This design comes from an exercise in tuning for small area on the open sky130 flow, not from production work. Not every run is shown, and edits may drop behaviour that the tests do not exercise. No functional check of the RTL was part of any run shown here.

==> design.v <==
module fir(
    input clk,
    input rst,
    input signed [15:0] x_in,
    output reg signed [31:0] y_out
);
    reg [15:0] r0;
    reg [15:0] r1;
    reg [15:0] r2;
    reg [15:0] r3;
    reg [15:0] r4;
    reg [15:0] r5;
    reg [15:0] r6;
    reg [15:0] r7;
    reg [15:0] r8;
    reg [15:0] r9;
    reg [15:0] r10;
    reg [15:0] r11;
    reg [15:0] r12;
    reg [15:0] r13;
    reg [15:0] r14;
    reg [15:0] r15;
    wire n1, n2;
    ha un1 (.a(r1[0]), .b(r15[0]), .s(n1), .co(n2));
    wire n3, n4;
    ha un3 (.a(r1[1]), .b(r15[1]), .s(n3), .co(n4));
    wire n5, n6;
    ha un5 (.a(r1[2]), .b(r15[2]), .s(n5), .co(n6));
    wire n7, n8;
    fa un7 (.a(r1[3]), .b(r15[3]), .c(n6), .s(n7), .co(n8));
    wire n9, n10;
    fa un9 (.a(r1[4]), .b(r15[4]), .c(n8), .s(n9), .co(n10));
    wire n11, n12;
    ha un11 (.a(r1[5]), .b(r15[5]), .s(n11), .co(n12));
    wire n13, n14;
    fa un13 (.a(r1[6]), .b(r15[6]), .c(n12), .s(n13), .co(n14));
    wire n15, n16;
    fa un15 (.a(r1[7]), .b(r15[7]), .c(n14), .s(n15), .co(n16));
    wire n17, n18;
    fa un17 (.a(r1[8]), .b(r15[8]), .c(n16), .s(n17), .co(n18));
    wire n19, n20;
    fa un19 (.a(r1[9]), .b(r15[9]), .c(n18), .s(n19), .co(n20));
    wire n21, n22;
    fa un21 (.a(r1[10]), .b(r15[10]), .c(n20), .s(n21), .co(n22));
    wire n23, n24;
    fa un23 (.a(r1[11]), .b(r15[11]), .c(n22), .s(n23), .co(n24));
    wire n25, n26;
    fa un25 (.a(r1[12]), .b(r15[12]), .c(n24), .s(n25), .co(n26));
    wire n27, n28;
    fa un27 (.a(r1[13]), .b(r15[13]), .c(n26), .s(n27), .co(n28));
    wire n29, n30;
    fa un29 (.a(r1[14]), .b(r15[14]), .c(n28), .s(n29), .co(n30));
    wire n31, n32;
    fa un31 (.a(r1[15]), .b(r15[15]), .c(n30), .s(n31), .co(n32));
    wire n33, n34;
    ha un33 (.a(r2[0]), .b(r14[0]), .s(n33), .co(n34));
    wire n35, n36;
    fa un35 (.a(r2[1]), .b(r14[1]), .c(n34), .s(n35), .co(n36));
    wire n37, n38;
    fa un37 (.a(r2[2]), .b(r14[2]), .c(n36), .s(n37), .co(n38));
    wire n39, n40;
    fa un39 (.a(r2[3]), .b(r14[3]), .c(n38), .s(n39), .co(n40));
    wire n41, n42;
    ha un41 (.a(r2[4]), .b(r14[4]), .s(n41), .co(n42));
    wire n43, n44;
    fa un43 (.a(r2[5]), .b(r14[5]), .c(n42), .s(n43), .co(n44));
    wire n45, n46;
    fa un45 (.a(r2[6]), .b(r14[6]), .c(n44), .s(n45), .co(n46));
    wire n47, n48;
    fa un47 (.a(r2[7]), .b(r14[7]), .c(n46), .s(n47), .co(n48));
    wire n49, n50;
    fa un49 (.a(r2[8]), .b(r14[8]), .c(n48), .s(n49), .co(n50));
    wire n51, n52;
    fa un51 (.a(r2[9]), .b(r14[9]), .c(n50), .s(n51), .co(n52));
    wire n53, n54;
    fa un53 (.a(r2[10]), .b(r14[10]), .c(n52), .s(n53), .co(n54));
    wire n55, n56;
    fa un55 (.a(r2[11]), .b(r14[11]), .c(n54), .s(n55), .co(n56));
    wire n57, n58;
    fa un57 (.a(r2[12]), .b(r14[12]), .c(n56), .s(n57), .co(n58));
    wire n59, n60;
    fa un59 (.a(r2[13]), .b(r14[13]), .c(n58), .s(n59), .co(n60));
    wire n61, n62;
    fa un61 (.a(r2[14]), .b(r14[14]), .c(n60), .s(n61), .co(n62));
    wire n63, n64;
    fa un63 (.a(r2[15]), .b(r14[15]), .c(n62), .s(n63), .co(n64));
    wire n65, n66;
    ha un65 (.a(r3[0]), .b(r13[0]), .s(n65), .co(n66));
    wire n67, n68;
    ha un67 (.a(r3[1]), .b(r13[1]), .s(n67), .co(n68));
    wire n69, n70;
    fa un69 (.a(r3[2]), .b(r13[2]), .c(n68), .s(n69), .co(n70));
    wire n71, n72;
    fa un71 (.a(r3[3]), .b(r13[3]), .c(n70), .s(n71), .co(n72));
    wire n73, n74;
    ha un73 (.a(r3[4]), .b(r13[4]), .s(n73), .co(n74));
    wire n75, n76;
    fa un75 (.a(r3[5]), .b(r13[5]), .c(n74), .s(n75), .co(n76));
    wire n77, n78;
    ha un77 (.a(r3[6]), .b(r13[6]), .s(n77), .co(n78));
    wire n79, n80;
    fa un79 (.a(r3[7]), .b(r13[7]), .c(n78), .s(n79), .co(n80));
    wire n81, n82;
    fa un81 (.a(r3[8]), .b(r13[8]), .c(n80), .s(n81), .co(n82));
    wire n83, n84;
    fa un83 (.a(r3[9]), .b(r13[9]), .c(n82), .s(n83), .co(n84));
    wire n85, n86;
    fa un85 (.a(r3[10]), .b(r13[10]), .c(n84), .s(n85), .co(n86));
    wire n87, n88;
    fa un87 (.a(r3[11]), .b(r13[11]), .c(n86), .s(n87), .co(n88));
    wire n89, n90;
    fa un89 (.a(r3[12]), .b(r13[12]), .c(n88), .s(n89), .co(n90));
    wire n91, n92;
    fa un91 (.a(r3[13]), .b(r13[13]), .c(n90), .s(n91), .co(n92));
    wire n93, n94;
    fa un93 (.a(r3[14]), .b(r13[14]), .c(n92), .s(n93), .co(n94));
    wire n95, n96;
    fa un95 (.a(r3[15]), .b(r13[15]), .c(n94), .s(n95), .co(n96));
    wire n97, n98;
    ha un97 (.a(r4[0]), .b(r12[0]), .s(n97), .co(n98));
    wire n99, n100;
    fa un99 (.a(r4[1]), .b(r12[1]), .c(n98), .s(n99), .co(n100));
    wire n101, n102;
    fa un101 (.a(r4[2]), .b(r12[2]), .c(n100), .s(n101), .co(n102));
    wire n103, n104;
    ha un103 (.a(r4[3]), .b(r12[3]), .s(n103), .co(n104));
    wire n105, n106;
    fa un105 (.a(r4[4]), .b(r12[4]), .c(n104), .s(n105), .co(n106));
    wire n107, n108;
    fa un107 (.a(r4[5]), .b(r12[5]), .c(n106), .s(n107), .co(n108));
    wire n109, n110;
    fa un109 (.a(r4[6]), .b(r12[6]), .c(n108), .s(n109), .co(n110));
    wire n111, n112;
    fa un111 (.a(r4[7]), .b(r12[7]), .c(n110), .s(n111), .co(n112));
    wire n113, n114;
    fa un113 (.a(r4[8]), .b(r12[8]), .c(n112), .s(n113), .co(n114));
    wire n115, n116;
    fa un115 (.a(r4[9]), .b(r12[9]), .c(n114), .s(n115), .co(n116));
    wire n117, n118;
    fa un117 (.a(r4[10]), .b(r12[10]), .c(n116), .s(n117), .co(n118));
    wire n119, n120;
    fa un119 (.a(r4[11]), .b(r12[11]), .c(n118), .s(n119), .co(n120));
    wire n121, n122;
    fa un121 (.a(r4[12]), .b(r12[12]), .c(n120), .s(n121), .co(n122));
    wire n123, n124;
    fa un123 (.a(r4[13]), .b(r12[13]), .c(n122), .s(n123), .co(n124));
    wire n125, n126;
    fa un125 (.a(r4[14]), .b(r12[14]), .c(n124), .s(n125), .co(n126));
    wire n127, n128;
    fa un127 (.a(r4[15]), .b(r12[15]), .c(n126), .s(n127), .co(n128));
    wire n129, n130;
    ha un129 (.a(r5[0]), .b(r11[0]), .s(n129), .co(n130));
    wire n131, n132;
    fa un131 (.a(r5[1]), .b(r11[1]), .c(n130), .s(n131), .co(n132));
    wire n133, n134;
    fa un133 (.a(r5[2]), .b(r11[2]), .c(n132), .s(n133), .co(n134));
    wire n135, n136;
    fa un135 (.a(r5[3]), .b(r11[3]), .c(n134), .s(n135), .co(n136));
    wire n137, n138;
    fa un137 (.a(r5[4]), .b(r11[4]), .c(n136), .s(n137), .co(n138));
    wire n139, n140;
    fa un139 (.a(r5[5]), .b(r11[5]), .c(n138), .s(n139), .co(n140));
    wire n141, n142;
    fa un141 (.a(r5[6]), .b(r11[6]), .c(n140), .s(n141), .co(n142));
    wire n143, n144;
    fa un143 (.a(r5[7]), .b(r11[7]), .c(n142), .s(n143), .co(n144));
    wire n145, n146;
    fa un145 (.a(r5[8]), .b(r11[8]), .c(n144), .s(n145), .co(n146));
    wire n147, n148;
    fa un147 (.a(r5[9]), .b(r11[9]), .c(n146), .s(n147), .co(n148));
    wire n149, n150;
    fa un149 (.a(r5[10]), .b(r11[10]), .c(n148), .s(n149), .co(n150));
    wire n151, n152;
    fa un151 (.a(r5[11]), .b(r11[11]), .c(n150), .s(n151), .co(n152));
    wire n153, n154;
    fa un153 (.a(r5[12]), .b(r11[12]), .c(n152), .s(n153), .co(n154));
    wire n155, n156;
    fa un155 (.a(r5[13]), .b(r11[13]), .c(n154), .s(n155), .co(n156));
    wire n157, n158;
    fa un157 (.a(r5[14]), .b(r11[14]), .c(n156), .s(n157), .co(n158));
    wire n159, n160;
    fa un159 (.a(r5[15]), .b(r11[15]), .c(n158), .s(n159), .co(n160));
    wire n161, n162;
    ha un161 (.a(r6[0]), .b(r10[0]), .s(n161), .co(n162));
    wire n163, n164;
    fa un163 (.a(r6[1]), .b(r10[1]), .c(n162), .s(n163), .co(n164));
    wire n165, n166;
    fa un165 (.a(r6[2]), .b(r10[2]), .c(n164), .s(n165), .co(n166));
    wire n167, n168;
    fa un167 (.a(r6[3]), .b(r10[3]), .c(n166), .s(n167), .co(n168));
    wire n169, n170;
    fa un169 (.a(r6[4]), .b(r10[4]), .c(n168), .s(n169), .co(n170));
    wire n171, n172;
    fa un171 (.a(r6[5]), .b(r10[5]), .c(n170), .s(n171), .co(n172));
    wire n173, n174;
    ha un173 (.a(r6[6]), .b(r10[6]), .s(n173), .co(n174));
    wire n175, n176;
    fa un175 (.a(r6[7]), .b(r10[7]), .c(n174), .s(n175), .co(n176));
    wire n177, n178;
    fa un177 (.a(r6[8]), .b(r10[8]), .c(n176), .s(n177), .co(n178));
    wire n179, n180;
    fa un179 (.a(r6[9]), .b(r10[9]), .c(n178), .s(n179), .co(n180));
    wire n181, n182;
    fa un181 (.a(r6[10]), .b(r10[10]), .c(n180), .s(n181), .co(n182));
    wire n183, n184;
    fa un183 (.a(r6[11]), .b(r10[11]), .c(n182), .s(n183), .co(n184));
    wire n185, n186;
    fa un185 (.a(r6[12]), .b(r10[12]), .c(n184), .s(n185), .co(n186));
    wire n187, n188;
    fa un187 (.a(r6[13]), .b(r10[13]), .c(n186), .s(n187), .co(n188));
    wire n189, n190;
    fa un189 (.a(r6[14]), .b(r10[14]), .c(n188), .s(n189), .co(n190));
    wire n191, n192;
    fa un191 (.a(r6[15]), .b(r10[15]), .c(n190), .s(n191), .co(n192));
    wire n193, n194;
    ha un193 (.a(r7[0]), .b(r9[0]), .s(n193), .co(n194));
    wire n195, n196;
    fa un195 (.a(r7[1]), .b(r9[1]), .c(n194), .s(n195), .co(n196));
    wire n197, n198;
    fa un197 (.a(r7[2]), .b(r9[2]), .c(n196), .s(n197), .co(n198));
    wire n199, n200;
    ha un199 (.a(r7[3]), .b(r9[3]), .s(n199), .co(n200));
    wire n201, n202;
    fa un201 (.a(r7[4]), .b(r9[4]), .c(n200), .s(n201), .co(n202));
    wire n203, n204;
    ha un203 (.a(r7[5]), .b(r9[5]), .s(n203), .co(n204));
    wire n205, n206;
    fa un205 (.a(r7[6]), .b(r9[6]), .c(n204), .s(n205), .co(n206));
    wire n207, n208;
    fa un207 (.a(r7[7]), .b(r9[7]), .c(n206), .s(n207), .co(n208));
    wire n209, n210;
    fa un209 (.a(r7[8]), .b(r9[8]), .c(n208), .s(n209), .co(n210));
    wire n211, n212;
    fa un211 (.a(r7[9]), .b(r9[9]), .c(n210), .s(n211), .co(n212));
    wire n213, n214;
    fa un213 (.a(r7[10]), .b(r9[10]), .c(n212), .s(n213), .co(n214));
    wire n215, n216;
    fa un215 (.a(r7[11]), .b(r9[11]), .c(n214), .s(n215), .co(n216));
    wire n217, n218;
    fa un217 (.a(r7[12]), .b(r9[12]), .c(n216), .s(n217), .co(n218));
    wire n219, n220;
    fa un219 (.a(r7[13]), .b(r9[13]), .c(n218), .s(n219), .co(n220));
    wire n221, n222;
    fa un221 (.a(r7[14]), .b(r9[14]), .c(n220), .s(n221), .co(n222));
    wire n223, n224;
    fa un223 (.a(r7[15]), .b(r9[15]), .c(n222), .s(n223), .co(n224));
    wire ni225 = ~n193;
    wire ni226 = ~n195;
    wire ni227 = ~n197;
    wire ni228 = ~n198;
    wire ni229 = ~n199;
    wire ni230 = ~n201;
    wire ni231 = ~n202;
    wire ni232 = ~n203;
    wire ni233 = ~n205;
    wire ni234 = ~n207;
    wire ni235 = ~n209;
    wire ni236 = ~n211;
    wire ni237 = ~n213;
    wire ni238 = ~n215;
    wire ni239 = ~n217;
    wire ni240 = ~n219;
    wire ni241 = ~n221;
    wire ni242 = ~n223;
    wire ni243 = ~n224;
    wire n244, n245;
    ha un244 (.a(n33), .b(ni225), .s(n244), .co(n245));
    wire n246, n247;
    fa un246 (.a(n245), .b(n35), .c(ni226), .s(n246), .co(n247));
    wire n248, n249;
    fa un248 (.a(n37), .b(ni227), .c(n247), .s(n248), .co(n249));
    wire n250, n251;
    fa un250 (.a(ni229), .b(ni228), .c(n39), .s(n250), .co(n251));
    wire n252, n253;
    fa un252 (.a(n41), .b(ni230), .c(n40), .s(n252), .co(n253));
    wire n254, n255;
    fa un254 (.a(ni232), .b(n43), .c(ni231), .s(n254), .co(n255));
    wire n256, n257;
    fa un256 (.a(ni233), .b(n45), .c(n255), .s(n256), .co(n257));
    wire n258, n259;
    fa un258 (.a(ni234), .b(n47), .c(n257), .s(n258), .co(n259));
    wire n260, n261;
    fa un260 (.a(ni235), .b(n49), .c(n259), .s(n260), .co(n261));
    wire n262, n263;
    fa un262 (.a(ni236), .b(n51), .c(n261), .s(n262), .co(n263));
    wire n264, n265;
    fa un264 (.a(ni237), .b(n53), .c(n263), .s(n264), .co(n265));
    wire n266, n267;
    fa un266 (.a(ni238), .b(n55), .c(n265), .s(n266), .co(n267));
    wire n268, n269;
    fa un268 (.a(ni239), .b(n57), .c(n267), .s(n268), .co(n269));
    wire n270, n271;
    fa un270 (.a(ni240), .b(n59), .c(n269), .s(n270), .co(n271));
    wire n272, n273;
    fa un272 (.a(ni241), .b(n61), .c(n271), .s(n272), .co(n273));
    wire n274, n275;
    fa un274 (.a(ni242), .b(n63), .c(n273), .s(n274), .co(n275));
    wire n276, n277;
    fa un276 (.a(ni243), .b(n64), .c(n275), .s(n276), .co(n277));
    wire n278, n279;
    fa un278 (.a(n2), .b(n3), .c(n97), .s(n278), .co(n279));
    wire n280, n281;
    fa un280 (.a(n4), .b(n5), .c(n279), .s(n280), .co(n281));
    wire n282, n283;
    fa un282 (.a(n7), .b(n281), .c(n101), .s(n282), .co(n283));
    wire n284, n285;
    fa un284 (.a(n103), .b(n102), .c(n9), .s(n284), .co(n285));
    wire n286, n287;
    fa un286 (.a(n11), .b(n105), .c(n10), .s(n286), .co(n287));
    wire n288, n289;
    fa un288 (.a(n13), .b(n107), .c(n287), .s(n288), .co(n289));
    wire n290, n291;
    fa un290 (.a(n15), .b(n109), .c(n289), .s(n290), .co(n291));
    wire n292, n293;
    fa un292 (.a(n17), .b(n111), .c(n291), .s(n292), .co(n293));
    wire n294, n295;
    fa un294 (.a(n19), .b(n113), .c(n293), .s(n294), .co(n295));
    wire n296, n297;
    fa un296 (.a(n21), .b(n115), .c(n295), .s(n296), .co(n297));
    wire n298, n299;
    fa un298 (.a(n23), .b(n117), .c(n297), .s(n298), .co(n299));
    wire n300, n301;
    fa un300 (.a(n25), .b(n119), .c(n299), .s(n300), .co(n301));
    wire n302, n303;
    fa un302 (.a(n27), .b(n121), .c(n301), .s(n302), .co(n303));
    wire n304, n305;
    fa un304 (.a(n29), .b(n123), .c(n303), .s(n304), .co(n305));
    wire n306, n307;
    fa un306 (.a(n31), .b(n125), .c(n305), .s(n306), .co(n307));
    wire n308, n309;
    fa un308 (.a(n32), .b(n127), .c(n307), .s(n308), .co(n309));
    wire n310, n311;
    ha un310 (.a(n128), .b(n309), .s(n310), .co(n311));
    wire ni312 = ~n1;
    wire ni313 = ~n278;
    wire ni314 = ~n280;
    wire ni315 = ~n99;
    wire ni316 = ~n282;
    wire ni317 = ~n284;
    wire ni318 = ~n283;
    wire ni319 = ~n286;
    wire ni320 = ~n285;
    wire ni321 = ~n288;
    wire ni322 = ~n290;
    wire ni323 = ~n292;
    wire ni324 = ~n294;
    wire ni325 = ~n296;
    wire ni326 = ~n298;
    wire ni327 = ~n300;
    wire ni328 = ~n302;
    wire ni329 = ~n304;
    wire ni330 = ~n306;
    wire ni331 = ~n308;
    wire ni332 = ~n310;
    wire ni333 = ~n311;
    wire n334, n335;
    ha un334 (.a(ni312), .b(n244), .s(n334), .co(n335));
    wire n336, n337;
    fa un336 (.a(ni313), .b(n335), .c(n246), .s(n336), .co(n337));
    wire n338, n339;
    fa un338 (.a(ni315), .b(ni314), .c(n248), .s(n338), .co(n339));
    wire n340, n341;
    fa un340 (.a(n249), .b(ni316), .c(n250), .s(n340), .co(n341));
    wire n342, n343;
    fa un342 (.a(ni318), .b(ni317), .c(n252), .s(n342), .co(n343));
    wire n344, n345;
    fa un344 (.a(n254), .b(ni320), .c(ni319), .s(n344), .co(n345));
    wire n346, n347;
    fa un346 (.a(n256), .b(ni321), .c(n345), .s(n346), .co(n347));
    wire n348, n349;
    fa un348 (.a(n258), .b(ni322), .c(n347), .s(n348), .co(n349));
    wire n350, n351;
    fa un350 (.a(n260), .b(ni323), .c(n349), .s(n350), .co(n351));
    wire n352, n353;
    fa un352 (.a(n262), .b(ni324), .c(n351), .s(n352), .co(n353));
    wire n354, n355;
    fa un354 (.a(n264), .b(ni325), .c(n353), .s(n354), .co(n355));
    wire n356, n357;
    fa un356 (.a(n266), .b(ni326), .c(n355), .s(n356), .co(n357));
    wire n358, n359;
    fa un358 (.a(n268), .b(ni327), .c(n357), .s(n358), .co(n359));
    wire n360, n361;
    fa un360 (.a(n270), .b(ni328), .c(n359), .s(n360), .co(n361));
    wire n362, n363;
    fa un362 (.a(n272), .b(ni329), .c(n361), .s(n362), .co(n363));
    wire n364, n365;
    fa un364 (.a(n274), .b(ni330), .c(n363), .s(n364), .co(n365));
    wire n366, n367;
    fa un366 (.a(n276), .b(ni331), .c(n365), .s(n366), .co(n367));
    wire n368, n369;
    fa un368 (.a(n277), .b(ni332), .c(n367), .s(n368), .co(n369));
    wire n370, n371;
    ha un370 (.a(ni333), .b(n369), .s(n370), .co(n371));
    wire n372, n373;
    ha un372 (.a(r8[1]), .b(n65), .s(n372), .co(n373));
    wire n374, n375;
    fa un374 (.a(r8[2]), .b(n66), .c(n67), .s(n374), .co(n375));
    wire n376, n377;
    fa un376 (.a(r8[3]), .b(n375), .c(n69), .s(n376), .co(n377));
    wire n378, n379;
    fa un378 (.a(r8[4]), .b(n71), .c(n377), .s(n378), .co(n379));
    wire n380, n381;
    fa un380 (.a(r8[5]), .b(n73), .c(n72), .s(n380), .co(n381));
    wire n382, n383;
    fa un382 (.a(r8[6]), .b(n75), .c(n381), .s(n382), .co(n383));
    wire n384, n385;
    fa un384 (.a(r8[7]), .b(n77), .c(n76), .s(n384), .co(n385));
    wire n386, n387;
    fa un386 (.a(r8[8]), .b(n79), .c(n385), .s(n386), .co(n387));
    wire n388, n389;
    fa un388 (.a(r8[9]), .b(n81), .c(n387), .s(n388), .co(n389));
    wire n390, n391;
    fa un390 (.a(r8[10]), .b(n83), .c(n389), .s(n390), .co(n391));
    wire n392, n393;
    fa un392 (.a(r8[11]), .b(n85), .c(n391), .s(n392), .co(n393));
    wire n394, n395;
    fa un394 (.a(r8[12]), .b(n87), .c(n393), .s(n394), .co(n395));
    wire n396, n397;
    fa un396 (.a(r8[13]), .b(n89), .c(n395), .s(n396), .co(n397));
    wire n398, n399;
    fa un398 (.a(r8[14]), .b(n91), .c(n397), .s(n398), .co(n399));
    wire n400, n401;
    fa un400 (.a(r8[15]), .b(n93), .c(n399), .s(n400), .co(n401));
    wire n402, n403;
    ha un402 (.a(n95), .b(n401), .s(n402), .co(n403));
    wire n404, n405;
    ha un404 (.a(n96), .b(n403), .s(n404), .co(n405));
    wire n406, n407;
    ha un406 (.a(n373), .b(n374), .s(n406), .co(n407));
    wire n408, n409;
    fa un408 (.a(n161), .b(n407), .c(n376), .s(n408), .co(n409));
    wire n410, n411;
    fa un410 (.a(n163), .b(n378), .c(n409), .s(n410), .co(n411));
    wire n412, n413;
    fa un412 (.a(n165), .b(n379), .c(n380), .s(n412), .co(n413));
    wire n414, n415;
    fa un414 (.a(n167), .b(n382), .c(n413), .s(n414), .co(n415));
    wire n416, n417;
    fa un416 (.a(n384), .b(n383), .c(n169), .s(n416), .co(n417));
    wire n418, n419;
    fa un418 (.a(n386), .b(n171), .c(n417), .s(n418), .co(n419));
    wire n420, n421;
    fa un420 (.a(n173), .b(n388), .c(n172), .s(n420), .co(n421));
    wire n422, n423;
    fa un422 (.a(n175), .b(n390), .c(n421), .s(n422), .co(n423));
    wire n424, n425;
    fa un424 (.a(n177), .b(n392), .c(n423), .s(n424), .co(n425));
    wire n426, n427;
    fa un426 (.a(n179), .b(n394), .c(n425), .s(n426), .co(n427));
    wire n428, n429;
    fa un428 (.a(n181), .b(n396), .c(n427), .s(n428), .co(n429));
    wire n430, n431;
    fa un430 (.a(n183), .b(n398), .c(n429), .s(n430), .co(n431));
    wire n432, n433;
    fa un432 (.a(n185), .b(n400), .c(n431), .s(n432), .co(n433));
    wire n434, n435;
    fa un434 (.a(n187), .b(n402), .c(n433), .s(n434), .co(n435));
    wire n436, n437;
    fa un436 (.a(n189), .b(n404), .c(n435), .s(n436), .co(n437));
    wire n438, n439;
    fa un438 (.a(n191), .b(n405), .c(n437), .s(n438), .co(n439));
    wire n440, n441;
    ha un440 (.a(n192), .b(n439), .s(n440), .co(n441));
    wire n442, n443;
    ha un442 (.a(n129), .b(n334), .s(n442), .co(n443));
    wire n444, n445;
    fa un444 (.a(n131), .b(n443), .c(n336), .s(n444), .co(n445));
    wire n446, n447;
    fa un446 (.a(n133), .b(n337), .c(n338), .s(n446), .co(n447));
    wire n448, n449;
    fa un448 (.a(n135), .b(n339), .c(n340), .s(n448), .co(n449));
    wire n450, n451;
    fa un450 (.a(n137), .b(n251), .c(n342), .s(n450), .co(n451));
    wire n452, n453;
    fa un452 (.a(n253), .b(n344), .c(n139), .s(n452), .co(n453));
    wire n454, n455;
    fa un454 (.a(n346), .b(n141), .c(n453), .s(n454), .co(n455));
    wire n456, n457;
    ha un456 (.a(n348), .b(n143), .s(n456), .co(n457));
    wire n458, n459;
    fa un458 (.a(n350), .b(n457), .c(n145), .s(n458), .co(n459));
    wire n460, n461;
    fa un460 (.a(n352), .b(n147), .c(n459), .s(n460), .co(n461));
    wire n462, n463;
    fa un462 (.a(n354), .b(n149), .c(n461), .s(n462), .co(n463));
    wire n464, n465;
    fa un464 (.a(n356), .b(n151), .c(n463), .s(n464), .co(n465));
    wire n466, n467;
    fa un466 (.a(n358), .b(n153), .c(n465), .s(n466), .co(n467));
    wire n468, n469;
    fa un468 (.a(n360), .b(n155), .c(n467), .s(n468), .co(n469));
    wire n470, n471;
    fa un470 (.a(n362), .b(n157), .c(n469), .s(n470), .co(n471));
    wire n472, n473;
    fa un472 (.a(n364), .b(n159), .c(n471), .s(n472), .co(n473));
    wire n474, n475;
    fa un474 (.a(n160), .b(n366), .c(n473), .s(n474), .co(n475));
    wire n476, n477;
    ha un476 (.a(n368), .b(n475), .s(n476), .co(n477));
    wire n478, n479;
    ha un478 (.a(n370), .b(n477), .s(n478), .co(n479));
    wire n480, n481;
    ha un480 (.a(n371), .b(n479), .s(n480), .co(n481));
    wire n482, n483;
    ha un482 (.a(r8[0]), .b(n167), .s(n482), .co(n483));
    wire n484, n485;
    fa un484 (.a(r8[1]), .b(n483), .c(n169), .s(n484), .co(n485));
    wire n486, n487;
    fa un486 (.a(r8[2]), .b(n171), .c(n485), .s(n486), .co(n487));
    wire n488, n489;
    fa un488 (.a(r8[3]), .b(n173), .c(n172), .s(n488), .co(n489));
    wire n490, n491;
    fa un490 (.a(r8[4]), .b(n175), .c(n489), .s(n490), .co(n491));
    wire n492, n493;
    fa un492 (.a(r8[5]), .b(n177), .c(n491), .s(n492), .co(n493));
    wire n494, n495;
    ha un494 (.a(r8[6]), .b(n179), .s(n494), .co(n495));
    wire n496, n497;
    fa un496 (.a(r8[7]), .b(n495), .c(n181), .s(n496), .co(n497));
    wire n498, n499;
    fa un498 (.a(r8[8]), .b(n183), .c(n497), .s(n498), .co(n499));
    wire n500, n501;
    fa un500 (.a(r8[9]), .b(n185), .c(n499), .s(n500), .co(n501));
    wire n502, n503;
    fa un502 (.a(r8[10]), .b(n187), .c(n501), .s(n502), .co(n503));
    wire n504, n505;
    fa un504 (.a(r8[11]), .b(n189), .c(n503), .s(n504), .co(n505));
    wire n506, n507;
    fa un506 (.a(r8[12]), .b(n191), .c(n505), .s(n506), .co(n507));
    wire n508, n509;
    fa un508 (.a(r8[13]), .b(n192), .c(n507), .s(n508), .co(n509));
    wire n510, n511;
    ha un510 (.a(r8[14]), .b(n509), .s(n510), .co(n511));
    wire n512, n513;
    ha un512 (.a(r8[15]), .b(n511), .s(n512), .co(n513));
    wire ni514 = ~n442;
    wire ni515 = ~n444;
    wire ni516 = ~n446;
    wire ni517 = ~n445;
    wire ni518 = ~n448;
    wire ni519 = ~n447;
    wire ni520 = ~n450;
    wire ni521 = ~n341;
    wire ni522 = ~n449;
    wire ni523 = ~n452;
    wire ni524 = ~n343;
    wire ni525 = ~n451;
    wire ni526 = ~n454;
    wire ni527 = ~n455;
    wire ni528 = ~n456;
    wire ni529 = ~n458;
    wire ni530 = ~n460;
    wire ni531 = ~n462;
    wire ni532 = ~n464;
    wire ni533 = ~n466;
    wire ni534 = ~n468;
    wire ni535 = ~n470;
    wire ni536 = ~n472;
    wire ni537 = ~n474;
    wire ni538 = ~n476;
    wire ni539 = ~n478;
    wire ni540 = ~n480;
    wire ni541 = ~n481;
    wire n542, n543;
    ha un542 (.a(n249), .b(n250), .s(n542), .co(n543));
    wire n544, n545;
    fa un544 (.a(ni514), .b(n252), .c(n251), .s(n544), .co(n545));
    wire n546, n547;
    fa un546 (.a(n254), .b(n253), .c(ni515), .s(n546), .co(n547));
    wire n548, n549;
    fa un548 (.a(n256), .b(ni517), .c(ni516), .s(n548), .co(n549));
    wire n550, n551;
    fa un550 (.a(n258), .b(ni519), .c(ni518), .s(n550), .co(n551));
    wire n552, n553;
    fa un552 (.a(n260), .b(ni521), .c(ni520), .s(n552), .co(n553));
    wire n554, n555;
    fa un554 (.a(ni524), .b(n262), .c(ni525), .s(n554), .co(n555));
    wire n556, n557;
    fa un556 (.a(n264), .b(n555), .c(ni526), .s(n556), .co(n557));
    wire n558, n559;
    fa un558 (.a(ni527), .b(ni528), .c(n266), .s(n558), .co(n559));
    wire n560, n561;
    fa un560 (.a(n268), .b(n559), .c(ni529), .s(n560), .co(n561));
    wire n562, n563;
    fa un562 (.a(n270), .b(ni530), .c(n561), .s(n562), .co(n563));
    wire n564, n565;
    fa un564 (.a(n272), .b(ni531), .c(n563), .s(n564), .co(n565));
    wire n566, n567;
    fa un566 (.a(n274), .b(ni532), .c(n565), .s(n566), .co(n567));
    wire n568, n569;
    fa un568 (.a(n276), .b(ni533), .c(n567), .s(n568), .co(n569));
    wire n570, n571;
    ha un570 (.a(n277), .b(ni534), .s(n570), .co(n571));
    wire n572, n573;
    ha un572 (.a(n571), .b(ni535), .s(n572), .co(n573));
    wire n574, n575;
    ha un574 (.a(n573), .b(ni536), .s(n574), .co(n575));
    wire n576, n577;
    ha un576 (.a(n575), .b(ni537), .s(n576), .co(n577));
    wire n578, n579;
    fa un578 (.a(r8[0]), .b(n1), .c(n193), .s(n578), .co(n579));
    wire n580, n581;
    fa un580 (.a(~n97), .b(n161), .c(n578), .s(n580), .co(n581));
    wire n582, n583;
    fa un582 (.a(n3), .b(n372), .c(n579), .s(n582), .co(n583));
    wire n584, n585;
    fa un584 (.a(n2), .b(n99), .c(n334), .s(n584), .co(n585));
    wire n586, n587;
    fa un586 (.a(n195), .b(n163), .c(n582), .s(n586), .co(n587));
    wire n588, n589;
    fa un588 (.a(n581), .b(~n584), .c(n586), .s(n588), .co(n589));
    wire n590, n591;
    fa un590 (.a(n4), .b(n5), .c(n2), .s(n590), .co(n591));
    wire n592, n593;
    fa un592 (.a(n590), .b(n406), .c(n583), .s(n592), .co(n593));
    wire n594, n595;
    fa un594 (.a(r8[0]), .b(n101), .c(n585), .s(n594), .co(n595));
    wire n596, n597;
    fa un596 (.a(n197), .b(n165), .c(n587), .s(n596), .co(n597));
    wire n598, n599;
    fa un598 (.a(n592), .b(n596), .c(n589), .s(n598), .co(n599));
    wire n600, n601;
    fa un600 (.a(n336), .b(n594), .c(~n598), .s(n600), .co(n601));
    wire n602, n603;
    fa un602 (.a(r8[0]), .b(n199), .c(n372), .s(n602), .co(n603));
    wire n604, n605;
    fa un604 (.a(n591), .b(n7), .c(n602), .s(n604), .co(n605));
    wire n606, n607;
    fa un606 (.a(n103), .b(n102), .c(~n198), .s(n606), .co(n607));
    wire n608, n609;
    fa un608 (.a(n593), .b(n604), .c(n408), .s(n608), .co(n609));
    wire n610, n611;
    fa un610 (.a(n606), .b(n337), .c(n595), .s(n610), .co(n611));
    wire n612, n613;
    fa un612 (.a(n482), .b(n597), .c(n608), .s(n612), .co(n613));
    wire n614, n615;
    fa un614 (.a(n338), .b(n610), .c(~n599), .s(n614), .co(n615));
    wire n616, n617;
    fa un616 (.a(~n612), .b(n601), .c(n614), .s(n616), .co(n617));
    wire n618, n619;
    fa un618 (.a(n97), .b(n129), .c(n373), .s(n618), .co(n619));
    wire n620, n621;
    fa un620 (.a(n201), .b(n374), .c(n603), .s(n620), .co(n621));
    wire n622, n623;
    fa un622 (.a(n244), .b(n105), .c(~n618), .s(n622), .co(n623));
    wire n624, n625;
    fa un624 (.a(n9), .b(n620), .c(n605), .s(n624), .co(n625));
    wire n626, n627;
    fa un626 (.a(n624), .b(n609), .c(n410), .s(n626), .co(n627));
    wire n628, n629;
    fa un628 (.a(n607), .b(n622), .c(n339), .s(n628), .co(n629));
    wire n630, n631;
    fa un630 (.a(n484), .b(n613), .c(n626), .s(n630), .co(n631));
    wire n632, n633;
    fa un632 (.a(n611), .b(n340), .c(n628), .s(n632), .co(n633));
    wire n634, n635;
    fa un634 (.a(~n630), .b(n615), .c(n632), .s(n634), .co(n635));
    wire n636, n637;
    ha un636 (.a(n617), .b(n634), .s(n636), .co(n637));
    wire n638, n639;
    fa un638 (.a(n11), .b(n203), .c(n202), .s(n638), .co(n639));
    wire n640, n641;
    fa un640 (.a(n99), .b(n131), .c(n619), .s(n640), .co(n641));
    wire n642, n643;
    fa un642 (.a(n10), .b(n638), .c(n376), .s(n642), .co(n643));
    wire n644, n645;
    fa un644 (.a(n107), .b(n246), .c(n623), .s(n644), .co(n645));
    wire n646, n647;
    fa un646 (.a(n621), .b(n640), .c(n642), .s(n646), .co(n647));
    wire n648, n649;
    fa un648 (.a(n625), .b(n412), .c(n411), .s(n648), .co(n649));
    wire n650, n651;
    fa un650 (.a(n251), .b(n644), .c(n342), .s(n650), .co(n651));
    wire n652, n653;
    fa un652 (.a(n646), .b(n627), .c(n648), .s(n652), .co(n653));
    wire n654, n655;
    fa un654 (.a(n341), .b(n629), .c(n650), .s(n654), .co(n655));
    wire n656, n657;
    fa un656 (.a(n486), .b(n631), .c(n652), .s(n656), .co(n657));
    wire n658, n659;
    fa un658 (.a(n633), .b(n654), .c(n635), .s(n658), .co(n659));
    wire n660, n661;
    fa un660 (.a(~n656), .b(n637), .c(n658), .s(n660), .co(n661));
    wire n662, n663;
    fa un662 (.a(n13), .b(n205), .c(n639), .s(n662), .co(n663));
    wire n664, n665;
    fa un664 (.a(n101), .b(n133), .c(n641), .s(n664), .co(n665));
    wire n666, n667;
    fa un666 (.a(n1), .b(n244), .c(n109), .s(n666), .co(n667));
    wire n668, n669;
    fa un668 (.a(n662), .b(n378), .c(n643), .s(n668), .co(n669));
    wire n670, n671;
    fa un670 (.a(n248), .b(n253), .c(n645), .s(n670), .co(n671));
    wire n672, n673;
    fa un672 (.a(n664), .b(n647), .c(n668), .s(n672), .co(n673));
    wire n674, n675;
    fa un674 (.a(n666), .b(n344), .c(n343), .s(n674), .co(n675));
    wire n676, n677;
    fa un676 (.a(n649), .b(n414), .c(n672), .s(n676), .co(n677));
    wire n678, n679;
    fa un678 (.a(n670), .b(n651), .c(n674), .s(n678), .co(n679));
    wire n680, n681;
    fa un680 (.a(n488), .b(n487), .c(n653), .s(n680), .co(n681));
    wire n682, n683;
    fa un682 (.a(n676), .b(n657), .c(n680), .s(n682), .co(n683));
    wire n684, n685;
    fa un684 (.a(n655), .b(n678), .c(n659), .s(n684), .co(n685));
    wire n686, n687;
    fa un686 (.a(~n682), .b(n684), .c(n661), .s(n686), .co(n687));
    wire n688, n689;
    fa un688 (.a(n2), .b(n3), .c(~n103), .s(n688), .co(n689));
    wire n690, n691;
    fa un690 (.a(n102), .b(n15), .c(n207), .s(n690), .co(n691));
    wire n692, n693;
    fa un692 (.a(n663), .b(n379), .c(n135), .s(n692), .co(n693));
    wire n694, n695;
    fa un694 (.a(n380), .b(n690), .c(n665), .s(n694), .co(n695));
    wire n696, n697;
    fa un696 (.a(n688), .b(n246), .c(n111), .s(n696), .co(n697));
    wire n698, n699;
    fa un698 (.a(n669), .b(n692), .c(n694), .s(n698), .co(n699));
    wire n700, n701;
    fa un700 (.a(n667), .b(n542), .c(n671), .s(n700), .co(n701));
    wire n702, n703;
    fa un702 (.a(n415), .b(n416), .c(n673), .s(n702), .co(n703));
    wire n704, n705;
    fa un704 (.a(n696), .b(n346), .c(n675), .s(n704), .co(n705));
    wire n706, n707;
    fa un706 (.a(n698), .b(n677), .c(n702), .s(n706), .co(n707));
    wire n708, n709;
    fa un708 (.a(n700), .b(n679), .c(n704), .s(n708), .co(n709));
    wire n710, n711;
    fa un710 (.a(n490), .b(n681), .c(n706), .s(n710), .co(n711));
    wire n712, n713;
    fa un712 (.a(~n708), .b(n683), .c(n710), .s(n712), .co(n713));
    wire n714, n715;
    fa un714 (.a(n685), .b(~n712), .c(n687), .s(n714), .co(n715));
    wire n716, n717;
    fa un716 (.a(n4), .b(n5), .c(n65), .s(n716), .co(n717));
    wire n718, n719;
    fa un718 (.a(~n105), .b(n716), .c(n689), .s(n718), .co(n719));
    wire n720, n721;
    fa un720 (.a(n691), .b(n17), .c(n209), .s(n720), .co(n721));
    wire n722, n723;
    fa un722 (.a(n137), .b(n382), .c(n693), .s(n722), .co(n723));
    wire n724, n725;
    fa un724 (.a(n718), .b(n248), .c(n543), .s(n724), .co(n725));
    wire n726, n727;
    fa un726 (.a(n113), .b(n697), .c(n544), .s(n726), .co(n727));
    wire n728, n729;
    fa un728 (.a(n720), .b(n695), .c(n722), .s(n728), .co(n729));
    wire n730, n731;
    fa un730 (.a(n699), .b(n418), .c(n703), .s(n730), .co(n731));
    wire n732, n733;
    fa un732 (.a(n701), .b(n724), .c(n726), .s(n732), .co(n733));
    wire n734, n735;
    fa un734 (.a(n728), .b(n707), .c(n730), .s(n734), .co(n735));
    wire n736, n737;
    fa un736 (.a(n348), .b(n705), .c(n732), .s(n736), .co(n737));
    wire n738, n739;
    fa un738 (.a(n492), .b(n711), .c(n734), .s(n738), .co(n739));
    wire n740, n741;
    fa un740 (.a(n709), .b(n736), .c(~n738), .s(n740), .co(n741));
    wire n742, n743;
    fa un742 (.a(~n713), .b(n740), .c(n715), .s(n742), .co(n743));
    wire n744, n745;
    fa un744 (.a(n66), .b(n67), .c(n161), .s(n744), .co(n745));
    wire n746, n747;
    fa un746 (.a(n717), .b(n7), .c(n744), .s(n746), .co(n747));
    wire n748, n749;
    fa un748 (.a(r8[0]), .b(n107), .c(n384), .s(n748), .co(n749));
    wire n750, n751;
    fa un750 (.a(n748), .b(n494), .c(n383), .s(n750), .co(n751));
    wire n752, n753;
    fa un752 (.a(n19), .b(n211), .c(n721), .s(n752), .co(n753));
    wire n754, n755;
    fa un754 (.a(n746), .b(n719), .c(n542), .s(n754), .co(n755));
    wire n756, n757;
    fa un756 (.a(n139), .b(n723), .c(n750), .s(n756), .co(n757));
    wire n758, n759;
    fa un758 (.a(n545), .b(n725), .c(n546), .s(n758), .co(n759));
    wire n760, n761;
    fa un760 (.a(n752), .b(n420), .c(n419), .s(n760), .co(n761));
    wire n762, n763;
    fa un762 (.a(n115), .b(n754), .c(n727), .s(n762), .co(n763));
    wire n764, n765;
    fa un764 (.a(n729), .b(n756), .c(n760), .s(n764), .co(n765));
    wire n766, n767;
    fa un766 (.a(n758), .b(n733), .c(n762), .s(n766), .co(n767));
    wire n768, n769;
    fa un768 (.a(n731), .b(n493), .c(n764), .s(n768), .co(n769));
    wire n770, n771;
    fa un770 (.a(n350), .b(n737), .c(n766), .s(n770), .co(n771));
    wire n772, n773;
    fa un772 (.a(n735), .b(n768), .c(n739), .s(n772), .co(n773));
    wire n774, n775;
    fa un774 (.a(n770), .b(~n772), .c(n741), .s(n774), .co(n775));
    wire n776, n777;
    ha un776 (.a(n774), .b(n743), .s(n776), .co(n777));
    wire n778, n779;
    fa un778 (.a(n745), .b(n69), .c(n163), .s(n778), .co(n779));
    wire n780, n781;
    fa un780 (.a(n9), .b(n747), .c(n778), .s(n780), .co(n781));
    wire n782, n783;
    fa un782 (.a(n372), .b(n749), .c(n109), .s(n782), .co(n783));
    wire n784, n785;
    fa un784 (.a(n386), .b(n782), .c(n751), .s(n784), .co(n785));
    wire n786, n787;
    fa un786 (.a(n21), .b(n213), .c(n753), .s(n786), .co(n787));
    wire n788, n789;
    fa un788 (.a(n780), .b(n543), .c(n544), .s(n788), .co(n789));
    wire n790, n791;
    fa un790 (.a(n496), .b(n141), .c(n757), .s(n790), .co(n791));
    wire n792, n793;
    fa un792 (.a(n547), .b(n755), .c(n788), .s(n792), .co(n793));
    wire n794, n795;
    fa un794 (.a(n548), .b(n759), .c(n117), .s(n794), .co(n795));
    wire n796, n797;
    fa un796 (.a(n784), .b(n786), .c(n422), .s(n796), .co(n797));
    wire n798, n799;
    fa un798 (.a(n761), .b(~n763), .c(n790), .s(n798), .co(n799));
    wire n800, n801;
    fa un800 (.a(n792), .b(n794), .c(n767), .s(n800), .co(n801));
    wire n802, n803;
    fa un802 (.a(n765), .b(n796), .c(n798), .s(n802), .co(n803));
    wire n804, n805;
    fa un804 (.a(n352), .b(n771), .c(n800), .s(n804), .co(n805));
    wire n806, n807;
    fa un806 (.a(n769), .b(n802), .c(n773), .s(n806), .co(n807));
    wire n808, n809;
    fa un808 (.a(n804), .b(~n806), .c(n775), .s(n808), .co(n809));
    wire n810, n811;
    ha un810 (.a(n808), .b(n777), .s(n810), .co(n811));
    wire n812, n813;
    fa un812 (.a(n10), .b(n71), .c(n165), .s(n812), .co(n813));
    wire n814, n815;
    fa un814 (.a(n11), .b(n406), .c(~n779), .s(n814), .co(n815));
    wire n816, n817;
    fa un816 (.a(n814), .b(n111), .c(n388), .s(n816), .co(n817));
    wire n818, n819;
    fa un818 (.a(n812), .b(n781), .c(~n783), .s(n818), .co(n819));
    wire n820, n821;
    fa un820 (.a(n545), .b(n818), .c(n546), .s(n820), .co(n821));
    wire n822, n823;
    fa un822 (.a(n816), .b(n785), .c(n23), .s(n822), .co(n823));
    wire n824, n825;
    fa un824 (.a(n215), .b(n787), .c(n498), .s(n824), .co(n825));
    wire n826, n827;
    fa un826 (.a(n789), .b(n549), .c(n820), .s(n826), .co(n827));
    wire n828, n829;
    fa un828 (.a(n143), .b(n791), .c(n822), .s(n828), .co(n829));
    wire n830, n831;
    fa un830 (.a(n793), .b(n550), .c(n119), .s(n830), .co(n831));
    wire n832, n833;
    fa un832 (.a(n824), .b(n424), .c(n797), .s(n832), .co(n833));
    wire n834, n835;
    fa un834 (.a(n795), .b(n826), .c(n830), .s(n834), .co(n835));
    wire n836, n837;
    fa un836 (.a(n828), .b(n799), .c(n832), .s(n836), .co(n837));
    wire n838, n839;
    fa un838 (.a(n801), .b(n354), .c(n834), .s(n838), .co(n839));
    wire n840, n841;
    fa un840 (.a(n803), .b(n836), .c(~n805), .s(n840), .co(n841));
    wire n842, n843;
    fa un842 (.a(~n838), .b(n807), .c(n840), .s(n842), .co(n843));
    wire n844, n845;
    fa un844 (.a(~n842), .b(n809), .c(n811), .s(n844), .co(n845));
    wire n846, n847;
    fa un846 (.a(n11), .b(n13), .c(n72), .s(n846), .co(n847));
    wire n848, n849;
    fa un848 (.a(n73), .b(n815), .c(n408), .s(n848), .co(n849));
    wire n850, n851;
    fa un850 (.a(n813), .b(n846), .c(n482), .s(n850), .co(n851));
    wire n852, n853;
    fa un852 (.a(n848), .b(n113), .c(n390), .s(n852), .co(n853));
    wire n854, n855;
    fa un854 (.a(n850), .b(n819), .c(n547), .s(n854), .co(n855));
    wire n856, n857;
    fa un856 (.a(ni522), .b(n548), .c(n821), .s(n856), .co(n857));
    wire n858, n859;
    fa un858 (.a(n817), .b(n852), .c(n25), .s(n858), .co(n859));
    wire n860, n861;
    fa un860 (.a(n217), .b(n823), .c(n500), .s(n860), .co(n861));
    wire n862, n863;
    fa un862 (.a(n854), .b(n552), .c(n551), .s(n862), .co(n863));
    wire n864, n865;
    fa un864 (.a(n825), .b(n145), .c(n829), .s(n864), .co(n865));
    wire n866, n867;
    fa un866 (.a(n827), .b(n856), .c(n862), .s(n866), .co(n867));
    wire n868, n869;
    fa un868 (.a(n858), .b(n860), .c(n426), .s(n868), .co(n869));
    wire n870, n871;
    fa un870 (.a(n121), .b(n831), .c(n866), .s(n870), .co(n871));
    wire n872, n873;
    fa un872 (.a(n833), .b(n864), .c(n868), .s(n872), .co(n873));
    wire n874, n875;
    fa un874 (.a(n835), .b(n356), .c(n870), .s(n874), .co(n875));
    wire n876, n877;
    fa un876 (.a(n837), .b(n872), .c(n841), .s(n876), .co(n877));
    wire n878, n879;
    fa un878 (.a(n839), .b(n874), .c(~n876), .s(n878), .co(n879));
    wire n880, n881;
    fa un880 (.a(~n843), .b(n878), .c(n845), .s(n880), .co(n881));
    wire n882, n883;
    fa un882 (.a(n193), .b(n73), .c(n75), .s(n882), .co(n883));
    wire n884, n885;
    fa un884 (.a(n15), .b(n882), .c(n847), .s(n884), .co(n885));
    wire n886, n887;
    fa un886 (.a(n884), .b(n851), .c(n484), .s(n886), .co(n887));
    wire n888, n889;
    fa un888 (.a(n849), .b(n410), .c(n115), .s(n888), .co(n889));
    wire n890, n891;
    fa un890 (.a(n886), .b(ni523), .c(n549), .s(n890), .co(n891));
    wire n892, n893;
    fa un892 (.a(n392), .b(n853), .c(n888), .s(n892), .co(n893));
    wire n894, n895;
    fa un894 (.a(n855), .b(n554), .c(n553), .s(n894), .co(n895));
    wire n896, n897;
    fa un896 (.a(n550), .b(n857), .c(n890), .s(n896), .co(n897));
    wire n898, n899;
    fa un898 (.a(n27), .b(n219), .c(n859), .s(n898), .co(n899));
    wire n900, n901;
    fa un900 (.a(n502), .b(n861), .c(n892), .s(n900), .co(n901));
    wire n902, n903;
    fa un902 (.a(n863), .b(n894), .c(n896), .s(n902), .co(n903));
    wire n904, n905;
    fa un904 (.a(n147), .b(n865), .c(n898), .s(n904), .co(n905));
    wire n906, n907;
    fa un906 (.a(n900), .b(n428), .c(n869), .s(n906), .co(n907));
    wire n908, n909;
    fa un908 (.a(n867), .b(n123), .c(n902), .s(n908), .co(n909));
    wire n910, n911;
    fa un910 (.a(n904), .b(n873), .c(n906), .s(n910), .co(n911));
    wire n912, n913;
    fa un912 (.a(n871), .b(n908), .c(n358), .s(n912), .co(n913));
    wire n914, n915;
    fa un914 (.a(n875), .b(~n910), .c(n912), .s(n914), .co(n915));
    wire n916, n917;
    fa un916 (.a(~n877), .b(n914), .c(n879), .s(n916), .co(n917));
    wire n918, n919;
    ha un918 (.a(n916), .b(n881), .s(n918), .co(n919));
    wire n920, n921;
    fa un920 (.a(n77), .b(n76), .c(n195), .s(n920), .co(n921));
    wire n922, n923;
    fa un922 (.a(n883), .b(n920), .c(n17), .s(n922), .co(n923));
    wire n924, n925;
    fa un924 (.a(r8[0]), .b(n412), .c(n411), .s(n924), .co(n925));
    wire n926, n927;
    fa un926 (.a(n885), .b(n922), .c(n887), .s(n926), .co(n927));
    wire n928, n929;
    fa un928 (.a(n924), .b(n117), .c(n394), .s(n928), .co(n929));
    wire n930, n931;
    fa un930 (.a(n486), .b(ni522), .c(n926), .s(n930), .co(n931));
    wire n932, n933;
    fa un932 (.a(n552), .b(n551), .c(n891), .s(n932), .co(n933));
    wire n934, n935;
    fa un934 (.a(n889), .b(n893), .c(n928), .s(n934), .co(n935));
    wire n936, n937;
    fa un936 (.a(n930), .b(n895), .c(n556), .s(n936), .co(n937));
    wire n938, n939;
    fa un938 (.a(n29), .b(n221), .c(n899), .s(n938), .co(n939));
    wire n940, n941;
    fa un940 (.a(n504), .b(n934), .c(n901), .s(n940), .co(n941));
    wire n942, n943;
    fa un942 (.a(n897), .b(n932), .c(n936), .s(n942), .co(n943));
    wire n944, n945;
    fa un944 (.a(n149), .b(n938), .c(n905), .s(n944), .co(n945));
    wire n946, n947;
    fa un946 (.a(n903), .b(n942), .c(n125), .s(n946), .co(n947));
    wire n948, n949;
    fa un948 (.a(n940), .b(n430), .c(n907), .s(n948), .co(n949));
    wire n950, n951;
    fa un950 (.a(n944), .b(n911), .c(n948), .s(n950), .co(n951));
    wire n952, n953;
    fa un952 (.a(n909), .b(n946), .c(n360), .s(n952), .co(n953));
    wire n954, n955;
    fa un954 (.a(n913), .b(n952), .c(n915), .s(n954), .co(n955));
    wire n956, n957;
    fa un956 (.a(~n950), .b(n954), .c(n917), .s(n956), .co(n957));
    wire n958, n959;
    ha un958 (.a(n956), .b(n919), .s(n958), .co(n959));
    wire n960, n961;
    fa un960 (.a(r8[1]), .b(r8[0]), .c(n79), .s(n960), .co(n961));
    wire n962, n963;
    fa un962 (.a(n197), .b(n921), .c(n960), .s(n962), .co(n963));
    wire n964, n965;
    fa un964 (.a(n962), .b(n19), .c(n923), .s(n964), .co(n965));
    wire n966, n967;
    fa un966 (.a(n964), .b(n488), .c(n487), .s(n966), .co(n967));
    wire n968, n969;
    fa un968 (.a(ni523), .b(n927), .c(n966), .s(n968), .co(n969));
    wire n970, n971;
    fa un970 (.a(n925), .b(n414), .c(n119), .s(n970), .co(n971));
    wire n972, n973;
    fa un972 (.a(n554), .b(n553), .c(n931), .s(n972), .co(n973));
    wire n974, n975;
    fa un974 (.a(n968), .b(n557), .c(n933), .s(n974), .co(n975));
    wire n976, n977;
    fa un976 (.a(n396), .b(n929), .c(n935), .s(n976), .co(n977));
    wire n978, n979;
    fa un978 (.a(n558), .b(n972), .c(n937), .s(n978), .co(n979));
    wire n980, n981;
    fa un980 (.a(n970), .b(n31), .c(n223), .s(n980), .co(n981));
    wire n982, n983;
    fa un982 (.a(n939), .b(n506), .c(n976), .s(n982), .co(n983));
    wire n984, n985;
    fa un984 (.a(n974), .b(n943), .c(n978), .s(n984), .co(n985));
    wire n986, n987;
    fa un986 (.a(n941), .b(n151), .c(n980), .s(n986), .co(n987));
    wire n988, n989;
    fa un988 (.a(n984), .b(n127), .c(n947), .s(n988), .co(n989));
    wire n990, n991;
    fa un990 (.a(n945), .b(n982), .c(n432), .s(n990), .co(n991));
    wire n992, n993;
    fa un992 (.a(n949), .b(n986), .c(n951), .s(n992), .co(n993));
    wire n994, n995;
    fa un994 (.a(n988), .b(n362), .c(n953), .s(n994), .co(n995));
    wire n996, n997;
    fa un996 (.a(n990), .b(n992), .c(~n994), .s(n996), .co(n997));
    wire n998, n999;
    fa un998 (.a(n955), .b(~n996), .c(n957), .s(n998), .co(n999));
    wire n1000, n1001;
    ha un1000 (.a(n998), .b(n959), .s(n1000), .co(n1001));
    wire n1002, n1003;
    fa un1002 (.a(r8[2]), .b(n199), .c(n198), .s(n1002), .co(n1003));
    wire n1004, n1005;
    fa un1004 (.a(n81), .b(n961), .c(n1002), .s(n1004), .co(n1005));
    wire n1006, n1007;
    fa un1006 (.a(n963), .b(n1004), .c(n21), .s(n1006), .co(n1007));
    wire n1008, n1009;
    fa un1008 (.a(n415), .b(~n965), .c(n416), .s(n1008), .co(n1009));
    wire n1010, n1011;
    fa un1010 (.a(n1006), .b(n490), .c(n967), .s(n1010), .co(n1011));
    wire n1012, n1013;
    fa un1012 (.a(n969), .b(n1010), .c(n556), .s(n1012), .co(n1013));
    wire n1014, n1015;
    fa un1014 (.a(n1008), .b(n121), .c(n398), .s(n1014), .co(n1015));
    wire n1016, n1017;
    fa un1016 (.a(n973), .b(n1012), .c(n975), .s(n1016), .co(n1017));
    wire n1018, n1019;
    fa un1018 (.a(n971), .b(n32), .c(n224), .s(n1018), .co(n1019));
    wire n1020, n1021;
    fa un1020 (.a(n560), .b(n979), .c(n1016), .s(n1020), .co(n1021));
    wire n1022, n1023;
    fa un1022 (.a(n1014), .b(n977), .c(n981), .s(n1022), .co(n1023));
    wire n1024, n1025;
    fa un1024 (.a(n1018), .b(n508), .c(n983), .s(n1024), .co(n1025));
    wire n1026, n1027;
    fa un1026 (.a(n985), .b(n128), .c(n1020), .s(n1026), .co(n1027));
    wire n1028, n1029;
    fa un1028 (.a(n153), .b(n987), .c(n1022), .s(n1028), .co(n1029));
    wire n1030, n1031;
    fa un1030 (.a(n1024), .b(n434), .c(n991), .s(n1030), .co(n1031));
    wire n1032, n1033;
    fa un1032 (.a(n1028), .b(n993), .c(n1030), .s(n1032), .co(n1033));
    wire n1034, n1035;
    fa un1034 (.a(n989), .b(n1026), .c(n364), .s(n1034), .co(n1035));
    wire n1036, n1037;
    fa un1036 (.a(n995), .b(~n1032), .c(n1034), .s(n1036), .co(n1037));
    wire n1038, n1039;
    fa un1038 (.a(~n997), .b(n1036), .c(n999), .s(n1038), .co(n1039));
    wire n1040, n1041;
    ha un1040 (.a(n1038), .b(n1001), .s(n1040), .co(n1041));
    wire n1042, n1043;
    fa un1042 (.a(r8[3]), .b(n201), .c(n1003), .s(n1042), .co(n1043));
    wire n1044, n1045;
    fa un1044 (.a(n83), .b(n1042), .c(n1005), .s(n1044), .co(n1045));
    wire n1046, n1047;
    fa un1046 (.a(n1044), .b(n23), .c(n1007), .s(n1046), .co(n1047));
    wire n1048, n1049;
    fa un1048 (.a(n1046), .b(n492), .c(n1011), .s(n1048), .co(n1049));
    wire n1050, n1051;
    fa un1050 (.a(n418), .b(n1009), .c(~n557), .s(n1050), .co(n1051));
    wire n1052, n1053;
    fa un1052 (.a(n1048), .b(n558), .c(n1013), .s(n1052), .co(n1053));
    wire n1054, n1055;
    fa un1054 (.a(n1050), .b(n123), .c(n400), .s(n1054), .co(n1055));
    wire n1056, n1057;
    fa un1056 (.a(n1015), .b(n1019), .c(n1054), .s(n1056), .co(n1057));
    wire n1058, n1059;
    fa un1058 (.a(n1052), .b(n1017), .c(n562), .s(n1058), .co(n1059));
    wire n1060, n1061;
    fa un1060 (.a(n510), .b(n1023), .c(n1056), .s(n1060), .co(n1061));
    wire n1062, n1063;
    fa un1062 (.a(n1021), .b(n1058), .c(n1027), .s(n1062), .co(n1063));
    wire n1064, n1065;
    fa un1064 (.a(n1025), .b(n155), .c(n1029), .s(n1064), .co(n1065));
    wire n1066, n1067;
    fa un1066 (.a(n1060), .b(n436), .c(n1031), .s(n1066), .co(n1067));
    wire n1068, n1069;
    fa un1068 (.a(n1064), .b(n1033), .c(n1066), .s(n1068), .co(n1069));
    wire n1070, n1071;
    fa un1070 (.a(n1062), .b(n366), .c(n1035), .s(n1070), .co(n1071));
    wire n1072, n1073;
    fa un1072 (.a(~n1068), .b(n1070), .c(n1037), .s(n1072), .co(n1073));
    wire n1074, n1075;
    fa un1074 (.a(n1072), .b(n1039), .c(n1041), .s(n1074), .co(n1075));
    wire n1076, n1077;
    fa un1076 (.a(r8[4]), .b(n203), .c(n202), .s(n1076), .co(n1077));
    wire n1078, n1079;
    fa un1078 (.a(n1076), .b(n494), .c(n1043), .s(n1078), .co(n1079));
    wire n1080, n1081;
    fa un1080 (.a(n85), .b(n1045), .c(n1078), .s(n1080), .co(n1081));
    wire n1082, n1083;
    fa un1082 (.a(n1080), .b(n25), .c(n1047), .s(n1082), .co(n1083));
    wire n1084, n1085;
    fa un1084 (.a(n420), .b(n419), .c(~n493), .s(n1084), .co(n1085));
    wire n1086, n1087;
    fa un1086 (.a(n1082), .b(n1049), .c(~n1084), .s(n1086), .co(n1087));
    wire n1088, n1089;
    fa un1088 (.a(n560), .b(n1053), .c(n1086), .s(n1088), .co(n1089));
    wire n1090, n1091;
    fa un1090 (.a(n1051), .b(n402), .c(n125), .s(n1090), .co(n1091));
    wire n1092, n1093;
    fa un1092 (.a(n1055), .b(n1057), .c(n1090), .s(n1092), .co(n1093));
    wire n1094, n1095;
    fa un1094 (.a(n1088), .b(n564), .c(n1059), .s(n1094), .co(n1095));
    wire n1096, n1097;
    fa un1096 (.a(n512), .b(n1061), .c(n1092), .s(n1096), .co(n1097));
    wire n1098, n1099;
    fa un1098 (.a(n157), .b(n1065), .c(n1096), .s(n1098), .co(n1099));
    wire n1100, n1101;
    fa un1100 (.a(n438), .b(n1067), .c(n1098), .s(n1100), .co(n1101));
    wire n1102, n1103;
    fa un1102 (.a(n1094), .b(n1063), .c(n368), .s(n1102), .co(n1103));
    wire n1104, n1105;
    fa un1104 (.a(n1069), .b(~n1071), .c(n1100), .s(n1104), .co(n1105));
    wire n1106, n1107;
    fa un1106 (.a(n1102), .b(n1073), .c(~n1104), .s(n1106), .co(n1107));
    wire n1108, n1109;
    ha un1108 (.a(n1106), .b(n1075), .s(n1108), .co(n1109));
    wire n1110, n1111;
    fa un1110 (.a(r8[5]), .b(n205), .c(n1077), .s(n1110), .co(n1111));
    wire n1112, n1113;
    fa un1112 (.a(n1110), .b(n1079), .c(n87), .s(n1112), .co(n1113));
    wire n1114, n1115;
    fa un1114 (.a(n496), .b(n1081), .c(n1112), .s(n1114), .co(n1115));
    wire n1116, n1117;
    fa un1116 (.a(n1114), .b(n27), .c(n1083), .s(n1116), .co(n1117));
    wire n1118, n1119;
    fa un1118 (.a(n422), .b(n1085), .c(~n1116), .s(n1118), .co(n1119));
    wire n1120, n1121;
    fa un1120 (.a(n1087), .b(n562), .c(n1089), .s(n1120), .co(n1121));
    wire n1122, n1123;
    fa un1122 (.a(n1118), .b(n404), .c(n127), .s(n1122), .co(n1123));
    wire n1124, n1125;
    fa un1124 (.a(n1091), .b(n513), .c(n1093), .s(n1124), .co(n1125));
    wire n1126, n1127;
    fa un1126 (.a(n1120), .b(n566), .c(n1095), .s(n1126), .co(n1127));
    wire n1128, n1129;
    fa un1128 (.a(n1122), .b(n1097), .c(n1124), .s(n1128), .co(n1129));
    wire n1130, n1131;
    fa un1130 (.a(n159), .b(n1099), .c(n1128), .s(n1130), .co(n1131));
    wire n1132, n1133;
    fa un1132 (.a(n440), .b(n1101), .c(n1130), .s(n1132), .co(n1133));
    wire n1134, n1135;
    fa un1134 (.a(n1126), .b(n370), .c(n1103), .s(n1134), .co(n1135));
    wire n1136, n1137;
    fa un1136 (.a(n1132), .b(n1105), .c(~n1134), .s(n1136), .co(n1137));
    wire n1138, n1139;
    fa un1138 (.a(n1107), .b(~n1136), .c(n1109), .s(n1138), .co(n1139));
    wire n1140, n1141;
    fa un1140 (.a(~r8[6]), .b(n207), .c(n1111), .s(n1140), .co(n1141));
    wire n1142, n1143;
    fa un1142 (.a(n1140), .b(n89), .c(n1113), .s(n1142), .co(n1143));
    wire n1144, n1145;
    fa un1144 (.a(n498), .b(n1115), .c(n1142), .s(n1144), .co(n1145));
    wire n1146, n1147;
    fa un1146 (.a(n1144), .b(n29), .c(n1117), .s(n1146), .co(n1147));
    wire n1148, n1149;
    fa un1148 (.a(n424), .b(~n1146), .c(n1119), .s(n1148), .co(n1149));
    wire n1150, n1151;
    fa un1150 (.a(n405), .b(n1148), .c(n128), .s(n1150), .co(n1151));
    wire n1152, n1153;
    fa un1152 (.a(n564), .b(n1121), .c(~n1123), .s(n1152), .co(n1153));
    wire n1154, n1155;
    fa un1154 (.a(n1152), .b(n568), .c(n1127), .s(n1154), .co(n1155));
    wire n1156, n1157;
    fa un1156 (.a(n1150), .b(n1125), .c(n160), .s(n1156), .co(n1157));
    wire n1158, n1159;
    fa un1158 (.a(n1129), .b(n441), .c(n1156), .s(n1158), .co(n1159));
    wire n1160, n1161;
    fa un1160 (.a(n1131), .b(n1158), .c(n1133), .s(n1160), .co(n1161));
    wire n1162, n1163;
    fa un1162 (.a(n1154), .b(n371), .c(n1135), .s(n1162), .co(n1163));
    wire n1164, n1165;
    fa un1164 (.a(n1160), .b(~n1162), .c(n1137), .s(n1164), .co(n1165));
    wire n1166, n1167;
    fa un1166 (.a(~r8[7]), .b(r8[6]), .c(n209), .s(n1166), .co(n1167));
    wire n1168, n1169;
    fa un1168 (.a(n1141), .b(n1166), .c(n91), .s(n1168), .co(n1169));
    wire n1170, n1171;
    fa un1170 (.a(n1143), .b(n500), .c(n1145), .s(n1170), .co(n1171));
    wire n1172, n1173;
    fa un1172 (.a(n1168), .b(n1170), .c(n31), .s(n1172), .co(n1173));
    wire n1174, n1175;
    fa un1174 (.a(~n426), .b(n1147), .c(n1172), .s(n1174), .co(n1175));
    wire n1176, n1177;
    fa un1176 (.a(n1149), .b(~n1174), .c(n1151), .s(n1176), .co(n1177));
    wire n1178, n1179;
    fa un1178 (.a(n566), .b(n1153), .c(n569), .s(n1178), .co(n1179));
    wire n1180, n1181;
    fa un1180 (.a(n570), .b(n1155), .c(n1178), .s(n1180), .co(n1181));
    wire n1182, n1183;
    fa un1182 (.a(n1176), .b(n1157), .c(n1159), .s(n1182), .co(n1183));
    wire n1184, n1185;
    fa un1184 (.a(~n1180), .b(n1182), .c(n1161), .s(n1184), .co(n1185));
    wire n1186, n1187;
    fa un1186 (.a(~n1163), .b(n1184), .c(n1165), .s(n1186), .co(n1187));
    wire n1188, n1189;
    fa un1188 (.a(r8[8]), .b(r8[7]), .c(n211), .s(n1188), .co(n1189));
    wire n1190, n1191;
    fa un1190 (.a(n1167), .b(n1188), .c(n93), .s(n1190), .co(n1191));
    wire n1192, n1193;
    fa un1192 (.a(n1169), .b(n502), .c(n1171), .s(n1192), .co(n1193));
    wire n1194, n1195;
    fa un1194 (.a(n1190), .b(n32), .c(n1192), .s(n1194), .co(n1195));
    wire n1196, n1197;
    fa un1196 (.a(n1173), .b(n1194), .c(n1175), .s(n1196), .co(n1197));
    wire n1198, n1199;
    fa un1198 (.a(n428), .b(~n1196), .c(n1177), .s(n1198), .co(n1199));
    wire n1200, n1201;
    fa un1200 (.a(n568), .b(n1179), .c(n572), .s(n1200), .co(n1201));
    wire n1202, n1203;
    fa un1202 (.a(~n1198), .b(n1181), .c(n1200), .s(n1202), .co(n1203));
    wire n1204, n1205;
    fa un1204 (.a(n1183), .b(~n1202), .c(n1185), .s(n1204), .co(n1205));
    wire n1206, n1207;
    fa un1206 (.a(~r8[9]), .b(n213), .c(n1189), .s(n1206), .co(n1207));
    wire n1208, n1209;
    fa un1208 (.a(n1206), .b(n95), .c(n1191), .s(n1208), .co(n1209));
    wire n1210, n1211;
    fa un1210 (.a(n504), .b(n1208), .c(n1193), .s(n1210), .co(n1211));
    wire n1212, n1213;
    fa un1212 (.a(~n430), .b(n1195), .c(n1210), .s(n1212), .co(n1213));
    wire n1214, n1215;
    fa un1214 (.a(n1212), .b(n1197), .c(n569), .s(n1214), .co(n1215));
    wire n1216, n1217;
    fa un1216 (.a(n570), .b(~n1199), .c(n1214), .s(n1216), .co(n1217));
    wire n1218, n1219;
    fa un1218 (.a(n1216), .b(n574), .c(n1201), .s(n1218), .co(n1219));
    wire n1220, n1221;
    fa un1220 (.a(n1218), .b(n1203), .c(~n1205), .s(n1220), .co(n1221));
    wire n1222, n1223;
    fa un1222 (.a(r8[10]), .b(r8[9]), .c(n215), .s(n1222), .co(n1223));
    wire n1224, n1225;
    fa un1224 (.a(n1207), .b(n1222), .c(n96), .s(n1224), .co(n1225));
    wire n1226, n1227;
    fa un1226 (.a(n1209), .b(n1224), .c(n506), .s(n1226), .co(n1227));
    wire n1228, n1229;
    fa un1228 (.a(n1211), .b(n1226), .c(n1213), .s(n1228), .co(n1229));
    wire n1230, n1231;
    fa un1230 (.a(n1228), .b(n1215), .c(n572), .s(n1230), .co(n1231));
    wire n1232, n1233;
    fa un1232 (.a(n1217), .b(n1230), .c(n576), .s(n1232), .co(n1233));
    wire n1234, n1235;
    fa un1234 (.a(~n432), .b(n1219), .c(n1232), .s(n1234), .co(n1235));
    wire n1236, n1237;
    fa un1236 (.a(r8[11]), .b(n217), .c(n1223), .s(n1236), .co(n1237));
    wire n1238, n1239;
    fa un1238 (.a(n1236), .b(n1225), .c(n508), .s(n1238), .co(n1239));
    wire n1240, n1241;
    fa un1240 (.a(n1227), .b(n1238), .c(n1229), .s(n1240), .co(n1241));
    wire n1242, n1243;
    fa un1242 (.a(n1240), .b(n574), .c(n1231), .s(n1242), .co(n1243));
    wire n1244, n1245;
    fa un1244 (.a(ni538), .b(n577), .c(n1242), .s(n1244), .co(n1245));
    wire n1246, n1247;
    fa un1246 (.a(~n434), .b(n1233), .c(n1244), .s(n1246), .co(n1247));
    wire n1248, n1249;
    fa un1248 (.a(r8[12]), .b(n219), .c(n1237), .s(n1248), .co(n1249));
    wire n1250, n1251;
    fa un1250 (.a(n1248), .b(n510), .c(n1239), .s(n1250), .co(n1251));
    wire n1252, n1253;
    fa un1252 (.a(n1250), .b(~n436), .c(n1241), .s(n1252), .co(n1253));
    wire n1254, n1255;
    fa un1254 (.a(n1252), .b(n576), .c(n1243), .s(n1254), .co(n1255));
    wire n1256, n1257;
    fa un1256 (.a(ni539), .b(n1245), .c(n1254), .s(n1256), .co(n1257));
    wire n1258, n1259;
    fa un1258 (.a(r8[13]), .b(n221), .c(n1249), .s(n1258), .co(n1259));
    wire n1260, n1261;
    fa un1260 (.a(n1258), .b(n512), .c(n1251), .s(n1260), .co(n1261));
    wire n1262, n1263;
    fa un1262 (.a(n1260), .b(~n438), .c(n1253), .s(n1262), .co(n1263));
    wire n1264, n1265;
    fa un1264 (.a(n1262), .b(ni538), .c(n577), .s(n1264), .co(n1265));
    wire n1266, n1267;
    fa un1266 (.a(n1255), .b(n1264), .c(ni540), .s(n1266), .co(n1267));
    wire n1268, n1269;
    fa un1268 (.a(~r8[14]), .b(n223), .c(n1259), .s(n1268), .co(n1269));
    wire n1270, n1271;
    fa un1270 (.a(n1268), .b(n513), .c(n1261), .s(n1270), .co(n1271));
    wire n1272, n1273;
    fa un1272 (.a(n1270), .b(~n440), .c(n1263), .s(n1272), .co(n1273));
    wire n1274, n1275;
    fa un1274 (.a(n1272), .b(ni539), .c(n1265), .s(n1274), .co(n1275));
    wire n1276, n1277;
    fa un1276 (.a(ni541), .b(n1274), .c(n1267), .s(n1276), .co(n1277));
    wire n1278, n1279;
    fa un1278 (.a(r8[15]), .b(r8[14]), .c(n224), .s(n1278), .co(n1279));
    wire n1280, n1281;
    fa un1280 (.a(n1278), .b(n1269), .c(n1271), .s(n1280), .co(n1281));
    wire n1282, n1283;
    fa un1282 (.a(~n441), .b(n1280), .c(n1273), .s(n1282), .co(n1283));
    wire n1284, n1285;
    fa un1284 (.a(n1282), .b(ni540), .c(n1275), .s(n1284), .co(n1285));
    wire n1286, n1287;
    fa un1286 (.a(n1279), .b(n1281), .c(n1283), .s(n1286), .co(n1287));
    wire n1288, n1289;
    fa un1288 (.a(ni541), .b(n1286), .c(n1285), .s(n1288), .co(n1289));
    wire [31:0] row0 = {n1287, n1288, n1277, n1276, n1257, n1247, n1235, n1221, n1220, ~n1187, ~n1186, n1139, n1138, n1108, n1074, n1040, n1000, n958, n918, n880, n844, n810, n776, n742, n714, n686, n660, n636, n616, n600, ~n588, ~n580};
    wire [31:0] row1 = {n1289, 1'b0, n1284, 1'b0, n1266, n1256, n1246, n1234, 1'b0, ~n1204, 1'b0, ~n1164, 1'b0, 1'b0, 1'b0, 1'b0, 1'b0, 1'b0, 1'b0, 1'b0, 1'b0, 1'b0, 1'b0, 1'b0, 1'b0, 1'b0, 1'b0, 1'b0, 1'b0, 1'b0, 1'b0, 1'b0};
    wire [31:0] ysum = row0 + row1;
    always @(posedge clk or posedge rst) begin
        if (rst) begin
            r0 <= 16'h8000;
            r1 <= 16'h8000;
            r2 <= 16'h8000;
            r3 <= 16'h8000;
            r4 <= 16'h8000;
            r5 <= 16'h8000;
            r6 <= 16'h8000;
            r7 <= 16'h8000;
            r8 <= 16'h8000;
            r9 <= 16'h8000;
            r10 <= 16'h8000;
            r11 <= 16'h8000;
            r12 <= 16'h8000;
            r13 <= 16'h8000;
            r14 <= 16'h8000;
            r15 <= 16'h8000;
            y_out <= 32'd0;
        end else begin
            r0 <= {~x_in[15], x_in[14:0]};
            r1 <= r0;
            r2 <= r1;
            r3 <= r2;
            r4 <= r3;
            r5 <= r4;
            r6 <= r5;
            r7 <= r6;
            r8 <= r7;
            r9 <= r8;
            r10 <= r9;
            r11 <= r10;
            r12 <= r11;
            r13 <= r12;
            r14 <= r13;
            r15 <= r14;
            y_out <= ysum;
        end
    end
endmodule
module fa(input a, input b, input c, output s, output co);
    assign s = a ^ b ^ c;
    assign co = (a & b) | (c & (a | b));
endmodule
module ha(input a, input b, output s, output co);
    assign s = a ^ b;
    assign co = a & b;
endmodule
module hn(input a, input b, output s, output co);
    assign s = a ^ b;
    assign co = ~(a | b);
endmodule
==> flow/run.sh <==
#!/bin/bash
# Own flow: the standard layout (standard.sh) with two changes:
#  - the port buffers that global placement inserts are the smallest buffer
#    cell (buf_1) instead of the default choice;
#  - clock tree synthesis does not add dummy loads.
set -euo pipefail
export BUFFER_PORTS_ARGS="-buffer_cell sky130_fd_sc_hd__buf_1"
export CTS_ARGS="-sink_clustering_enable -repair_clock_nets -sink_clustering_size 18 -sink_clustering_max_diameter 70 -buf_list sky130_fd_sc_hd__clkbuf_8 -dont_use_dummy_load"
bash standard.sh > standard.log 2>&1
==> standard.sh <==
#!/bin/bash
# synth_recipe.tcl (not shown) runs the flow's synth.tcl, then flattens the netlist and writes it again
# the make line also repeats each setting of config.mk as NAME=value (left out here)
make -C /OpenROAD-flow-scripts/flow DESIGN_CONFIG=/design/flow/config.mk WORK_HOME=/design/flow/orfs CLKGATE_MAP_FILE= SYNTH_SCRIPT=/design/flow/synth_recipe.tcl "${@:-finish}"
==> config.mk <==
export PLATFORM = sky130hd
export DESIGN_NAME = fir
export DESIGN_NICKNAME = fir
export VERILOG_FILES = /design/flow/design.v
export SDC_FILE = /design/flow/constraint.sdc
export NUM_CORES = 4
export LEC_CHECK = 0
export CAP_MARGIN = 20
export CORE_MARGIN = 2
export CORE_UTILIZATION = 60
export CTS_BUF_LIST = sky130_fd_sc_hd__clkbuf_8
export CTS_CLUSTER_DIAMETER = 70
export CTS_CLUSTER_SIZE = 18
export PLACE_DENSITY = 0.75
export SLEW_MARGIN = 20
export SYNTH_HIERARCHICAL = 1
export SYNTH_MINIMUM_KEEP_SIZE = 0
==> constraint.sdc <==
create_clock -name core_clock -period 12.0 [get_ports {clk}]
set_input_delay 2.4000 -clock core_clock [delete_from_list [all_inputs] [get_ports {clk}]]
set_output_delay 2.4000 -clock core_clock [all_outputs]
set_load 0.01 [all_outputs]
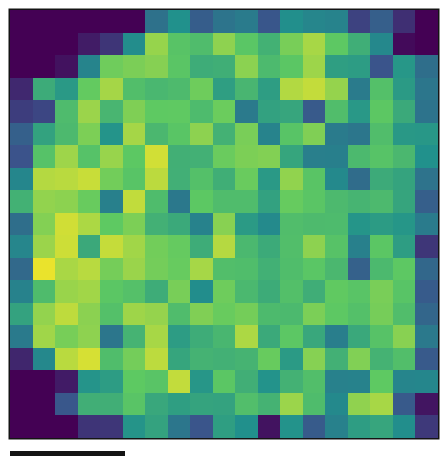
**Above:** run 1 (local utilization).
Bar = 50 µm. 19 x 19 tiles, from dark purple (low) to yellow (high), 0 to 100% covered.
nearly empty tiles = 5.5%
densest ninth of the die = left middle
tiles over 75% full = 27%
emptiest ninth of the die = top left
fin util: 0.6446
starting density of the core: 0.6120
Core Area: 32700 µm²

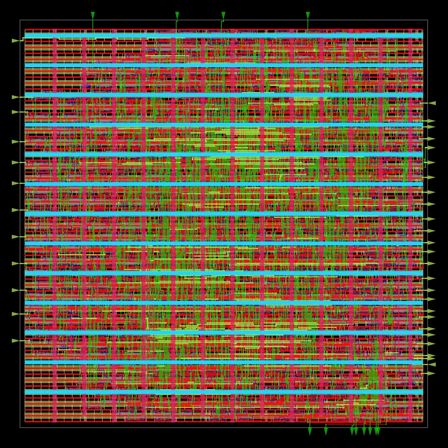
**Above:** run 1 (full-chip view from the flow's report step).
final instance area: 21080 µm²
die height: 186.6 µm
Die Area: 34830 µm²

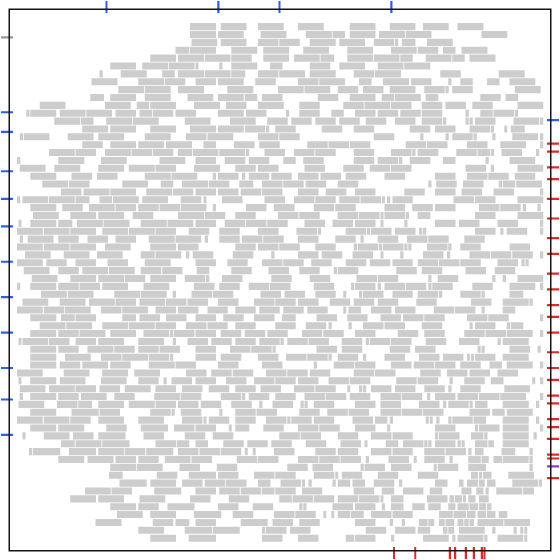
**Above:** run 1 (pin map).
Pins as bars across the die edge, other pins in gray.
purple -> rst  # pins 1, direction input, edge right
blue -> x_in  # pins 16, direction input, edge 11 left, 4 top, 1 right
red -> y_out  # pins 32, direction output, edge 24 right, 8 bottom
all pins by edge = 26 right, 12 left, 8 bottom, 4 top
Die W: 186.6 µm
Port Buf Inserts: 49

==> metrics.md, run 1 <==
| Metric | Value |
|---|---|
| Busiest layer in global routing | `met1` |
| Register area | `around 7200 µm²` |
| Hold Path Class | `flip-flop to flip-flop` |
| Count leader, synth | `fa_1` |
| Syn Area/Cell | `18.39 µm²` |
| Hold wc startpoint | `r3[15]` |
| Slew margin rel. | `0.2755` |
| CTS sink count | `288` |
| Post-synth top flop | `dfrtp_1` |
| Row count | `66` |
| Status | `finished clean` |
| Vias in the first global route | `approximately 11000` |
| Setup-failing EPs final | `0` |
| H-tree Lvls | `1` |
| Antenna Cells | `0` |
| DRT iter0 DRCs | `530` |
| Critical path endpoint category | `flip-flop` |
| I/O pins | `50` |
| Setup_tns | `0 ps` |
| Area used by multi-input combinational logic | `approximately 12000 µm²` |
| Hold Buf Count CTS | `0` |
| Critical path origin | `r1[2]` |
| Reg2reg path depth | `30` |
| Synth warn | `7` |
| Area grow syn2layout | `5.333%` |
| Reg2Reg Setup Slack | `between 1000 and 1500 ps` |
| Post-DP Area | `20780 µm²` |
| Library cells used by synthesis | `30` |
| Largest register FFs | `32` |
| Synthesized area | `roughly 20000 µm²` |
| Register with the most flip-flops | `y_out` |
| Buf/Inv on CP | `3` |
| First-pass GRT wire length | `around 64 mm` |
| RR Endpoint | `y_out[30]` |
| Total track usage | `0.2552` |
| Antenna violations before repair | `0` |
| Final period util | `0.9166` |
| Routed WL per cell | `between 20 and 30 µm` |
| Synth async-reset ratio | `1.000` |
| Synthesis-stage register bit count | `288` |
| Worst R2R Start | `r1[2]` |
| Post-CTS Resized | `0` |
| Final WL | `between 40 and 50 mm` |
| DP Cell Count | `roughly 1600` |
| Top cells by count, synth | `561 x fa_1, 272 x dfrtp_1, 142 x inv_1` |
| Critical Path Slowest Stage Cell | `fa_1` |
| Hold_ws | `343.3 ps` |
==> run 1: layout make-up <==
class | instances | area share
Clock buffer | 22 | 0.01436
Inverter | 142 | 0.02564
Multi-Input combinational cell | 658 | 0.5813
Sequential cell | 288 | 0.3428
Tap cell | 442 | 0.02623
Timing Repair Buffer | 50 | 0.009675
==> run 1: modules after synthesis, one instance, submodules excluded <==
module	flops+latches	copies in the design	cells	area (µm²)
ha	0	49	1	12.51
fa	0	561	1	20.02
fir	288	1	478	8169
==> run 1: layout by cell type, fill, tap and decap left out, types with 2 or more instances in the layout <==
cell type,netlist,routed
fa_1,561,561
or3_1,2,2
xor2_1,4,4
dfstp_2,16,16
nand2_1,2,2
nand3_1,2,2
buf_1,0,49
clkbuf_8,0,22
dfrtp_1,272,272
a211oi_1,2,2
xnor2_1,4,4
a21o_1,4,4
nor3_1,2,2
inv_1,142,141
ha_1,57,57
a21oi_1,2,2
==> run 1: cells by family after synthesis <==
kind of cell | share of synthesized area
buffers and inverters | 0.02663
XOR/XNOR | 0.003501
flip-flops | 0.3611
AND/OR/NAND/NOR | 0.004627
AO/OA/AOI/OAI | 0.007315
adder cells (fa/ha/maj) | 0.5968
==> run 1: layer usage <==
layer / wire [µm] / share of wire
met1: 18500 / 0.45
met2: 18690 / 0.45
met3: 3437 / 0.083
met4: 555 / 0.013
met5: 0 / 0
==> run 1: metrics by stage <==
step / setup slack (ps)
detailed placement: 987.5
finish: 1001
CTS: 998.9
global route: 675.9
global placement: 1132
floorplan: 1467
==> run 1: worst max-delay path by stage <==
stage | end | slack, ps | cells past startpoint
after floorplan | y_out[30] | 1470 | 29
after global placement | y_out[30] | 1130 | 28
after detailed placement | y_out[30] | 990 | 28
after CTS | y_out[30] | 1000 | 29
after global routing | y_out[30] | 680 | 29
final | y_out[30] | 1000 | 30
**Run 1: signal metal coverage by tile**

Bar = 50 µm. 37 x 37 tiles, from dark purple (low) to yellow (high), scaled to the fullest tile. Values are wire area over tile area, all layers added.
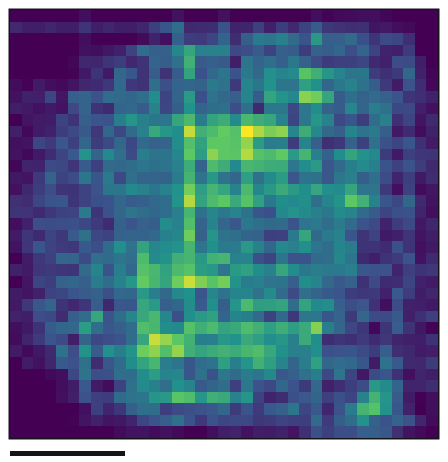

==> run 2: a larger rewrite; changed files in full <==
==> design.v <==
module fir(
    input clk,
    input rst,
    input signed [15:0] x_in,
    output reg signed [31:0] y_out
);
    reg [15:0] r0;
    reg [15:0] r1;
    reg [15:0] r2;
    reg [15:0] r3;
    reg [15:0] r4;
    reg [15:0] r5;
    reg [15:0] r6;
    reg [15:0] r7;
    reg [15:0] r8;
    reg [15:0] r9;
    reg [15:0] r10;
    reg [15:0] r11;
    reg [15:0] r12;
    reg [15:0] r13;
    reg [15:0] r14;
    reg [15:0] r15;
    wire n1, n2;
    ha un1 (.a(r1[0]), .b(r15[0]), .s(n1), .co(n2));
    wire n3, n4;
    fa un3 (.a(r1[1]), .b(r15[1]), .c(n2), .s(n3), .co(n4));
    wire n5, n6;
    fa un5 (.a(r1[2]), .b(r15[2]), .c(n4), .s(n5), .co(n6));
    wire n7, n8;
    fa un7 (.a(r1[3]), .b(r15[3]), .c(n6), .s(n7), .co(n8));
    wire n9, n10;
    fa un9 (.a(r1[4]), .b(r15[4]), .c(n8), .s(n9), .co(n10));
    wire n11, n12;
    fa un11 (.a(r1[5]), .b(r15[5]), .c(n10), .s(n11), .co(n12));
    wire n13, n14;
    fa un13 (.a(r1[6]), .b(r15[6]), .c(n12), .s(n13), .co(n14));
    wire n15, n16;
    fa un15 (.a(r1[7]), .b(r15[7]), .c(n14), .s(n15), .co(n16));
    wire n17, n18;
    fa un17 (.a(r1[8]), .b(r15[8]), .c(n16), .s(n17), .co(n18));
    wire n19, n20;
    fa un19 (.a(r1[9]), .b(r15[9]), .c(n18), .s(n19), .co(n20));
    wire n21, n22;
    fa un21 (.a(r1[10]), .b(r15[10]), .c(n20), .s(n21), .co(n22));
    wire n23, n24;
    fa un23 (.a(r1[11]), .b(r15[11]), .c(n22), .s(n23), .co(n24));
    wire n25, n26;
    fa un25 (.a(r1[12]), .b(r15[12]), .c(n24), .s(n25), .co(n26));
    wire n27, n28;
    fa un27 (.a(r1[13]), .b(r15[13]), .c(n26), .s(n27), .co(n28));
    wire n29, n30;
    fa un29 (.a(r1[14]), .b(r15[14]), .c(n28), .s(n29), .co(n30));
    wire n31, n32;
    fa un31 (.a(r1[15]), .b(r15[15]), .c(n30), .s(n31), .co(n32));
    wire n33, n34;
    ha un33 (.a(r2[0]), .b(r14[0]), .s(n33), .co(n34));
    wire n35, n36;
    fa un35 (.a(r2[1]), .b(r14[1]), .c(n34), .s(n35), .co(n36));
    wire n37, n38;
    fa un37 (.a(r2[2]), .b(r14[2]), .c(n36), .s(n37), .co(n38));
    wire n39, n40;
    fa un39 (.a(r2[3]), .b(r14[3]), .c(n38), .s(n39), .co(n40));
    wire n41, n42;
    fa un41 (.a(r2[4]), .b(r14[4]), .c(n40), .s(n41), .co(n42));
    wire n43, n44;
    fa un43 (.a(r2[5]), .b(r14[5]), .c(n42), .s(n43), .co(n44));
    wire n45, n46;
    fa un45 (.a(r2[6]), .b(r14[6]), .c(n44), .s(n45), .co(n46));
    wire n47, n48;
    fa un47 (.a(r2[7]), .b(r14[7]), .c(n46), .s(n47), .co(n48));
    wire n49, n50;
    fa un49 (.a(r2[8]), .b(r14[8]), .c(n48), .s(n49), .co(n50));
    wire n51, n52;
    fa un51 (.a(r2[9]), .b(r14[9]), .c(n50), .s(n51), .co(n52));
    wire n53, n54;
    fa un53 (.a(r2[10]), .b(r14[10]), .c(n52), .s(n53), .co(n54));
    wire n55, n56;
    fa un55 (.a(r2[11]), .b(r14[11]), .c(n54), .s(n55), .co(n56));
    wire n57, n58;
    fa un57 (.a(r2[12]), .b(r14[12]), .c(n56), .s(n57), .co(n58));
    wire n59, n60;
    fa un59 (.a(r2[13]), .b(r14[13]), .c(n58), .s(n59), .co(n60));
    wire n61, n62;
    fa un61 (.a(r2[14]), .b(r14[14]), .c(n60), .s(n61), .co(n62));
    wire n63, n64;
    fa un63 (.a(r2[15]), .b(r14[15]), .c(n62), .s(n63), .co(n64));
    wire n65, n66;
    ha un65 (.a(r3[0]), .b(r13[0]), .s(n65), .co(n66));
    wire n67, n68;
    fa un67 (.a(r3[1]), .b(r13[1]), .c(n66), .s(n67), .co(n68));
    wire n69, n70;
    fa un69 (.a(r3[2]), .b(r13[2]), .c(n68), .s(n69), .co(n70));
    wire n71, n72;
    fa un71 (.a(r3[3]), .b(r13[3]), .c(n70), .s(n71), .co(n72));
    wire n73, n74;
    fa un73 (.a(r3[4]), .b(r13[4]), .c(n72), .s(n73), .co(n74));
    wire n75, n76;
    fa un75 (.a(r3[5]), .b(r13[5]), .c(n74), .s(n75), .co(n76));
    wire n77, n78;
    fa un77 (.a(r3[6]), .b(r13[6]), .c(n76), .s(n77), .co(n78));
    wire n79, n80;
    fa un79 (.a(r3[7]), .b(r13[7]), .c(n78), .s(n79), .co(n80));
    wire n81, n82;
    fa un81 (.a(r3[8]), .b(r13[8]), .c(n80), .s(n81), .co(n82));
    wire n83, n84;
    fa un83 (.a(r3[9]), .b(r13[9]), .c(n82), .s(n83), .co(n84));
    wire n85, n86;
    fa un85 (.a(r3[10]), .b(r13[10]), .c(n84), .s(n85), .co(n86));
    wire n87, n88;
    fa un87 (.a(r3[11]), .b(r13[11]), .c(n86), .s(n87), .co(n88));
    wire n89, n90;
    fa un89 (.a(r3[12]), .b(r13[12]), .c(n88), .s(n89), .co(n90));
    wire n91, n92;
    fa un91 (.a(r3[13]), .b(r13[13]), .c(n90), .s(n91), .co(n92));
    wire n93, n94;
    fa un93 (.a(r3[14]), .b(r13[14]), .c(n92), .s(n93), .co(n94));
    wire n95, n96;
    fa un95 (.a(r3[15]), .b(r13[15]), .c(n94), .s(n95), .co(n96));
    wire n97, n98;
    ha un97 (.a(r4[0]), .b(r12[0]), .s(n97), .co(n98));
    wire n99, n100;
    fa un99 (.a(r4[1]), .b(r12[1]), .c(n98), .s(n99), .co(n100));
    wire n101, n102;
    fa un101 (.a(r4[2]), .b(r12[2]), .c(n100), .s(n101), .co(n102));
    wire n103, n104;
    fa un103 (.a(r4[3]), .b(r12[3]), .c(n102), .s(n103), .co(n104));
    wire n105, n106;
    fa un105 (.a(r4[4]), .b(r12[4]), .c(n104), .s(n105), .co(n106));
    wire n107, n108;
    fa un107 (.a(r4[5]), .b(r12[5]), .c(n106), .s(n107), .co(n108));
    wire n109, n110;
    fa un109 (.a(r4[6]), .b(r12[6]), .c(n108), .s(n109), .co(n110));
    wire n111, n112;
    fa un111 (.a(r4[7]), .b(r12[7]), .c(n110), .s(n111), .co(n112));
    wire n113, n114;
    fa un113 (.a(r4[8]), .b(r12[8]), .c(n112), .s(n113), .co(n114));
    wire n115, n116;
    fa un115 (.a(r4[9]), .b(r12[9]), .c(n114), .s(n115), .co(n116));
    wire n117, n118;
    fa un117 (.a(r4[10]), .b(r12[10]), .c(n116), .s(n117), .co(n118));
    wire n119, n120;
    fa un119 (.a(r4[11]), .b(r12[11]), .c(n118), .s(n119), .co(n120));
    wire n121, n122;
    fa un121 (.a(r4[12]), .b(r12[12]), .c(n120), .s(n121), .co(n122));
    wire n123, n124;
    fa un123 (.a(r4[13]), .b(r12[13]), .c(n122), .s(n123), .co(n124));
    wire n125, n126;
    fa un125 (.a(r4[14]), .b(r12[14]), .c(n124), .s(n125), .co(n126));
    wire n127, n128;
    fa un127 (.a(r4[15]), .b(r12[15]), .c(n126), .s(n127), .co(n128));
    wire n129, n130;
    ha un129 (.a(r5[0]), .b(r11[0]), .s(n129), .co(n130));
    wire n131, n132;
    fa un131 (.a(r5[1]), .b(r11[1]), .c(n130), .s(n131), .co(n132));
    wire n133, n134;
    fa un133 (.a(r5[2]), .b(r11[2]), .c(n132), .s(n133), .co(n134));
    wire n135, n136;
    fa un135 (.a(r5[3]), .b(r11[3]), .c(n134), .s(n135), .co(n136));
    wire n137, n138;
    fa un137 (.a(r5[4]), .b(r11[4]), .c(n136), .s(n137), .co(n138));
    wire n139, n140;
    fa un139 (.a(r5[5]), .b(r11[5]), .c(n138), .s(n139), .co(n140));
    wire n141, n142;
    fa un141 (.a(r5[6]), .b(r11[6]), .c(n140), .s(n141), .co(n142));
    wire n143, n144;
    fa un143 (.a(r5[7]), .b(r11[7]), .c(n142), .s(n143), .co(n144));
    wire n145, n146;
    fa un145 (.a(r5[8]), .b(r11[8]), .c(n144), .s(n145), .co(n146));
    wire n147, n148;
    fa un147 (.a(r5[9]), .b(r11[9]), .c(n146), .s(n147), .co(n148));
    wire n149, n150;
    fa un149 (.a(r5[10]), .b(r11[10]), .c(n148), .s(n149), .co(n150));
    wire n151, n152;
    fa un151 (.a(r5[11]), .b(r11[11]), .c(n150), .s(n151), .co(n152));
    wire n153, n154;
    fa un153 (.a(r5[12]), .b(r11[12]), .c(n152), .s(n153), .co(n154));
    wire n155, n156;
    fa un155 (.a(r5[13]), .b(r11[13]), .c(n154), .s(n155), .co(n156));
    wire n157, n158;
    fa un157 (.a(r5[14]), .b(r11[14]), .c(n156), .s(n157), .co(n158));
    wire n159, n160;
    fa un159 (.a(r5[15]), .b(r11[15]), .c(n158), .s(n159), .co(n160));
    wire n161, n162;
    ha un161 (.a(r6[0]), .b(r10[0]), .s(n161), .co(n162));
    wire n163, n164;
    fa un163 (.a(r6[1]), .b(r10[1]), .c(n162), .s(n163), .co(n164));
    wire n165, n166;
    fa un165 (.a(r6[2]), .b(r10[2]), .c(n164), .s(n165), .co(n166));
    wire n167, n168;
    fa un167 (.a(r6[3]), .b(r10[3]), .c(n166), .s(n167), .co(n168));
    wire n169, n170;
    fa un169 (.a(r6[4]), .b(r10[4]), .c(n168), .s(n169), .co(n170));
    wire n171, n172;
    fa un171 (.a(r6[5]), .b(r10[5]), .c(n170), .s(n171), .co(n172));
    wire n173, n174;
    fa un173 (.a(r6[6]), .b(r10[6]), .c(n172), .s(n173), .co(n174));
    wire n175, n176;
    fa un175 (.a(r6[7]), .b(r10[7]), .c(n174), .s(n175), .co(n176));
    wire n177, n178;
    fa un177 (.a(r6[8]), .b(r10[8]), .c(n176), .s(n177), .co(n178));
    wire n179, n180;
    fa un179 (.a(r6[9]), .b(r10[9]), .c(n178), .s(n179), .co(n180));
    wire n181, n182;
    fa un181 (.a(r6[10]), .b(r10[10]), .c(n180), .s(n181), .co(n182));
    wire n183, n184;
    fa un183 (.a(r6[11]), .b(r10[11]), .c(n182), .s(n183), .co(n184));
    wire n185, n186;
    fa un185 (.a(r6[12]), .b(r10[12]), .c(n184), .s(n185), .co(n186));
    wire n187, n188;
    fa un187 (.a(r6[13]), .b(r10[13]), .c(n186), .s(n187), .co(n188));
    wire n189, n190;
    fa un189 (.a(r6[14]), .b(r10[14]), .c(n188), .s(n189), .co(n190));
    wire n191, n192;
    fa un191 (.a(r6[15]), .b(r10[15]), .c(n190), .s(n191), .co(n192));
    wire n193, n194;
    ha un193 (.a(r7[0]), .b(r9[0]), .s(n193), .co(n194));
    wire n195, n196;
    fa un195 (.a(r7[1]), .b(r9[1]), .c(n194), .s(n195), .co(n196));
    wire n197, n198;
    fa un197 (.a(r7[2]), .b(r9[2]), .c(n196), .s(n197), .co(n198));
    wire n199, n200;
    fa un199 (.a(r7[3]), .b(r9[3]), .c(n198), .s(n199), .co(n200));
    wire n201, n202;
    fa un201 (.a(r7[4]), .b(r9[4]), .c(n200), .s(n201), .co(n202));
    wire n203, n204;
    fa un203 (.a(r7[5]), .b(r9[5]), .c(n202), .s(n203), .co(n204));
    wire n205, n206;
    fa un205 (.a(r7[6]), .b(r9[6]), .c(n204), .s(n205), .co(n206));
    wire n207, n208;
    fa un207 (.a(r7[7]), .b(r9[7]), .c(n206), .s(n207), .co(n208));
    wire n209, n210;
    fa un209 (.a(r7[8]), .b(r9[8]), .c(n208), .s(n209), .co(n210));
    wire n211, n212;
    fa un211 (.a(r7[9]), .b(r9[9]), .c(n210), .s(n211), .co(n212));
    wire n213, n214;
    fa un213 (.a(r7[10]), .b(r9[10]), .c(n212), .s(n213), .co(n214));
    wire n215, n216;
    fa un215 (.a(r7[11]), .b(r9[11]), .c(n214), .s(n215), .co(n216));
    wire n217, n218;
    fa un217 (.a(r7[12]), .b(r9[12]), .c(n216), .s(n217), .co(n218));
    wire n219, n220;
    ha un219 (.a(r7[13]), .b(r9[13]), .s(n219), .co(n220));
    wire n221, n222;
    fa un221 (.a(r7[14]), .b(r9[14]), .c(n220), .s(n221), .co(n222));
    wire n223, n224;
    fa un223 (.a(r7[15]), .b(r9[15]), .c(n222), .s(n223), .co(n224));
    wire ni225 = ~n193;
    wire ni226 = ~n195;
    wire ni227 = ~n197;
    wire ni228 = ~n199;
    wire ni229 = ~n201;
    wire ni230 = ~n203;
    wire ni231 = ~n205;
    wire ni232 = ~n207;
    wire ni233 = ~n209;
    wire ni234 = ~n211;
    wire ni235 = ~n213;
    wire ni236 = ~n215;
    wire ni237 = ~n217;
    wire ni238 = ~n218;
    wire ni239 = ~n219;
    wire ni240 = ~n221;
    wire ni241 = ~n223;
    wire ni242 = ~n224;
    wire n243, n244;
    ha un243 (.a(n33), .b(ni225), .s(n243), .co(n244));
    wire n245, n246;
    fa un245 (.a(n244), .b(n35), .c(ni226), .s(n245), .co(n246));
    wire n247, n248;
    fa un247 (.a(n37), .b(ni227), .c(n246), .s(n247), .co(n248));
    wire n249, n250;
    fa un249 (.a(n39), .b(ni228), .c(n248), .s(n249), .co(n250));
    wire n251, n252;
    fa un251 (.a(n41), .b(ni229), .c(n250), .s(n251), .co(n252));
    wire n253, n254;
    fa un253 (.a(n43), .b(ni230), .c(n252), .s(n253), .co(n254));
    wire n255, n256;
    fa un255 (.a(n45), .b(ni231), .c(n254), .s(n255), .co(n256));
    wire n257, n258;
    fa un257 (.a(n47), .b(ni232), .c(n256), .s(n257), .co(n258));
    wire n259, n260;
    fa un259 (.a(n49), .b(ni233), .c(n258), .s(n259), .co(n260));
    wire n261, n262;
    fa un261 (.a(n51), .b(ni234), .c(n260), .s(n261), .co(n262));
    wire n263, n264;
    fa un263 (.a(n53), .b(ni235), .c(n262), .s(n263), .co(n264));
    wire n265, n266;
    fa un265 (.a(n55), .b(ni236), .c(n264), .s(n265), .co(n266));
    wire n267, n268;
    fa un267 (.a(n57), .b(ni237), .c(n266), .s(n267), .co(n268));
    wire n269, n270;
    fa un269 (.a(ni239), .b(ni238), .c(n59), .s(n269), .co(n270));
    wire n271, n272;
    fa un271 (.a(ni240), .b(n61), .c(n270), .s(n271), .co(n272));
    wire n273, n274;
    fa un273 (.a(ni241), .b(n63), .c(n272), .s(n273), .co(n274));
    wire n275, n276;
    fa un275 (.a(ni242), .b(n64), .c(n274), .s(n275), .co(n276));
    wire n277, n278;
    ha un277 (.a(n97), .b(n3), .s(n277), .co(n278));
    wire n279, n280;
    fa un279 (.a(n99), .b(n278), .c(n5), .s(n279), .co(n280));
    wire n281, n282;
    fa un281 (.a(n101), .b(n7), .c(n280), .s(n281), .co(n282));
    wire n283, n284;
    fa un283 (.a(n103), .b(n9), .c(n282), .s(n283), .co(n284));
    wire n285, n286;
    fa un285 (.a(n105), .b(n11), .c(n284), .s(n285), .co(n286));
    wire n287, n288;
    fa un287 (.a(n107), .b(n13), .c(n286), .s(n287), .co(n288));
    wire n289, n290;
    fa un289 (.a(n109), .b(n15), .c(n288), .s(n289), .co(n290));
    wire n291, n292;
    fa un291 (.a(n111), .b(n17), .c(n290), .s(n291), .co(n292));
    wire n293, n294;
    fa un293 (.a(n113), .b(n19), .c(n292), .s(n293), .co(n294));
    wire n295, n296;
    fa un295 (.a(n115), .b(n21), .c(n294), .s(n295), .co(n296));
    wire n297, n298;
    fa un297 (.a(n117), .b(n23), .c(n296), .s(n297), .co(n298));
    wire n299, n300;
    fa un299 (.a(n119), .b(n25), .c(n298), .s(n299), .co(n300));
    wire n301, n302;
    fa un301 (.a(n121), .b(n27), .c(n300), .s(n301), .co(n302));
    wire n303, n304;
    fa un303 (.a(n123), .b(n29), .c(n302), .s(n303), .co(n304));
    wire n305, n306;
    fa un305 (.a(n125), .b(n31), .c(n304), .s(n305), .co(n306));
    wire n307, n308;
    fa un307 (.a(n32), .b(n127), .c(n306), .s(n307), .co(n308));
    wire n309, n310;
    ha un309 (.a(n128), .b(n308), .s(n309), .co(n310));
    wire ni311 = ~n1;
    wire ni312 = ~n277;
    wire ni313 = ~n279;
    wire ni314 = ~n281;
    wire ni315 = ~n283;
    wire ni316 = ~n285;
    wire ni317 = ~n287;
    wire ni318 = ~n289;
    wire ni319 = ~n291;
    wire ni320 = ~n293;
    wire ni321 = ~n295;
    wire ni322 = ~n297;
    wire ni323 = ~n299;
    wire ni324 = ~n301;
    wire ni325 = ~n303;
    wire ni326 = ~n305;
    wire ni327 = ~n307;
    wire ni328 = ~n309;
    wire ni329 = ~n310;
    wire n330, n331;
    ha un330 (.a(ni311), .b(n243), .s(n330), .co(n331));
    wire n332, n333;
    fa un332 (.a(n331), .b(ni312), .c(n245), .s(n332), .co(n333));
    wire n334, n335;
    fa un334 (.a(n333), .b(n247), .c(ni313), .s(n334), .co(n335));
    wire n336, n337;
    fa un336 (.a(n249), .b(ni314), .c(n335), .s(n336), .co(n337));
    wire n338, n339;
    fa un338 (.a(n251), .b(ni315), .c(n337), .s(n338), .co(n339));
    wire n340, n341;
    fa un340 (.a(n253), .b(ni316), .c(n339), .s(n340), .co(n341));
    wire n342, n343;
    fa un342 (.a(n255), .b(ni317), .c(n341), .s(n342), .co(n343));
    wire n344, n345;
    fa un344 (.a(n257), .b(ni318), .c(n343), .s(n344), .co(n345));
    wire n346, n347;
    fa un346 (.a(n259), .b(ni319), .c(n345), .s(n346), .co(n347));
    wire n348, n349;
    fa un348 (.a(n261), .b(ni320), .c(n347), .s(n348), .co(n349));
    wire n350, n351;
    fa un350 (.a(n263), .b(ni321), .c(n349), .s(n350), .co(n351));
    wire n352, n353;
    fa un352 (.a(n265), .b(ni322), .c(n351), .s(n352), .co(n353));
    wire n354, n355;
    fa un354 (.a(n267), .b(ni323), .c(n353), .s(n354), .co(n355));
    wire n356, n357;
    fa un356 (.a(n268), .b(n269), .c(ni324), .s(n356), .co(n357));
    wire n358, n359;
    fa un358 (.a(n271), .b(ni325), .c(n357), .s(n358), .co(n359));
    wire n360, n361;
    fa un360 (.a(n273), .b(ni326), .c(n359), .s(n360), .co(n361));
    wire n362, n363;
    fa un362 (.a(n275), .b(ni327), .c(n361), .s(n362), .co(n363));
    wire n364, n365;
    fa un364 (.a(n276), .b(ni328), .c(n363), .s(n364), .co(n365));
    wire n366, n367;
    ha un366 (.a(ni329), .b(n365), .s(n366), .co(n367));
    wire n368, n369;
    ha un368 (.a(r8[1]), .b(n65), .s(n368), .co(n369));
    wire n370, n371;
    fa un370 (.a(r8[2]), .b(n369), .c(n67), .s(n370), .co(n371));
    wire n372, n373;
    fa un372 (.a(r8[3]), .b(n69), .c(n371), .s(n372), .co(n373));
    wire n374, n375;
    fa un374 (.a(r8[4]), .b(n71), .c(n373), .s(n374), .co(n375));
    wire n376, n377;
    fa un376 (.a(r8[5]), .b(n73), .c(n375), .s(n376), .co(n377));
    wire n378, n379;
    fa un378 (.a(r8[6]), .b(n75), .c(n377), .s(n378), .co(n379));
    wire n380, n381;
    fa un380 (.a(r8[7]), .b(n77), .c(n379), .s(n380), .co(n381));
    wire n382, n383;
    fa un382 (.a(r8[8]), .b(n79), .c(n381), .s(n382), .co(n383));
    wire n384, n385;
    fa un384 (.a(r8[9]), .b(n81), .c(n383), .s(n384), .co(n385));
    wire n386, n387;
    fa un386 (.a(r8[10]), .b(n83), .c(n385), .s(n386), .co(n387));
    wire n388, n389;
    fa un388 (.a(r8[11]), .b(n85), .c(n387), .s(n388), .co(n389));
    wire n390, n391;
    fa un390 (.a(r8[12]), .b(n87), .c(n389), .s(n390), .co(n391));
    wire n392, n393;
    fa un392 (.a(r8[13]), .b(n89), .c(n391), .s(n392), .co(n393));
    wire n394, n395;
    fa un394 (.a(r8[14]), .b(n91), .c(n393), .s(n394), .co(n395));
    wire n396, n397;
    fa un396 (.a(r8[15]), .b(n93), .c(n395), .s(n396), .co(n397));
    wire n398, n399;
    ha un398 (.a(n95), .b(n397), .s(n398), .co(n399));
    wire n400, n401;
    ha un400 (.a(n96), .b(n399), .s(n400), .co(n401));
    wire n402, n403;
    ha un402 (.a(n161), .b(n372), .s(n402), .co(n403));
    wire n404, n405;
    fa un404 (.a(n163), .b(n403), .c(n374), .s(n404), .co(n405));
    wire n406, n407;
    fa un406 (.a(n165), .b(n376), .c(n405), .s(n406), .co(n407));
    wire n408, n409;
    fa un408 (.a(n167), .b(n378), .c(n407), .s(n408), .co(n409));
    wire n410, n411;
    fa un410 (.a(n169), .b(n380), .c(n409), .s(n410), .co(n411));
    wire n412, n413;
    fa un412 (.a(n171), .b(n382), .c(n411), .s(n412), .co(n413));
    wire n414, n415;
    fa un414 (.a(n173), .b(n384), .c(n413), .s(n414), .co(n415));
    wire n416, n417;
    fa un416 (.a(n175), .b(n386), .c(n415), .s(n416), .co(n417));
    wire n418, n419;
    fa un418 (.a(n177), .b(n388), .c(n417), .s(n418), .co(n419));
    wire n420, n421;
    fa un420 (.a(n179), .b(n390), .c(n419), .s(n420), .co(n421));
    wire n422, n423;
    fa un422 (.a(n181), .b(n392), .c(n421), .s(n422), .co(n423));
    wire n424, n425;
    fa un424 (.a(n183), .b(n394), .c(n423), .s(n424), .co(n425));
    wire n426, n427;
    fa un426 (.a(n185), .b(n396), .c(n425), .s(n426), .co(n427));
    wire n428, n429;
    fa un428 (.a(n187), .b(n398), .c(n427), .s(n428), .co(n429));
    wire n430, n431;
    fa un430 (.a(n189), .b(n400), .c(n429), .s(n430), .co(n431));
    wire n432, n433;
    fa un432 (.a(n191), .b(n401), .c(n431), .s(n432), .co(n433));
    wire n434, n435;
    ha un434 (.a(n192), .b(n433), .s(n434), .co(n435));
    wire n436, n437;
    ha un436 (.a(n129), .b(n330), .s(n436), .co(n437));
    wire n438, n439;
    fa un438 (.a(n131), .b(n437), .c(n332), .s(n438), .co(n439));
    wire n440, n441;
    fa un440 (.a(n133), .b(n334), .c(n439), .s(n440), .co(n441));
    wire n442, n443;
    fa un442 (.a(n135), .b(n336), .c(n441), .s(n442), .co(n443));
    wire n444, n445;
    fa un444 (.a(n137), .b(n338), .c(n443), .s(n444), .co(n445));
    wire n446, n447;
    fa un446 (.a(n139), .b(n340), .c(n445), .s(n446), .co(n447));
    wire n448, n449;
    fa un448 (.a(n141), .b(n342), .c(n447), .s(n448), .co(n449));
    wire n450, n451;
    fa un450 (.a(n143), .b(n344), .c(n449), .s(n450), .co(n451));
    wire n452, n453;
    fa un452 (.a(n145), .b(n346), .c(n451), .s(n452), .co(n453));
    wire n454, n455;
    fa un454 (.a(n147), .b(n348), .c(n453), .s(n454), .co(n455));
    wire n456, n457;
    fa un456 (.a(n149), .b(n350), .c(n455), .s(n456), .co(n457));
    wire n458, n459;
    fa un458 (.a(n151), .b(n352), .c(n457), .s(n458), .co(n459));
    wire n460, n461;
    fa un460 (.a(n153), .b(n354), .c(n459), .s(n460), .co(n461));
    wire n462, n463;
    fa un462 (.a(n155), .b(n355), .c(n356), .s(n462), .co(n463));
    wire n464, n465;
    fa un464 (.a(n157), .b(n358), .c(n463), .s(n464), .co(n465));
    wire n466, n467;
    fa un466 (.a(n159), .b(n360), .c(n465), .s(n466), .co(n467));
    wire n468, n469;
    fa un468 (.a(n160), .b(n362), .c(n467), .s(n468), .co(n469));
    wire n470, n471;
    ha un470 (.a(n364), .b(n469), .s(n470), .co(n471));
    wire n472, n473;
    ha un472 (.a(n366), .b(n471), .s(n472), .co(n473));
    wire n474, n475;
    ha un474 (.a(r8[0]), .b(n167), .s(n474), .co(n475));
    wire n476, n477;
    fa un476 (.a(r8[1]), .b(n475), .c(n169), .s(n476), .co(n477));
    wire n478, n479;
    fa un478 (.a(r8[2]), .b(n171), .c(n477), .s(n478), .co(n479));
    wire n480, n481;
    fa un480 (.a(r8[3]), .b(n173), .c(n479), .s(n480), .co(n481));
    wire n482, n483;
    fa un482 (.a(r8[4]), .b(n175), .c(n481), .s(n482), .co(n483));
    wire n484, n485;
    fa un484 (.a(r8[5]), .b(n177), .c(n483), .s(n484), .co(n485));
    wire n486, n487;
    fa un486 (.a(r8[6]), .b(n179), .c(n485), .s(n486), .co(n487));
    wire n488, n489;
    fa un488 (.a(r8[7]), .b(n181), .c(n487), .s(n488), .co(n489));
    wire n490, n491;
    fa un490 (.a(r8[8]), .b(n183), .c(n489), .s(n490), .co(n491));
    wire n492, n493;
    fa un492 (.a(r8[9]), .b(n185), .c(n491), .s(n492), .co(n493));
    wire n494, n495;
    fa un494 (.a(r8[10]), .b(n187), .c(n493), .s(n494), .co(n495));
    wire n496, n497;
    fa un496 (.a(r8[11]), .b(n189), .c(n495), .s(n496), .co(n497));
    wire n498, n499;
    fa un498 (.a(r8[12]), .b(n191), .c(n497), .s(n498), .co(n499));
    wire n500, n501;
    fa un500 (.a(r8[13]), .b(n192), .c(n499), .s(n500), .co(n501));
    wire n502, n503;
    ha un502 (.a(r8[14]), .b(n501), .s(n502), .co(n503));
    wire n504, n505;
    ha un504 (.a(r8[15]), .b(n503), .s(n504), .co(n505));
    wire ni506 = ~n436;
    wire ni507 = ~n438;
    wire ni508 = ~n440;
    wire ni509 = ~n442;
    wire ni510 = ~n444;
    wire ni511 = ~n446;
    wire ni512 = ~n448;
    wire ni513 = ~n450;
    wire ni514 = ~n452;
    wire ni515 = ~n454;
    wire ni516 = ~n456;
    wire ni517 = ~n458;
    wire ni518 = ~n460;
    wire ni519 = ~n462;
    wire ni520 = ~n461;
    wire ni521 = ~n464;
    wire ni522 = ~n466;
    wire ni523 = ~n468;
    wire ni524 = ~n470;
    wire ni525 = ~n472;
    wire ni526 = ~n473;
    wire ni527 = ~n367;
    wire n528, n529;
    ha un528 (.a(ni506), .b(n251), .s(n528), .co(n529));
    wire n530, n531;
    fa un530 (.a(ni507), .b(n529), .c(n253), .s(n530), .co(n531));
    wire n532, n533;
    fa un532 (.a(ni508), .b(n255), .c(n531), .s(n532), .co(n533));
    wire n534, n535;
    fa un534 (.a(ni509), .b(n257), .c(n533), .s(n534), .co(n535));
    wire n536, n537;
    fa un536 (.a(ni510), .b(n535), .c(n259), .s(n536), .co(n537));
    wire n538, n539;
    fa un538 (.a(ni511), .b(n261), .c(n537), .s(n538), .co(n539));
    wire n540, n541;
    fa un540 (.a(ni512), .b(n263), .c(n539), .s(n540), .co(n541));
    wire n542, n543;
    fa un542 (.a(ni513), .b(n265), .c(n541), .s(n542), .co(n543));
    wire n544, n545;
    fa un544 (.a(ni514), .b(n267), .c(n543), .s(n544), .co(n545));
    wire n546, n547;
    fa un546 (.a(ni515), .b(n268), .c(n269), .s(n546), .co(n547));
    wire n548, n549;
    fa un548 (.a(ni516), .b(n271), .c(n547), .s(n548), .co(n549));
    wire n550, n551;
    fa un550 (.a(ni517), .b(n273), .c(n549), .s(n550), .co(n551));
    wire n552, n553;
    fa un552 (.a(ni518), .b(n275), .c(n551), .s(n552), .co(n553));
    wire n554, n555;
    fa un554 (.a(ni520), .b(n276), .c(ni519), .s(n554), .co(n555));
    wire n556, n557;
    ha un556 (.a(ni527), .b(ni526), .s(n556), .co(n557));
    wire n558, n559;
    fa un558 (.a(r8[0]), .b(n1), .c(n193), .s(n558), .co(n559));
    wire n560, n561;
    fa un560 (.a(~n97), .b(n161), .c(n558), .s(n560), .co(n561));
    wire n562, n563;
    fa un562 (.a(n368), .b(n559), .c(n3), .s(n562), .co(n563));
    wire n564, n565;
    fa un564 (.a(~n99), .b(n195), .c(n163), .s(n564), .co(n565));
    wire n566, n567;
    fa un566 (.a(n561), .b(n562), .c(n564), .s(n566), .co(n567));
    wire n568, n569;
    ha un568 (.a(n330), .b(~n566), .s(n568), .co(n569));
    wire n570, n571;
    fa un570 (.a(n5), .b(n197), .c(n165), .s(n570), .co(n571));
    wire n572, n573;
    fa un572 (.a(n563), .b(n565), .c(n370), .s(n572), .co(n573));
    wire n574, n575;
    fa un574 (.a(n570), .b(n567), .c(n572), .s(n574), .co(n575));
    wire n576, n577;
    fa un576 (.a(r8[0]), .b(n101), .c(n332), .s(n576), .co(n577));
    wire n578, n579;
    fa un578 (.a(n569), .b(~n574), .c(n576), .s(n578), .co(n579));
    wire n580, n581;
    fa un580 (.a(n368), .b(n7), .c(n199), .s(n580), .co(n581));
    wire n582, n583;
    fa un582 (.a(n571), .b(n573), .c(n474), .s(n582), .co(n583));
    wire n584, n585;
    fa un584 (.a(n402), .b(n580), .c(n575), .s(n584), .co(n585));
    wire n586, n587;
    fa un586 (.a(r8[0]), .b(n103), .c(n334), .s(n586), .co(n587));
    wire n588, n589;
    fa un588 (.a(n577), .b(n586), .c(n579), .s(n588), .co(n589));
    wire n590, n591;
    fa un590 (.a(n582), .b(n584), .c(~n588), .s(n590), .co(n591));
    wire n592, n593;
    fa un592 (.a(~r8[0]), .b(n97), .c(n129), .s(n592), .co(n593));
    wire n594, n595;
    fa un594 (.a(~n243), .b(n592), .c(n370), .s(n594), .co(n595));
    wire n596, n597;
    fa un596 (.a(n594), .b(n9), .c(n201), .s(n596), .co(n597));
    wire n598, n599;
    fa un598 (.a(n581), .b(n583), .c(n476), .s(n598), .co(n599));
    wire n600, n601;
    fa un600 (.a(n596), .b(n404), .c(n585), .s(n600), .co(n601));
    wire n602, n603;
    fa un602 (.a(n105), .b(n336), .c(n587), .s(n602), .co(n603));
    wire n604, n605;
    fa un604 (.a(n598), .b(n600), .c(~n602), .s(n604), .co(n605));
    wire n606, n607;
    fa un606 (.a(~n589), .b(n604), .c(n591), .s(n606), .co(n607));
    wire n608, n609;
    fa un608 (.a(n593), .b(n99), .c(n131), .s(n608), .co(n609));
    wire n610, n611;
    fa un610 (.a(r8[0]), .b(~n608), .c(n245), .s(n610), .co(n611));
    wire n612, n613;
    fa un612 (.a(n372), .b(n595), .c(~n610), .s(n612), .co(n613));
    wire n614, n615;
    fa un614 (.a(n11), .b(n203), .c(n597), .s(n614), .co(n615));
    wire n616, n617;
    fa un616 (.a(n612), .b(n478), .c(n599), .s(n616), .co(n617));
    wire n618, n619;
    fa un618 (.a(n614), .b(n406), .c(n601), .s(n618), .co(n619));
    wire n620, n621;
    fa un620 (.a(n107), .b(n338), .c(n603), .s(n620), .co(n621));
    wire n622, n623;
    fa un622 (.a(n616), .b(n618), .c(n605), .s(n622), .co(n623));
    wire n624, n625;
    fa un624 (.a(~n620), .b(n622), .c(n607), .s(n624), .co(n625));
    wire n626, n627;
    fa un626 (.a(r8[0]), .b(n1), .c(n243), .s(n626), .co(n627));
    wire n628, n629;
    fa un628 (.a(n101), .b(n133), .c(n609), .s(n628), .co(n629));
    wire n630, n631;
    fa un630 (.a(n626), .b(n247), .c(n611), .s(n630), .co(n631));
    wire n632, n633;
    fa un632 (.a(n628), .b(n374), .c(n613), .s(n632), .co(n633));
    wire n634, n635;
    fa un634 (.a(n13), .b(n205), .c(n615), .s(n634), .co(n635));
    wire n636, n637;
    fa un636 (.a(n632), .b(n480), .c(n617), .s(n636), .co(n637));
    wire n638, n639;
    fa un638 (.a(n634), .b(n408), .c(n619), .s(n638), .co(n639));
    wire n640, n641;
    fa un640 (.a(n630), .b(n109), .c(n340), .s(n640), .co(n641));
    wire n642, n643;
    fa un642 (.a(n636), .b(n638), .c(n623), .s(n642), .co(n643));
    wire n644, n645;
    fa un644 (.a(n621), .b(n640), .c(~n642), .s(n644), .co(n645));
    wire n646, n647;
    ha un646 (.a(~n625), .b(n644), .s(n646), .co(n647));
    wire n648, n649;
    fa un648 (.a(n3), .b(n627), .c(n245), .s(n648), .co(n649));
    wire n650, n651;
    fa un650 (.a(r8[0]), .b(n103), .c(n135), .s(n650), .co(n651));
    wire n652, n653;
    fa un652 (.a(n648), .b(n249), .c(n631), .s(n652), .co(n653));
    wire n654, n655;
    fa un654 (.a(n629), .b(n650), .c(n376), .s(n654), .co(n655));
    wire n656, n657;
    fa un656 (.a(n633), .b(n654), .c(n15), .s(n656), .co(n657));
    wire n658, n659;
    fa un658 (.a(n652), .b(n111), .c(~n207), .s(n658), .co(n659));
    wire n660, n661;
    fa un660 (.a(n635), .b(n656), .c(n482), .s(n660), .co(n661));
    wire n662, n663;
    fa un662 (.a(n637), .b(n410), .c(n639), .s(n662), .co(n663));
    wire n664, n665;
    fa un664 (.a(n658), .b(n342), .c(n641), .s(n664), .co(n665));
    wire n666, n667;
    fa un666 (.a(n660), .b(n662), .c(n643), .s(n666), .co(n667));
    wire n668, n669;
    fa un668 (.a(n664), .b(~n666), .c(n645), .s(n668), .co(n669));
    wire n670, n671;
    ha un670 (.a(n647), .b(n668), .s(n670), .co(n671));
    wire n672, n673;
    fa un672 (.a(n5), .b(n649), .c(n247), .s(n672), .co(n673));
    wire n674, n675;
    fa un674 (.a(n65), .b(n105), .c(n137), .s(n674), .co(n675));
    wire n676, n677;
    fa un676 (.a(n672), .b(n653), .c(n528), .s(n676), .co(n677));
    wire n678, n679;
    fa un678 (.a(n651), .b(n674), .c(n378), .s(n678), .co(n679));
    wire n680, n681;
    fa un680 (.a(n655), .b(n678), .c(n17), .s(n680), .co(n681));
    wire n682, n683;
    fa un682 (.a(n676), .b(n113), .c(n659), .s(n682), .co(n683));
    wire n684, n685;
    fa un684 (.a(n209), .b(n657), .c(n661), .s(n684), .co(n685));
    wire n686, n687;
    fa un686 (.a(n680), .b(n484), .c(n412), .s(n686), .co(n687));
    wire n688, n689;
    fa un688 (.a(n682), .b(n344), .c(n665), .s(n688), .co(n689));
    wire n690, n691;
    fa un690 (.a(n663), .b(n684), .c(n686), .s(n690), .co(n691));
    wire n692, n693;
    fa un692 (.a(~n688), .b(n667), .c(n690), .s(n692), .co(n693));
    wire n694, n695;
    fa un694 (.a(n669), .b(~n692), .c(n671), .s(n694), .co(n695));
    wire n696, n697;
    fa un696 (.a(~r8[0]), .b(n161), .c(n65), .s(n696), .co(n697));
    wire n698, n699;
    fa un698 (.a(n67), .b(n696), .c(n7), .s(n698), .co(n699));
    wire n700, n701;
    fa un700 (.a(n698), .b(n249), .c(n673), .s(n700), .co(n701));
    wire n702, n703;
    fa un702 (.a(n107), .b(n139), .c(n675), .s(n702), .co(n703));
    wire n704, n705;
    fa un704 (.a(n702), .b(n380), .c(n679), .s(n704), .co(n705));
    wire n706, n707;
    fa un706 (.a(n700), .b(n677), .c(n530), .s(n706), .co(n707));
    wire n708, n709;
    fa un708 (.a(n704), .b(n19), .c(n211), .s(n708), .co(n709));
    wire n710, n711;
    fa un710 (.a(n115), .b(n706), .c(n683), .s(n710), .co(n711));
    wire n712, n713;
    fa un712 (.a(n681), .b(n708), .c(n685), .s(n712), .co(n713));
    wire n714, n715;
    fa un714 (.a(n486), .b(n414), .c(n687), .s(n714), .co(n715));
    wire n716, n717;
    fa un716 (.a(n710), .b(n346), .c(n689), .s(n716), .co(n717));
    wire n718, n719;
    fa un718 (.a(n712), .b(n691), .c(n714), .s(n718), .co(n719));
    wire n720, n721;
    fa un720 (.a(~n716), .b(n718), .c(n693), .s(n720), .co(n721));
    wire n722, n723;
    ha un722 (.a(~n720), .b(n695), .s(n722), .co(n723));
    wire n724, n725;
    fa un724 (.a(n368), .b(n697), .c(n163), .s(n724), .co(n725));
    wire n726, n727;
    fa un726 (.a(n69), .b(n724), .c(n9), .s(n726), .co(n727));
    wire n728, n729;
    fa un728 (.a(n699), .b(n726), .c(n701), .s(n728), .co(n729));
    wire n730, n731;
    fa un730 (.a(n109), .b(n141), .c(n703), .s(n730), .co(n731));
    wire n732, n733;
    fa un732 (.a(n528), .b(n728), .c(~n730), .s(n732), .co(n733));
    wire n734, n735;
    fa un734 (.a(n532), .b(n707), .c(n732), .s(n734), .co(n735));
    wire n736, n737;
    fa un736 (.a(n382), .b(n705), .c(n21), .s(n736), .co(n737));
    wire n738, n739;
    fa un738 (.a(n117), .b(n734), .c(n711), .s(n738), .co(n739));
    wire n740, n741;
    fa un740 (.a(n213), .b(n709), .c(n736), .s(n740), .co(n741));
    wire n742, n743;
    fa un742 (.a(n713), .b(n488), .c(n416), .s(n742), .co(n743));
    wire n744, n745;
    fa un744 (.a(n738), .b(n348), .c(n717), .s(n744), .co(n745));
    wire n746, n747;
    fa un746 (.a(n715), .b(n740), .c(n719), .s(n746), .co(n747));
    wire n748, n749;
    fa un748 (.a(n742), .b(n746), .c(n721), .s(n748), .co(n749));
    wire n750, n751;
    fa un750 (.a(n744), .b(~n748), .c(n723), .s(n750), .co(n751));
    wire n752, n753;
    fa un752 (.a(n368), .b(n165), .c(n725), .s(n752), .co(n753));
    wire n754, n755;
    fa un754 (.a(~n370), .b(n71), .c(n752), .s(n754), .co(n755));
    wire n756, n757;
    fa un756 (.a(n754), .b(n11), .c(n727), .s(n756), .co(n757));
    wire n758, n759;
    fa un758 (.a(n111), .b(n143), .c(n731), .s(n758), .co(n759));
    wire n760, n761;
    fa un760 (.a(n756), .b(n729), .c(n530), .s(n760), .co(n761));
    wire n762, n763;
    fa un762 (.a(n733), .b(n760), .c(n534), .s(n762), .co(n763));
    wire n764, n765;
    fa un764 (.a(n758), .b(n384), .c(~n735), .s(n764), .co(n765));
    wire n766, n767;
    fa un766 (.a(n23), .b(n215), .c(n737), .s(n766), .co(n767));
    wire n768, n769;
    fa un768 (.a(n119), .b(n762), .c(n739), .s(n768), .co(n769));
    wire n770, n771;
    fa un770 (.a(n764), .b(n741), .c(n766), .s(n770), .co(n771));
    wire n772, n773;
    fa un772 (.a(n490), .b(n418), .c(n743), .s(n772), .co(n773));
    wire n774, n775;
    fa un774 (.a(n768), .b(n350), .c(n745), .s(n774), .co(n775));
    wire n776, n777;
    fa un776 (.a(n770), .b(n747), .c(n772), .s(n776), .co(n777));
    wire n778, n779;
    fa un778 (.a(~n774), .b(n776), .c(n749), .s(n778), .co(n779));
    wire n780, n781;
    ha un780 (.a(~n778), .b(n751), .s(n780), .co(n781));
    wire n782, n783;
    fa un782 (.a(n368), .b(n753), .c(n474), .s(n782), .co(n783));
    wire n784, n785;
    fa un784 (.a(n73), .b(n755), .c(n782), .s(n784), .co(n785));
    wire n786, n787;
    fa un786 (.a(n13), .b(n757), .c(n784), .s(n786), .co(n787));
    wire n788, n789;
    fa un788 (.a(n402), .b(n113), .c(n145), .s(n788), .co(n789));
    wire n790, n791;
    fa un790 (.a(n786), .b(n532), .c(n761), .s(n790), .co(n791));
    wire n792, n793;
    fa un792 (.a(n759), .b(n788), .c(n386), .s(n792), .co(n793));
    wire n794, n795;
    fa un794 (.a(n790), .b(n536), .c(n763), .s(n794), .co(n795));
    wire n796, n797;
    fa un796 (.a(n765), .b(n792), .c(n25), .s(n796), .co(n797));
    wire n798, n799;
    fa un798 (.a(n121), .b(n794), .c(n769), .s(n798), .co(n799));
    wire n800, n801;
    fa un800 (.a(n217), .b(n767), .c(n771), .s(n800), .co(n801));
    wire n802, n803;
    fa un802 (.a(n796), .b(n492), .c(n420), .s(n802), .co(n803));
    wire n804, n805;
    fa un804 (.a(n798), .b(n352), .c(n775), .s(n804), .co(n805));
    wire n806, n807;
    fa un806 (.a(n773), .b(n800), .c(n777), .s(n806), .co(n807));
    wire n808, n809;
    fa un808 (.a(n802), .b(n806), .c(n779), .s(n808), .co(n809));
    wire n810, n811;
    fa un810 (.a(n804), .b(~n808), .c(n781), .s(n810), .co(n811));
    wire n812, n813;
    fa un812 (.a(n219), .b(~n193), .c(n368), .s(n812), .co(n813));
    wire n814, n815;
    fa un814 (.a(n783), .b(n75), .c(n476), .s(n814), .co(n815));
    wire n816, n817;
    fa un816 (.a(n812), .b(n404), .c(~n785), .s(n816), .co(n817));
    wire n818, n819;
    fa un818 (.a(n814), .b(n15), .c(n787), .s(n818), .co(n819));
    wire n820, n821;
    fa un820 (.a(n816), .b(n115), .c(n147), .s(n820), .co(n821));
    wire n822, n823;
    fa un822 (.a(n818), .b(n534), .c(n791), .s(n822), .co(n823));
    wire n824, n825;
    fa un824 (.a(n789), .b(n820), .c(n388), .s(n824), .co(n825));
    wire n826, n827;
    fa un826 (.a(n822), .b(n538), .c(n795), .s(n826), .co(n827));
    wire n828, n829;
    fa un828 (.a(n793), .b(n218), .c(n824), .s(n828), .co(n829));
    wire n830, n831;
    fa un830 (.a(n123), .b(n826), .c(n799), .s(n830), .co(n831));
    wire n832, n833;
    fa un832 (.a(n27), .b(n797), .c(n828), .s(n832), .co(n833));
    wire n834, n835;
    fa un834 (.a(n801), .b(n494), .c(n422), .s(n834), .co(n835));
    wire n836, n837;
    fa un836 (.a(n830), .b(n354), .c(n805), .s(n836), .co(n837));
    wire n838, n839;
    fa un838 (.a(n803), .b(n832), .c(n807), .s(n838), .co(n839));
    wire n840, n841;
    fa un840 (.a(n834), .b(n838), .c(n809), .s(n840), .co(n841));
    wire n842, n843;
    fa un842 (.a(n836), .b(~n840), .c(n811), .s(n842), .co(n843));
    wire n844, n845;
    fa un844 (.a(r8[0]), .b(~n221), .c(n195), .s(n844), .co(n845));
    wire n846, n847;
    fa un846 (.a(n844), .b(n77), .c(n478), .s(n846), .co(n847));
    wire n848, n849;
    fa un848 (.a(n813), .b(n406), .c(n817), .s(n848), .co(n849));
    wire n850, n851;
    fa un850 (.a(n815), .b(n846), .c(n17), .s(n850), .co(n851));
    wire n852, n853;
    fa un852 (.a(n848), .b(n117), .c(n149), .s(n852), .co(n853));
    wire n854, n855;
    fa un854 (.a(n819), .b(n850), .c(n536), .s(n854), .co(n855));
    wire n856, n857;
    fa un856 (.a(n821), .b(~n823), .c(n852), .s(n856), .co(n857));
    wire n858, n859;
    fa un858 (.a(n390), .b(n825), .c(n856), .s(n858), .co(n859));
    wire n860, n861;
    fa un860 (.a(n854), .b(n540), .c(n827), .s(n860), .co(n861));
    wire n862, n863;
    fa un862 (.a(n829), .b(n858), .c(n29), .s(n862), .co(n863));
    wire n864, n865;
    fa un864 (.a(n125), .b(n860), .c(n831), .s(n864), .co(n865));
    wire n866, n867;
    fa un866 (.a(n833), .b(n862), .c(n496), .s(n866), .co(n867));
    wire n868, n869;
    fa un868 (.a(n355), .b(n864), .c(n356), .s(n868), .co(n869));
    wire n870, n871;
    fa un870 (.a(n424), .b(n835), .c(n866), .s(n870), .co(n871));
    wire n872, n873;
    fa un872 (.a(n837), .b(~n839), .c(n868), .s(n872), .co(n873));
    wire n874, n875;
    fa un874 (.a(n870), .b(~n872), .c(n841), .s(n874), .co(n875));
    wire n876, n877;
    ha un876 (.a(~n874), .b(n843), .s(n876), .co(n877));
    wire n878, n879;
    fa un878 (.a(r8[1]), .b(n197), .c(n845), .s(n878), .co(n879));
    wire n880, n881;
    fa un880 (.a(n878), .b(n79), .c(n480), .s(n880), .co(n881));
    wire n882, n883;
    fa un882 (.a(n223), .b(n408), .c(n849), .s(n882), .co(n883));
    wire n884, n885;
    fa un884 (.a(n847), .b(n880), .c(n19), .s(n884), .co(n885));
    wire n886, n887;
    fa un886 (.a(n882), .b(n119), .c(n151), .s(n886), .co(n887));
    wire n888, n889;
    fa un888 (.a(n851), .b(n884), .c(n538), .s(n888), .co(n889));
    wire n890, n891;
    fa un890 (.a(n853), .b(n886), .c(n857), .s(n890), .co(n891));
    wire n892, n893;
    fa un892 (.a(n392), .b(n859), .c(n890), .s(n892), .co(n893));
    wire n894, n895;
    fa un894 (.a(n855), .b(n888), .c(n542), .s(n894), .co(n895));
    wire n896, n897;
    fa un896 (.a(n861), .b(n127), .c(n894), .s(n896), .co(n897));
    wire n898, n899;
    fa un898 (.a(n892), .b(n31), .c(n863), .s(n898), .co(n899));
    wire n900, n901;
    fa un900 (.a(n898), .b(n498), .c(n867), .s(n900), .co(n901));
    wire n902, n903;
    fa un902 (.a(n865), .b(n896), .c(n358), .s(n902), .co(n903));
    wire n904, n905;
    fa un904 (.a(n426), .b(n871), .c(n900), .s(n904), .co(n905));
    wire n906, n907;
    fa un906 (.a(n869), .b(n902), .c(n873), .s(n906), .co(n907));
    wire n908, n909;
    fa un908 (.a(n904), .b(~n906), .c(n875), .s(n908), .co(n909));
    wire n910, n911;
    ha un910 (.a(~n908), .b(n877), .s(n910), .co(n911));
    wire n912, n913;
    fa un912 (.a(r8[2]), .b(n199), .c(n879), .s(n912), .co(n913));
    wire n914, n915;
    fa un914 (.a(n912), .b(n81), .c(n482), .s(n914), .co(n915));
    wire n916, n917;
    fa un916 (.a(n224), .b(n410), .c(n883), .s(n916), .co(n917));
    wire n918, n919;
    fa un918 (.a(n881), .b(n914), .c(n21), .s(n918), .co(n919));
    wire n920, n921;
    fa un920 (.a(n916), .b(n121), .c(n153), .s(n920), .co(n921));
    wire n922, n923;
    fa un922 (.a(n885), .b(n918), .c(n540), .s(n922), .co(n923));
    wire n924, n925;
    fa un924 (.a(n887), .b(n920), .c(n891), .s(n924), .co(n925));
    wire n926, n927;
    fa un926 (.a(n394), .b(n893), .c(n924), .s(n926), .co(n927));
    wire n928, n929;
    fa un928 (.a(n889), .b(n922), .c(n128), .s(n928), .co(n929));
    wire n930, n931;
    fa un930 (.a(~n32), .b(n544), .c(n895), .s(n930), .co(n931));
    wire n932, n933;
    fa un932 (.a(n897), .b(n928), .c(n930), .s(n932), .co(n933));
    wire n934, n935;
    fa un934 (.a(n926), .b(n899), .c(n500), .s(n934), .co(n935));
    wire n936, n937;
    fa un936 (.a(n932), .b(n360), .c(n903), .s(n936), .co(n937));
    wire n938, n939;
    fa un938 (.a(n901), .b(n428), .c(n905), .s(n938), .co(n939));
    wire n940, n941;
    fa un940 (.a(~n934), .b(n936), .c(n907), .s(n940), .co(n941));
    wire n942, n943;
    fa un942 (.a(n938), .b(~n940), .c(n909), .s(n942), .co(n943));
    wire n944, n945;
    ha un944 (.a(n911), .b(~n942), .s(n944), .co(n945));
    wire n946, n947;
    fa un946 (.a(~r8[3]), .b(n201), .c(n913), .s(n946), .co(n947));
    wire n948, n949;
    fa un948 (.a(n946), .b(n83), .c(n915), .s(n948), .co(n949));
    wire n950, n951;
    fa un950 (.a(n484), .b(n948), .c(n23), .s(n950), .co(n951));
    wire n952, n953;
    fa un952 (.a(n412), .b(n917), .c(~n919), .s(n952), .co(n953));
    wire n954, n955;
    fa un954 (.a(n952), .b(n123), .c(n155), .s(n954), .co(n955));
    wire n956, n957;
    fa un956 (.a(n950), .b(n542), .c(n923), .s(n956), .co(n957));
    wire n958, n959;
    fa un958 (.a(n921), .b(n954), .c(n925), .s(n958), .co(n959));
    wire n960, n961;
    fa un960 (.a(n545), .b(n956), .c(n546), .s(n960), .co(n961));
    wire n962, n963;
    fa un962 (.a(n396), .b(n927), .c(n958), .s(n962), .co(n963));
    wire n964, n965;
    fa un964 (.a(n929), .b(n931), .c(n960), .s(n964), .co(n965));
    wire n966, n967;
    fa un966 (.a(n962), .b(n502), .c(n935), .s(n966), .co(n967));
    wire n968, n969;
    fa un968 (.a(n933), .b(n964), .c(n362), .s(n968), .co(n969));
    wire n970, n971;
    fa un970 (.a(n430), .b(n939), .c(n966), .s(n970), .co(n971));
    wire n972, n973;
    fa un972 (.a(n937), .b(n968), .c(n941), .s(n972), .co(n973));
    wire n974, n975;
    fa un974 (.a(n970), .b(~n972), .c(n943), .s(n974), .co(n975));
    wire n976, n977;
    fa un976 (.a(r8[3]), .b(n203), .c(n947), .s(n976), .co(n977));
    wire n978, n979;
    fa un978 (.a(n976), .b(n85), .c(n949), .s(n978), .co(n979));
    wire n980, n981;
    fa un980 (.a(r8[4]), .b(~n486), .c(n414), .s(n980), .co(n981));
    wire n982, n983;
    fa un982 (.a(n978), .b(n25), .c(n951), .s(n982), .co(n983));
    wire n984, n985;
    fa un984 (.a(n980), .b(n953), .c(n125), .s(n984), .co(n985));
    wire n986, n987;
    fa un986 (.a(n982), .b(n544), .c(n957), .s(n986), .co(n987));
    wire n988, n989;
    fa un988 (.a(n157), .b(n955), .c(n984), .s(n988), .co(n989));
    wire n990, n991;
    fa un990 (.a(n986), .b(n548), .c(n961), .s(n990), .co(n991));
    wire n992, n993;
    fa un992 (.a(n959), .b(n398), .c(n988), .s(n992), .co(n993));
    wire n994, n995;
    fa un994 (.a(n963), .b(n992), .c(n504), .s(n994), .co(n995));
    wire n996, n997;
    fa un996 (.a(n965), .b(n990), .c(n364), .s(n996), .co(n997));
    wire n998, n999;
    fa un998 (.a(n967), .b(n432), .c(n994), .s(n998), .co(n999));
    wire n1000, n1001;
    fa un1000 (.a(n969), .b(n996), .c(n973), .s(n1000), .co(n1001));
    wire n1002, n1003;
    fa un1002 (.a(n971), .b(n998), .c(n975), .s(n1002), .co(n1003));
    wire n1004, n1005;
    fa un1004 (.a(r8[4]), .b(n205), .c(n977), .s(n1004), .co(n1005));
    wire n1006, n1007;
    fa un1006 (.a(n1004), .b(n87), .c(n979), .s(n1006), .co(n1007));
    wire n1008, n1009;
    fa un1008 (.a(r8[5]), .b(n416), .c(n981), .s(n1008), .co(n1009));
    wire n1010, n1011;
    fa un1010 (.a(n488), .b(n1006), .c(n27), .s(n1010), .co(n1011));
    wire n1012, n1013;
    fa un1012 (.a(n983), .b(n1010), .c(n545), .s(n1012), .co(n1013));
    wire n1014, n1015;
    fa un1014 (.a(n1008), .b(n127), .c(n159), .s(n1014), .co(n1015));
    wire n1016, n1017;
    fa un1016 (.a(n546), .b(n987), .c(n1012), .s(n1016), .co(n1017));
    wire n1018, n1019;
    fa un1018 (.a(n985), .b(n989), .c(n1014), .s(n1018), .co(n1019));
    wire n1020, n1021;
    fa un1020 (.a(n1016), .b(n550), .c(n991), .s(n1020), .co(n1021));
    wire n1022, n1023;
    fa un1022 (.a(n400), .b(n993), .c(n1018), .s(n1022), .co(n1023));
    wire n1024, n1025;
    fa un1024 (.a(n505), .b(n1022), .c(n995), .s(n1024), .co(n1025));
    wire n1026, n1027;
    fa un1026 (.a(n1020), .b(n366), .c(n997), .s(n1026), .co(n1027));
    wire n1028, n1029;
    fa un1028 (.a(n434), .b(n1024), .c(n999), .s(n1028), .co(n1029));
    wire n1030, n1031;
    fa un1030 (.a(n1026), .b(~n1028), .c(n1001), .s(n1030), .co(n1031));
    wire n1032, n1033;
    fa un1032 (.a(r8[6]), .b(r8[5]), .c(n207), .s(n1032), .co(n1033));
    wire n1034, n1035;
    fa un1034 (.a(n1005), .b(n1032), .c(n89), .s(n1034), .co(n1035));
    wire n1036, n1037;
    fa un1036 (.a(n1007), .b(n490), .c(n1034), .s(n1036), .co(n1037));
    wire n1038, n1039;
    fa un1038 (.a(n29), .b(n1011), .c(n1036), .s(n1038), .co(n1039));
    wire n1040, n1041;
    fa un1040 (.a(n418), .b(n1009), .c(n128), .s(n1040), .co(n1041));
    wire n1042, n1043;
    fa un1042 (.a(n160), .b(n1015), .c(n1040), .s(n1042), .co(n1043));
    wire n1044, n1045;
    fa un1044 (.a(n1013), .b(n1038), .c(n548), .s(n1044), .co(n1045));
    wire n1046, n1047;
    fa un1046 (.a(n401), .b(n1019), .c(n1042), .s(n1046), .co(n1047));
    wire n1048, n1049;
    fa un1048 (.a(n1017), .b(n1044), .c(n552), .s(n1048), .co(n1049));
    wire n1050, n1051;
    fa un1050 (.a(~n1021), .b(n1023), .c(n1046), .s(n1050), .co(n1051));
    wire n1052, n1053;
    fa un1052 (.a(n1050), .b(n435), .c(n1025), .s(n1052), .co(n1053));
    wire n1054, n1055;
    fa un1054 (.a(n1048), .b(n367), .c(n1027), .s(n1054), .co(n1055));
    wire n1056, n1057;
    fa un1056 (.a(n1052), .b(n1029), .c(~n1054), .s(n1056), .co(n1057));
    wire n1058, n1059;
    fa un1058 (.a(~r8[7]), .b(n209), .c(n1033), .s(n1058), .co(n1059));
    wire n1060, n1061;
    fa un1060 (.a(n1058), .b(n91), .c(n1035), .s(n1060), .co(n1061));
    wire n1062, n1063;
    fa un1062 (.a(n492), .b(n1037), .c(n1060), .s(n1062), .co(n1063));
    wire n1064, n1065;
    fa un1064 (.a(n31), .b(n1039), .c(n1062), .s(n1064), .co(n1065));
    wire n1066, n1067;
    fa un1066 (.a(n420), .b(n1041), .c(n1043), .s(n1066), .co(n1067));
    wire n1068, n1069;
    fa un1068 (.a(n1064), .b(n550), .c(n1045), .s(n1068), .co(n1069));
    wire n1070, n1071;
    fa un1070 (.a(n553), .b(n554), .c(n1068), .s(n1070), .co(n1071));
    wire n1072, n1073;
    fa un1072 (.a(n1047), .b(n1066), .c(n1051), .s(n1072), .co(n1073));
    wire n1074, n1075;
    fa un1074 (.a(n1049), .b(n1070), .c(~n1072), .s(n1074), .co(n1075));
    wire n1076, n1077;
    fa un1076 (.a(~n1053), .b(n1074), .c(n1055), .s(n1076), .co(n1077));
    wire n1078, n1079;
    fa un1078 (.a(r8[8]), .b(r8[7]), .c(n211), .s(n1078), .co(n1079));
    wire n1080, n1081;
    fa un1080 (.a(n1059), .b(n1078), .c(n93), .s(n1080), .co(n1081));
    wire n1082, n1083;
    fa un1082 (.a(n1061), .b(n494), .c(n32), .s(n1082), .co(n1083));
    wire n1084, n1085;
    fa un1084 (.a(n1063), .b(n1080), .c(n1082), .s(n1084), .co(n1085));
    wire n1086, n1087;
    fa un1086 (.a(~n422), .b(n1065), .c(n1084), .s(n1086), .co(n1087));
    wire n1088, n1089;
    fa un1088 (.a(n555), .b(ni521), .c(n552), .s(n1088), .co(n1089));
    wire n1090, n1091;
    fa un1090 (.a(~n1067), .b(n1069), .c(n1086), .s(n1090), .co(n1091));
    wire n1092, n1093;
    fa un1092 (.a(n1071), .b(n1088), .c(n1090), .s(n1092), .co(n1093));
    wire n1094, n1095;
    fa un1094 (.a(~n1073), .b(n1092), .c(n1075), .s(n1094), .co(n1095));
    wire n1096, n1097;
    fa un1096 (.a(~r8[9]), .b(n213), .c(n1079), .s(n1096), .co(n1097));
    wire n1098, n1099;
    fa un1098 (.a(n1096), .b(n95), .c(n1081), .s(n1098), .co(n1099));
    wire n1100, n1101;
    fa un1100 (.a(n496), .b(n1083), .c(n1098), .s(n1100), .co(n1101));
    wire n1102, n1103;
    fa un1102 (.a(n1085), .b(n1100), .c(n553), .s(n1102), .co(n1103));
    wire n1104, n1105;
    fa un1104 (.a(n554), .b(n1087), .c(ni522), .s(n1104), .co(n1105));
    wire n1106, n1107;
    fa un1106 (.a(n1089), .b(n1102), .c(n1091), .s(n1106), .co(n1107));
    wire n1108, n1109;
    fa un1108 (.a(n1104), .b(n1093), .c(n1106), .s(n1108), .co(n1109));
    wire n1110, n1111;
    fa un1110 (.a(~n424), .b(n1108), .c(n1095), .s(n1110), .co(n1111));
    wire n1112, n1113;
    fa un1112 (.a(r8[10]), .b(r8[9]), .c(n215), .s(n1112), .co(n1113));
    wire n1114, n1115;
    fa un1114 (.a(n1097), .b(n1112), .c(n96), .s(n1114), .co(n1115));
    wire n1116, n1117;
    fa un1116 (.a(n1099), .b(n1114), .c(n498), .s(n1116), .co(n1117));
    wire n1118, n1119;
    fa un1118 (.a(n1101), .b(n1116), .c(n555), .s(n1118), .co(n1119));
    wire n1120, n1121;
    fa un1120 (.a(ni521), .b(n1103), .c(n1118), .s(n1120), .co(n1121));
    wire n1122, n1123;
    fa un1122 (.a(ni523), .b(n1105), .c(n1120), .s(n1122), .co(n1123));
    wire n1124, n1125;
    fa un1124 (.a(n1107), .b(n1122), .c(n1109), .s(n1124), .co(n1125));
    wire n1126, n1127;
    fa un1126 (.a(~n426), .b(n1124), .c(n1111), .s(n1126), .co(n1127));
    wire n1128, n1129;
    fa un1128 (.a(r8[11]), .b(n217), .c(n1113), .s(n1128), .co(n1129));
    wire n1130, n1131;
    fa un1130 (.a(n1128), .b(n1115), .c(n500), .s(n1130), .co(n1131));
    wire n1132, n1133;
    fa un1132 (.a(n1117), .b(n1130), .c(ni522), .s(n1132), .co(n1133));
    wire n1134, n1135;
    fa un1134 (.a(n1119), .b(n1121), .c(n1132), .s(n1134), .co(n1135));
    wire n1136, n1137;
    fa un1136 (.a(ni524), .b(n1123), .c(n1134), .s(n1136), .co(n1137));
    wire n1138, n1139;
    fa un1138 (.a(~n428), .b(n1136), .c(n1125), .s(n1138), .co(n1139));
    wire n1140, n1141;
    fa un1140 (.a(r8[12]), .b(n219), .c(n218), .s(n1140), .co(n1141));
    wire n1142, n1143;
    fa un1142 (.a(n1129), .b(n1140), .c(n502), .s(n1142), .co(n1143));
    wire n1144, n1145;
    fa un1144 (.a(n1131), .b(~n430), .c(n1142), .s(n1144), .co(n1145));
    wire n1146, n1147;
    fa un1146 (.a(ni523), .b(n1133), .c(n1144), .s(n1146), .co(n1147));
    wire n1148, n1149;
    fa un1148 (.a(ni525), .b(n1135), .c(n1146), .s(n1148), .co(n1149));
    wire n1150, n1151;
    fa un1150 (.a(n1137), .b(n1148), .c(n1139), .s(n1150), .co(n1151));
    wire n1152, n1153;
    fa un1152 (.a(~r8[13]), .b(n221), .c(n1141), .s(n1152), .co(n1153));
    wire n1154, n1155;
    fa un1154 (.a(n1152), .b(n504), .c(n1143), .s(n1154), .co(n1155));
    wire n1156, n1157;
    fa un1156 (.a(n1154), .b(n1145), .c(ni524), .s(n1156), .co(n1157));
    wire n1158, n1159;
    fa un1158 (.a(n1147), .b(n1156), .c(n556), .s(n1158), .co(n1159));
    wire n1160, n1161;
    fa un1160 (.a(~n432), .b(n1149), .c(n1158), .s(n1160), .co(n1161));
    wire n1162, n1163;
    fa un1162 (.a(~r8[14]), .b(r8[13]), .c(n223), .s(n1162), .co(n1163));
    wire n1164, n1165;
    fa un1164 (.a(n1162), .b(n1153), .c(n505), .s(n1164), .co(n1165));
    wire n1166, n1167;
    fa un1166 (.a(n1155), .b(n1164), .c(~n434), .s(n1166), .co(n1167));
    wire n1168, n1169;
    fa un1168 (.a(ni525), .b(n1166), .c(n1157), .s(n1168), .co(n1169));
    wire n1170, n1171;
    fa un1170 (.a(n557), .b(n1168), .c(n1159), .s(n1170), .co(n1171));
    wire n1172, n1173;
    fa un1172 (.a(~r8[15]), .b(r8[14]), .c(n224), .s(n1172), .co(n1173));
    wire n1174, n1175;
    fa un1174 (.a(n1163), .b(n1172), .c(n1165), .s(n1174), .co(n1175));
    wire n1176, n1177;
    fa un1176 (.a(n1174), .b(n1167), .c(n556), .s(n1176), .co(n1177));
    wire n1178, n1179;
    fa un1178 (.a(n1169), .b(n1176), .c(n1171), .s(n1178), .co(n1179));
    wire n1180, n1181;
    fa un1180 (.a(r8[15]), .b(n1173), .c(n1175), .s(n1180), .co(n1181));
    wire n1182, n1183;
    fa un1182 (.a(n1180), .b(n557), .c(n1177), .s(n1182), .co(n1183));
    wire [31:0] row0 = {n1181, n1179, ~n435, n1161, n1151, n1150, n1127, n1126, n1110, n1077, ~n1057, n1031, ~n1003, n1000, n945, n944, n910, n876, n842, n810, n780, n750, n722, n694, n670, n646, ~n624, ~n606, ~n590, n578, n568, ~n560};
    wire [31:0] row1 = {n1183, n1182, n1178, n1170, n1160, 1'b0, n1138, 1'b0, 1'b0, n1094, n1076, ~n1056, n1030, ~n1002, ~n974, 1'b0, 1'b0, 1'b0, 1'b0, 1'b0, 1'b0, 1'b0, 1'b0, 1'b0, 1'b0, 1'b0, 1'b0, 1'b0, 1'b0, 1'b0, 1'b0, 1'b0};
    wire [31:0] ysum = row0 + row1;
    always @(posedge clk or posedge rst) begin
        if (rst) begin
            r0 <= 16'h8000;
            r1 <= 16'h8000;
            r2 <= 16'h8000;
            r3 <= 16'h8000;
            r4 <= 16'h8000;
            r5 <= 16'h8000;
            r6 <= 16'h8000;
            r7 <= 16'h8000;
            r8 <= 16'h8000;
            r9 <= 16'h8000;
            r10 <= 16'h8000;
            r11 <= 16'h8000;
            r12 <= 16'h8000;
            r13 <= 16'h8000;
            r14 <= 16'h8000;
            r15 <= 16'h8000;
            y_out <= 32'd0;
        end else begin
            r0 <= {~x_in[15], x_in[14:0]};
            r1 <= r0;
            r2 <= r1;
            r3 <= r2;
            r4 <= r3;
            r5 <= r4;
            r6 <= r5;
            r7 <= r6;
            r8 <= r7;
            r9 <= r8;
            r10 <= r9;
            r11 <= r10;
            r12 <= r11;
            r13 <= r12;
            r14 <= r13;
            r15 <= r14;
            y_out <= ysum;
        end
    end
endmodule
module fa(input a, input b, input c, output s, output co);
    assign s = a ^ b ^ c;
    assign co = (a & b) | (c & (a | b));
endmodule
module ha(input a, input b, output s, output co);
    assign s = a ^ b;
    assign co = a & b;
endmodule
module hn(input a, input b, output s, output co);
    assign s = a ^ b;
    assign co = ~(a | b);
endmodule
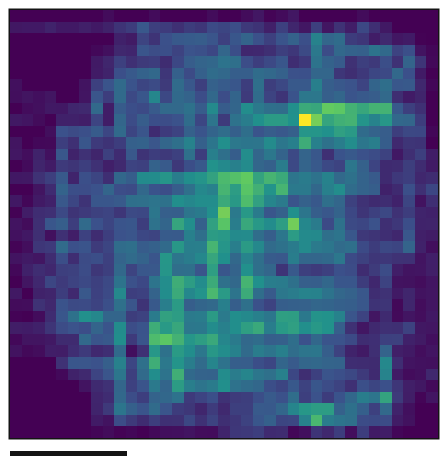
**Above:** run 2 (signal metal coverage by tile).
Bar = 50 µm. 37 x 37 tiles, from dark purple (low) to yellow (high), scaled to the fullest tile. Values are wire area over tile area, all layers added.
tiles over half the peak = 7.7%
nearly empty tiles = 11%
densest ninth of the die = middle
emptiest ninth of the die = top left
Routed WL per cell: 24.84 µm
routed via count: 8946
total track usage: 0.2631

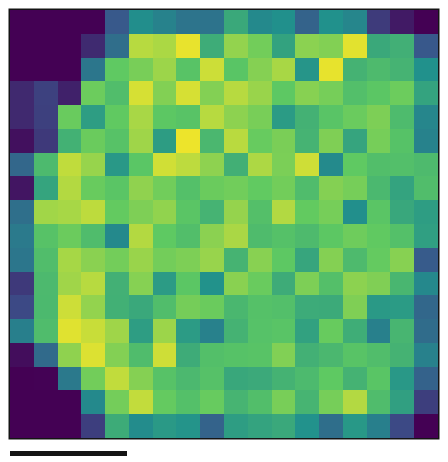
**Above:** run 2 (local utilization).
Bar = 50 µm. 18 x 18 tiles, from dark purple (low) to yellow (high), 0 to 100% covered.
mean over tiles = 62%
emptiest ninth of the die = top left
tiles over 75% full = 37%
fin util: 0.6772
starting density of the core: 0.6103
Core Area: 31640 µm²

==> run 2 against run 1 <==
Core utilization rose by 3.3 points. Via count rose by 2.7%. Die area fell by 3.4%. Area after synthesis fell by 3.5%. Clock skew fell by 32 ps. Critical endpoint unchanged.
==> metrics.md, run 2 <==
| Metric | Value |
|---|---|
| Port Buf Inserts | `49 (unchanged)` |
| RR Endpoint | `y_out[30]` |
| Die W | `183.4 µm (-1.7%)` |
| Syn Area/Cell | `18.23 µm² (-0.88%)` |
| Largest register FFs | `32 (unchanged)` |
| Slowest stage delay, CP | `around 600 ps` |
| Hold Path Class | `flip-flop to flip-flop` |
| Buf/Inv on CP | `2 (-1)` |
| DRT iter0 DRCs | `667 (+26%)` |
| H-tree Lvls | `1 (unchanged)` |
| Synthesized area | `19310 µm² (-3.5%)` |
| Final instance area | `21420 µm² (+1.6%)` |
| Critical path endpoint category | `flip-flop` |
| Setup_tns | `0 ps (unchanged)` |
| Hold_ws | `341.4 ps (-1.912 ps)` |
| Post-synth top flop | `dfrtp_1` |
| Register with the most flip-flops | `y_out` |
| Reg2Reg Setup Slack | `180 ps (-820 ps)` |
| Synth async-reset ratio | `1.000 (unchanged)` |
| Min cycle time layout | `11820 ps` |
| Die height | `183.4 µm (-1.7%)` |
| Worst Setup EP | `y_out[30]` |
| Synthesis-stage register bit count | `288 (unchanged)` |
| Most common cell after layout, fill and taps aside | `fa_1` |
| Antenna violations before repair | `0 (unchanged)` |
| Status | `finished clean` |
| CTS sink count | `288 (unchanged)` |
| Area grow syn2layout | `10.96%` |
| Syn_nets | `between 1500 and 2000` |
| Crit-path leading delay family | `adder cells` |
| Post-DP Area | `20760 µm² (about the same)` |
| Critical Path Slowest Stage Cell | `fa_2` |
| Slew of the pin with the lowest slew margin | `just under 900 ps` |
| Die Area | `33630 µm² (-3.4%)` |
| Critical path origin | `r3[0]` |
| Most frequent cells in the layout | `420 x fa_1, 272 x dfrtp_1, 135 x inv_1` |
| First-pass GRT wire length | `62.40 mm (-2.0%)` |
| Row count | `65 (-1.5%)` |
| Root buf cell | `clkbuf_8` |
| Setup-failing EPs final | `0 (unchanged)` |
| DP Cell Count | `1611 (+2.0%)` |
| Drt drc | `0` |
| Final setup margin | `183.7 ps (-817.6 ps)` |
| Antenna Cells | `0 (unchanged)` |
| Reg2reg path depth | `30 (unchanged)` |
| I/O pins | `50 (unchanged)` |
| Top cells by count, synth | `529 x fa_1, 272 x dfrtp_1, 137 x inv_1` |
| Library cells used by synthesis | `32 (+6.7%)` |
| Crit path depth | `30 (unchanged)` |
| Hold wc startpoint | `r0[0]` |
| Dpl ws | `-249.6 ps (-1237 ps)` |
| Vias in the first global route | `10500 (-2.2%)` |
| Synth warn | `7 (unchanged)` |
| Total gr overflow | `0` |
| Final period util | `0.9847 (+0.06814)` |
| Count leader, synth | `fa_1` |
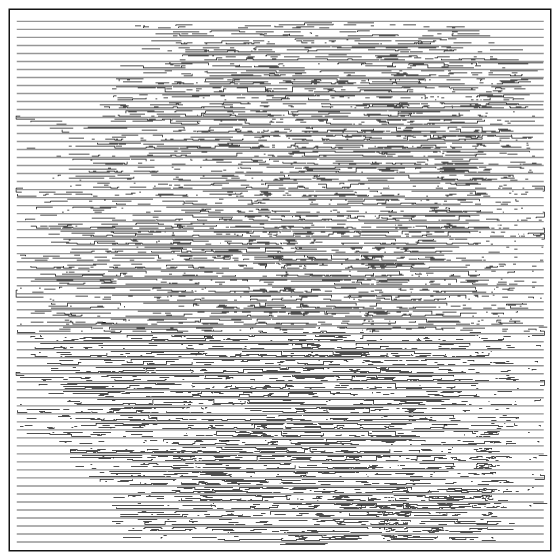
**Above:** run 2 (met1 routing).
Supply wires on this layer in gray.
wire length on this layer = 18600 µm
longest straight run = 74.5 µm
final WL: 40.64 mm
met1 Use GR: 0.4309

## run 2: per-layer routing
metal / up-vias / global-route usage / wire length [µm]
met2: 339 / 0.3663 / 17800
met5: - / 0 / 0
met3: 45 / 0.07188 / 3509
li1: 3505 / - / -
met4: 0 / 0.04896 / 733
met1: 5057 / 0.4309 / 18600
## run 2: kinds of logic (layout without fill, tap and decap cells)
logic type                 after synthesis  after routing  synth area share
muxes                                    1              1         0.0005184
adders and majority gates              574            574            0.5776
AOI/OAI and AO/OA                       23             23          0.009072
DFF                                    288            288            0.3743
and+or+nand+nor                         25             25          0.006869
buffers and inverters                  137            312           0.02663
xor gates and xnor gates                11             11          0.004990
## run 2: worst register-to-register path, delay by kind of cell, from the launching register on
| family | cells | cell delay (ps) |
|---|---|---|
| AOI/OAI and AO/OA | 1 | 130 |
| adders and majority gates | 26 | 10550 |
| buffers and inverters | 2 | 110 |
| DFF | 1 | 410 |
| and+or+nand+nor | 1 | 530 |
## run 2: what timing repair did
item                       4_1_cts  5_1_grt
setup endpoints to repair        8       10
buffers inserted                 0        4
pin swaps                        7       26
hold buffers                     0        0
resized for setup               33       87
## run 2: how the worst min path moves through the flow
stage | endpoint | slack, ps | cells after the start
6_report | r1[0] | 340 | 0
5_1_grt | r11[15] | 360 | 0
3_5_place_dp | r1[8] | 330 | 0
4_1_cts | r11[15] | 350 | 0
2_1_floorplan | r1[0] | 330 | 0
3_3_place_gp | r1[4] | 330 | 0
## run 2: per-module statistics from Yosys (local to each module, per instance)
module | times used | flip-flops and latches | area [µm²] | cells
ha | 34 | 0 | 12.51 | 1
fir | 1 | 288 | 8313 | 497
fa | 528 | 0 | 20.02 | 1
## run 2: layout make-up
type                            instances  area [µm²]
Clock buffer                           21       289.0
Fill cell                            2080       10210
Tap cell                              402       503.0
Multi-Input combinational cell        634       11910
Timing Repair Buffer                  154       972.2
Sequential cell                       288        7227
Inverter                              137       521.8
**Run 2: pin map**

Pins as bars across the die edge, other pins in gray.
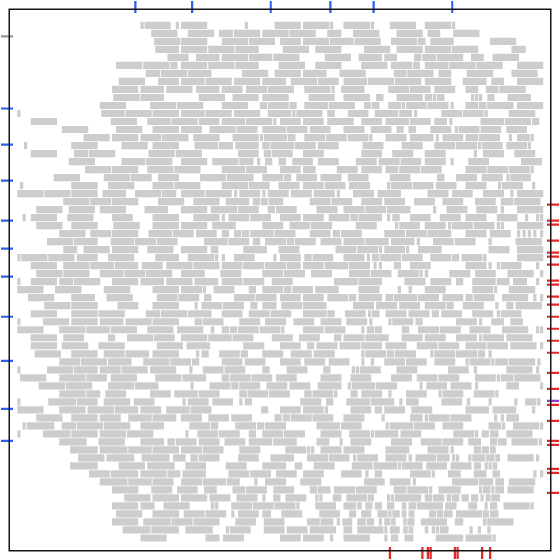

==> run 3: too many edits to list; what changed since run 2 <==
design.v: 1260 -> 1269 lines; modules unchanged: 3
  fir: edited, 1248 -> 1257 lines
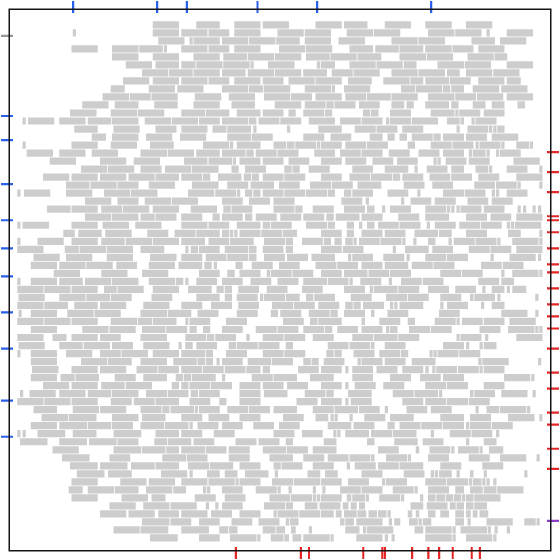
**Above:** run 3 (pin map).
Pins as bars across the die edge, other pins in gray.
die height: 183.2 µm
Die W: 183.2 µm

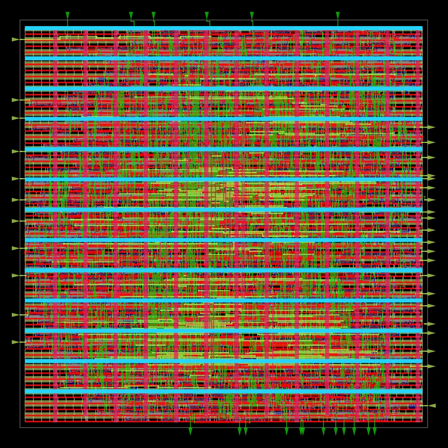
**Above:** run 3 (full-chip view from the flow's report step).
I/O pins: 50
row count: 65
Die Area: 33550 µm²
final WL: 40.79 mm
final instance area: 21340 µm²

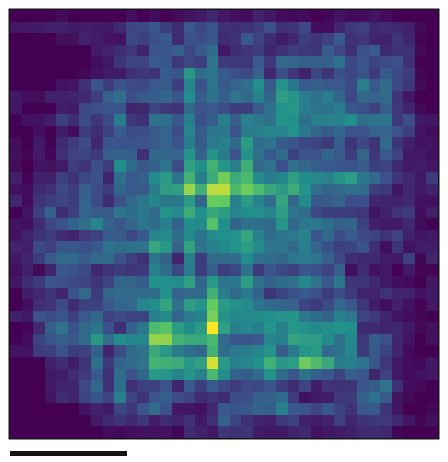
**Above:** run 3 (signal metal coverage by tile).
Bar = 50 µm. 37 x 37 tiles, from dark purple (low) to yellow (high), scaled to the fullest tile. Values are wire area over tile area, all layers added.
densest ninth of the die = middle
emptiest ninth of the die = top left
mean over tiles = 0.20
fullest tile = 0.83
total track usage: 0.2643
Routed WL per cell: 25.16 µm

==> run 3 against run 2 <==
Core utilization decreased by 0.095 points. Still clean. Cell count shrank 0.92%. Worst hold slack got worse by 14 ps. Sequential share of layout area is 0.13 points higher.
==> metrics.md, run 3 <==
| Metric | Value |
|---|---|
| Core Area | `31560 µm² (-0.26%)` |
| Largest register FFs | `32 (unchanged)` |
| Worst Hold End | `r1[8]` |
| Drt drc | `0 (unchanged)` |
| Setup-failing EPs final | `0 (unchanged)` |
| Register with the most flip-flops | `y_out` |
| Reg2Reg Setup Slack | `280 ps (+100 ps)` |
| Hold Path Depth | `0 (unchanged)` |
| CTS sink count | `288 (unchanged)` |
| Synthesized area | `19260 µm² (-0.24%)` |
| Critical path endpoint category | `flip-flop` |
| Antenna Cells | `0 (unchanged)` |
| Syn Area/Cell | `18.34 µm² (+0.62%)` |
| Hold Path Class | `flip-flop to flip-flop` |
| Root buf cell | `clkbuf_8` |
| Status | `finished clean` |
| Post-synth top flop | `dfrtp_1` |
| Antenna violations before repair | `0 (unchanged)` |
| Slew of the pin with the lowest slew margin | `955.3 ps (+86.83 ps)` |
| Most frequent cells in the layout | `411 x fa_1, 272 x dfrtp_1, 139 x inv_1` |
| Reg2reg path depth | `32 (+6.7%)` |
| Syn_nets | `1644 (-0.42%)` |
| Hold wc startpoint | `r0[8]` |
| Count leader, synth | `fa_1` |
| Area grow syn2layout | `10.78%` |
| Final period util | `0.9765 (-0.008212)` |
| Synth warn | `7 (unchanged)` |
| Synthesis-stage register bit count | `288 (unchanged)` |
| First-pass GRT wire length | `62.31 mm (-0.14%)` |
## run 3: layout make-up
class                      instances  area (µm²)  area share
clock buffer                      21       289.0     0.01354
multi-input combinational        621       11840      0.5549
sequential                       288        7227      0.3387
tap                              402       503.0     0.02357
timing repair buffer             148       943.4     0.04421
inverter                         141       536.8     0.02515
## run 3: per-layer routing
layer,GRT usage,wire length [µm],vias up
li1,-,-,3456
met1,0.4215,18060,4926
met2,0.3588,17490,329
met3,0.09670,4413,50
met4,0.05376,830,0
met5,0,0,-
## run 3: modules after synthesis, one instance, submodules excluded
module,copies in the design,flip-flops and latches,cell area (µm²)
fir,1,288,8187
fa,532,0,20.02
ha,34,0,12.51
## run 3: repair_timing
action,in CTS,in global routing
buffers inserted,5,27
pin swaps,12,50
gates resized for setup,40,87
setup endpoints to repair,10,10
## run 3: how the worst max path moves through the flow
stage / endpoint / from / cells after the start
after global placement: y_out[28] / r1[0] / 33
after CTS: y_out[30] / r6[0] / 31
final: y_out[28] / r7[0] / 32
after global routing: y_out[28] / r7[0] / 32
after floorplan: y_out[28] / r1[0] / 33
after detailed placement: y_out[30] / r1[0] / 33
## run 3: critical path: cells and delay by family, from the launching register on
kind / cells / cell delay (ps)
DFF: 1 / 390
buffers and inverters: 3 / 160
AOI/OAI and AO/OA: 3 / 860
and+or+nand+nor: 1 / 90
xor gates and xnor gates: 1 / 130
adders and majority gates: 24 / 9940
## run 3: through the flow
step           cells  setup TNS (ps)  cell area [µm²]  setup slack [ps]
3_3_place_gp    1568           -1165            20470            -240.0
2_1_floorplan   1050               0            19260             522.4
5_1_grt         1621          -32.15            21340            -32.15
4_1_cts         1594               0            20910            0.5658
6_report        1621               0            21340             282.3
3_5_place_dp    1568           -2276            20470            -353.5
## run 3: cells by family (layout without fill, tap and decap cells)
| kind of cell | Yosys count | after routing | share of synthesized area |
|---|---|---|---|
| flip-flops | 288 | 288 | 0.3752 |
| XOR/XNOR | 12 | 12 | 0.005457 |
| buffers and inverters | 141 | 310 | 0.02748 |
| AO/OA/AOI/OAI | 17 | 17 | 0.006171 |
| adder cells (fa/ha/maj) | 576 | 576 | 0.5815 |
| AND/OR/NAND/NOR | 16 | 16 | 0.004223 |
**Run 3: met1 routing**

Supply wires on this layer in gray.
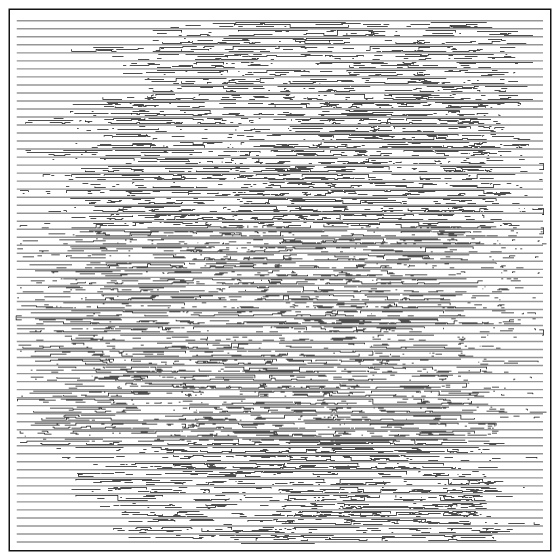

==> inputs of run 4 (changes only) <==
--- a/config.mk
+++ b/config.mk
@@ -12,4 +12,5 @@
 export CTS_CLUSTER_DIAMETER = 70
 export CTS_CLUSTER_SIZE = 18
+export GPL_TIMING_DRIVEN = 0
 export PLACE_DENSITY = 0.75
 export SLEW_MARGIN = 20
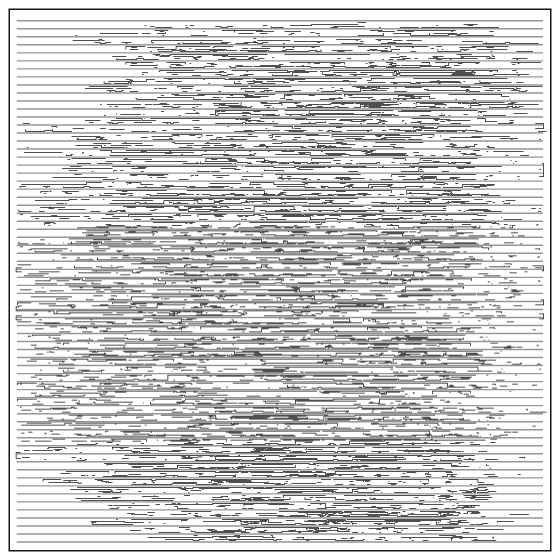
**Above:** run 4 (met1 routing).
Supply wires on this layer in gray.
final WL: 39.48 mm
routed via count: 8635
met1 Use GR: 0.4281

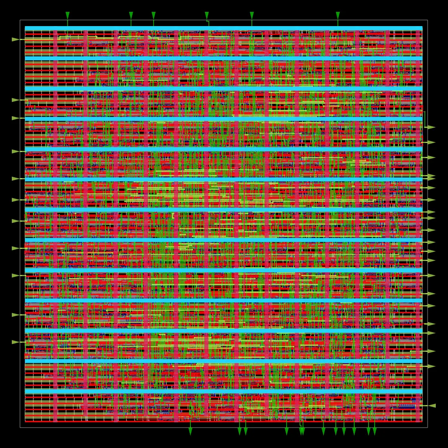
**Above:** run 4 (full-chip view from the flow's report step).
fin cells: 1574
final instance area: 21050 µm²
fin util: 0.6669

==> run 4 against run 3 <==
Via count decreased by 1.4%. Critical path depth increased by 1. Cell count decreased by 2.9%. Clock skew increased by 3.4 ps. Highest routed layer unchanged.
==> metrics.md, run 4 <==
| Metric | Value |
|---|---|
| Worst R2R Start | `r6[0]` |
| Buf/Inv on CP | `2 (-1)` |
| Hold Path Depth | `0 (unchanged)` |
| Post-synth top flop | `dfrtp_1` |
| Die W | `183.2 µm (unchanged)` |
| Syn_nets | `1644 (unchanged)` |
| Crit-path leading delay family | `adder cells` |
| Largest register FFs | `32 (unchanged)` |
| Synthesized area | `19260 µm² (unchanged)` |
| Root buf cell | `clkbuf_8` |
| Area used by multi-input combinational logic | `11860 µm² (+0.14%)` |
| First-pass GRT wire length | `60.70 mm (-2.6%)` |
| Die height | `183.2 µm (unchanged)` |
| Synthesis-stage register bit count | `288 (unchanged)` |
| Reg2reg path depth | `33 (+3.1%)` |
| Worst Setup EP | `y_out[30]` |
| Worst Hold End | `r10[15]` |
| Most frequent cells in the layout | `413 x fa_1, 272 x dfrtp_1, 139 x inv_1` |
| H-tree Lvls | `1` |
| Top Metal Used | `met4` |
| Reg2Reg Setup Slack | `240 ps (-40 ps)` |
| Crit path depth | `33 (+3.1%)` |
| Critical path endpoint category | `flip-flop` |
| Synth warn | `7 (unchanged)` |
| DRT iter0 DRCs | `roughly 670` |
| CTS sink count | `288 (unchanged)` |
| Area grow syn2layout | `9.256%` |
| Count leader, synth | `fa_1` |
| Register with the most flip-flops | `y_out` |
| Met1 WL | `18.61 mm (+3.0%)` |
| Setup-failing EPs final | `0 (unchanged)` |
| WL met2 | `17.12 mm (-2.1%)` |
| Routed wl met3 | `3.303 mm (-25%)` |
| Worst EP arrival | `12220 ps` |
| Antenna violations before repair | `0 (unchanged)` |
| Hold wc startpoint | `r9[15]` |
| Slew of the pin with the lowest slew margin | `686.5 ps (-268.8 ps)` |
| Core Area | `31560 µm² (unchanged)` |
| Final period util | `0.9797 (+0.003177)` |
| Antenna Cells | `0 (unchanged)` |
| Die Area | `33550 µm² (unchanged)` |
| Row count | `65 (unchanged)` |
| Status | `finished clean` |
| I/O pins | `50 (unchanged)` |
| Drt drc | `0 (unchanged)` |
| Register area | `7227 µm² (unchanged)` |
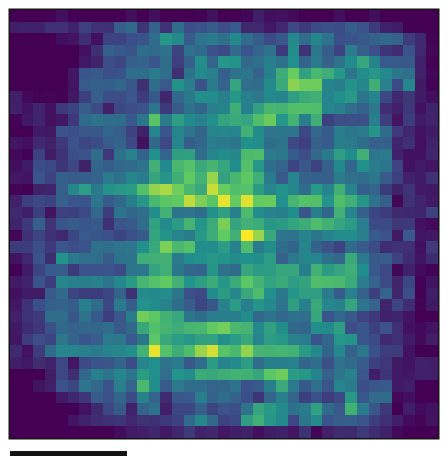
**Above:** run 4 (signal metal coverage by tile).
Bar = 50 µm. 37 x 37 tiles, from dark purple (low) to yellow (high), scaled to the fullest tile. Values are wire area over tile area, all layers added.
emptiest ninth of the die = top left
densest ninth of the die = middle
tiles over half the peak = 19%
nearly empty tiles = 8.8%
fullest tile = 0.59
Routed WL per cell: 25.08 µm
total track usage: 0.2577

run 4: changes by cell type in the layout (fill, tap and decap cells not counted), sizes merged:
cell and delta:
buf -50, clkbuf +3
run 4: area by class of cell:
type	instances	share of cell area
tap	402	0.02390
timing repair buffer	98	0.02812
multi-input combinational	621	0.5634
inverter	141	0.02551
clock buffer	24	0.01570
sequential	288	0.3434
run 4: per-layer routing:
metal / track usage / vias to the layer above
li1: - / 3355
met4: 0.03488 / 0
met5: 0 / -
met3: 0.07764 / 30
met1: 0.4281 / 4969
met2: 0.3541 / 281
run 4: what timing repair did:
item / 4_1_cts / 5_1_grt
gates resized for setup: 72 / 57
pin swaps: 37 / 34
hold buffers: 0 / 0
buffers inserted: 27 / 20
setup endpoints to repair: 9 / 8
run 4: logic make-up (layout without fill, tap and decap cells):
logic type / after synthesis / count (layout) / share of synthesized area
DFF: 288 / 288 / 0.3752
and+or+nand+nor: 16 / 16 / 0.004223
buffers and inverters: 141 / 263 / 0.02748
xor gates and xnor gates: 12 / 12 / 0.005457
AOI/OAI and AO/OA: 17 / 17 / 0.006171
adders and majority gates: 576 / 576 / 0.5815
run 4: stage by stage:
| step | hold slack [ps] | worst slack, ps | instance area (µm²) | std cells | TNS, ps |
|---|---|---|---|---|---|
| floorplan | 331.2 | 522.4 | 19260 | 1050 | 0 |
| global placement | 331.6 | -825.8 | 19950 | 1501 | -211280 |
| detailed placement | 334.7 | -452.7 | 20010 | 1503 | -1926 |
| CTS | 335.7 | 1.176 | 20730 | 1554 | 0 |
| global route | 329.6 | -45.65 | 21050 | 1574 | -120.6 |
| finish | 335.6 | 244.2 | 21050 | 1574 | 0 |
run 4: worst register-to-register path, delay by kind of cell (launching register included):
kind	cells	cell delay [ps]
AO/OA/AOI/OAI	4	840
adder cells (fa/ha/maj)	26	10090
buffers and inverters	2	220
XOR/XNOR	1	120
flip-flops	1	390
**Run 4: pin map**

Pins as bars across the die edge, other pins in gray.
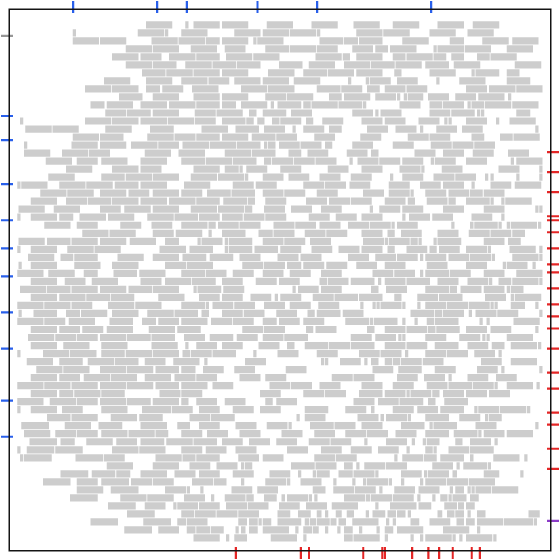

==> inputs of run 5 (changes only) <==
--- a/config.mk
+++ b/config.mk
@@ -8,10 +8,9 @@
 export CAP_MARGIN = 20
 export CORE_MARGIN = 2
-export CORE_UTILIZATION = 60
+export CORE_UTILIZATION = 70
 export CTS_BUF_LIST = sky130_fd_sc_hd__clkbuf_8
 export CTS_CLUSTER_DIAMETER = 70
 export CTS_CLUSTER_SIZE = 18
-export GPL_TIMING_DRIVEN = 0
-export PLACE_DENSITY = 0.75
+export PLACE_DENSITY = 0.85
 export SLEW_MARGIN = 20
 export SYNTH_HIERARCHICAL = 1
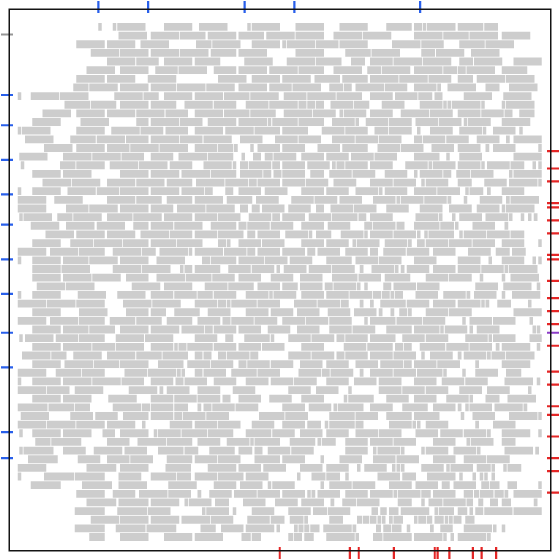
**Above:** run 5 (pin map).
Pins as bars across the die edge, other pins in gray.
red -> y_out  # pins 32, direction output, edge 22 right, 10 bottom
purple -> rst  # pins 1, direction input, edge right
blue -> x_in  # pins 16, direction input, edge 11 left, 5 top
all pins by edge = 23 right, 12 left, 10 bottom, 5 top
Die W: 169.9 µm
die height: 169.9 µm

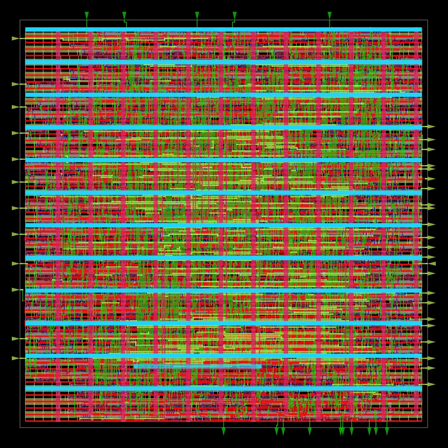
**Above:** run 5 (full-chip view from the flow's report step).
Die Area: 28860 µm²
row count: 60
fin cells: 1534
final instance area: 21000 µm²

==> run 5 against run 4 <==
Global-route usage up 5.5 points. First-iteration DRC count up 7.9%. Core utilization up 11 points. Area after synthesis unchanged. Worst setup slack worse by 23 ps. Critical path depth unchanged. Critical path type unchanged. Highest routed layer is now met5.
==> metrics.md, run 5 <==
| Metric | Value |
|---|---|
| Status | `finished clean` |
| Final period util | `0.9816 (+0.001932)` |
| Worst EP arrival | `12200 ps (-20 ps)` |
| Core Area | `26950 µm² (-15%)` |
| Most frequent cells in the layout | `429 x fa_1, 272 x dfrtp_1, 139 x inv_1` |
| Setup-failing EPs final | `0 (unchanged)` |
| Routed via count | `8974 (+3.9%)` |
| Hold Buf Count CTS | `0 (unchanged)` |
| RR Endpoint | `y_out[31]` |
| Root buf cell | `clkbuf_8` |
| Worst Setup EP | `y_out[31]` |
| DRT iter0 DRCs | `725 (+7.9%)` |
| Synthesized area | `19260 µm² (unchanged)` |
| Worst Hold End | `r5[15]` |
| H-tree Lvls | `1 (unchanged)` |
| Count leader, synth | `fa_1` |
| DP Cell Count | `1497 (-0.40%)` |
| I/O pins | `50 (unchanged)` |
| Antenna Cells | `0 (unchanged)` |
| Synth warn | `7 (unchanged)` |
| Syn_nets | `1644 (unchanged)` |
| Area grow syn2layout | `9.009%` |
| Register with the most flip-flops | `y_out` |
| Hold_ws | `335.2 ps (-0.3990 ps)` |
| Largest register FFs | `32 (unchanged)` |
| Hold wc startpoint | `r4[15]` |
| Routed wl met3 | `4.855 mm (+47%)` |
| Met1 WL | `17.12 mm (-8.0%)` |
| Top Metal Used | `met5` |
| Drt drc | `0 (unchanged)` |
| Critical path endpoint category | `flip-flop` |
| WL met2 | `18.66 mm (+9.0%)` |
| Hold Path Depth | `0 (unchanged)` |
| Post-synth top flop | `dfrtp_1` |
| Final WL | `41.55 mm (+5.3%)` |
| Post-synth EDFFs | `0` |
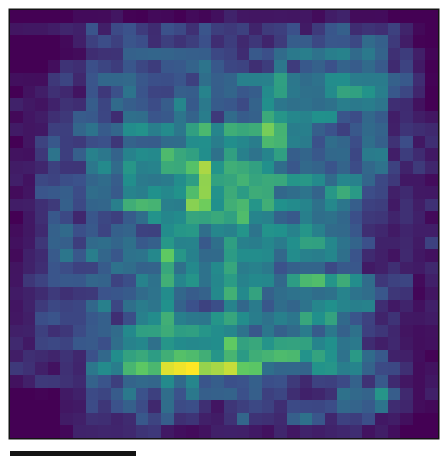
**Above:** run 5 (signal metal coverage by tile).
Bar = 50 µm. 34 x 34 tiles, from dark purple (low) to yellow (high), scaled to the fullest tile. Values are wire area over tile area, all layers added.
Routed WL per cell: 27.09 µm
total track usage: 0.3123

run 5: cells by family after synthesis:
kind of cell,after synthesis,share of synthesized area
simple gates,16,0.004223
compound gates,17,0.006171
flops,288,0.3752
buf+inv,141,0.02748
xor+xnor,12,0.005457
fa+ha+maj,576,0.5815
run 5: layout make-up:
class | instances | area [µm²] | area share
multi-input combinational | 621 | 11780 | 0.5610
sequential | 288 | 7227 | 0.3442
timing repair buffer | 122 | 739.5 | 0.03522
inverter | 141 | 536.8 | 0.02556
tap | 341 | 426.7 | 0.02032
clock buffer | 21 | 289.0 | 0.01376
run 5: timing repair:
item	CTS	global route
gates cloned	0	0
gates resized for setup	21	85
pin swaps	6	27
setup endpoints to repair	9	9
buffers inserted	2	14
run 5: worst max-delay path: cells and delay by family, from the launching register on:
kind	cells	cell delay, ps
AO/OA/AOI/OAI	2	350
XOR/XNOR	1	130
adder cells (fa/ha/maj)	24	10070
buffers and inverters	4	310
flip-flops	1	400
AND/OR/NAND/NOR	2	330
run 5: metal layers:
| layer | global-route usage | vias to the layer above |
|---|---|---|
| met2 | 0.4307 | 418 |
| li1 | - | 3399 |
| met3 | 0.1188 | 49 |
| met5 | 0.01391 | - |
| met1 | 0.4970 | 5106 |
| met4 | 0.06020 | 2 |
run 5: modules after synthesis (local to each module, per instance):
module	area (µm²)	cells
fir	8187	484
ha	12.51	1
fa	20.02	1
run 5: stage by stage:
step / utilization / setup slack (ps) / setup TNS (ps) / area [µm²]
after global routing: 0.7791 / -73.74 / -163.6 / 21000
after detailed placement: 0.7535 / -204.8 / -1192 / 20310
after global placement: 0.7535 / -77.34 / -370.9 / 20310
final: 0.7791 / 221.0 / 0 / 21000
after CTS: 0.7668 / 14.56 / 0 / 20660
after floorplan: - / 522.4 / 0 / 19260
**Run 5: local utilization**

Bar = 50 µm. 17 x 17 tiles, from dark purple (low) to yellow (high), 0 to 100% covered.
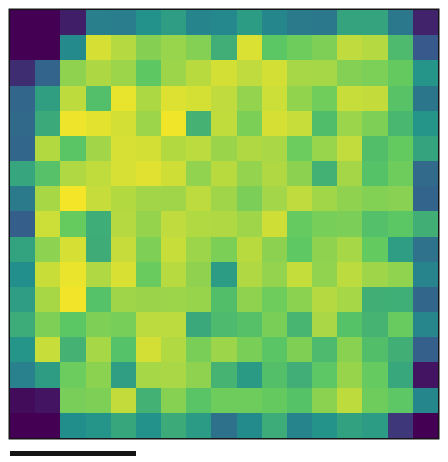

--- run 6: outline of the changes from run 5 ---
design.v: 1269 -> 1267 lines; modules unchanged: 3
  fir: edited, 1257 -> 1255 lines
--- a/config.mk
+++ b/config.mk
@@ -8,9 +8,9 @@
 export CAP_MARGIN = 20
 export CORE_MARGIN = 2
-export CORE_UTILIZATION = 70
+export CORE_UTILIZATION = 60
 export CTS_BUF_LIST = sky130_fd_sc_hd__clkbuf_8
 export CTS_CLUSTER_DIAMETER = 70
 export CTS_CLUSTER_SIZE = 18
-export PLACE_DENSITY = 0.85
+export PLACE_DENSITY = 0.75
 export SLEW_MARGIN = 20
 export SYNTH_HIERARCHICAL = 1
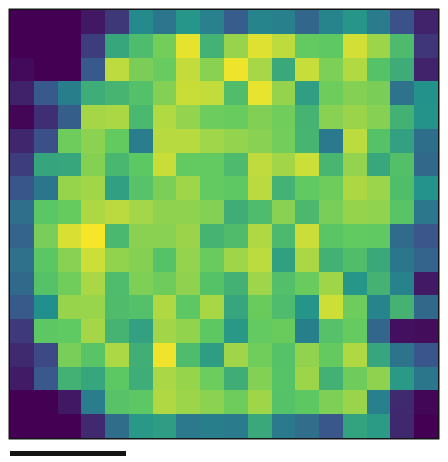
**Above:** run 6 (local utilization).
Bar = 50 µm. 18 x 18 tiles, from dark purple (low) to yellow (high), 0 to 100% covered.
mean over tiles = 62%
nearly empty tiles = 4.9%
emptiest ninth of the die = top left
fin util: 0.6727
starting density of the core: 0.6110
Core Area: 31720 µm²

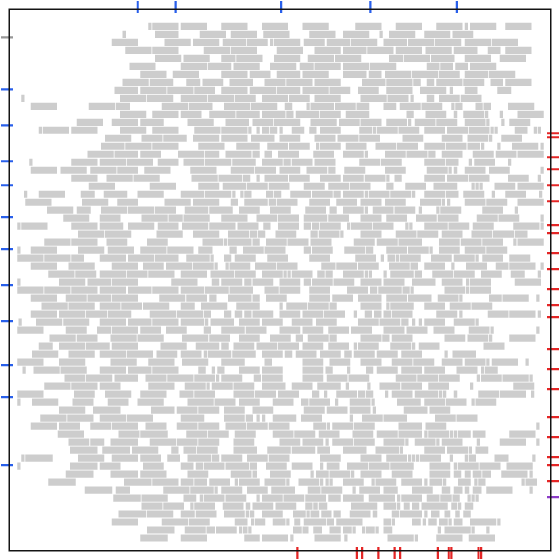
**Above:** run 6 (pin map).
Pins as bars across the die edge, other pins in gray.
red -> y_out  # pins 32, direction output, edge 21 right, 11 bottom
blue -> x_in  # pins 16, direction input, edge 11 left, 5 top
purple -> rst  # pins 1, direction input, edge right
Die W: 183.7 µm
die height: 183.7 µm

==> run 6 against run 5 <==
Still clean on timing, DRC and antenna. Clock-buffer cell count is 2 higher. Area after synthesis up 0.61%. Synthesized cell count increased by 0.95%. Core utilization decreased by 11 points. Worst hold slack better by 15 ps. Fmax increased by 0.45%. Non-clock buffer count grew 15. Register-to-register slack gained 50 ps. Cell count rose by 5.7%.
==> metrics.md, run 6 <==
| Metric | Value |
|---|---|
| Post-synth EDFFs | `0 (unchanged)` |
| Root buf cell | `clkbuf_8` |
| Count leader, synth | `fa_1` |
| Post-synthesis simple-gate area fraction | `0.007231 (+0.003009)` |
| GRT met2 Usage | `0.3614 (-0.06934)` |
| Synth warn | `7 (unchanged)` |
| Post-synth top flop | `dfrtp_1` |
| Busiest layer in global routing | `met1` |
| Main combinational cell family by area after synthesis | `adder cells` |
| Most frequent cells in the layout | `438 x fa_1, 272 x dfrtp_1, 136 x inv_1` |
| Largest register FFs | `32 (unchanged)` |
| Synth async-reset ratio | `1.000` |
| Final instance area | `21340 µm² (+1.6%)` |
| Final period util | `0.9772 (-0.004404)` |
| XOR/XNOR Fraction of Synth Area | `0.006327 (+0.0008708)` |
| Syn_nets | `1654 (+0.61%)` |
| Die Area | `33750 µm² (+17%)` |
| Status | `finished clean` |
| Post-DP Area | `20570 µm² (+1.3%)` |
| Synth Area in Adders | `0.5787 (-0.002754)` |
| Maxcap violations | `0` |
| Clock transition at path regs | `about 100 ps` |
| Register with the most flip-flops | `y_out` |
| Met3 Usage GRT | `0.07666 (-0.04217)` |
| I/O pins | `50 (unchanged)` |
| Final setup margin | `273.8 ps (+52.85 ps)` |
| Dpl ws | `-198.5 ps (+6.293 ps)` |
| Met1 WL | `18.15 mm (+6.0%)` |
| Drt drc | `0 (unchanged)` |
| Synth Area in Compound Gates | `0.007554 (+0.001383)` |
| WL met2 | `17.50 mm (-6.2%)` |
| Setup-failing EPs final | `0 (unchanged)` |
| Routed wl met3 | `3.801 mm (-22%)` |
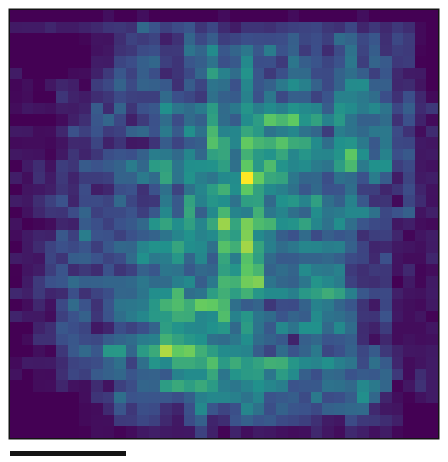
**Above:** run 6 (signal metal coverage by tile).
Bar = 50 µm. 37 x 37 tiles, from dark purple (low) to yellow (high), scaled to the fullest tile. Values are wire area over tile area, all layers added.
fullest tile = 0.74
densest ninth of the die = middle
emptiest ninth of the die = top left
nearly empty tiles = 9.9%
tiles over half the peak = 12%
mean over tiles = 0.19
total track usage: 0.2604
Routed WL per cell: 24.76 µm
routed via count: 8888
final WL: 40.17 mm

-- run 6: Yosys stat by module, one instance, submodules excluded --
| module | cells inside | cell area (µm²) | copies in the design |
|---|---|---|---|
| fir | 495 | 8309 | 1 |
| fa | 1 | 20.02 | 533 |
| ha | 1 | 12.51 | 32 |
-- run 6: worst paths after layout --
path / startpoint / cells after the start / to / slack, ps
worst max-delay path: r4[0] / 30 / y_out[28] / 270
worst min-delay path: r9[15] / 0 / r10[15] / 350
worst max register to register: r4[0] / 30 / y_out[28] / 270
worst min register to register: r9[15] / 0 / r10[15] / 350
max in group asynchronous: rst / 3 / r9[12] / 8550
min in group asynchronous: rst / 2 / y_out[19] / 1970
-- run 6: area by class of cell --
class	count	area [µm²]	share of cell area
flip-flops and latches	288	7227	0.3387
well taps	402	503.0	0.02357
clock buffers	23	316.6	0.01484
repair buffers	137	857.1	0.04017
multi-input cells	634	11910	0.5581
inverters	138	525.5	0.02463
-- run 6: timing repair --
item | 4_1_cts | 5_1_grt
buffers inserted | 4 | 20
resized for setup | 22 | 79
setup endpoints to repair | 5 | 7
pin swaps | 9 | 37
-- run 6: per-stage QoR --
stage / util / cells / hold slack [ps] / TNS (ps)
6_report: 0.6727 / 1622 / 350.0 / 0
2_1_floorplan: - / 1060 / 331.2 / 0
4_1_cts: 0.6612 / 1602 / 348.6 / 0
3_5_place_dp: 0.6484 / 1575 / 335.5 / -647.8
5_1_grt: 0.6727 / 1622 / 344.3 / -31.49
3_3_place_gp: 0.6484 / 1575 / 331.3 / 0
-- run 6: critical path, delay by kind of cell (launching register included) --
kind,cells,cell delay [ps]
AOI/OAI and AO/OA,2,340
xor gates and xnor gates,1,140
adders and majority gates,24,9970
buffers and inverters,1,70
DFF,1,410
and+or+nand+nor,2,650
-- run 6: logic make-up after synthesis --
| group | Yosys count |
|---|---|
| buffers and inverters | 138 |
| muxes | 1 |
| adders and majority gates | 576 |
| and+or+nand+nor | 25 |
| DFF | 288 |
| AOI/OAI and AO/OA | 18 |
| xor gates and xnor gates | 14 |
**Run 6: met1 routing**

Supply wires on this layer in gray.
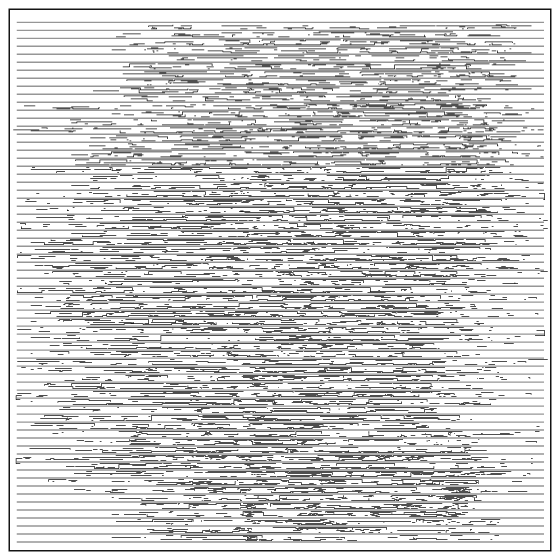

--- run 7: outline of the changes from run 6 ---
design.v: 1267 -> 1279 lines; modules unchanged: 3
  fir: edited, 1255 -> 1267 lines
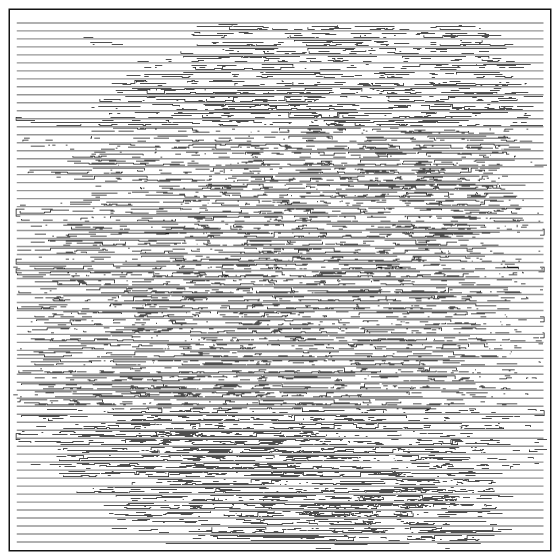
**Above:** run 7 (met1 routing).
Supply wires on this layer in gray.
longest straight run = 82.8 µm
share of all routed wire = 43%
nets with wire on the layer = 1795
main direction = horizontal
wire length on this layer = 18700 µm
met1 Use GR: 0.4217
routed via count: 9516
final WL: 43.87 mm

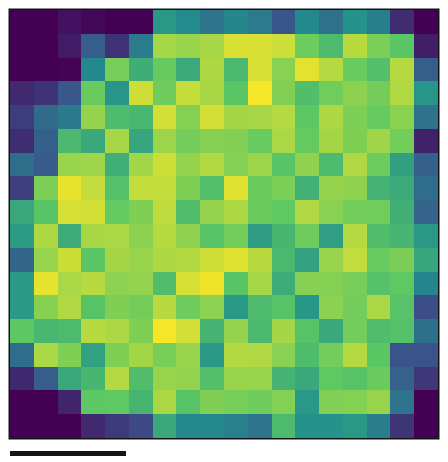
**Above:** run 7 (local utilization).
Bar = 50 µm. 18 x 18 tiles, from dark purple (low) to yellow (high), 0 to 100% covered.
starting density of the core: 0.6124
fin util: 0.7105

==> run 7 against run 6 <==
Fmax fell by 0.62%. Area after synthesis grew 0.23%. Sequential share of layout area fell by 1.8 points. Largest cell class unchanged. Routed wire length up 9.2%. Clock-buffer cell count fell by 1. Register-to-register slack got worse by 70 ps. Core utilization increased by 3.8 points. First-iteration DRC count down 5.8%. Global-route usage up 2.0 points. Critical endpoint unchanged. Non-clock buffer count grew 109.
==> metrics.md, run 7 <==
| Metric | Value |
|---|---|
| Status | `finished clean` |
| Fin cells | `1736 (+7.0%)` |
| Dpl ws | `-723.6 ps (-525.1 ps)` |
| Die Area | `33830 µm² (+0.22%)` |
| Final setup margin | `201.0 ps (-72.86 ps)` |
| Root buf cell | `clkbuf_8` |
| Setup-failing EPs final | `0 (unchanged)` |
| Post-synth top flop | `dfrtp_1` |
| Maxcap violations | `0 (unchanged)` |
| Critical Path Slowest Stage Cell | `fa_2` |
| Clock transition at path regs | `100 ps (about the same)` |
| Clock skew | `~97 ps` |
| Drt drc | `0 (unchanged)` |
| Post-synth EDFFs | `0 (unchanged)` |
| WL met2 | `20.40 mm (+17%)` |
| Core Area | `31720 µm² (unchanged)` |
| Critical path origin | `r3[0]` |
| Setup_tns | `0 ps (unchanged)` |
| DP Cell Count | `1678 (+6.5%)` |
| Slew margin rel. | `0.3700` |
| Routed wl met3 | `3.628 mm (-4.6%)` |
| Hold_ws | `309.7 ps (-40.28 ps)` |
| Most frequent cells in the layout | `347 x fa_1, 272 x dfrtp_1, 194 x buf_4` |
| Met1 WL | `18.74 mm (+3.3%)` |
| Hold wc startpoint | `r2[15]` |
| Die height | `183.9 µm (+0.11%)` |
| Setup Crit Path Kind | `flip-flop to flip-flop` |
| Worst R2R Start | `r3[0]` |
| Syn_nets | `1670 (+0.97%)` |
| Largest register FFs | `32 (unchanged)` |
| DRT iter0 DRCs | `about 660` |
| Die W | `183.9 µm (+0.11%)` |
| CTS Buffer Depth | `3` |
| Register with the most flip-flops | `y_out` |
| Maximum clock frequency | `~85 MHz` |
| Final period util | `0.9833 (+0.006072)` |
| Count leader, synth | `fa_1` |
| I/O pins | `50 (unchanged)` |
| Top-area cell type share of the netlist area | `0.5442` |
| Synth warn | `7 (unchanged)` |
| Largest net degree at the start of global routing | `88` |
| Synth area leader | `fa_1` |
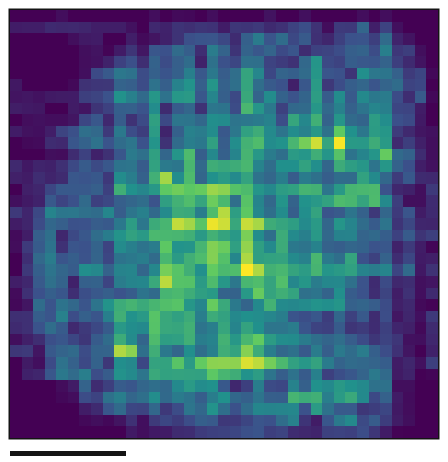
**Above:** run 7 (signal metal coverage by tile).
Bar = 50 µm. 37 x 37 tiles, from dark purple (low) to yellow (high), scaled to the fullest tile. Values are wire area over tile area, all layers added.
densest ninth of the die = middle
emptiest ninth of the die = top left
nearly empty tiles = 9.3%
fullest tile = 0.67
mean over tiles = 0.21
tiles over half the peak = 21%
total track usage: 0.2804
Routed WL per cell: 25.27 µm

run 7: cell type report:
class / instances / area, µm²
clock buffers: 22 / 302.8
inverters: 125 / 476.7
repair buffers: 246 / 1683
multi-input cells: 653 / 12340
well taps: 402 / 503.0
flip-flops and latches: 288 / 7227
fillers: 1962 / 9184
run 7: kinds of logic (layout without fill, tap and decap cells):
group,Yosys count,in the layout,synth area share
AOI/OAI and AO/OA,27,27,0.009469
xor gates and xnor gates,12,12,0.005411
adders and majority gates,585,585,0.5809
buffers and inverters,126,393,0.02474
DFF,288,288,0.3721
and+or+nand+nor,29,29,0.007408
run 7: worst max-delay path, delay by kind of cell, from the launching register on:
family,cells,cell delay [ps]
adders and majority gates,26,10200
DFF,1,410
and+or+nand+nor,3,360
buffers and inverters,3,310
xor gates and xnor gates,1,200
AOI/OAI and AO/OA,1,170
run 7: final timing paths:
path / end / slack, ps / depth (start not counted)
worst max register to register: y_out[28] / 200 / 34
worst min-delay path: r3[15] / 310 / 0
worst min register to register: r3[15] / 310 / 0
worst max-delay path: y_out[28] / 200 / 34
min in group asynchronous: r11[14] / 1890 / 2
max in group asynchronous: r10[7] / 8010 / 4
run 7: through the flow:
stage,util,area [µm²]
6_report,0.7105,22530
5_1_grt,0.7105,22530
3_5_place_dp,0.6727,21340
2_1_floorplan,-,19440
3_3_place_gp,0.6727,21340
4_1_cts,0.6955,22060
run 7: modules after synthesis, one instance, submodules excluded:
module	cells inside	times used	area, µm²
fir	495	1	8310
ha	1	45	12.51
fa	1	527	20.02
run 7: per-layer routing:
metal | track usage | vias up
li1 | - | 3751
met1 | 0.4217 | 5358
met2 | 0.4146 | 332
met3 | 0.08439 | 75
met4 | 0.06784 | 0
met5 | 0 | -
run 7: what timing repair did:
item                                    CTS  global route
gates resized for setup                 108           100
endpoints found under the setup margin   11            10
pin swaps                                45            81
setup buffers                            14            22

[what the ideal ports hide]
Ports are ideal in the flow. The routed layouts listed here were re-timed in OpenROAD.
Step 1, drivers: a clkbuf_16 drives clk and a buf_2 each remaining input, both assumed.
Step 2 adds t to the input delays and takes it off the output delays; t is the mean of the earliest and latest rising clock arrival at the registers after step 1. Input paths then give back, and output paths get back, about the clock's delay inside the block.
Three values: no drivers, after step 1, after step 2; two values: the first two.
| run | shift t [ns] | slack for setup (ns) | worst setup path after step 2 |
|---|---|---|---|
| run 1 | 0.600 | 1.001 / 1.001 / 1.001 | register to register |
| run 2 | 0.587 | 0.184 / 0.184 / 0.184 | register to register |
| run 3 | 0.603 | 0.282 / 0.282 / 0.282 | register to register |
| run 4 | 0.594 | 0.244 / 0.244 / 0.244 | register to register |
| run 5 | 0.591 | 0.221 / 0.221 / 0.221 | register to register |
| run 6 | 0.593 | 0.274 / 0.274 / 0.274 | register to register |
| run 7 | 0.588 | 0.201 / 0.201 / 0.201 | register to register |
After both steps every run listed still meets setup and hold.
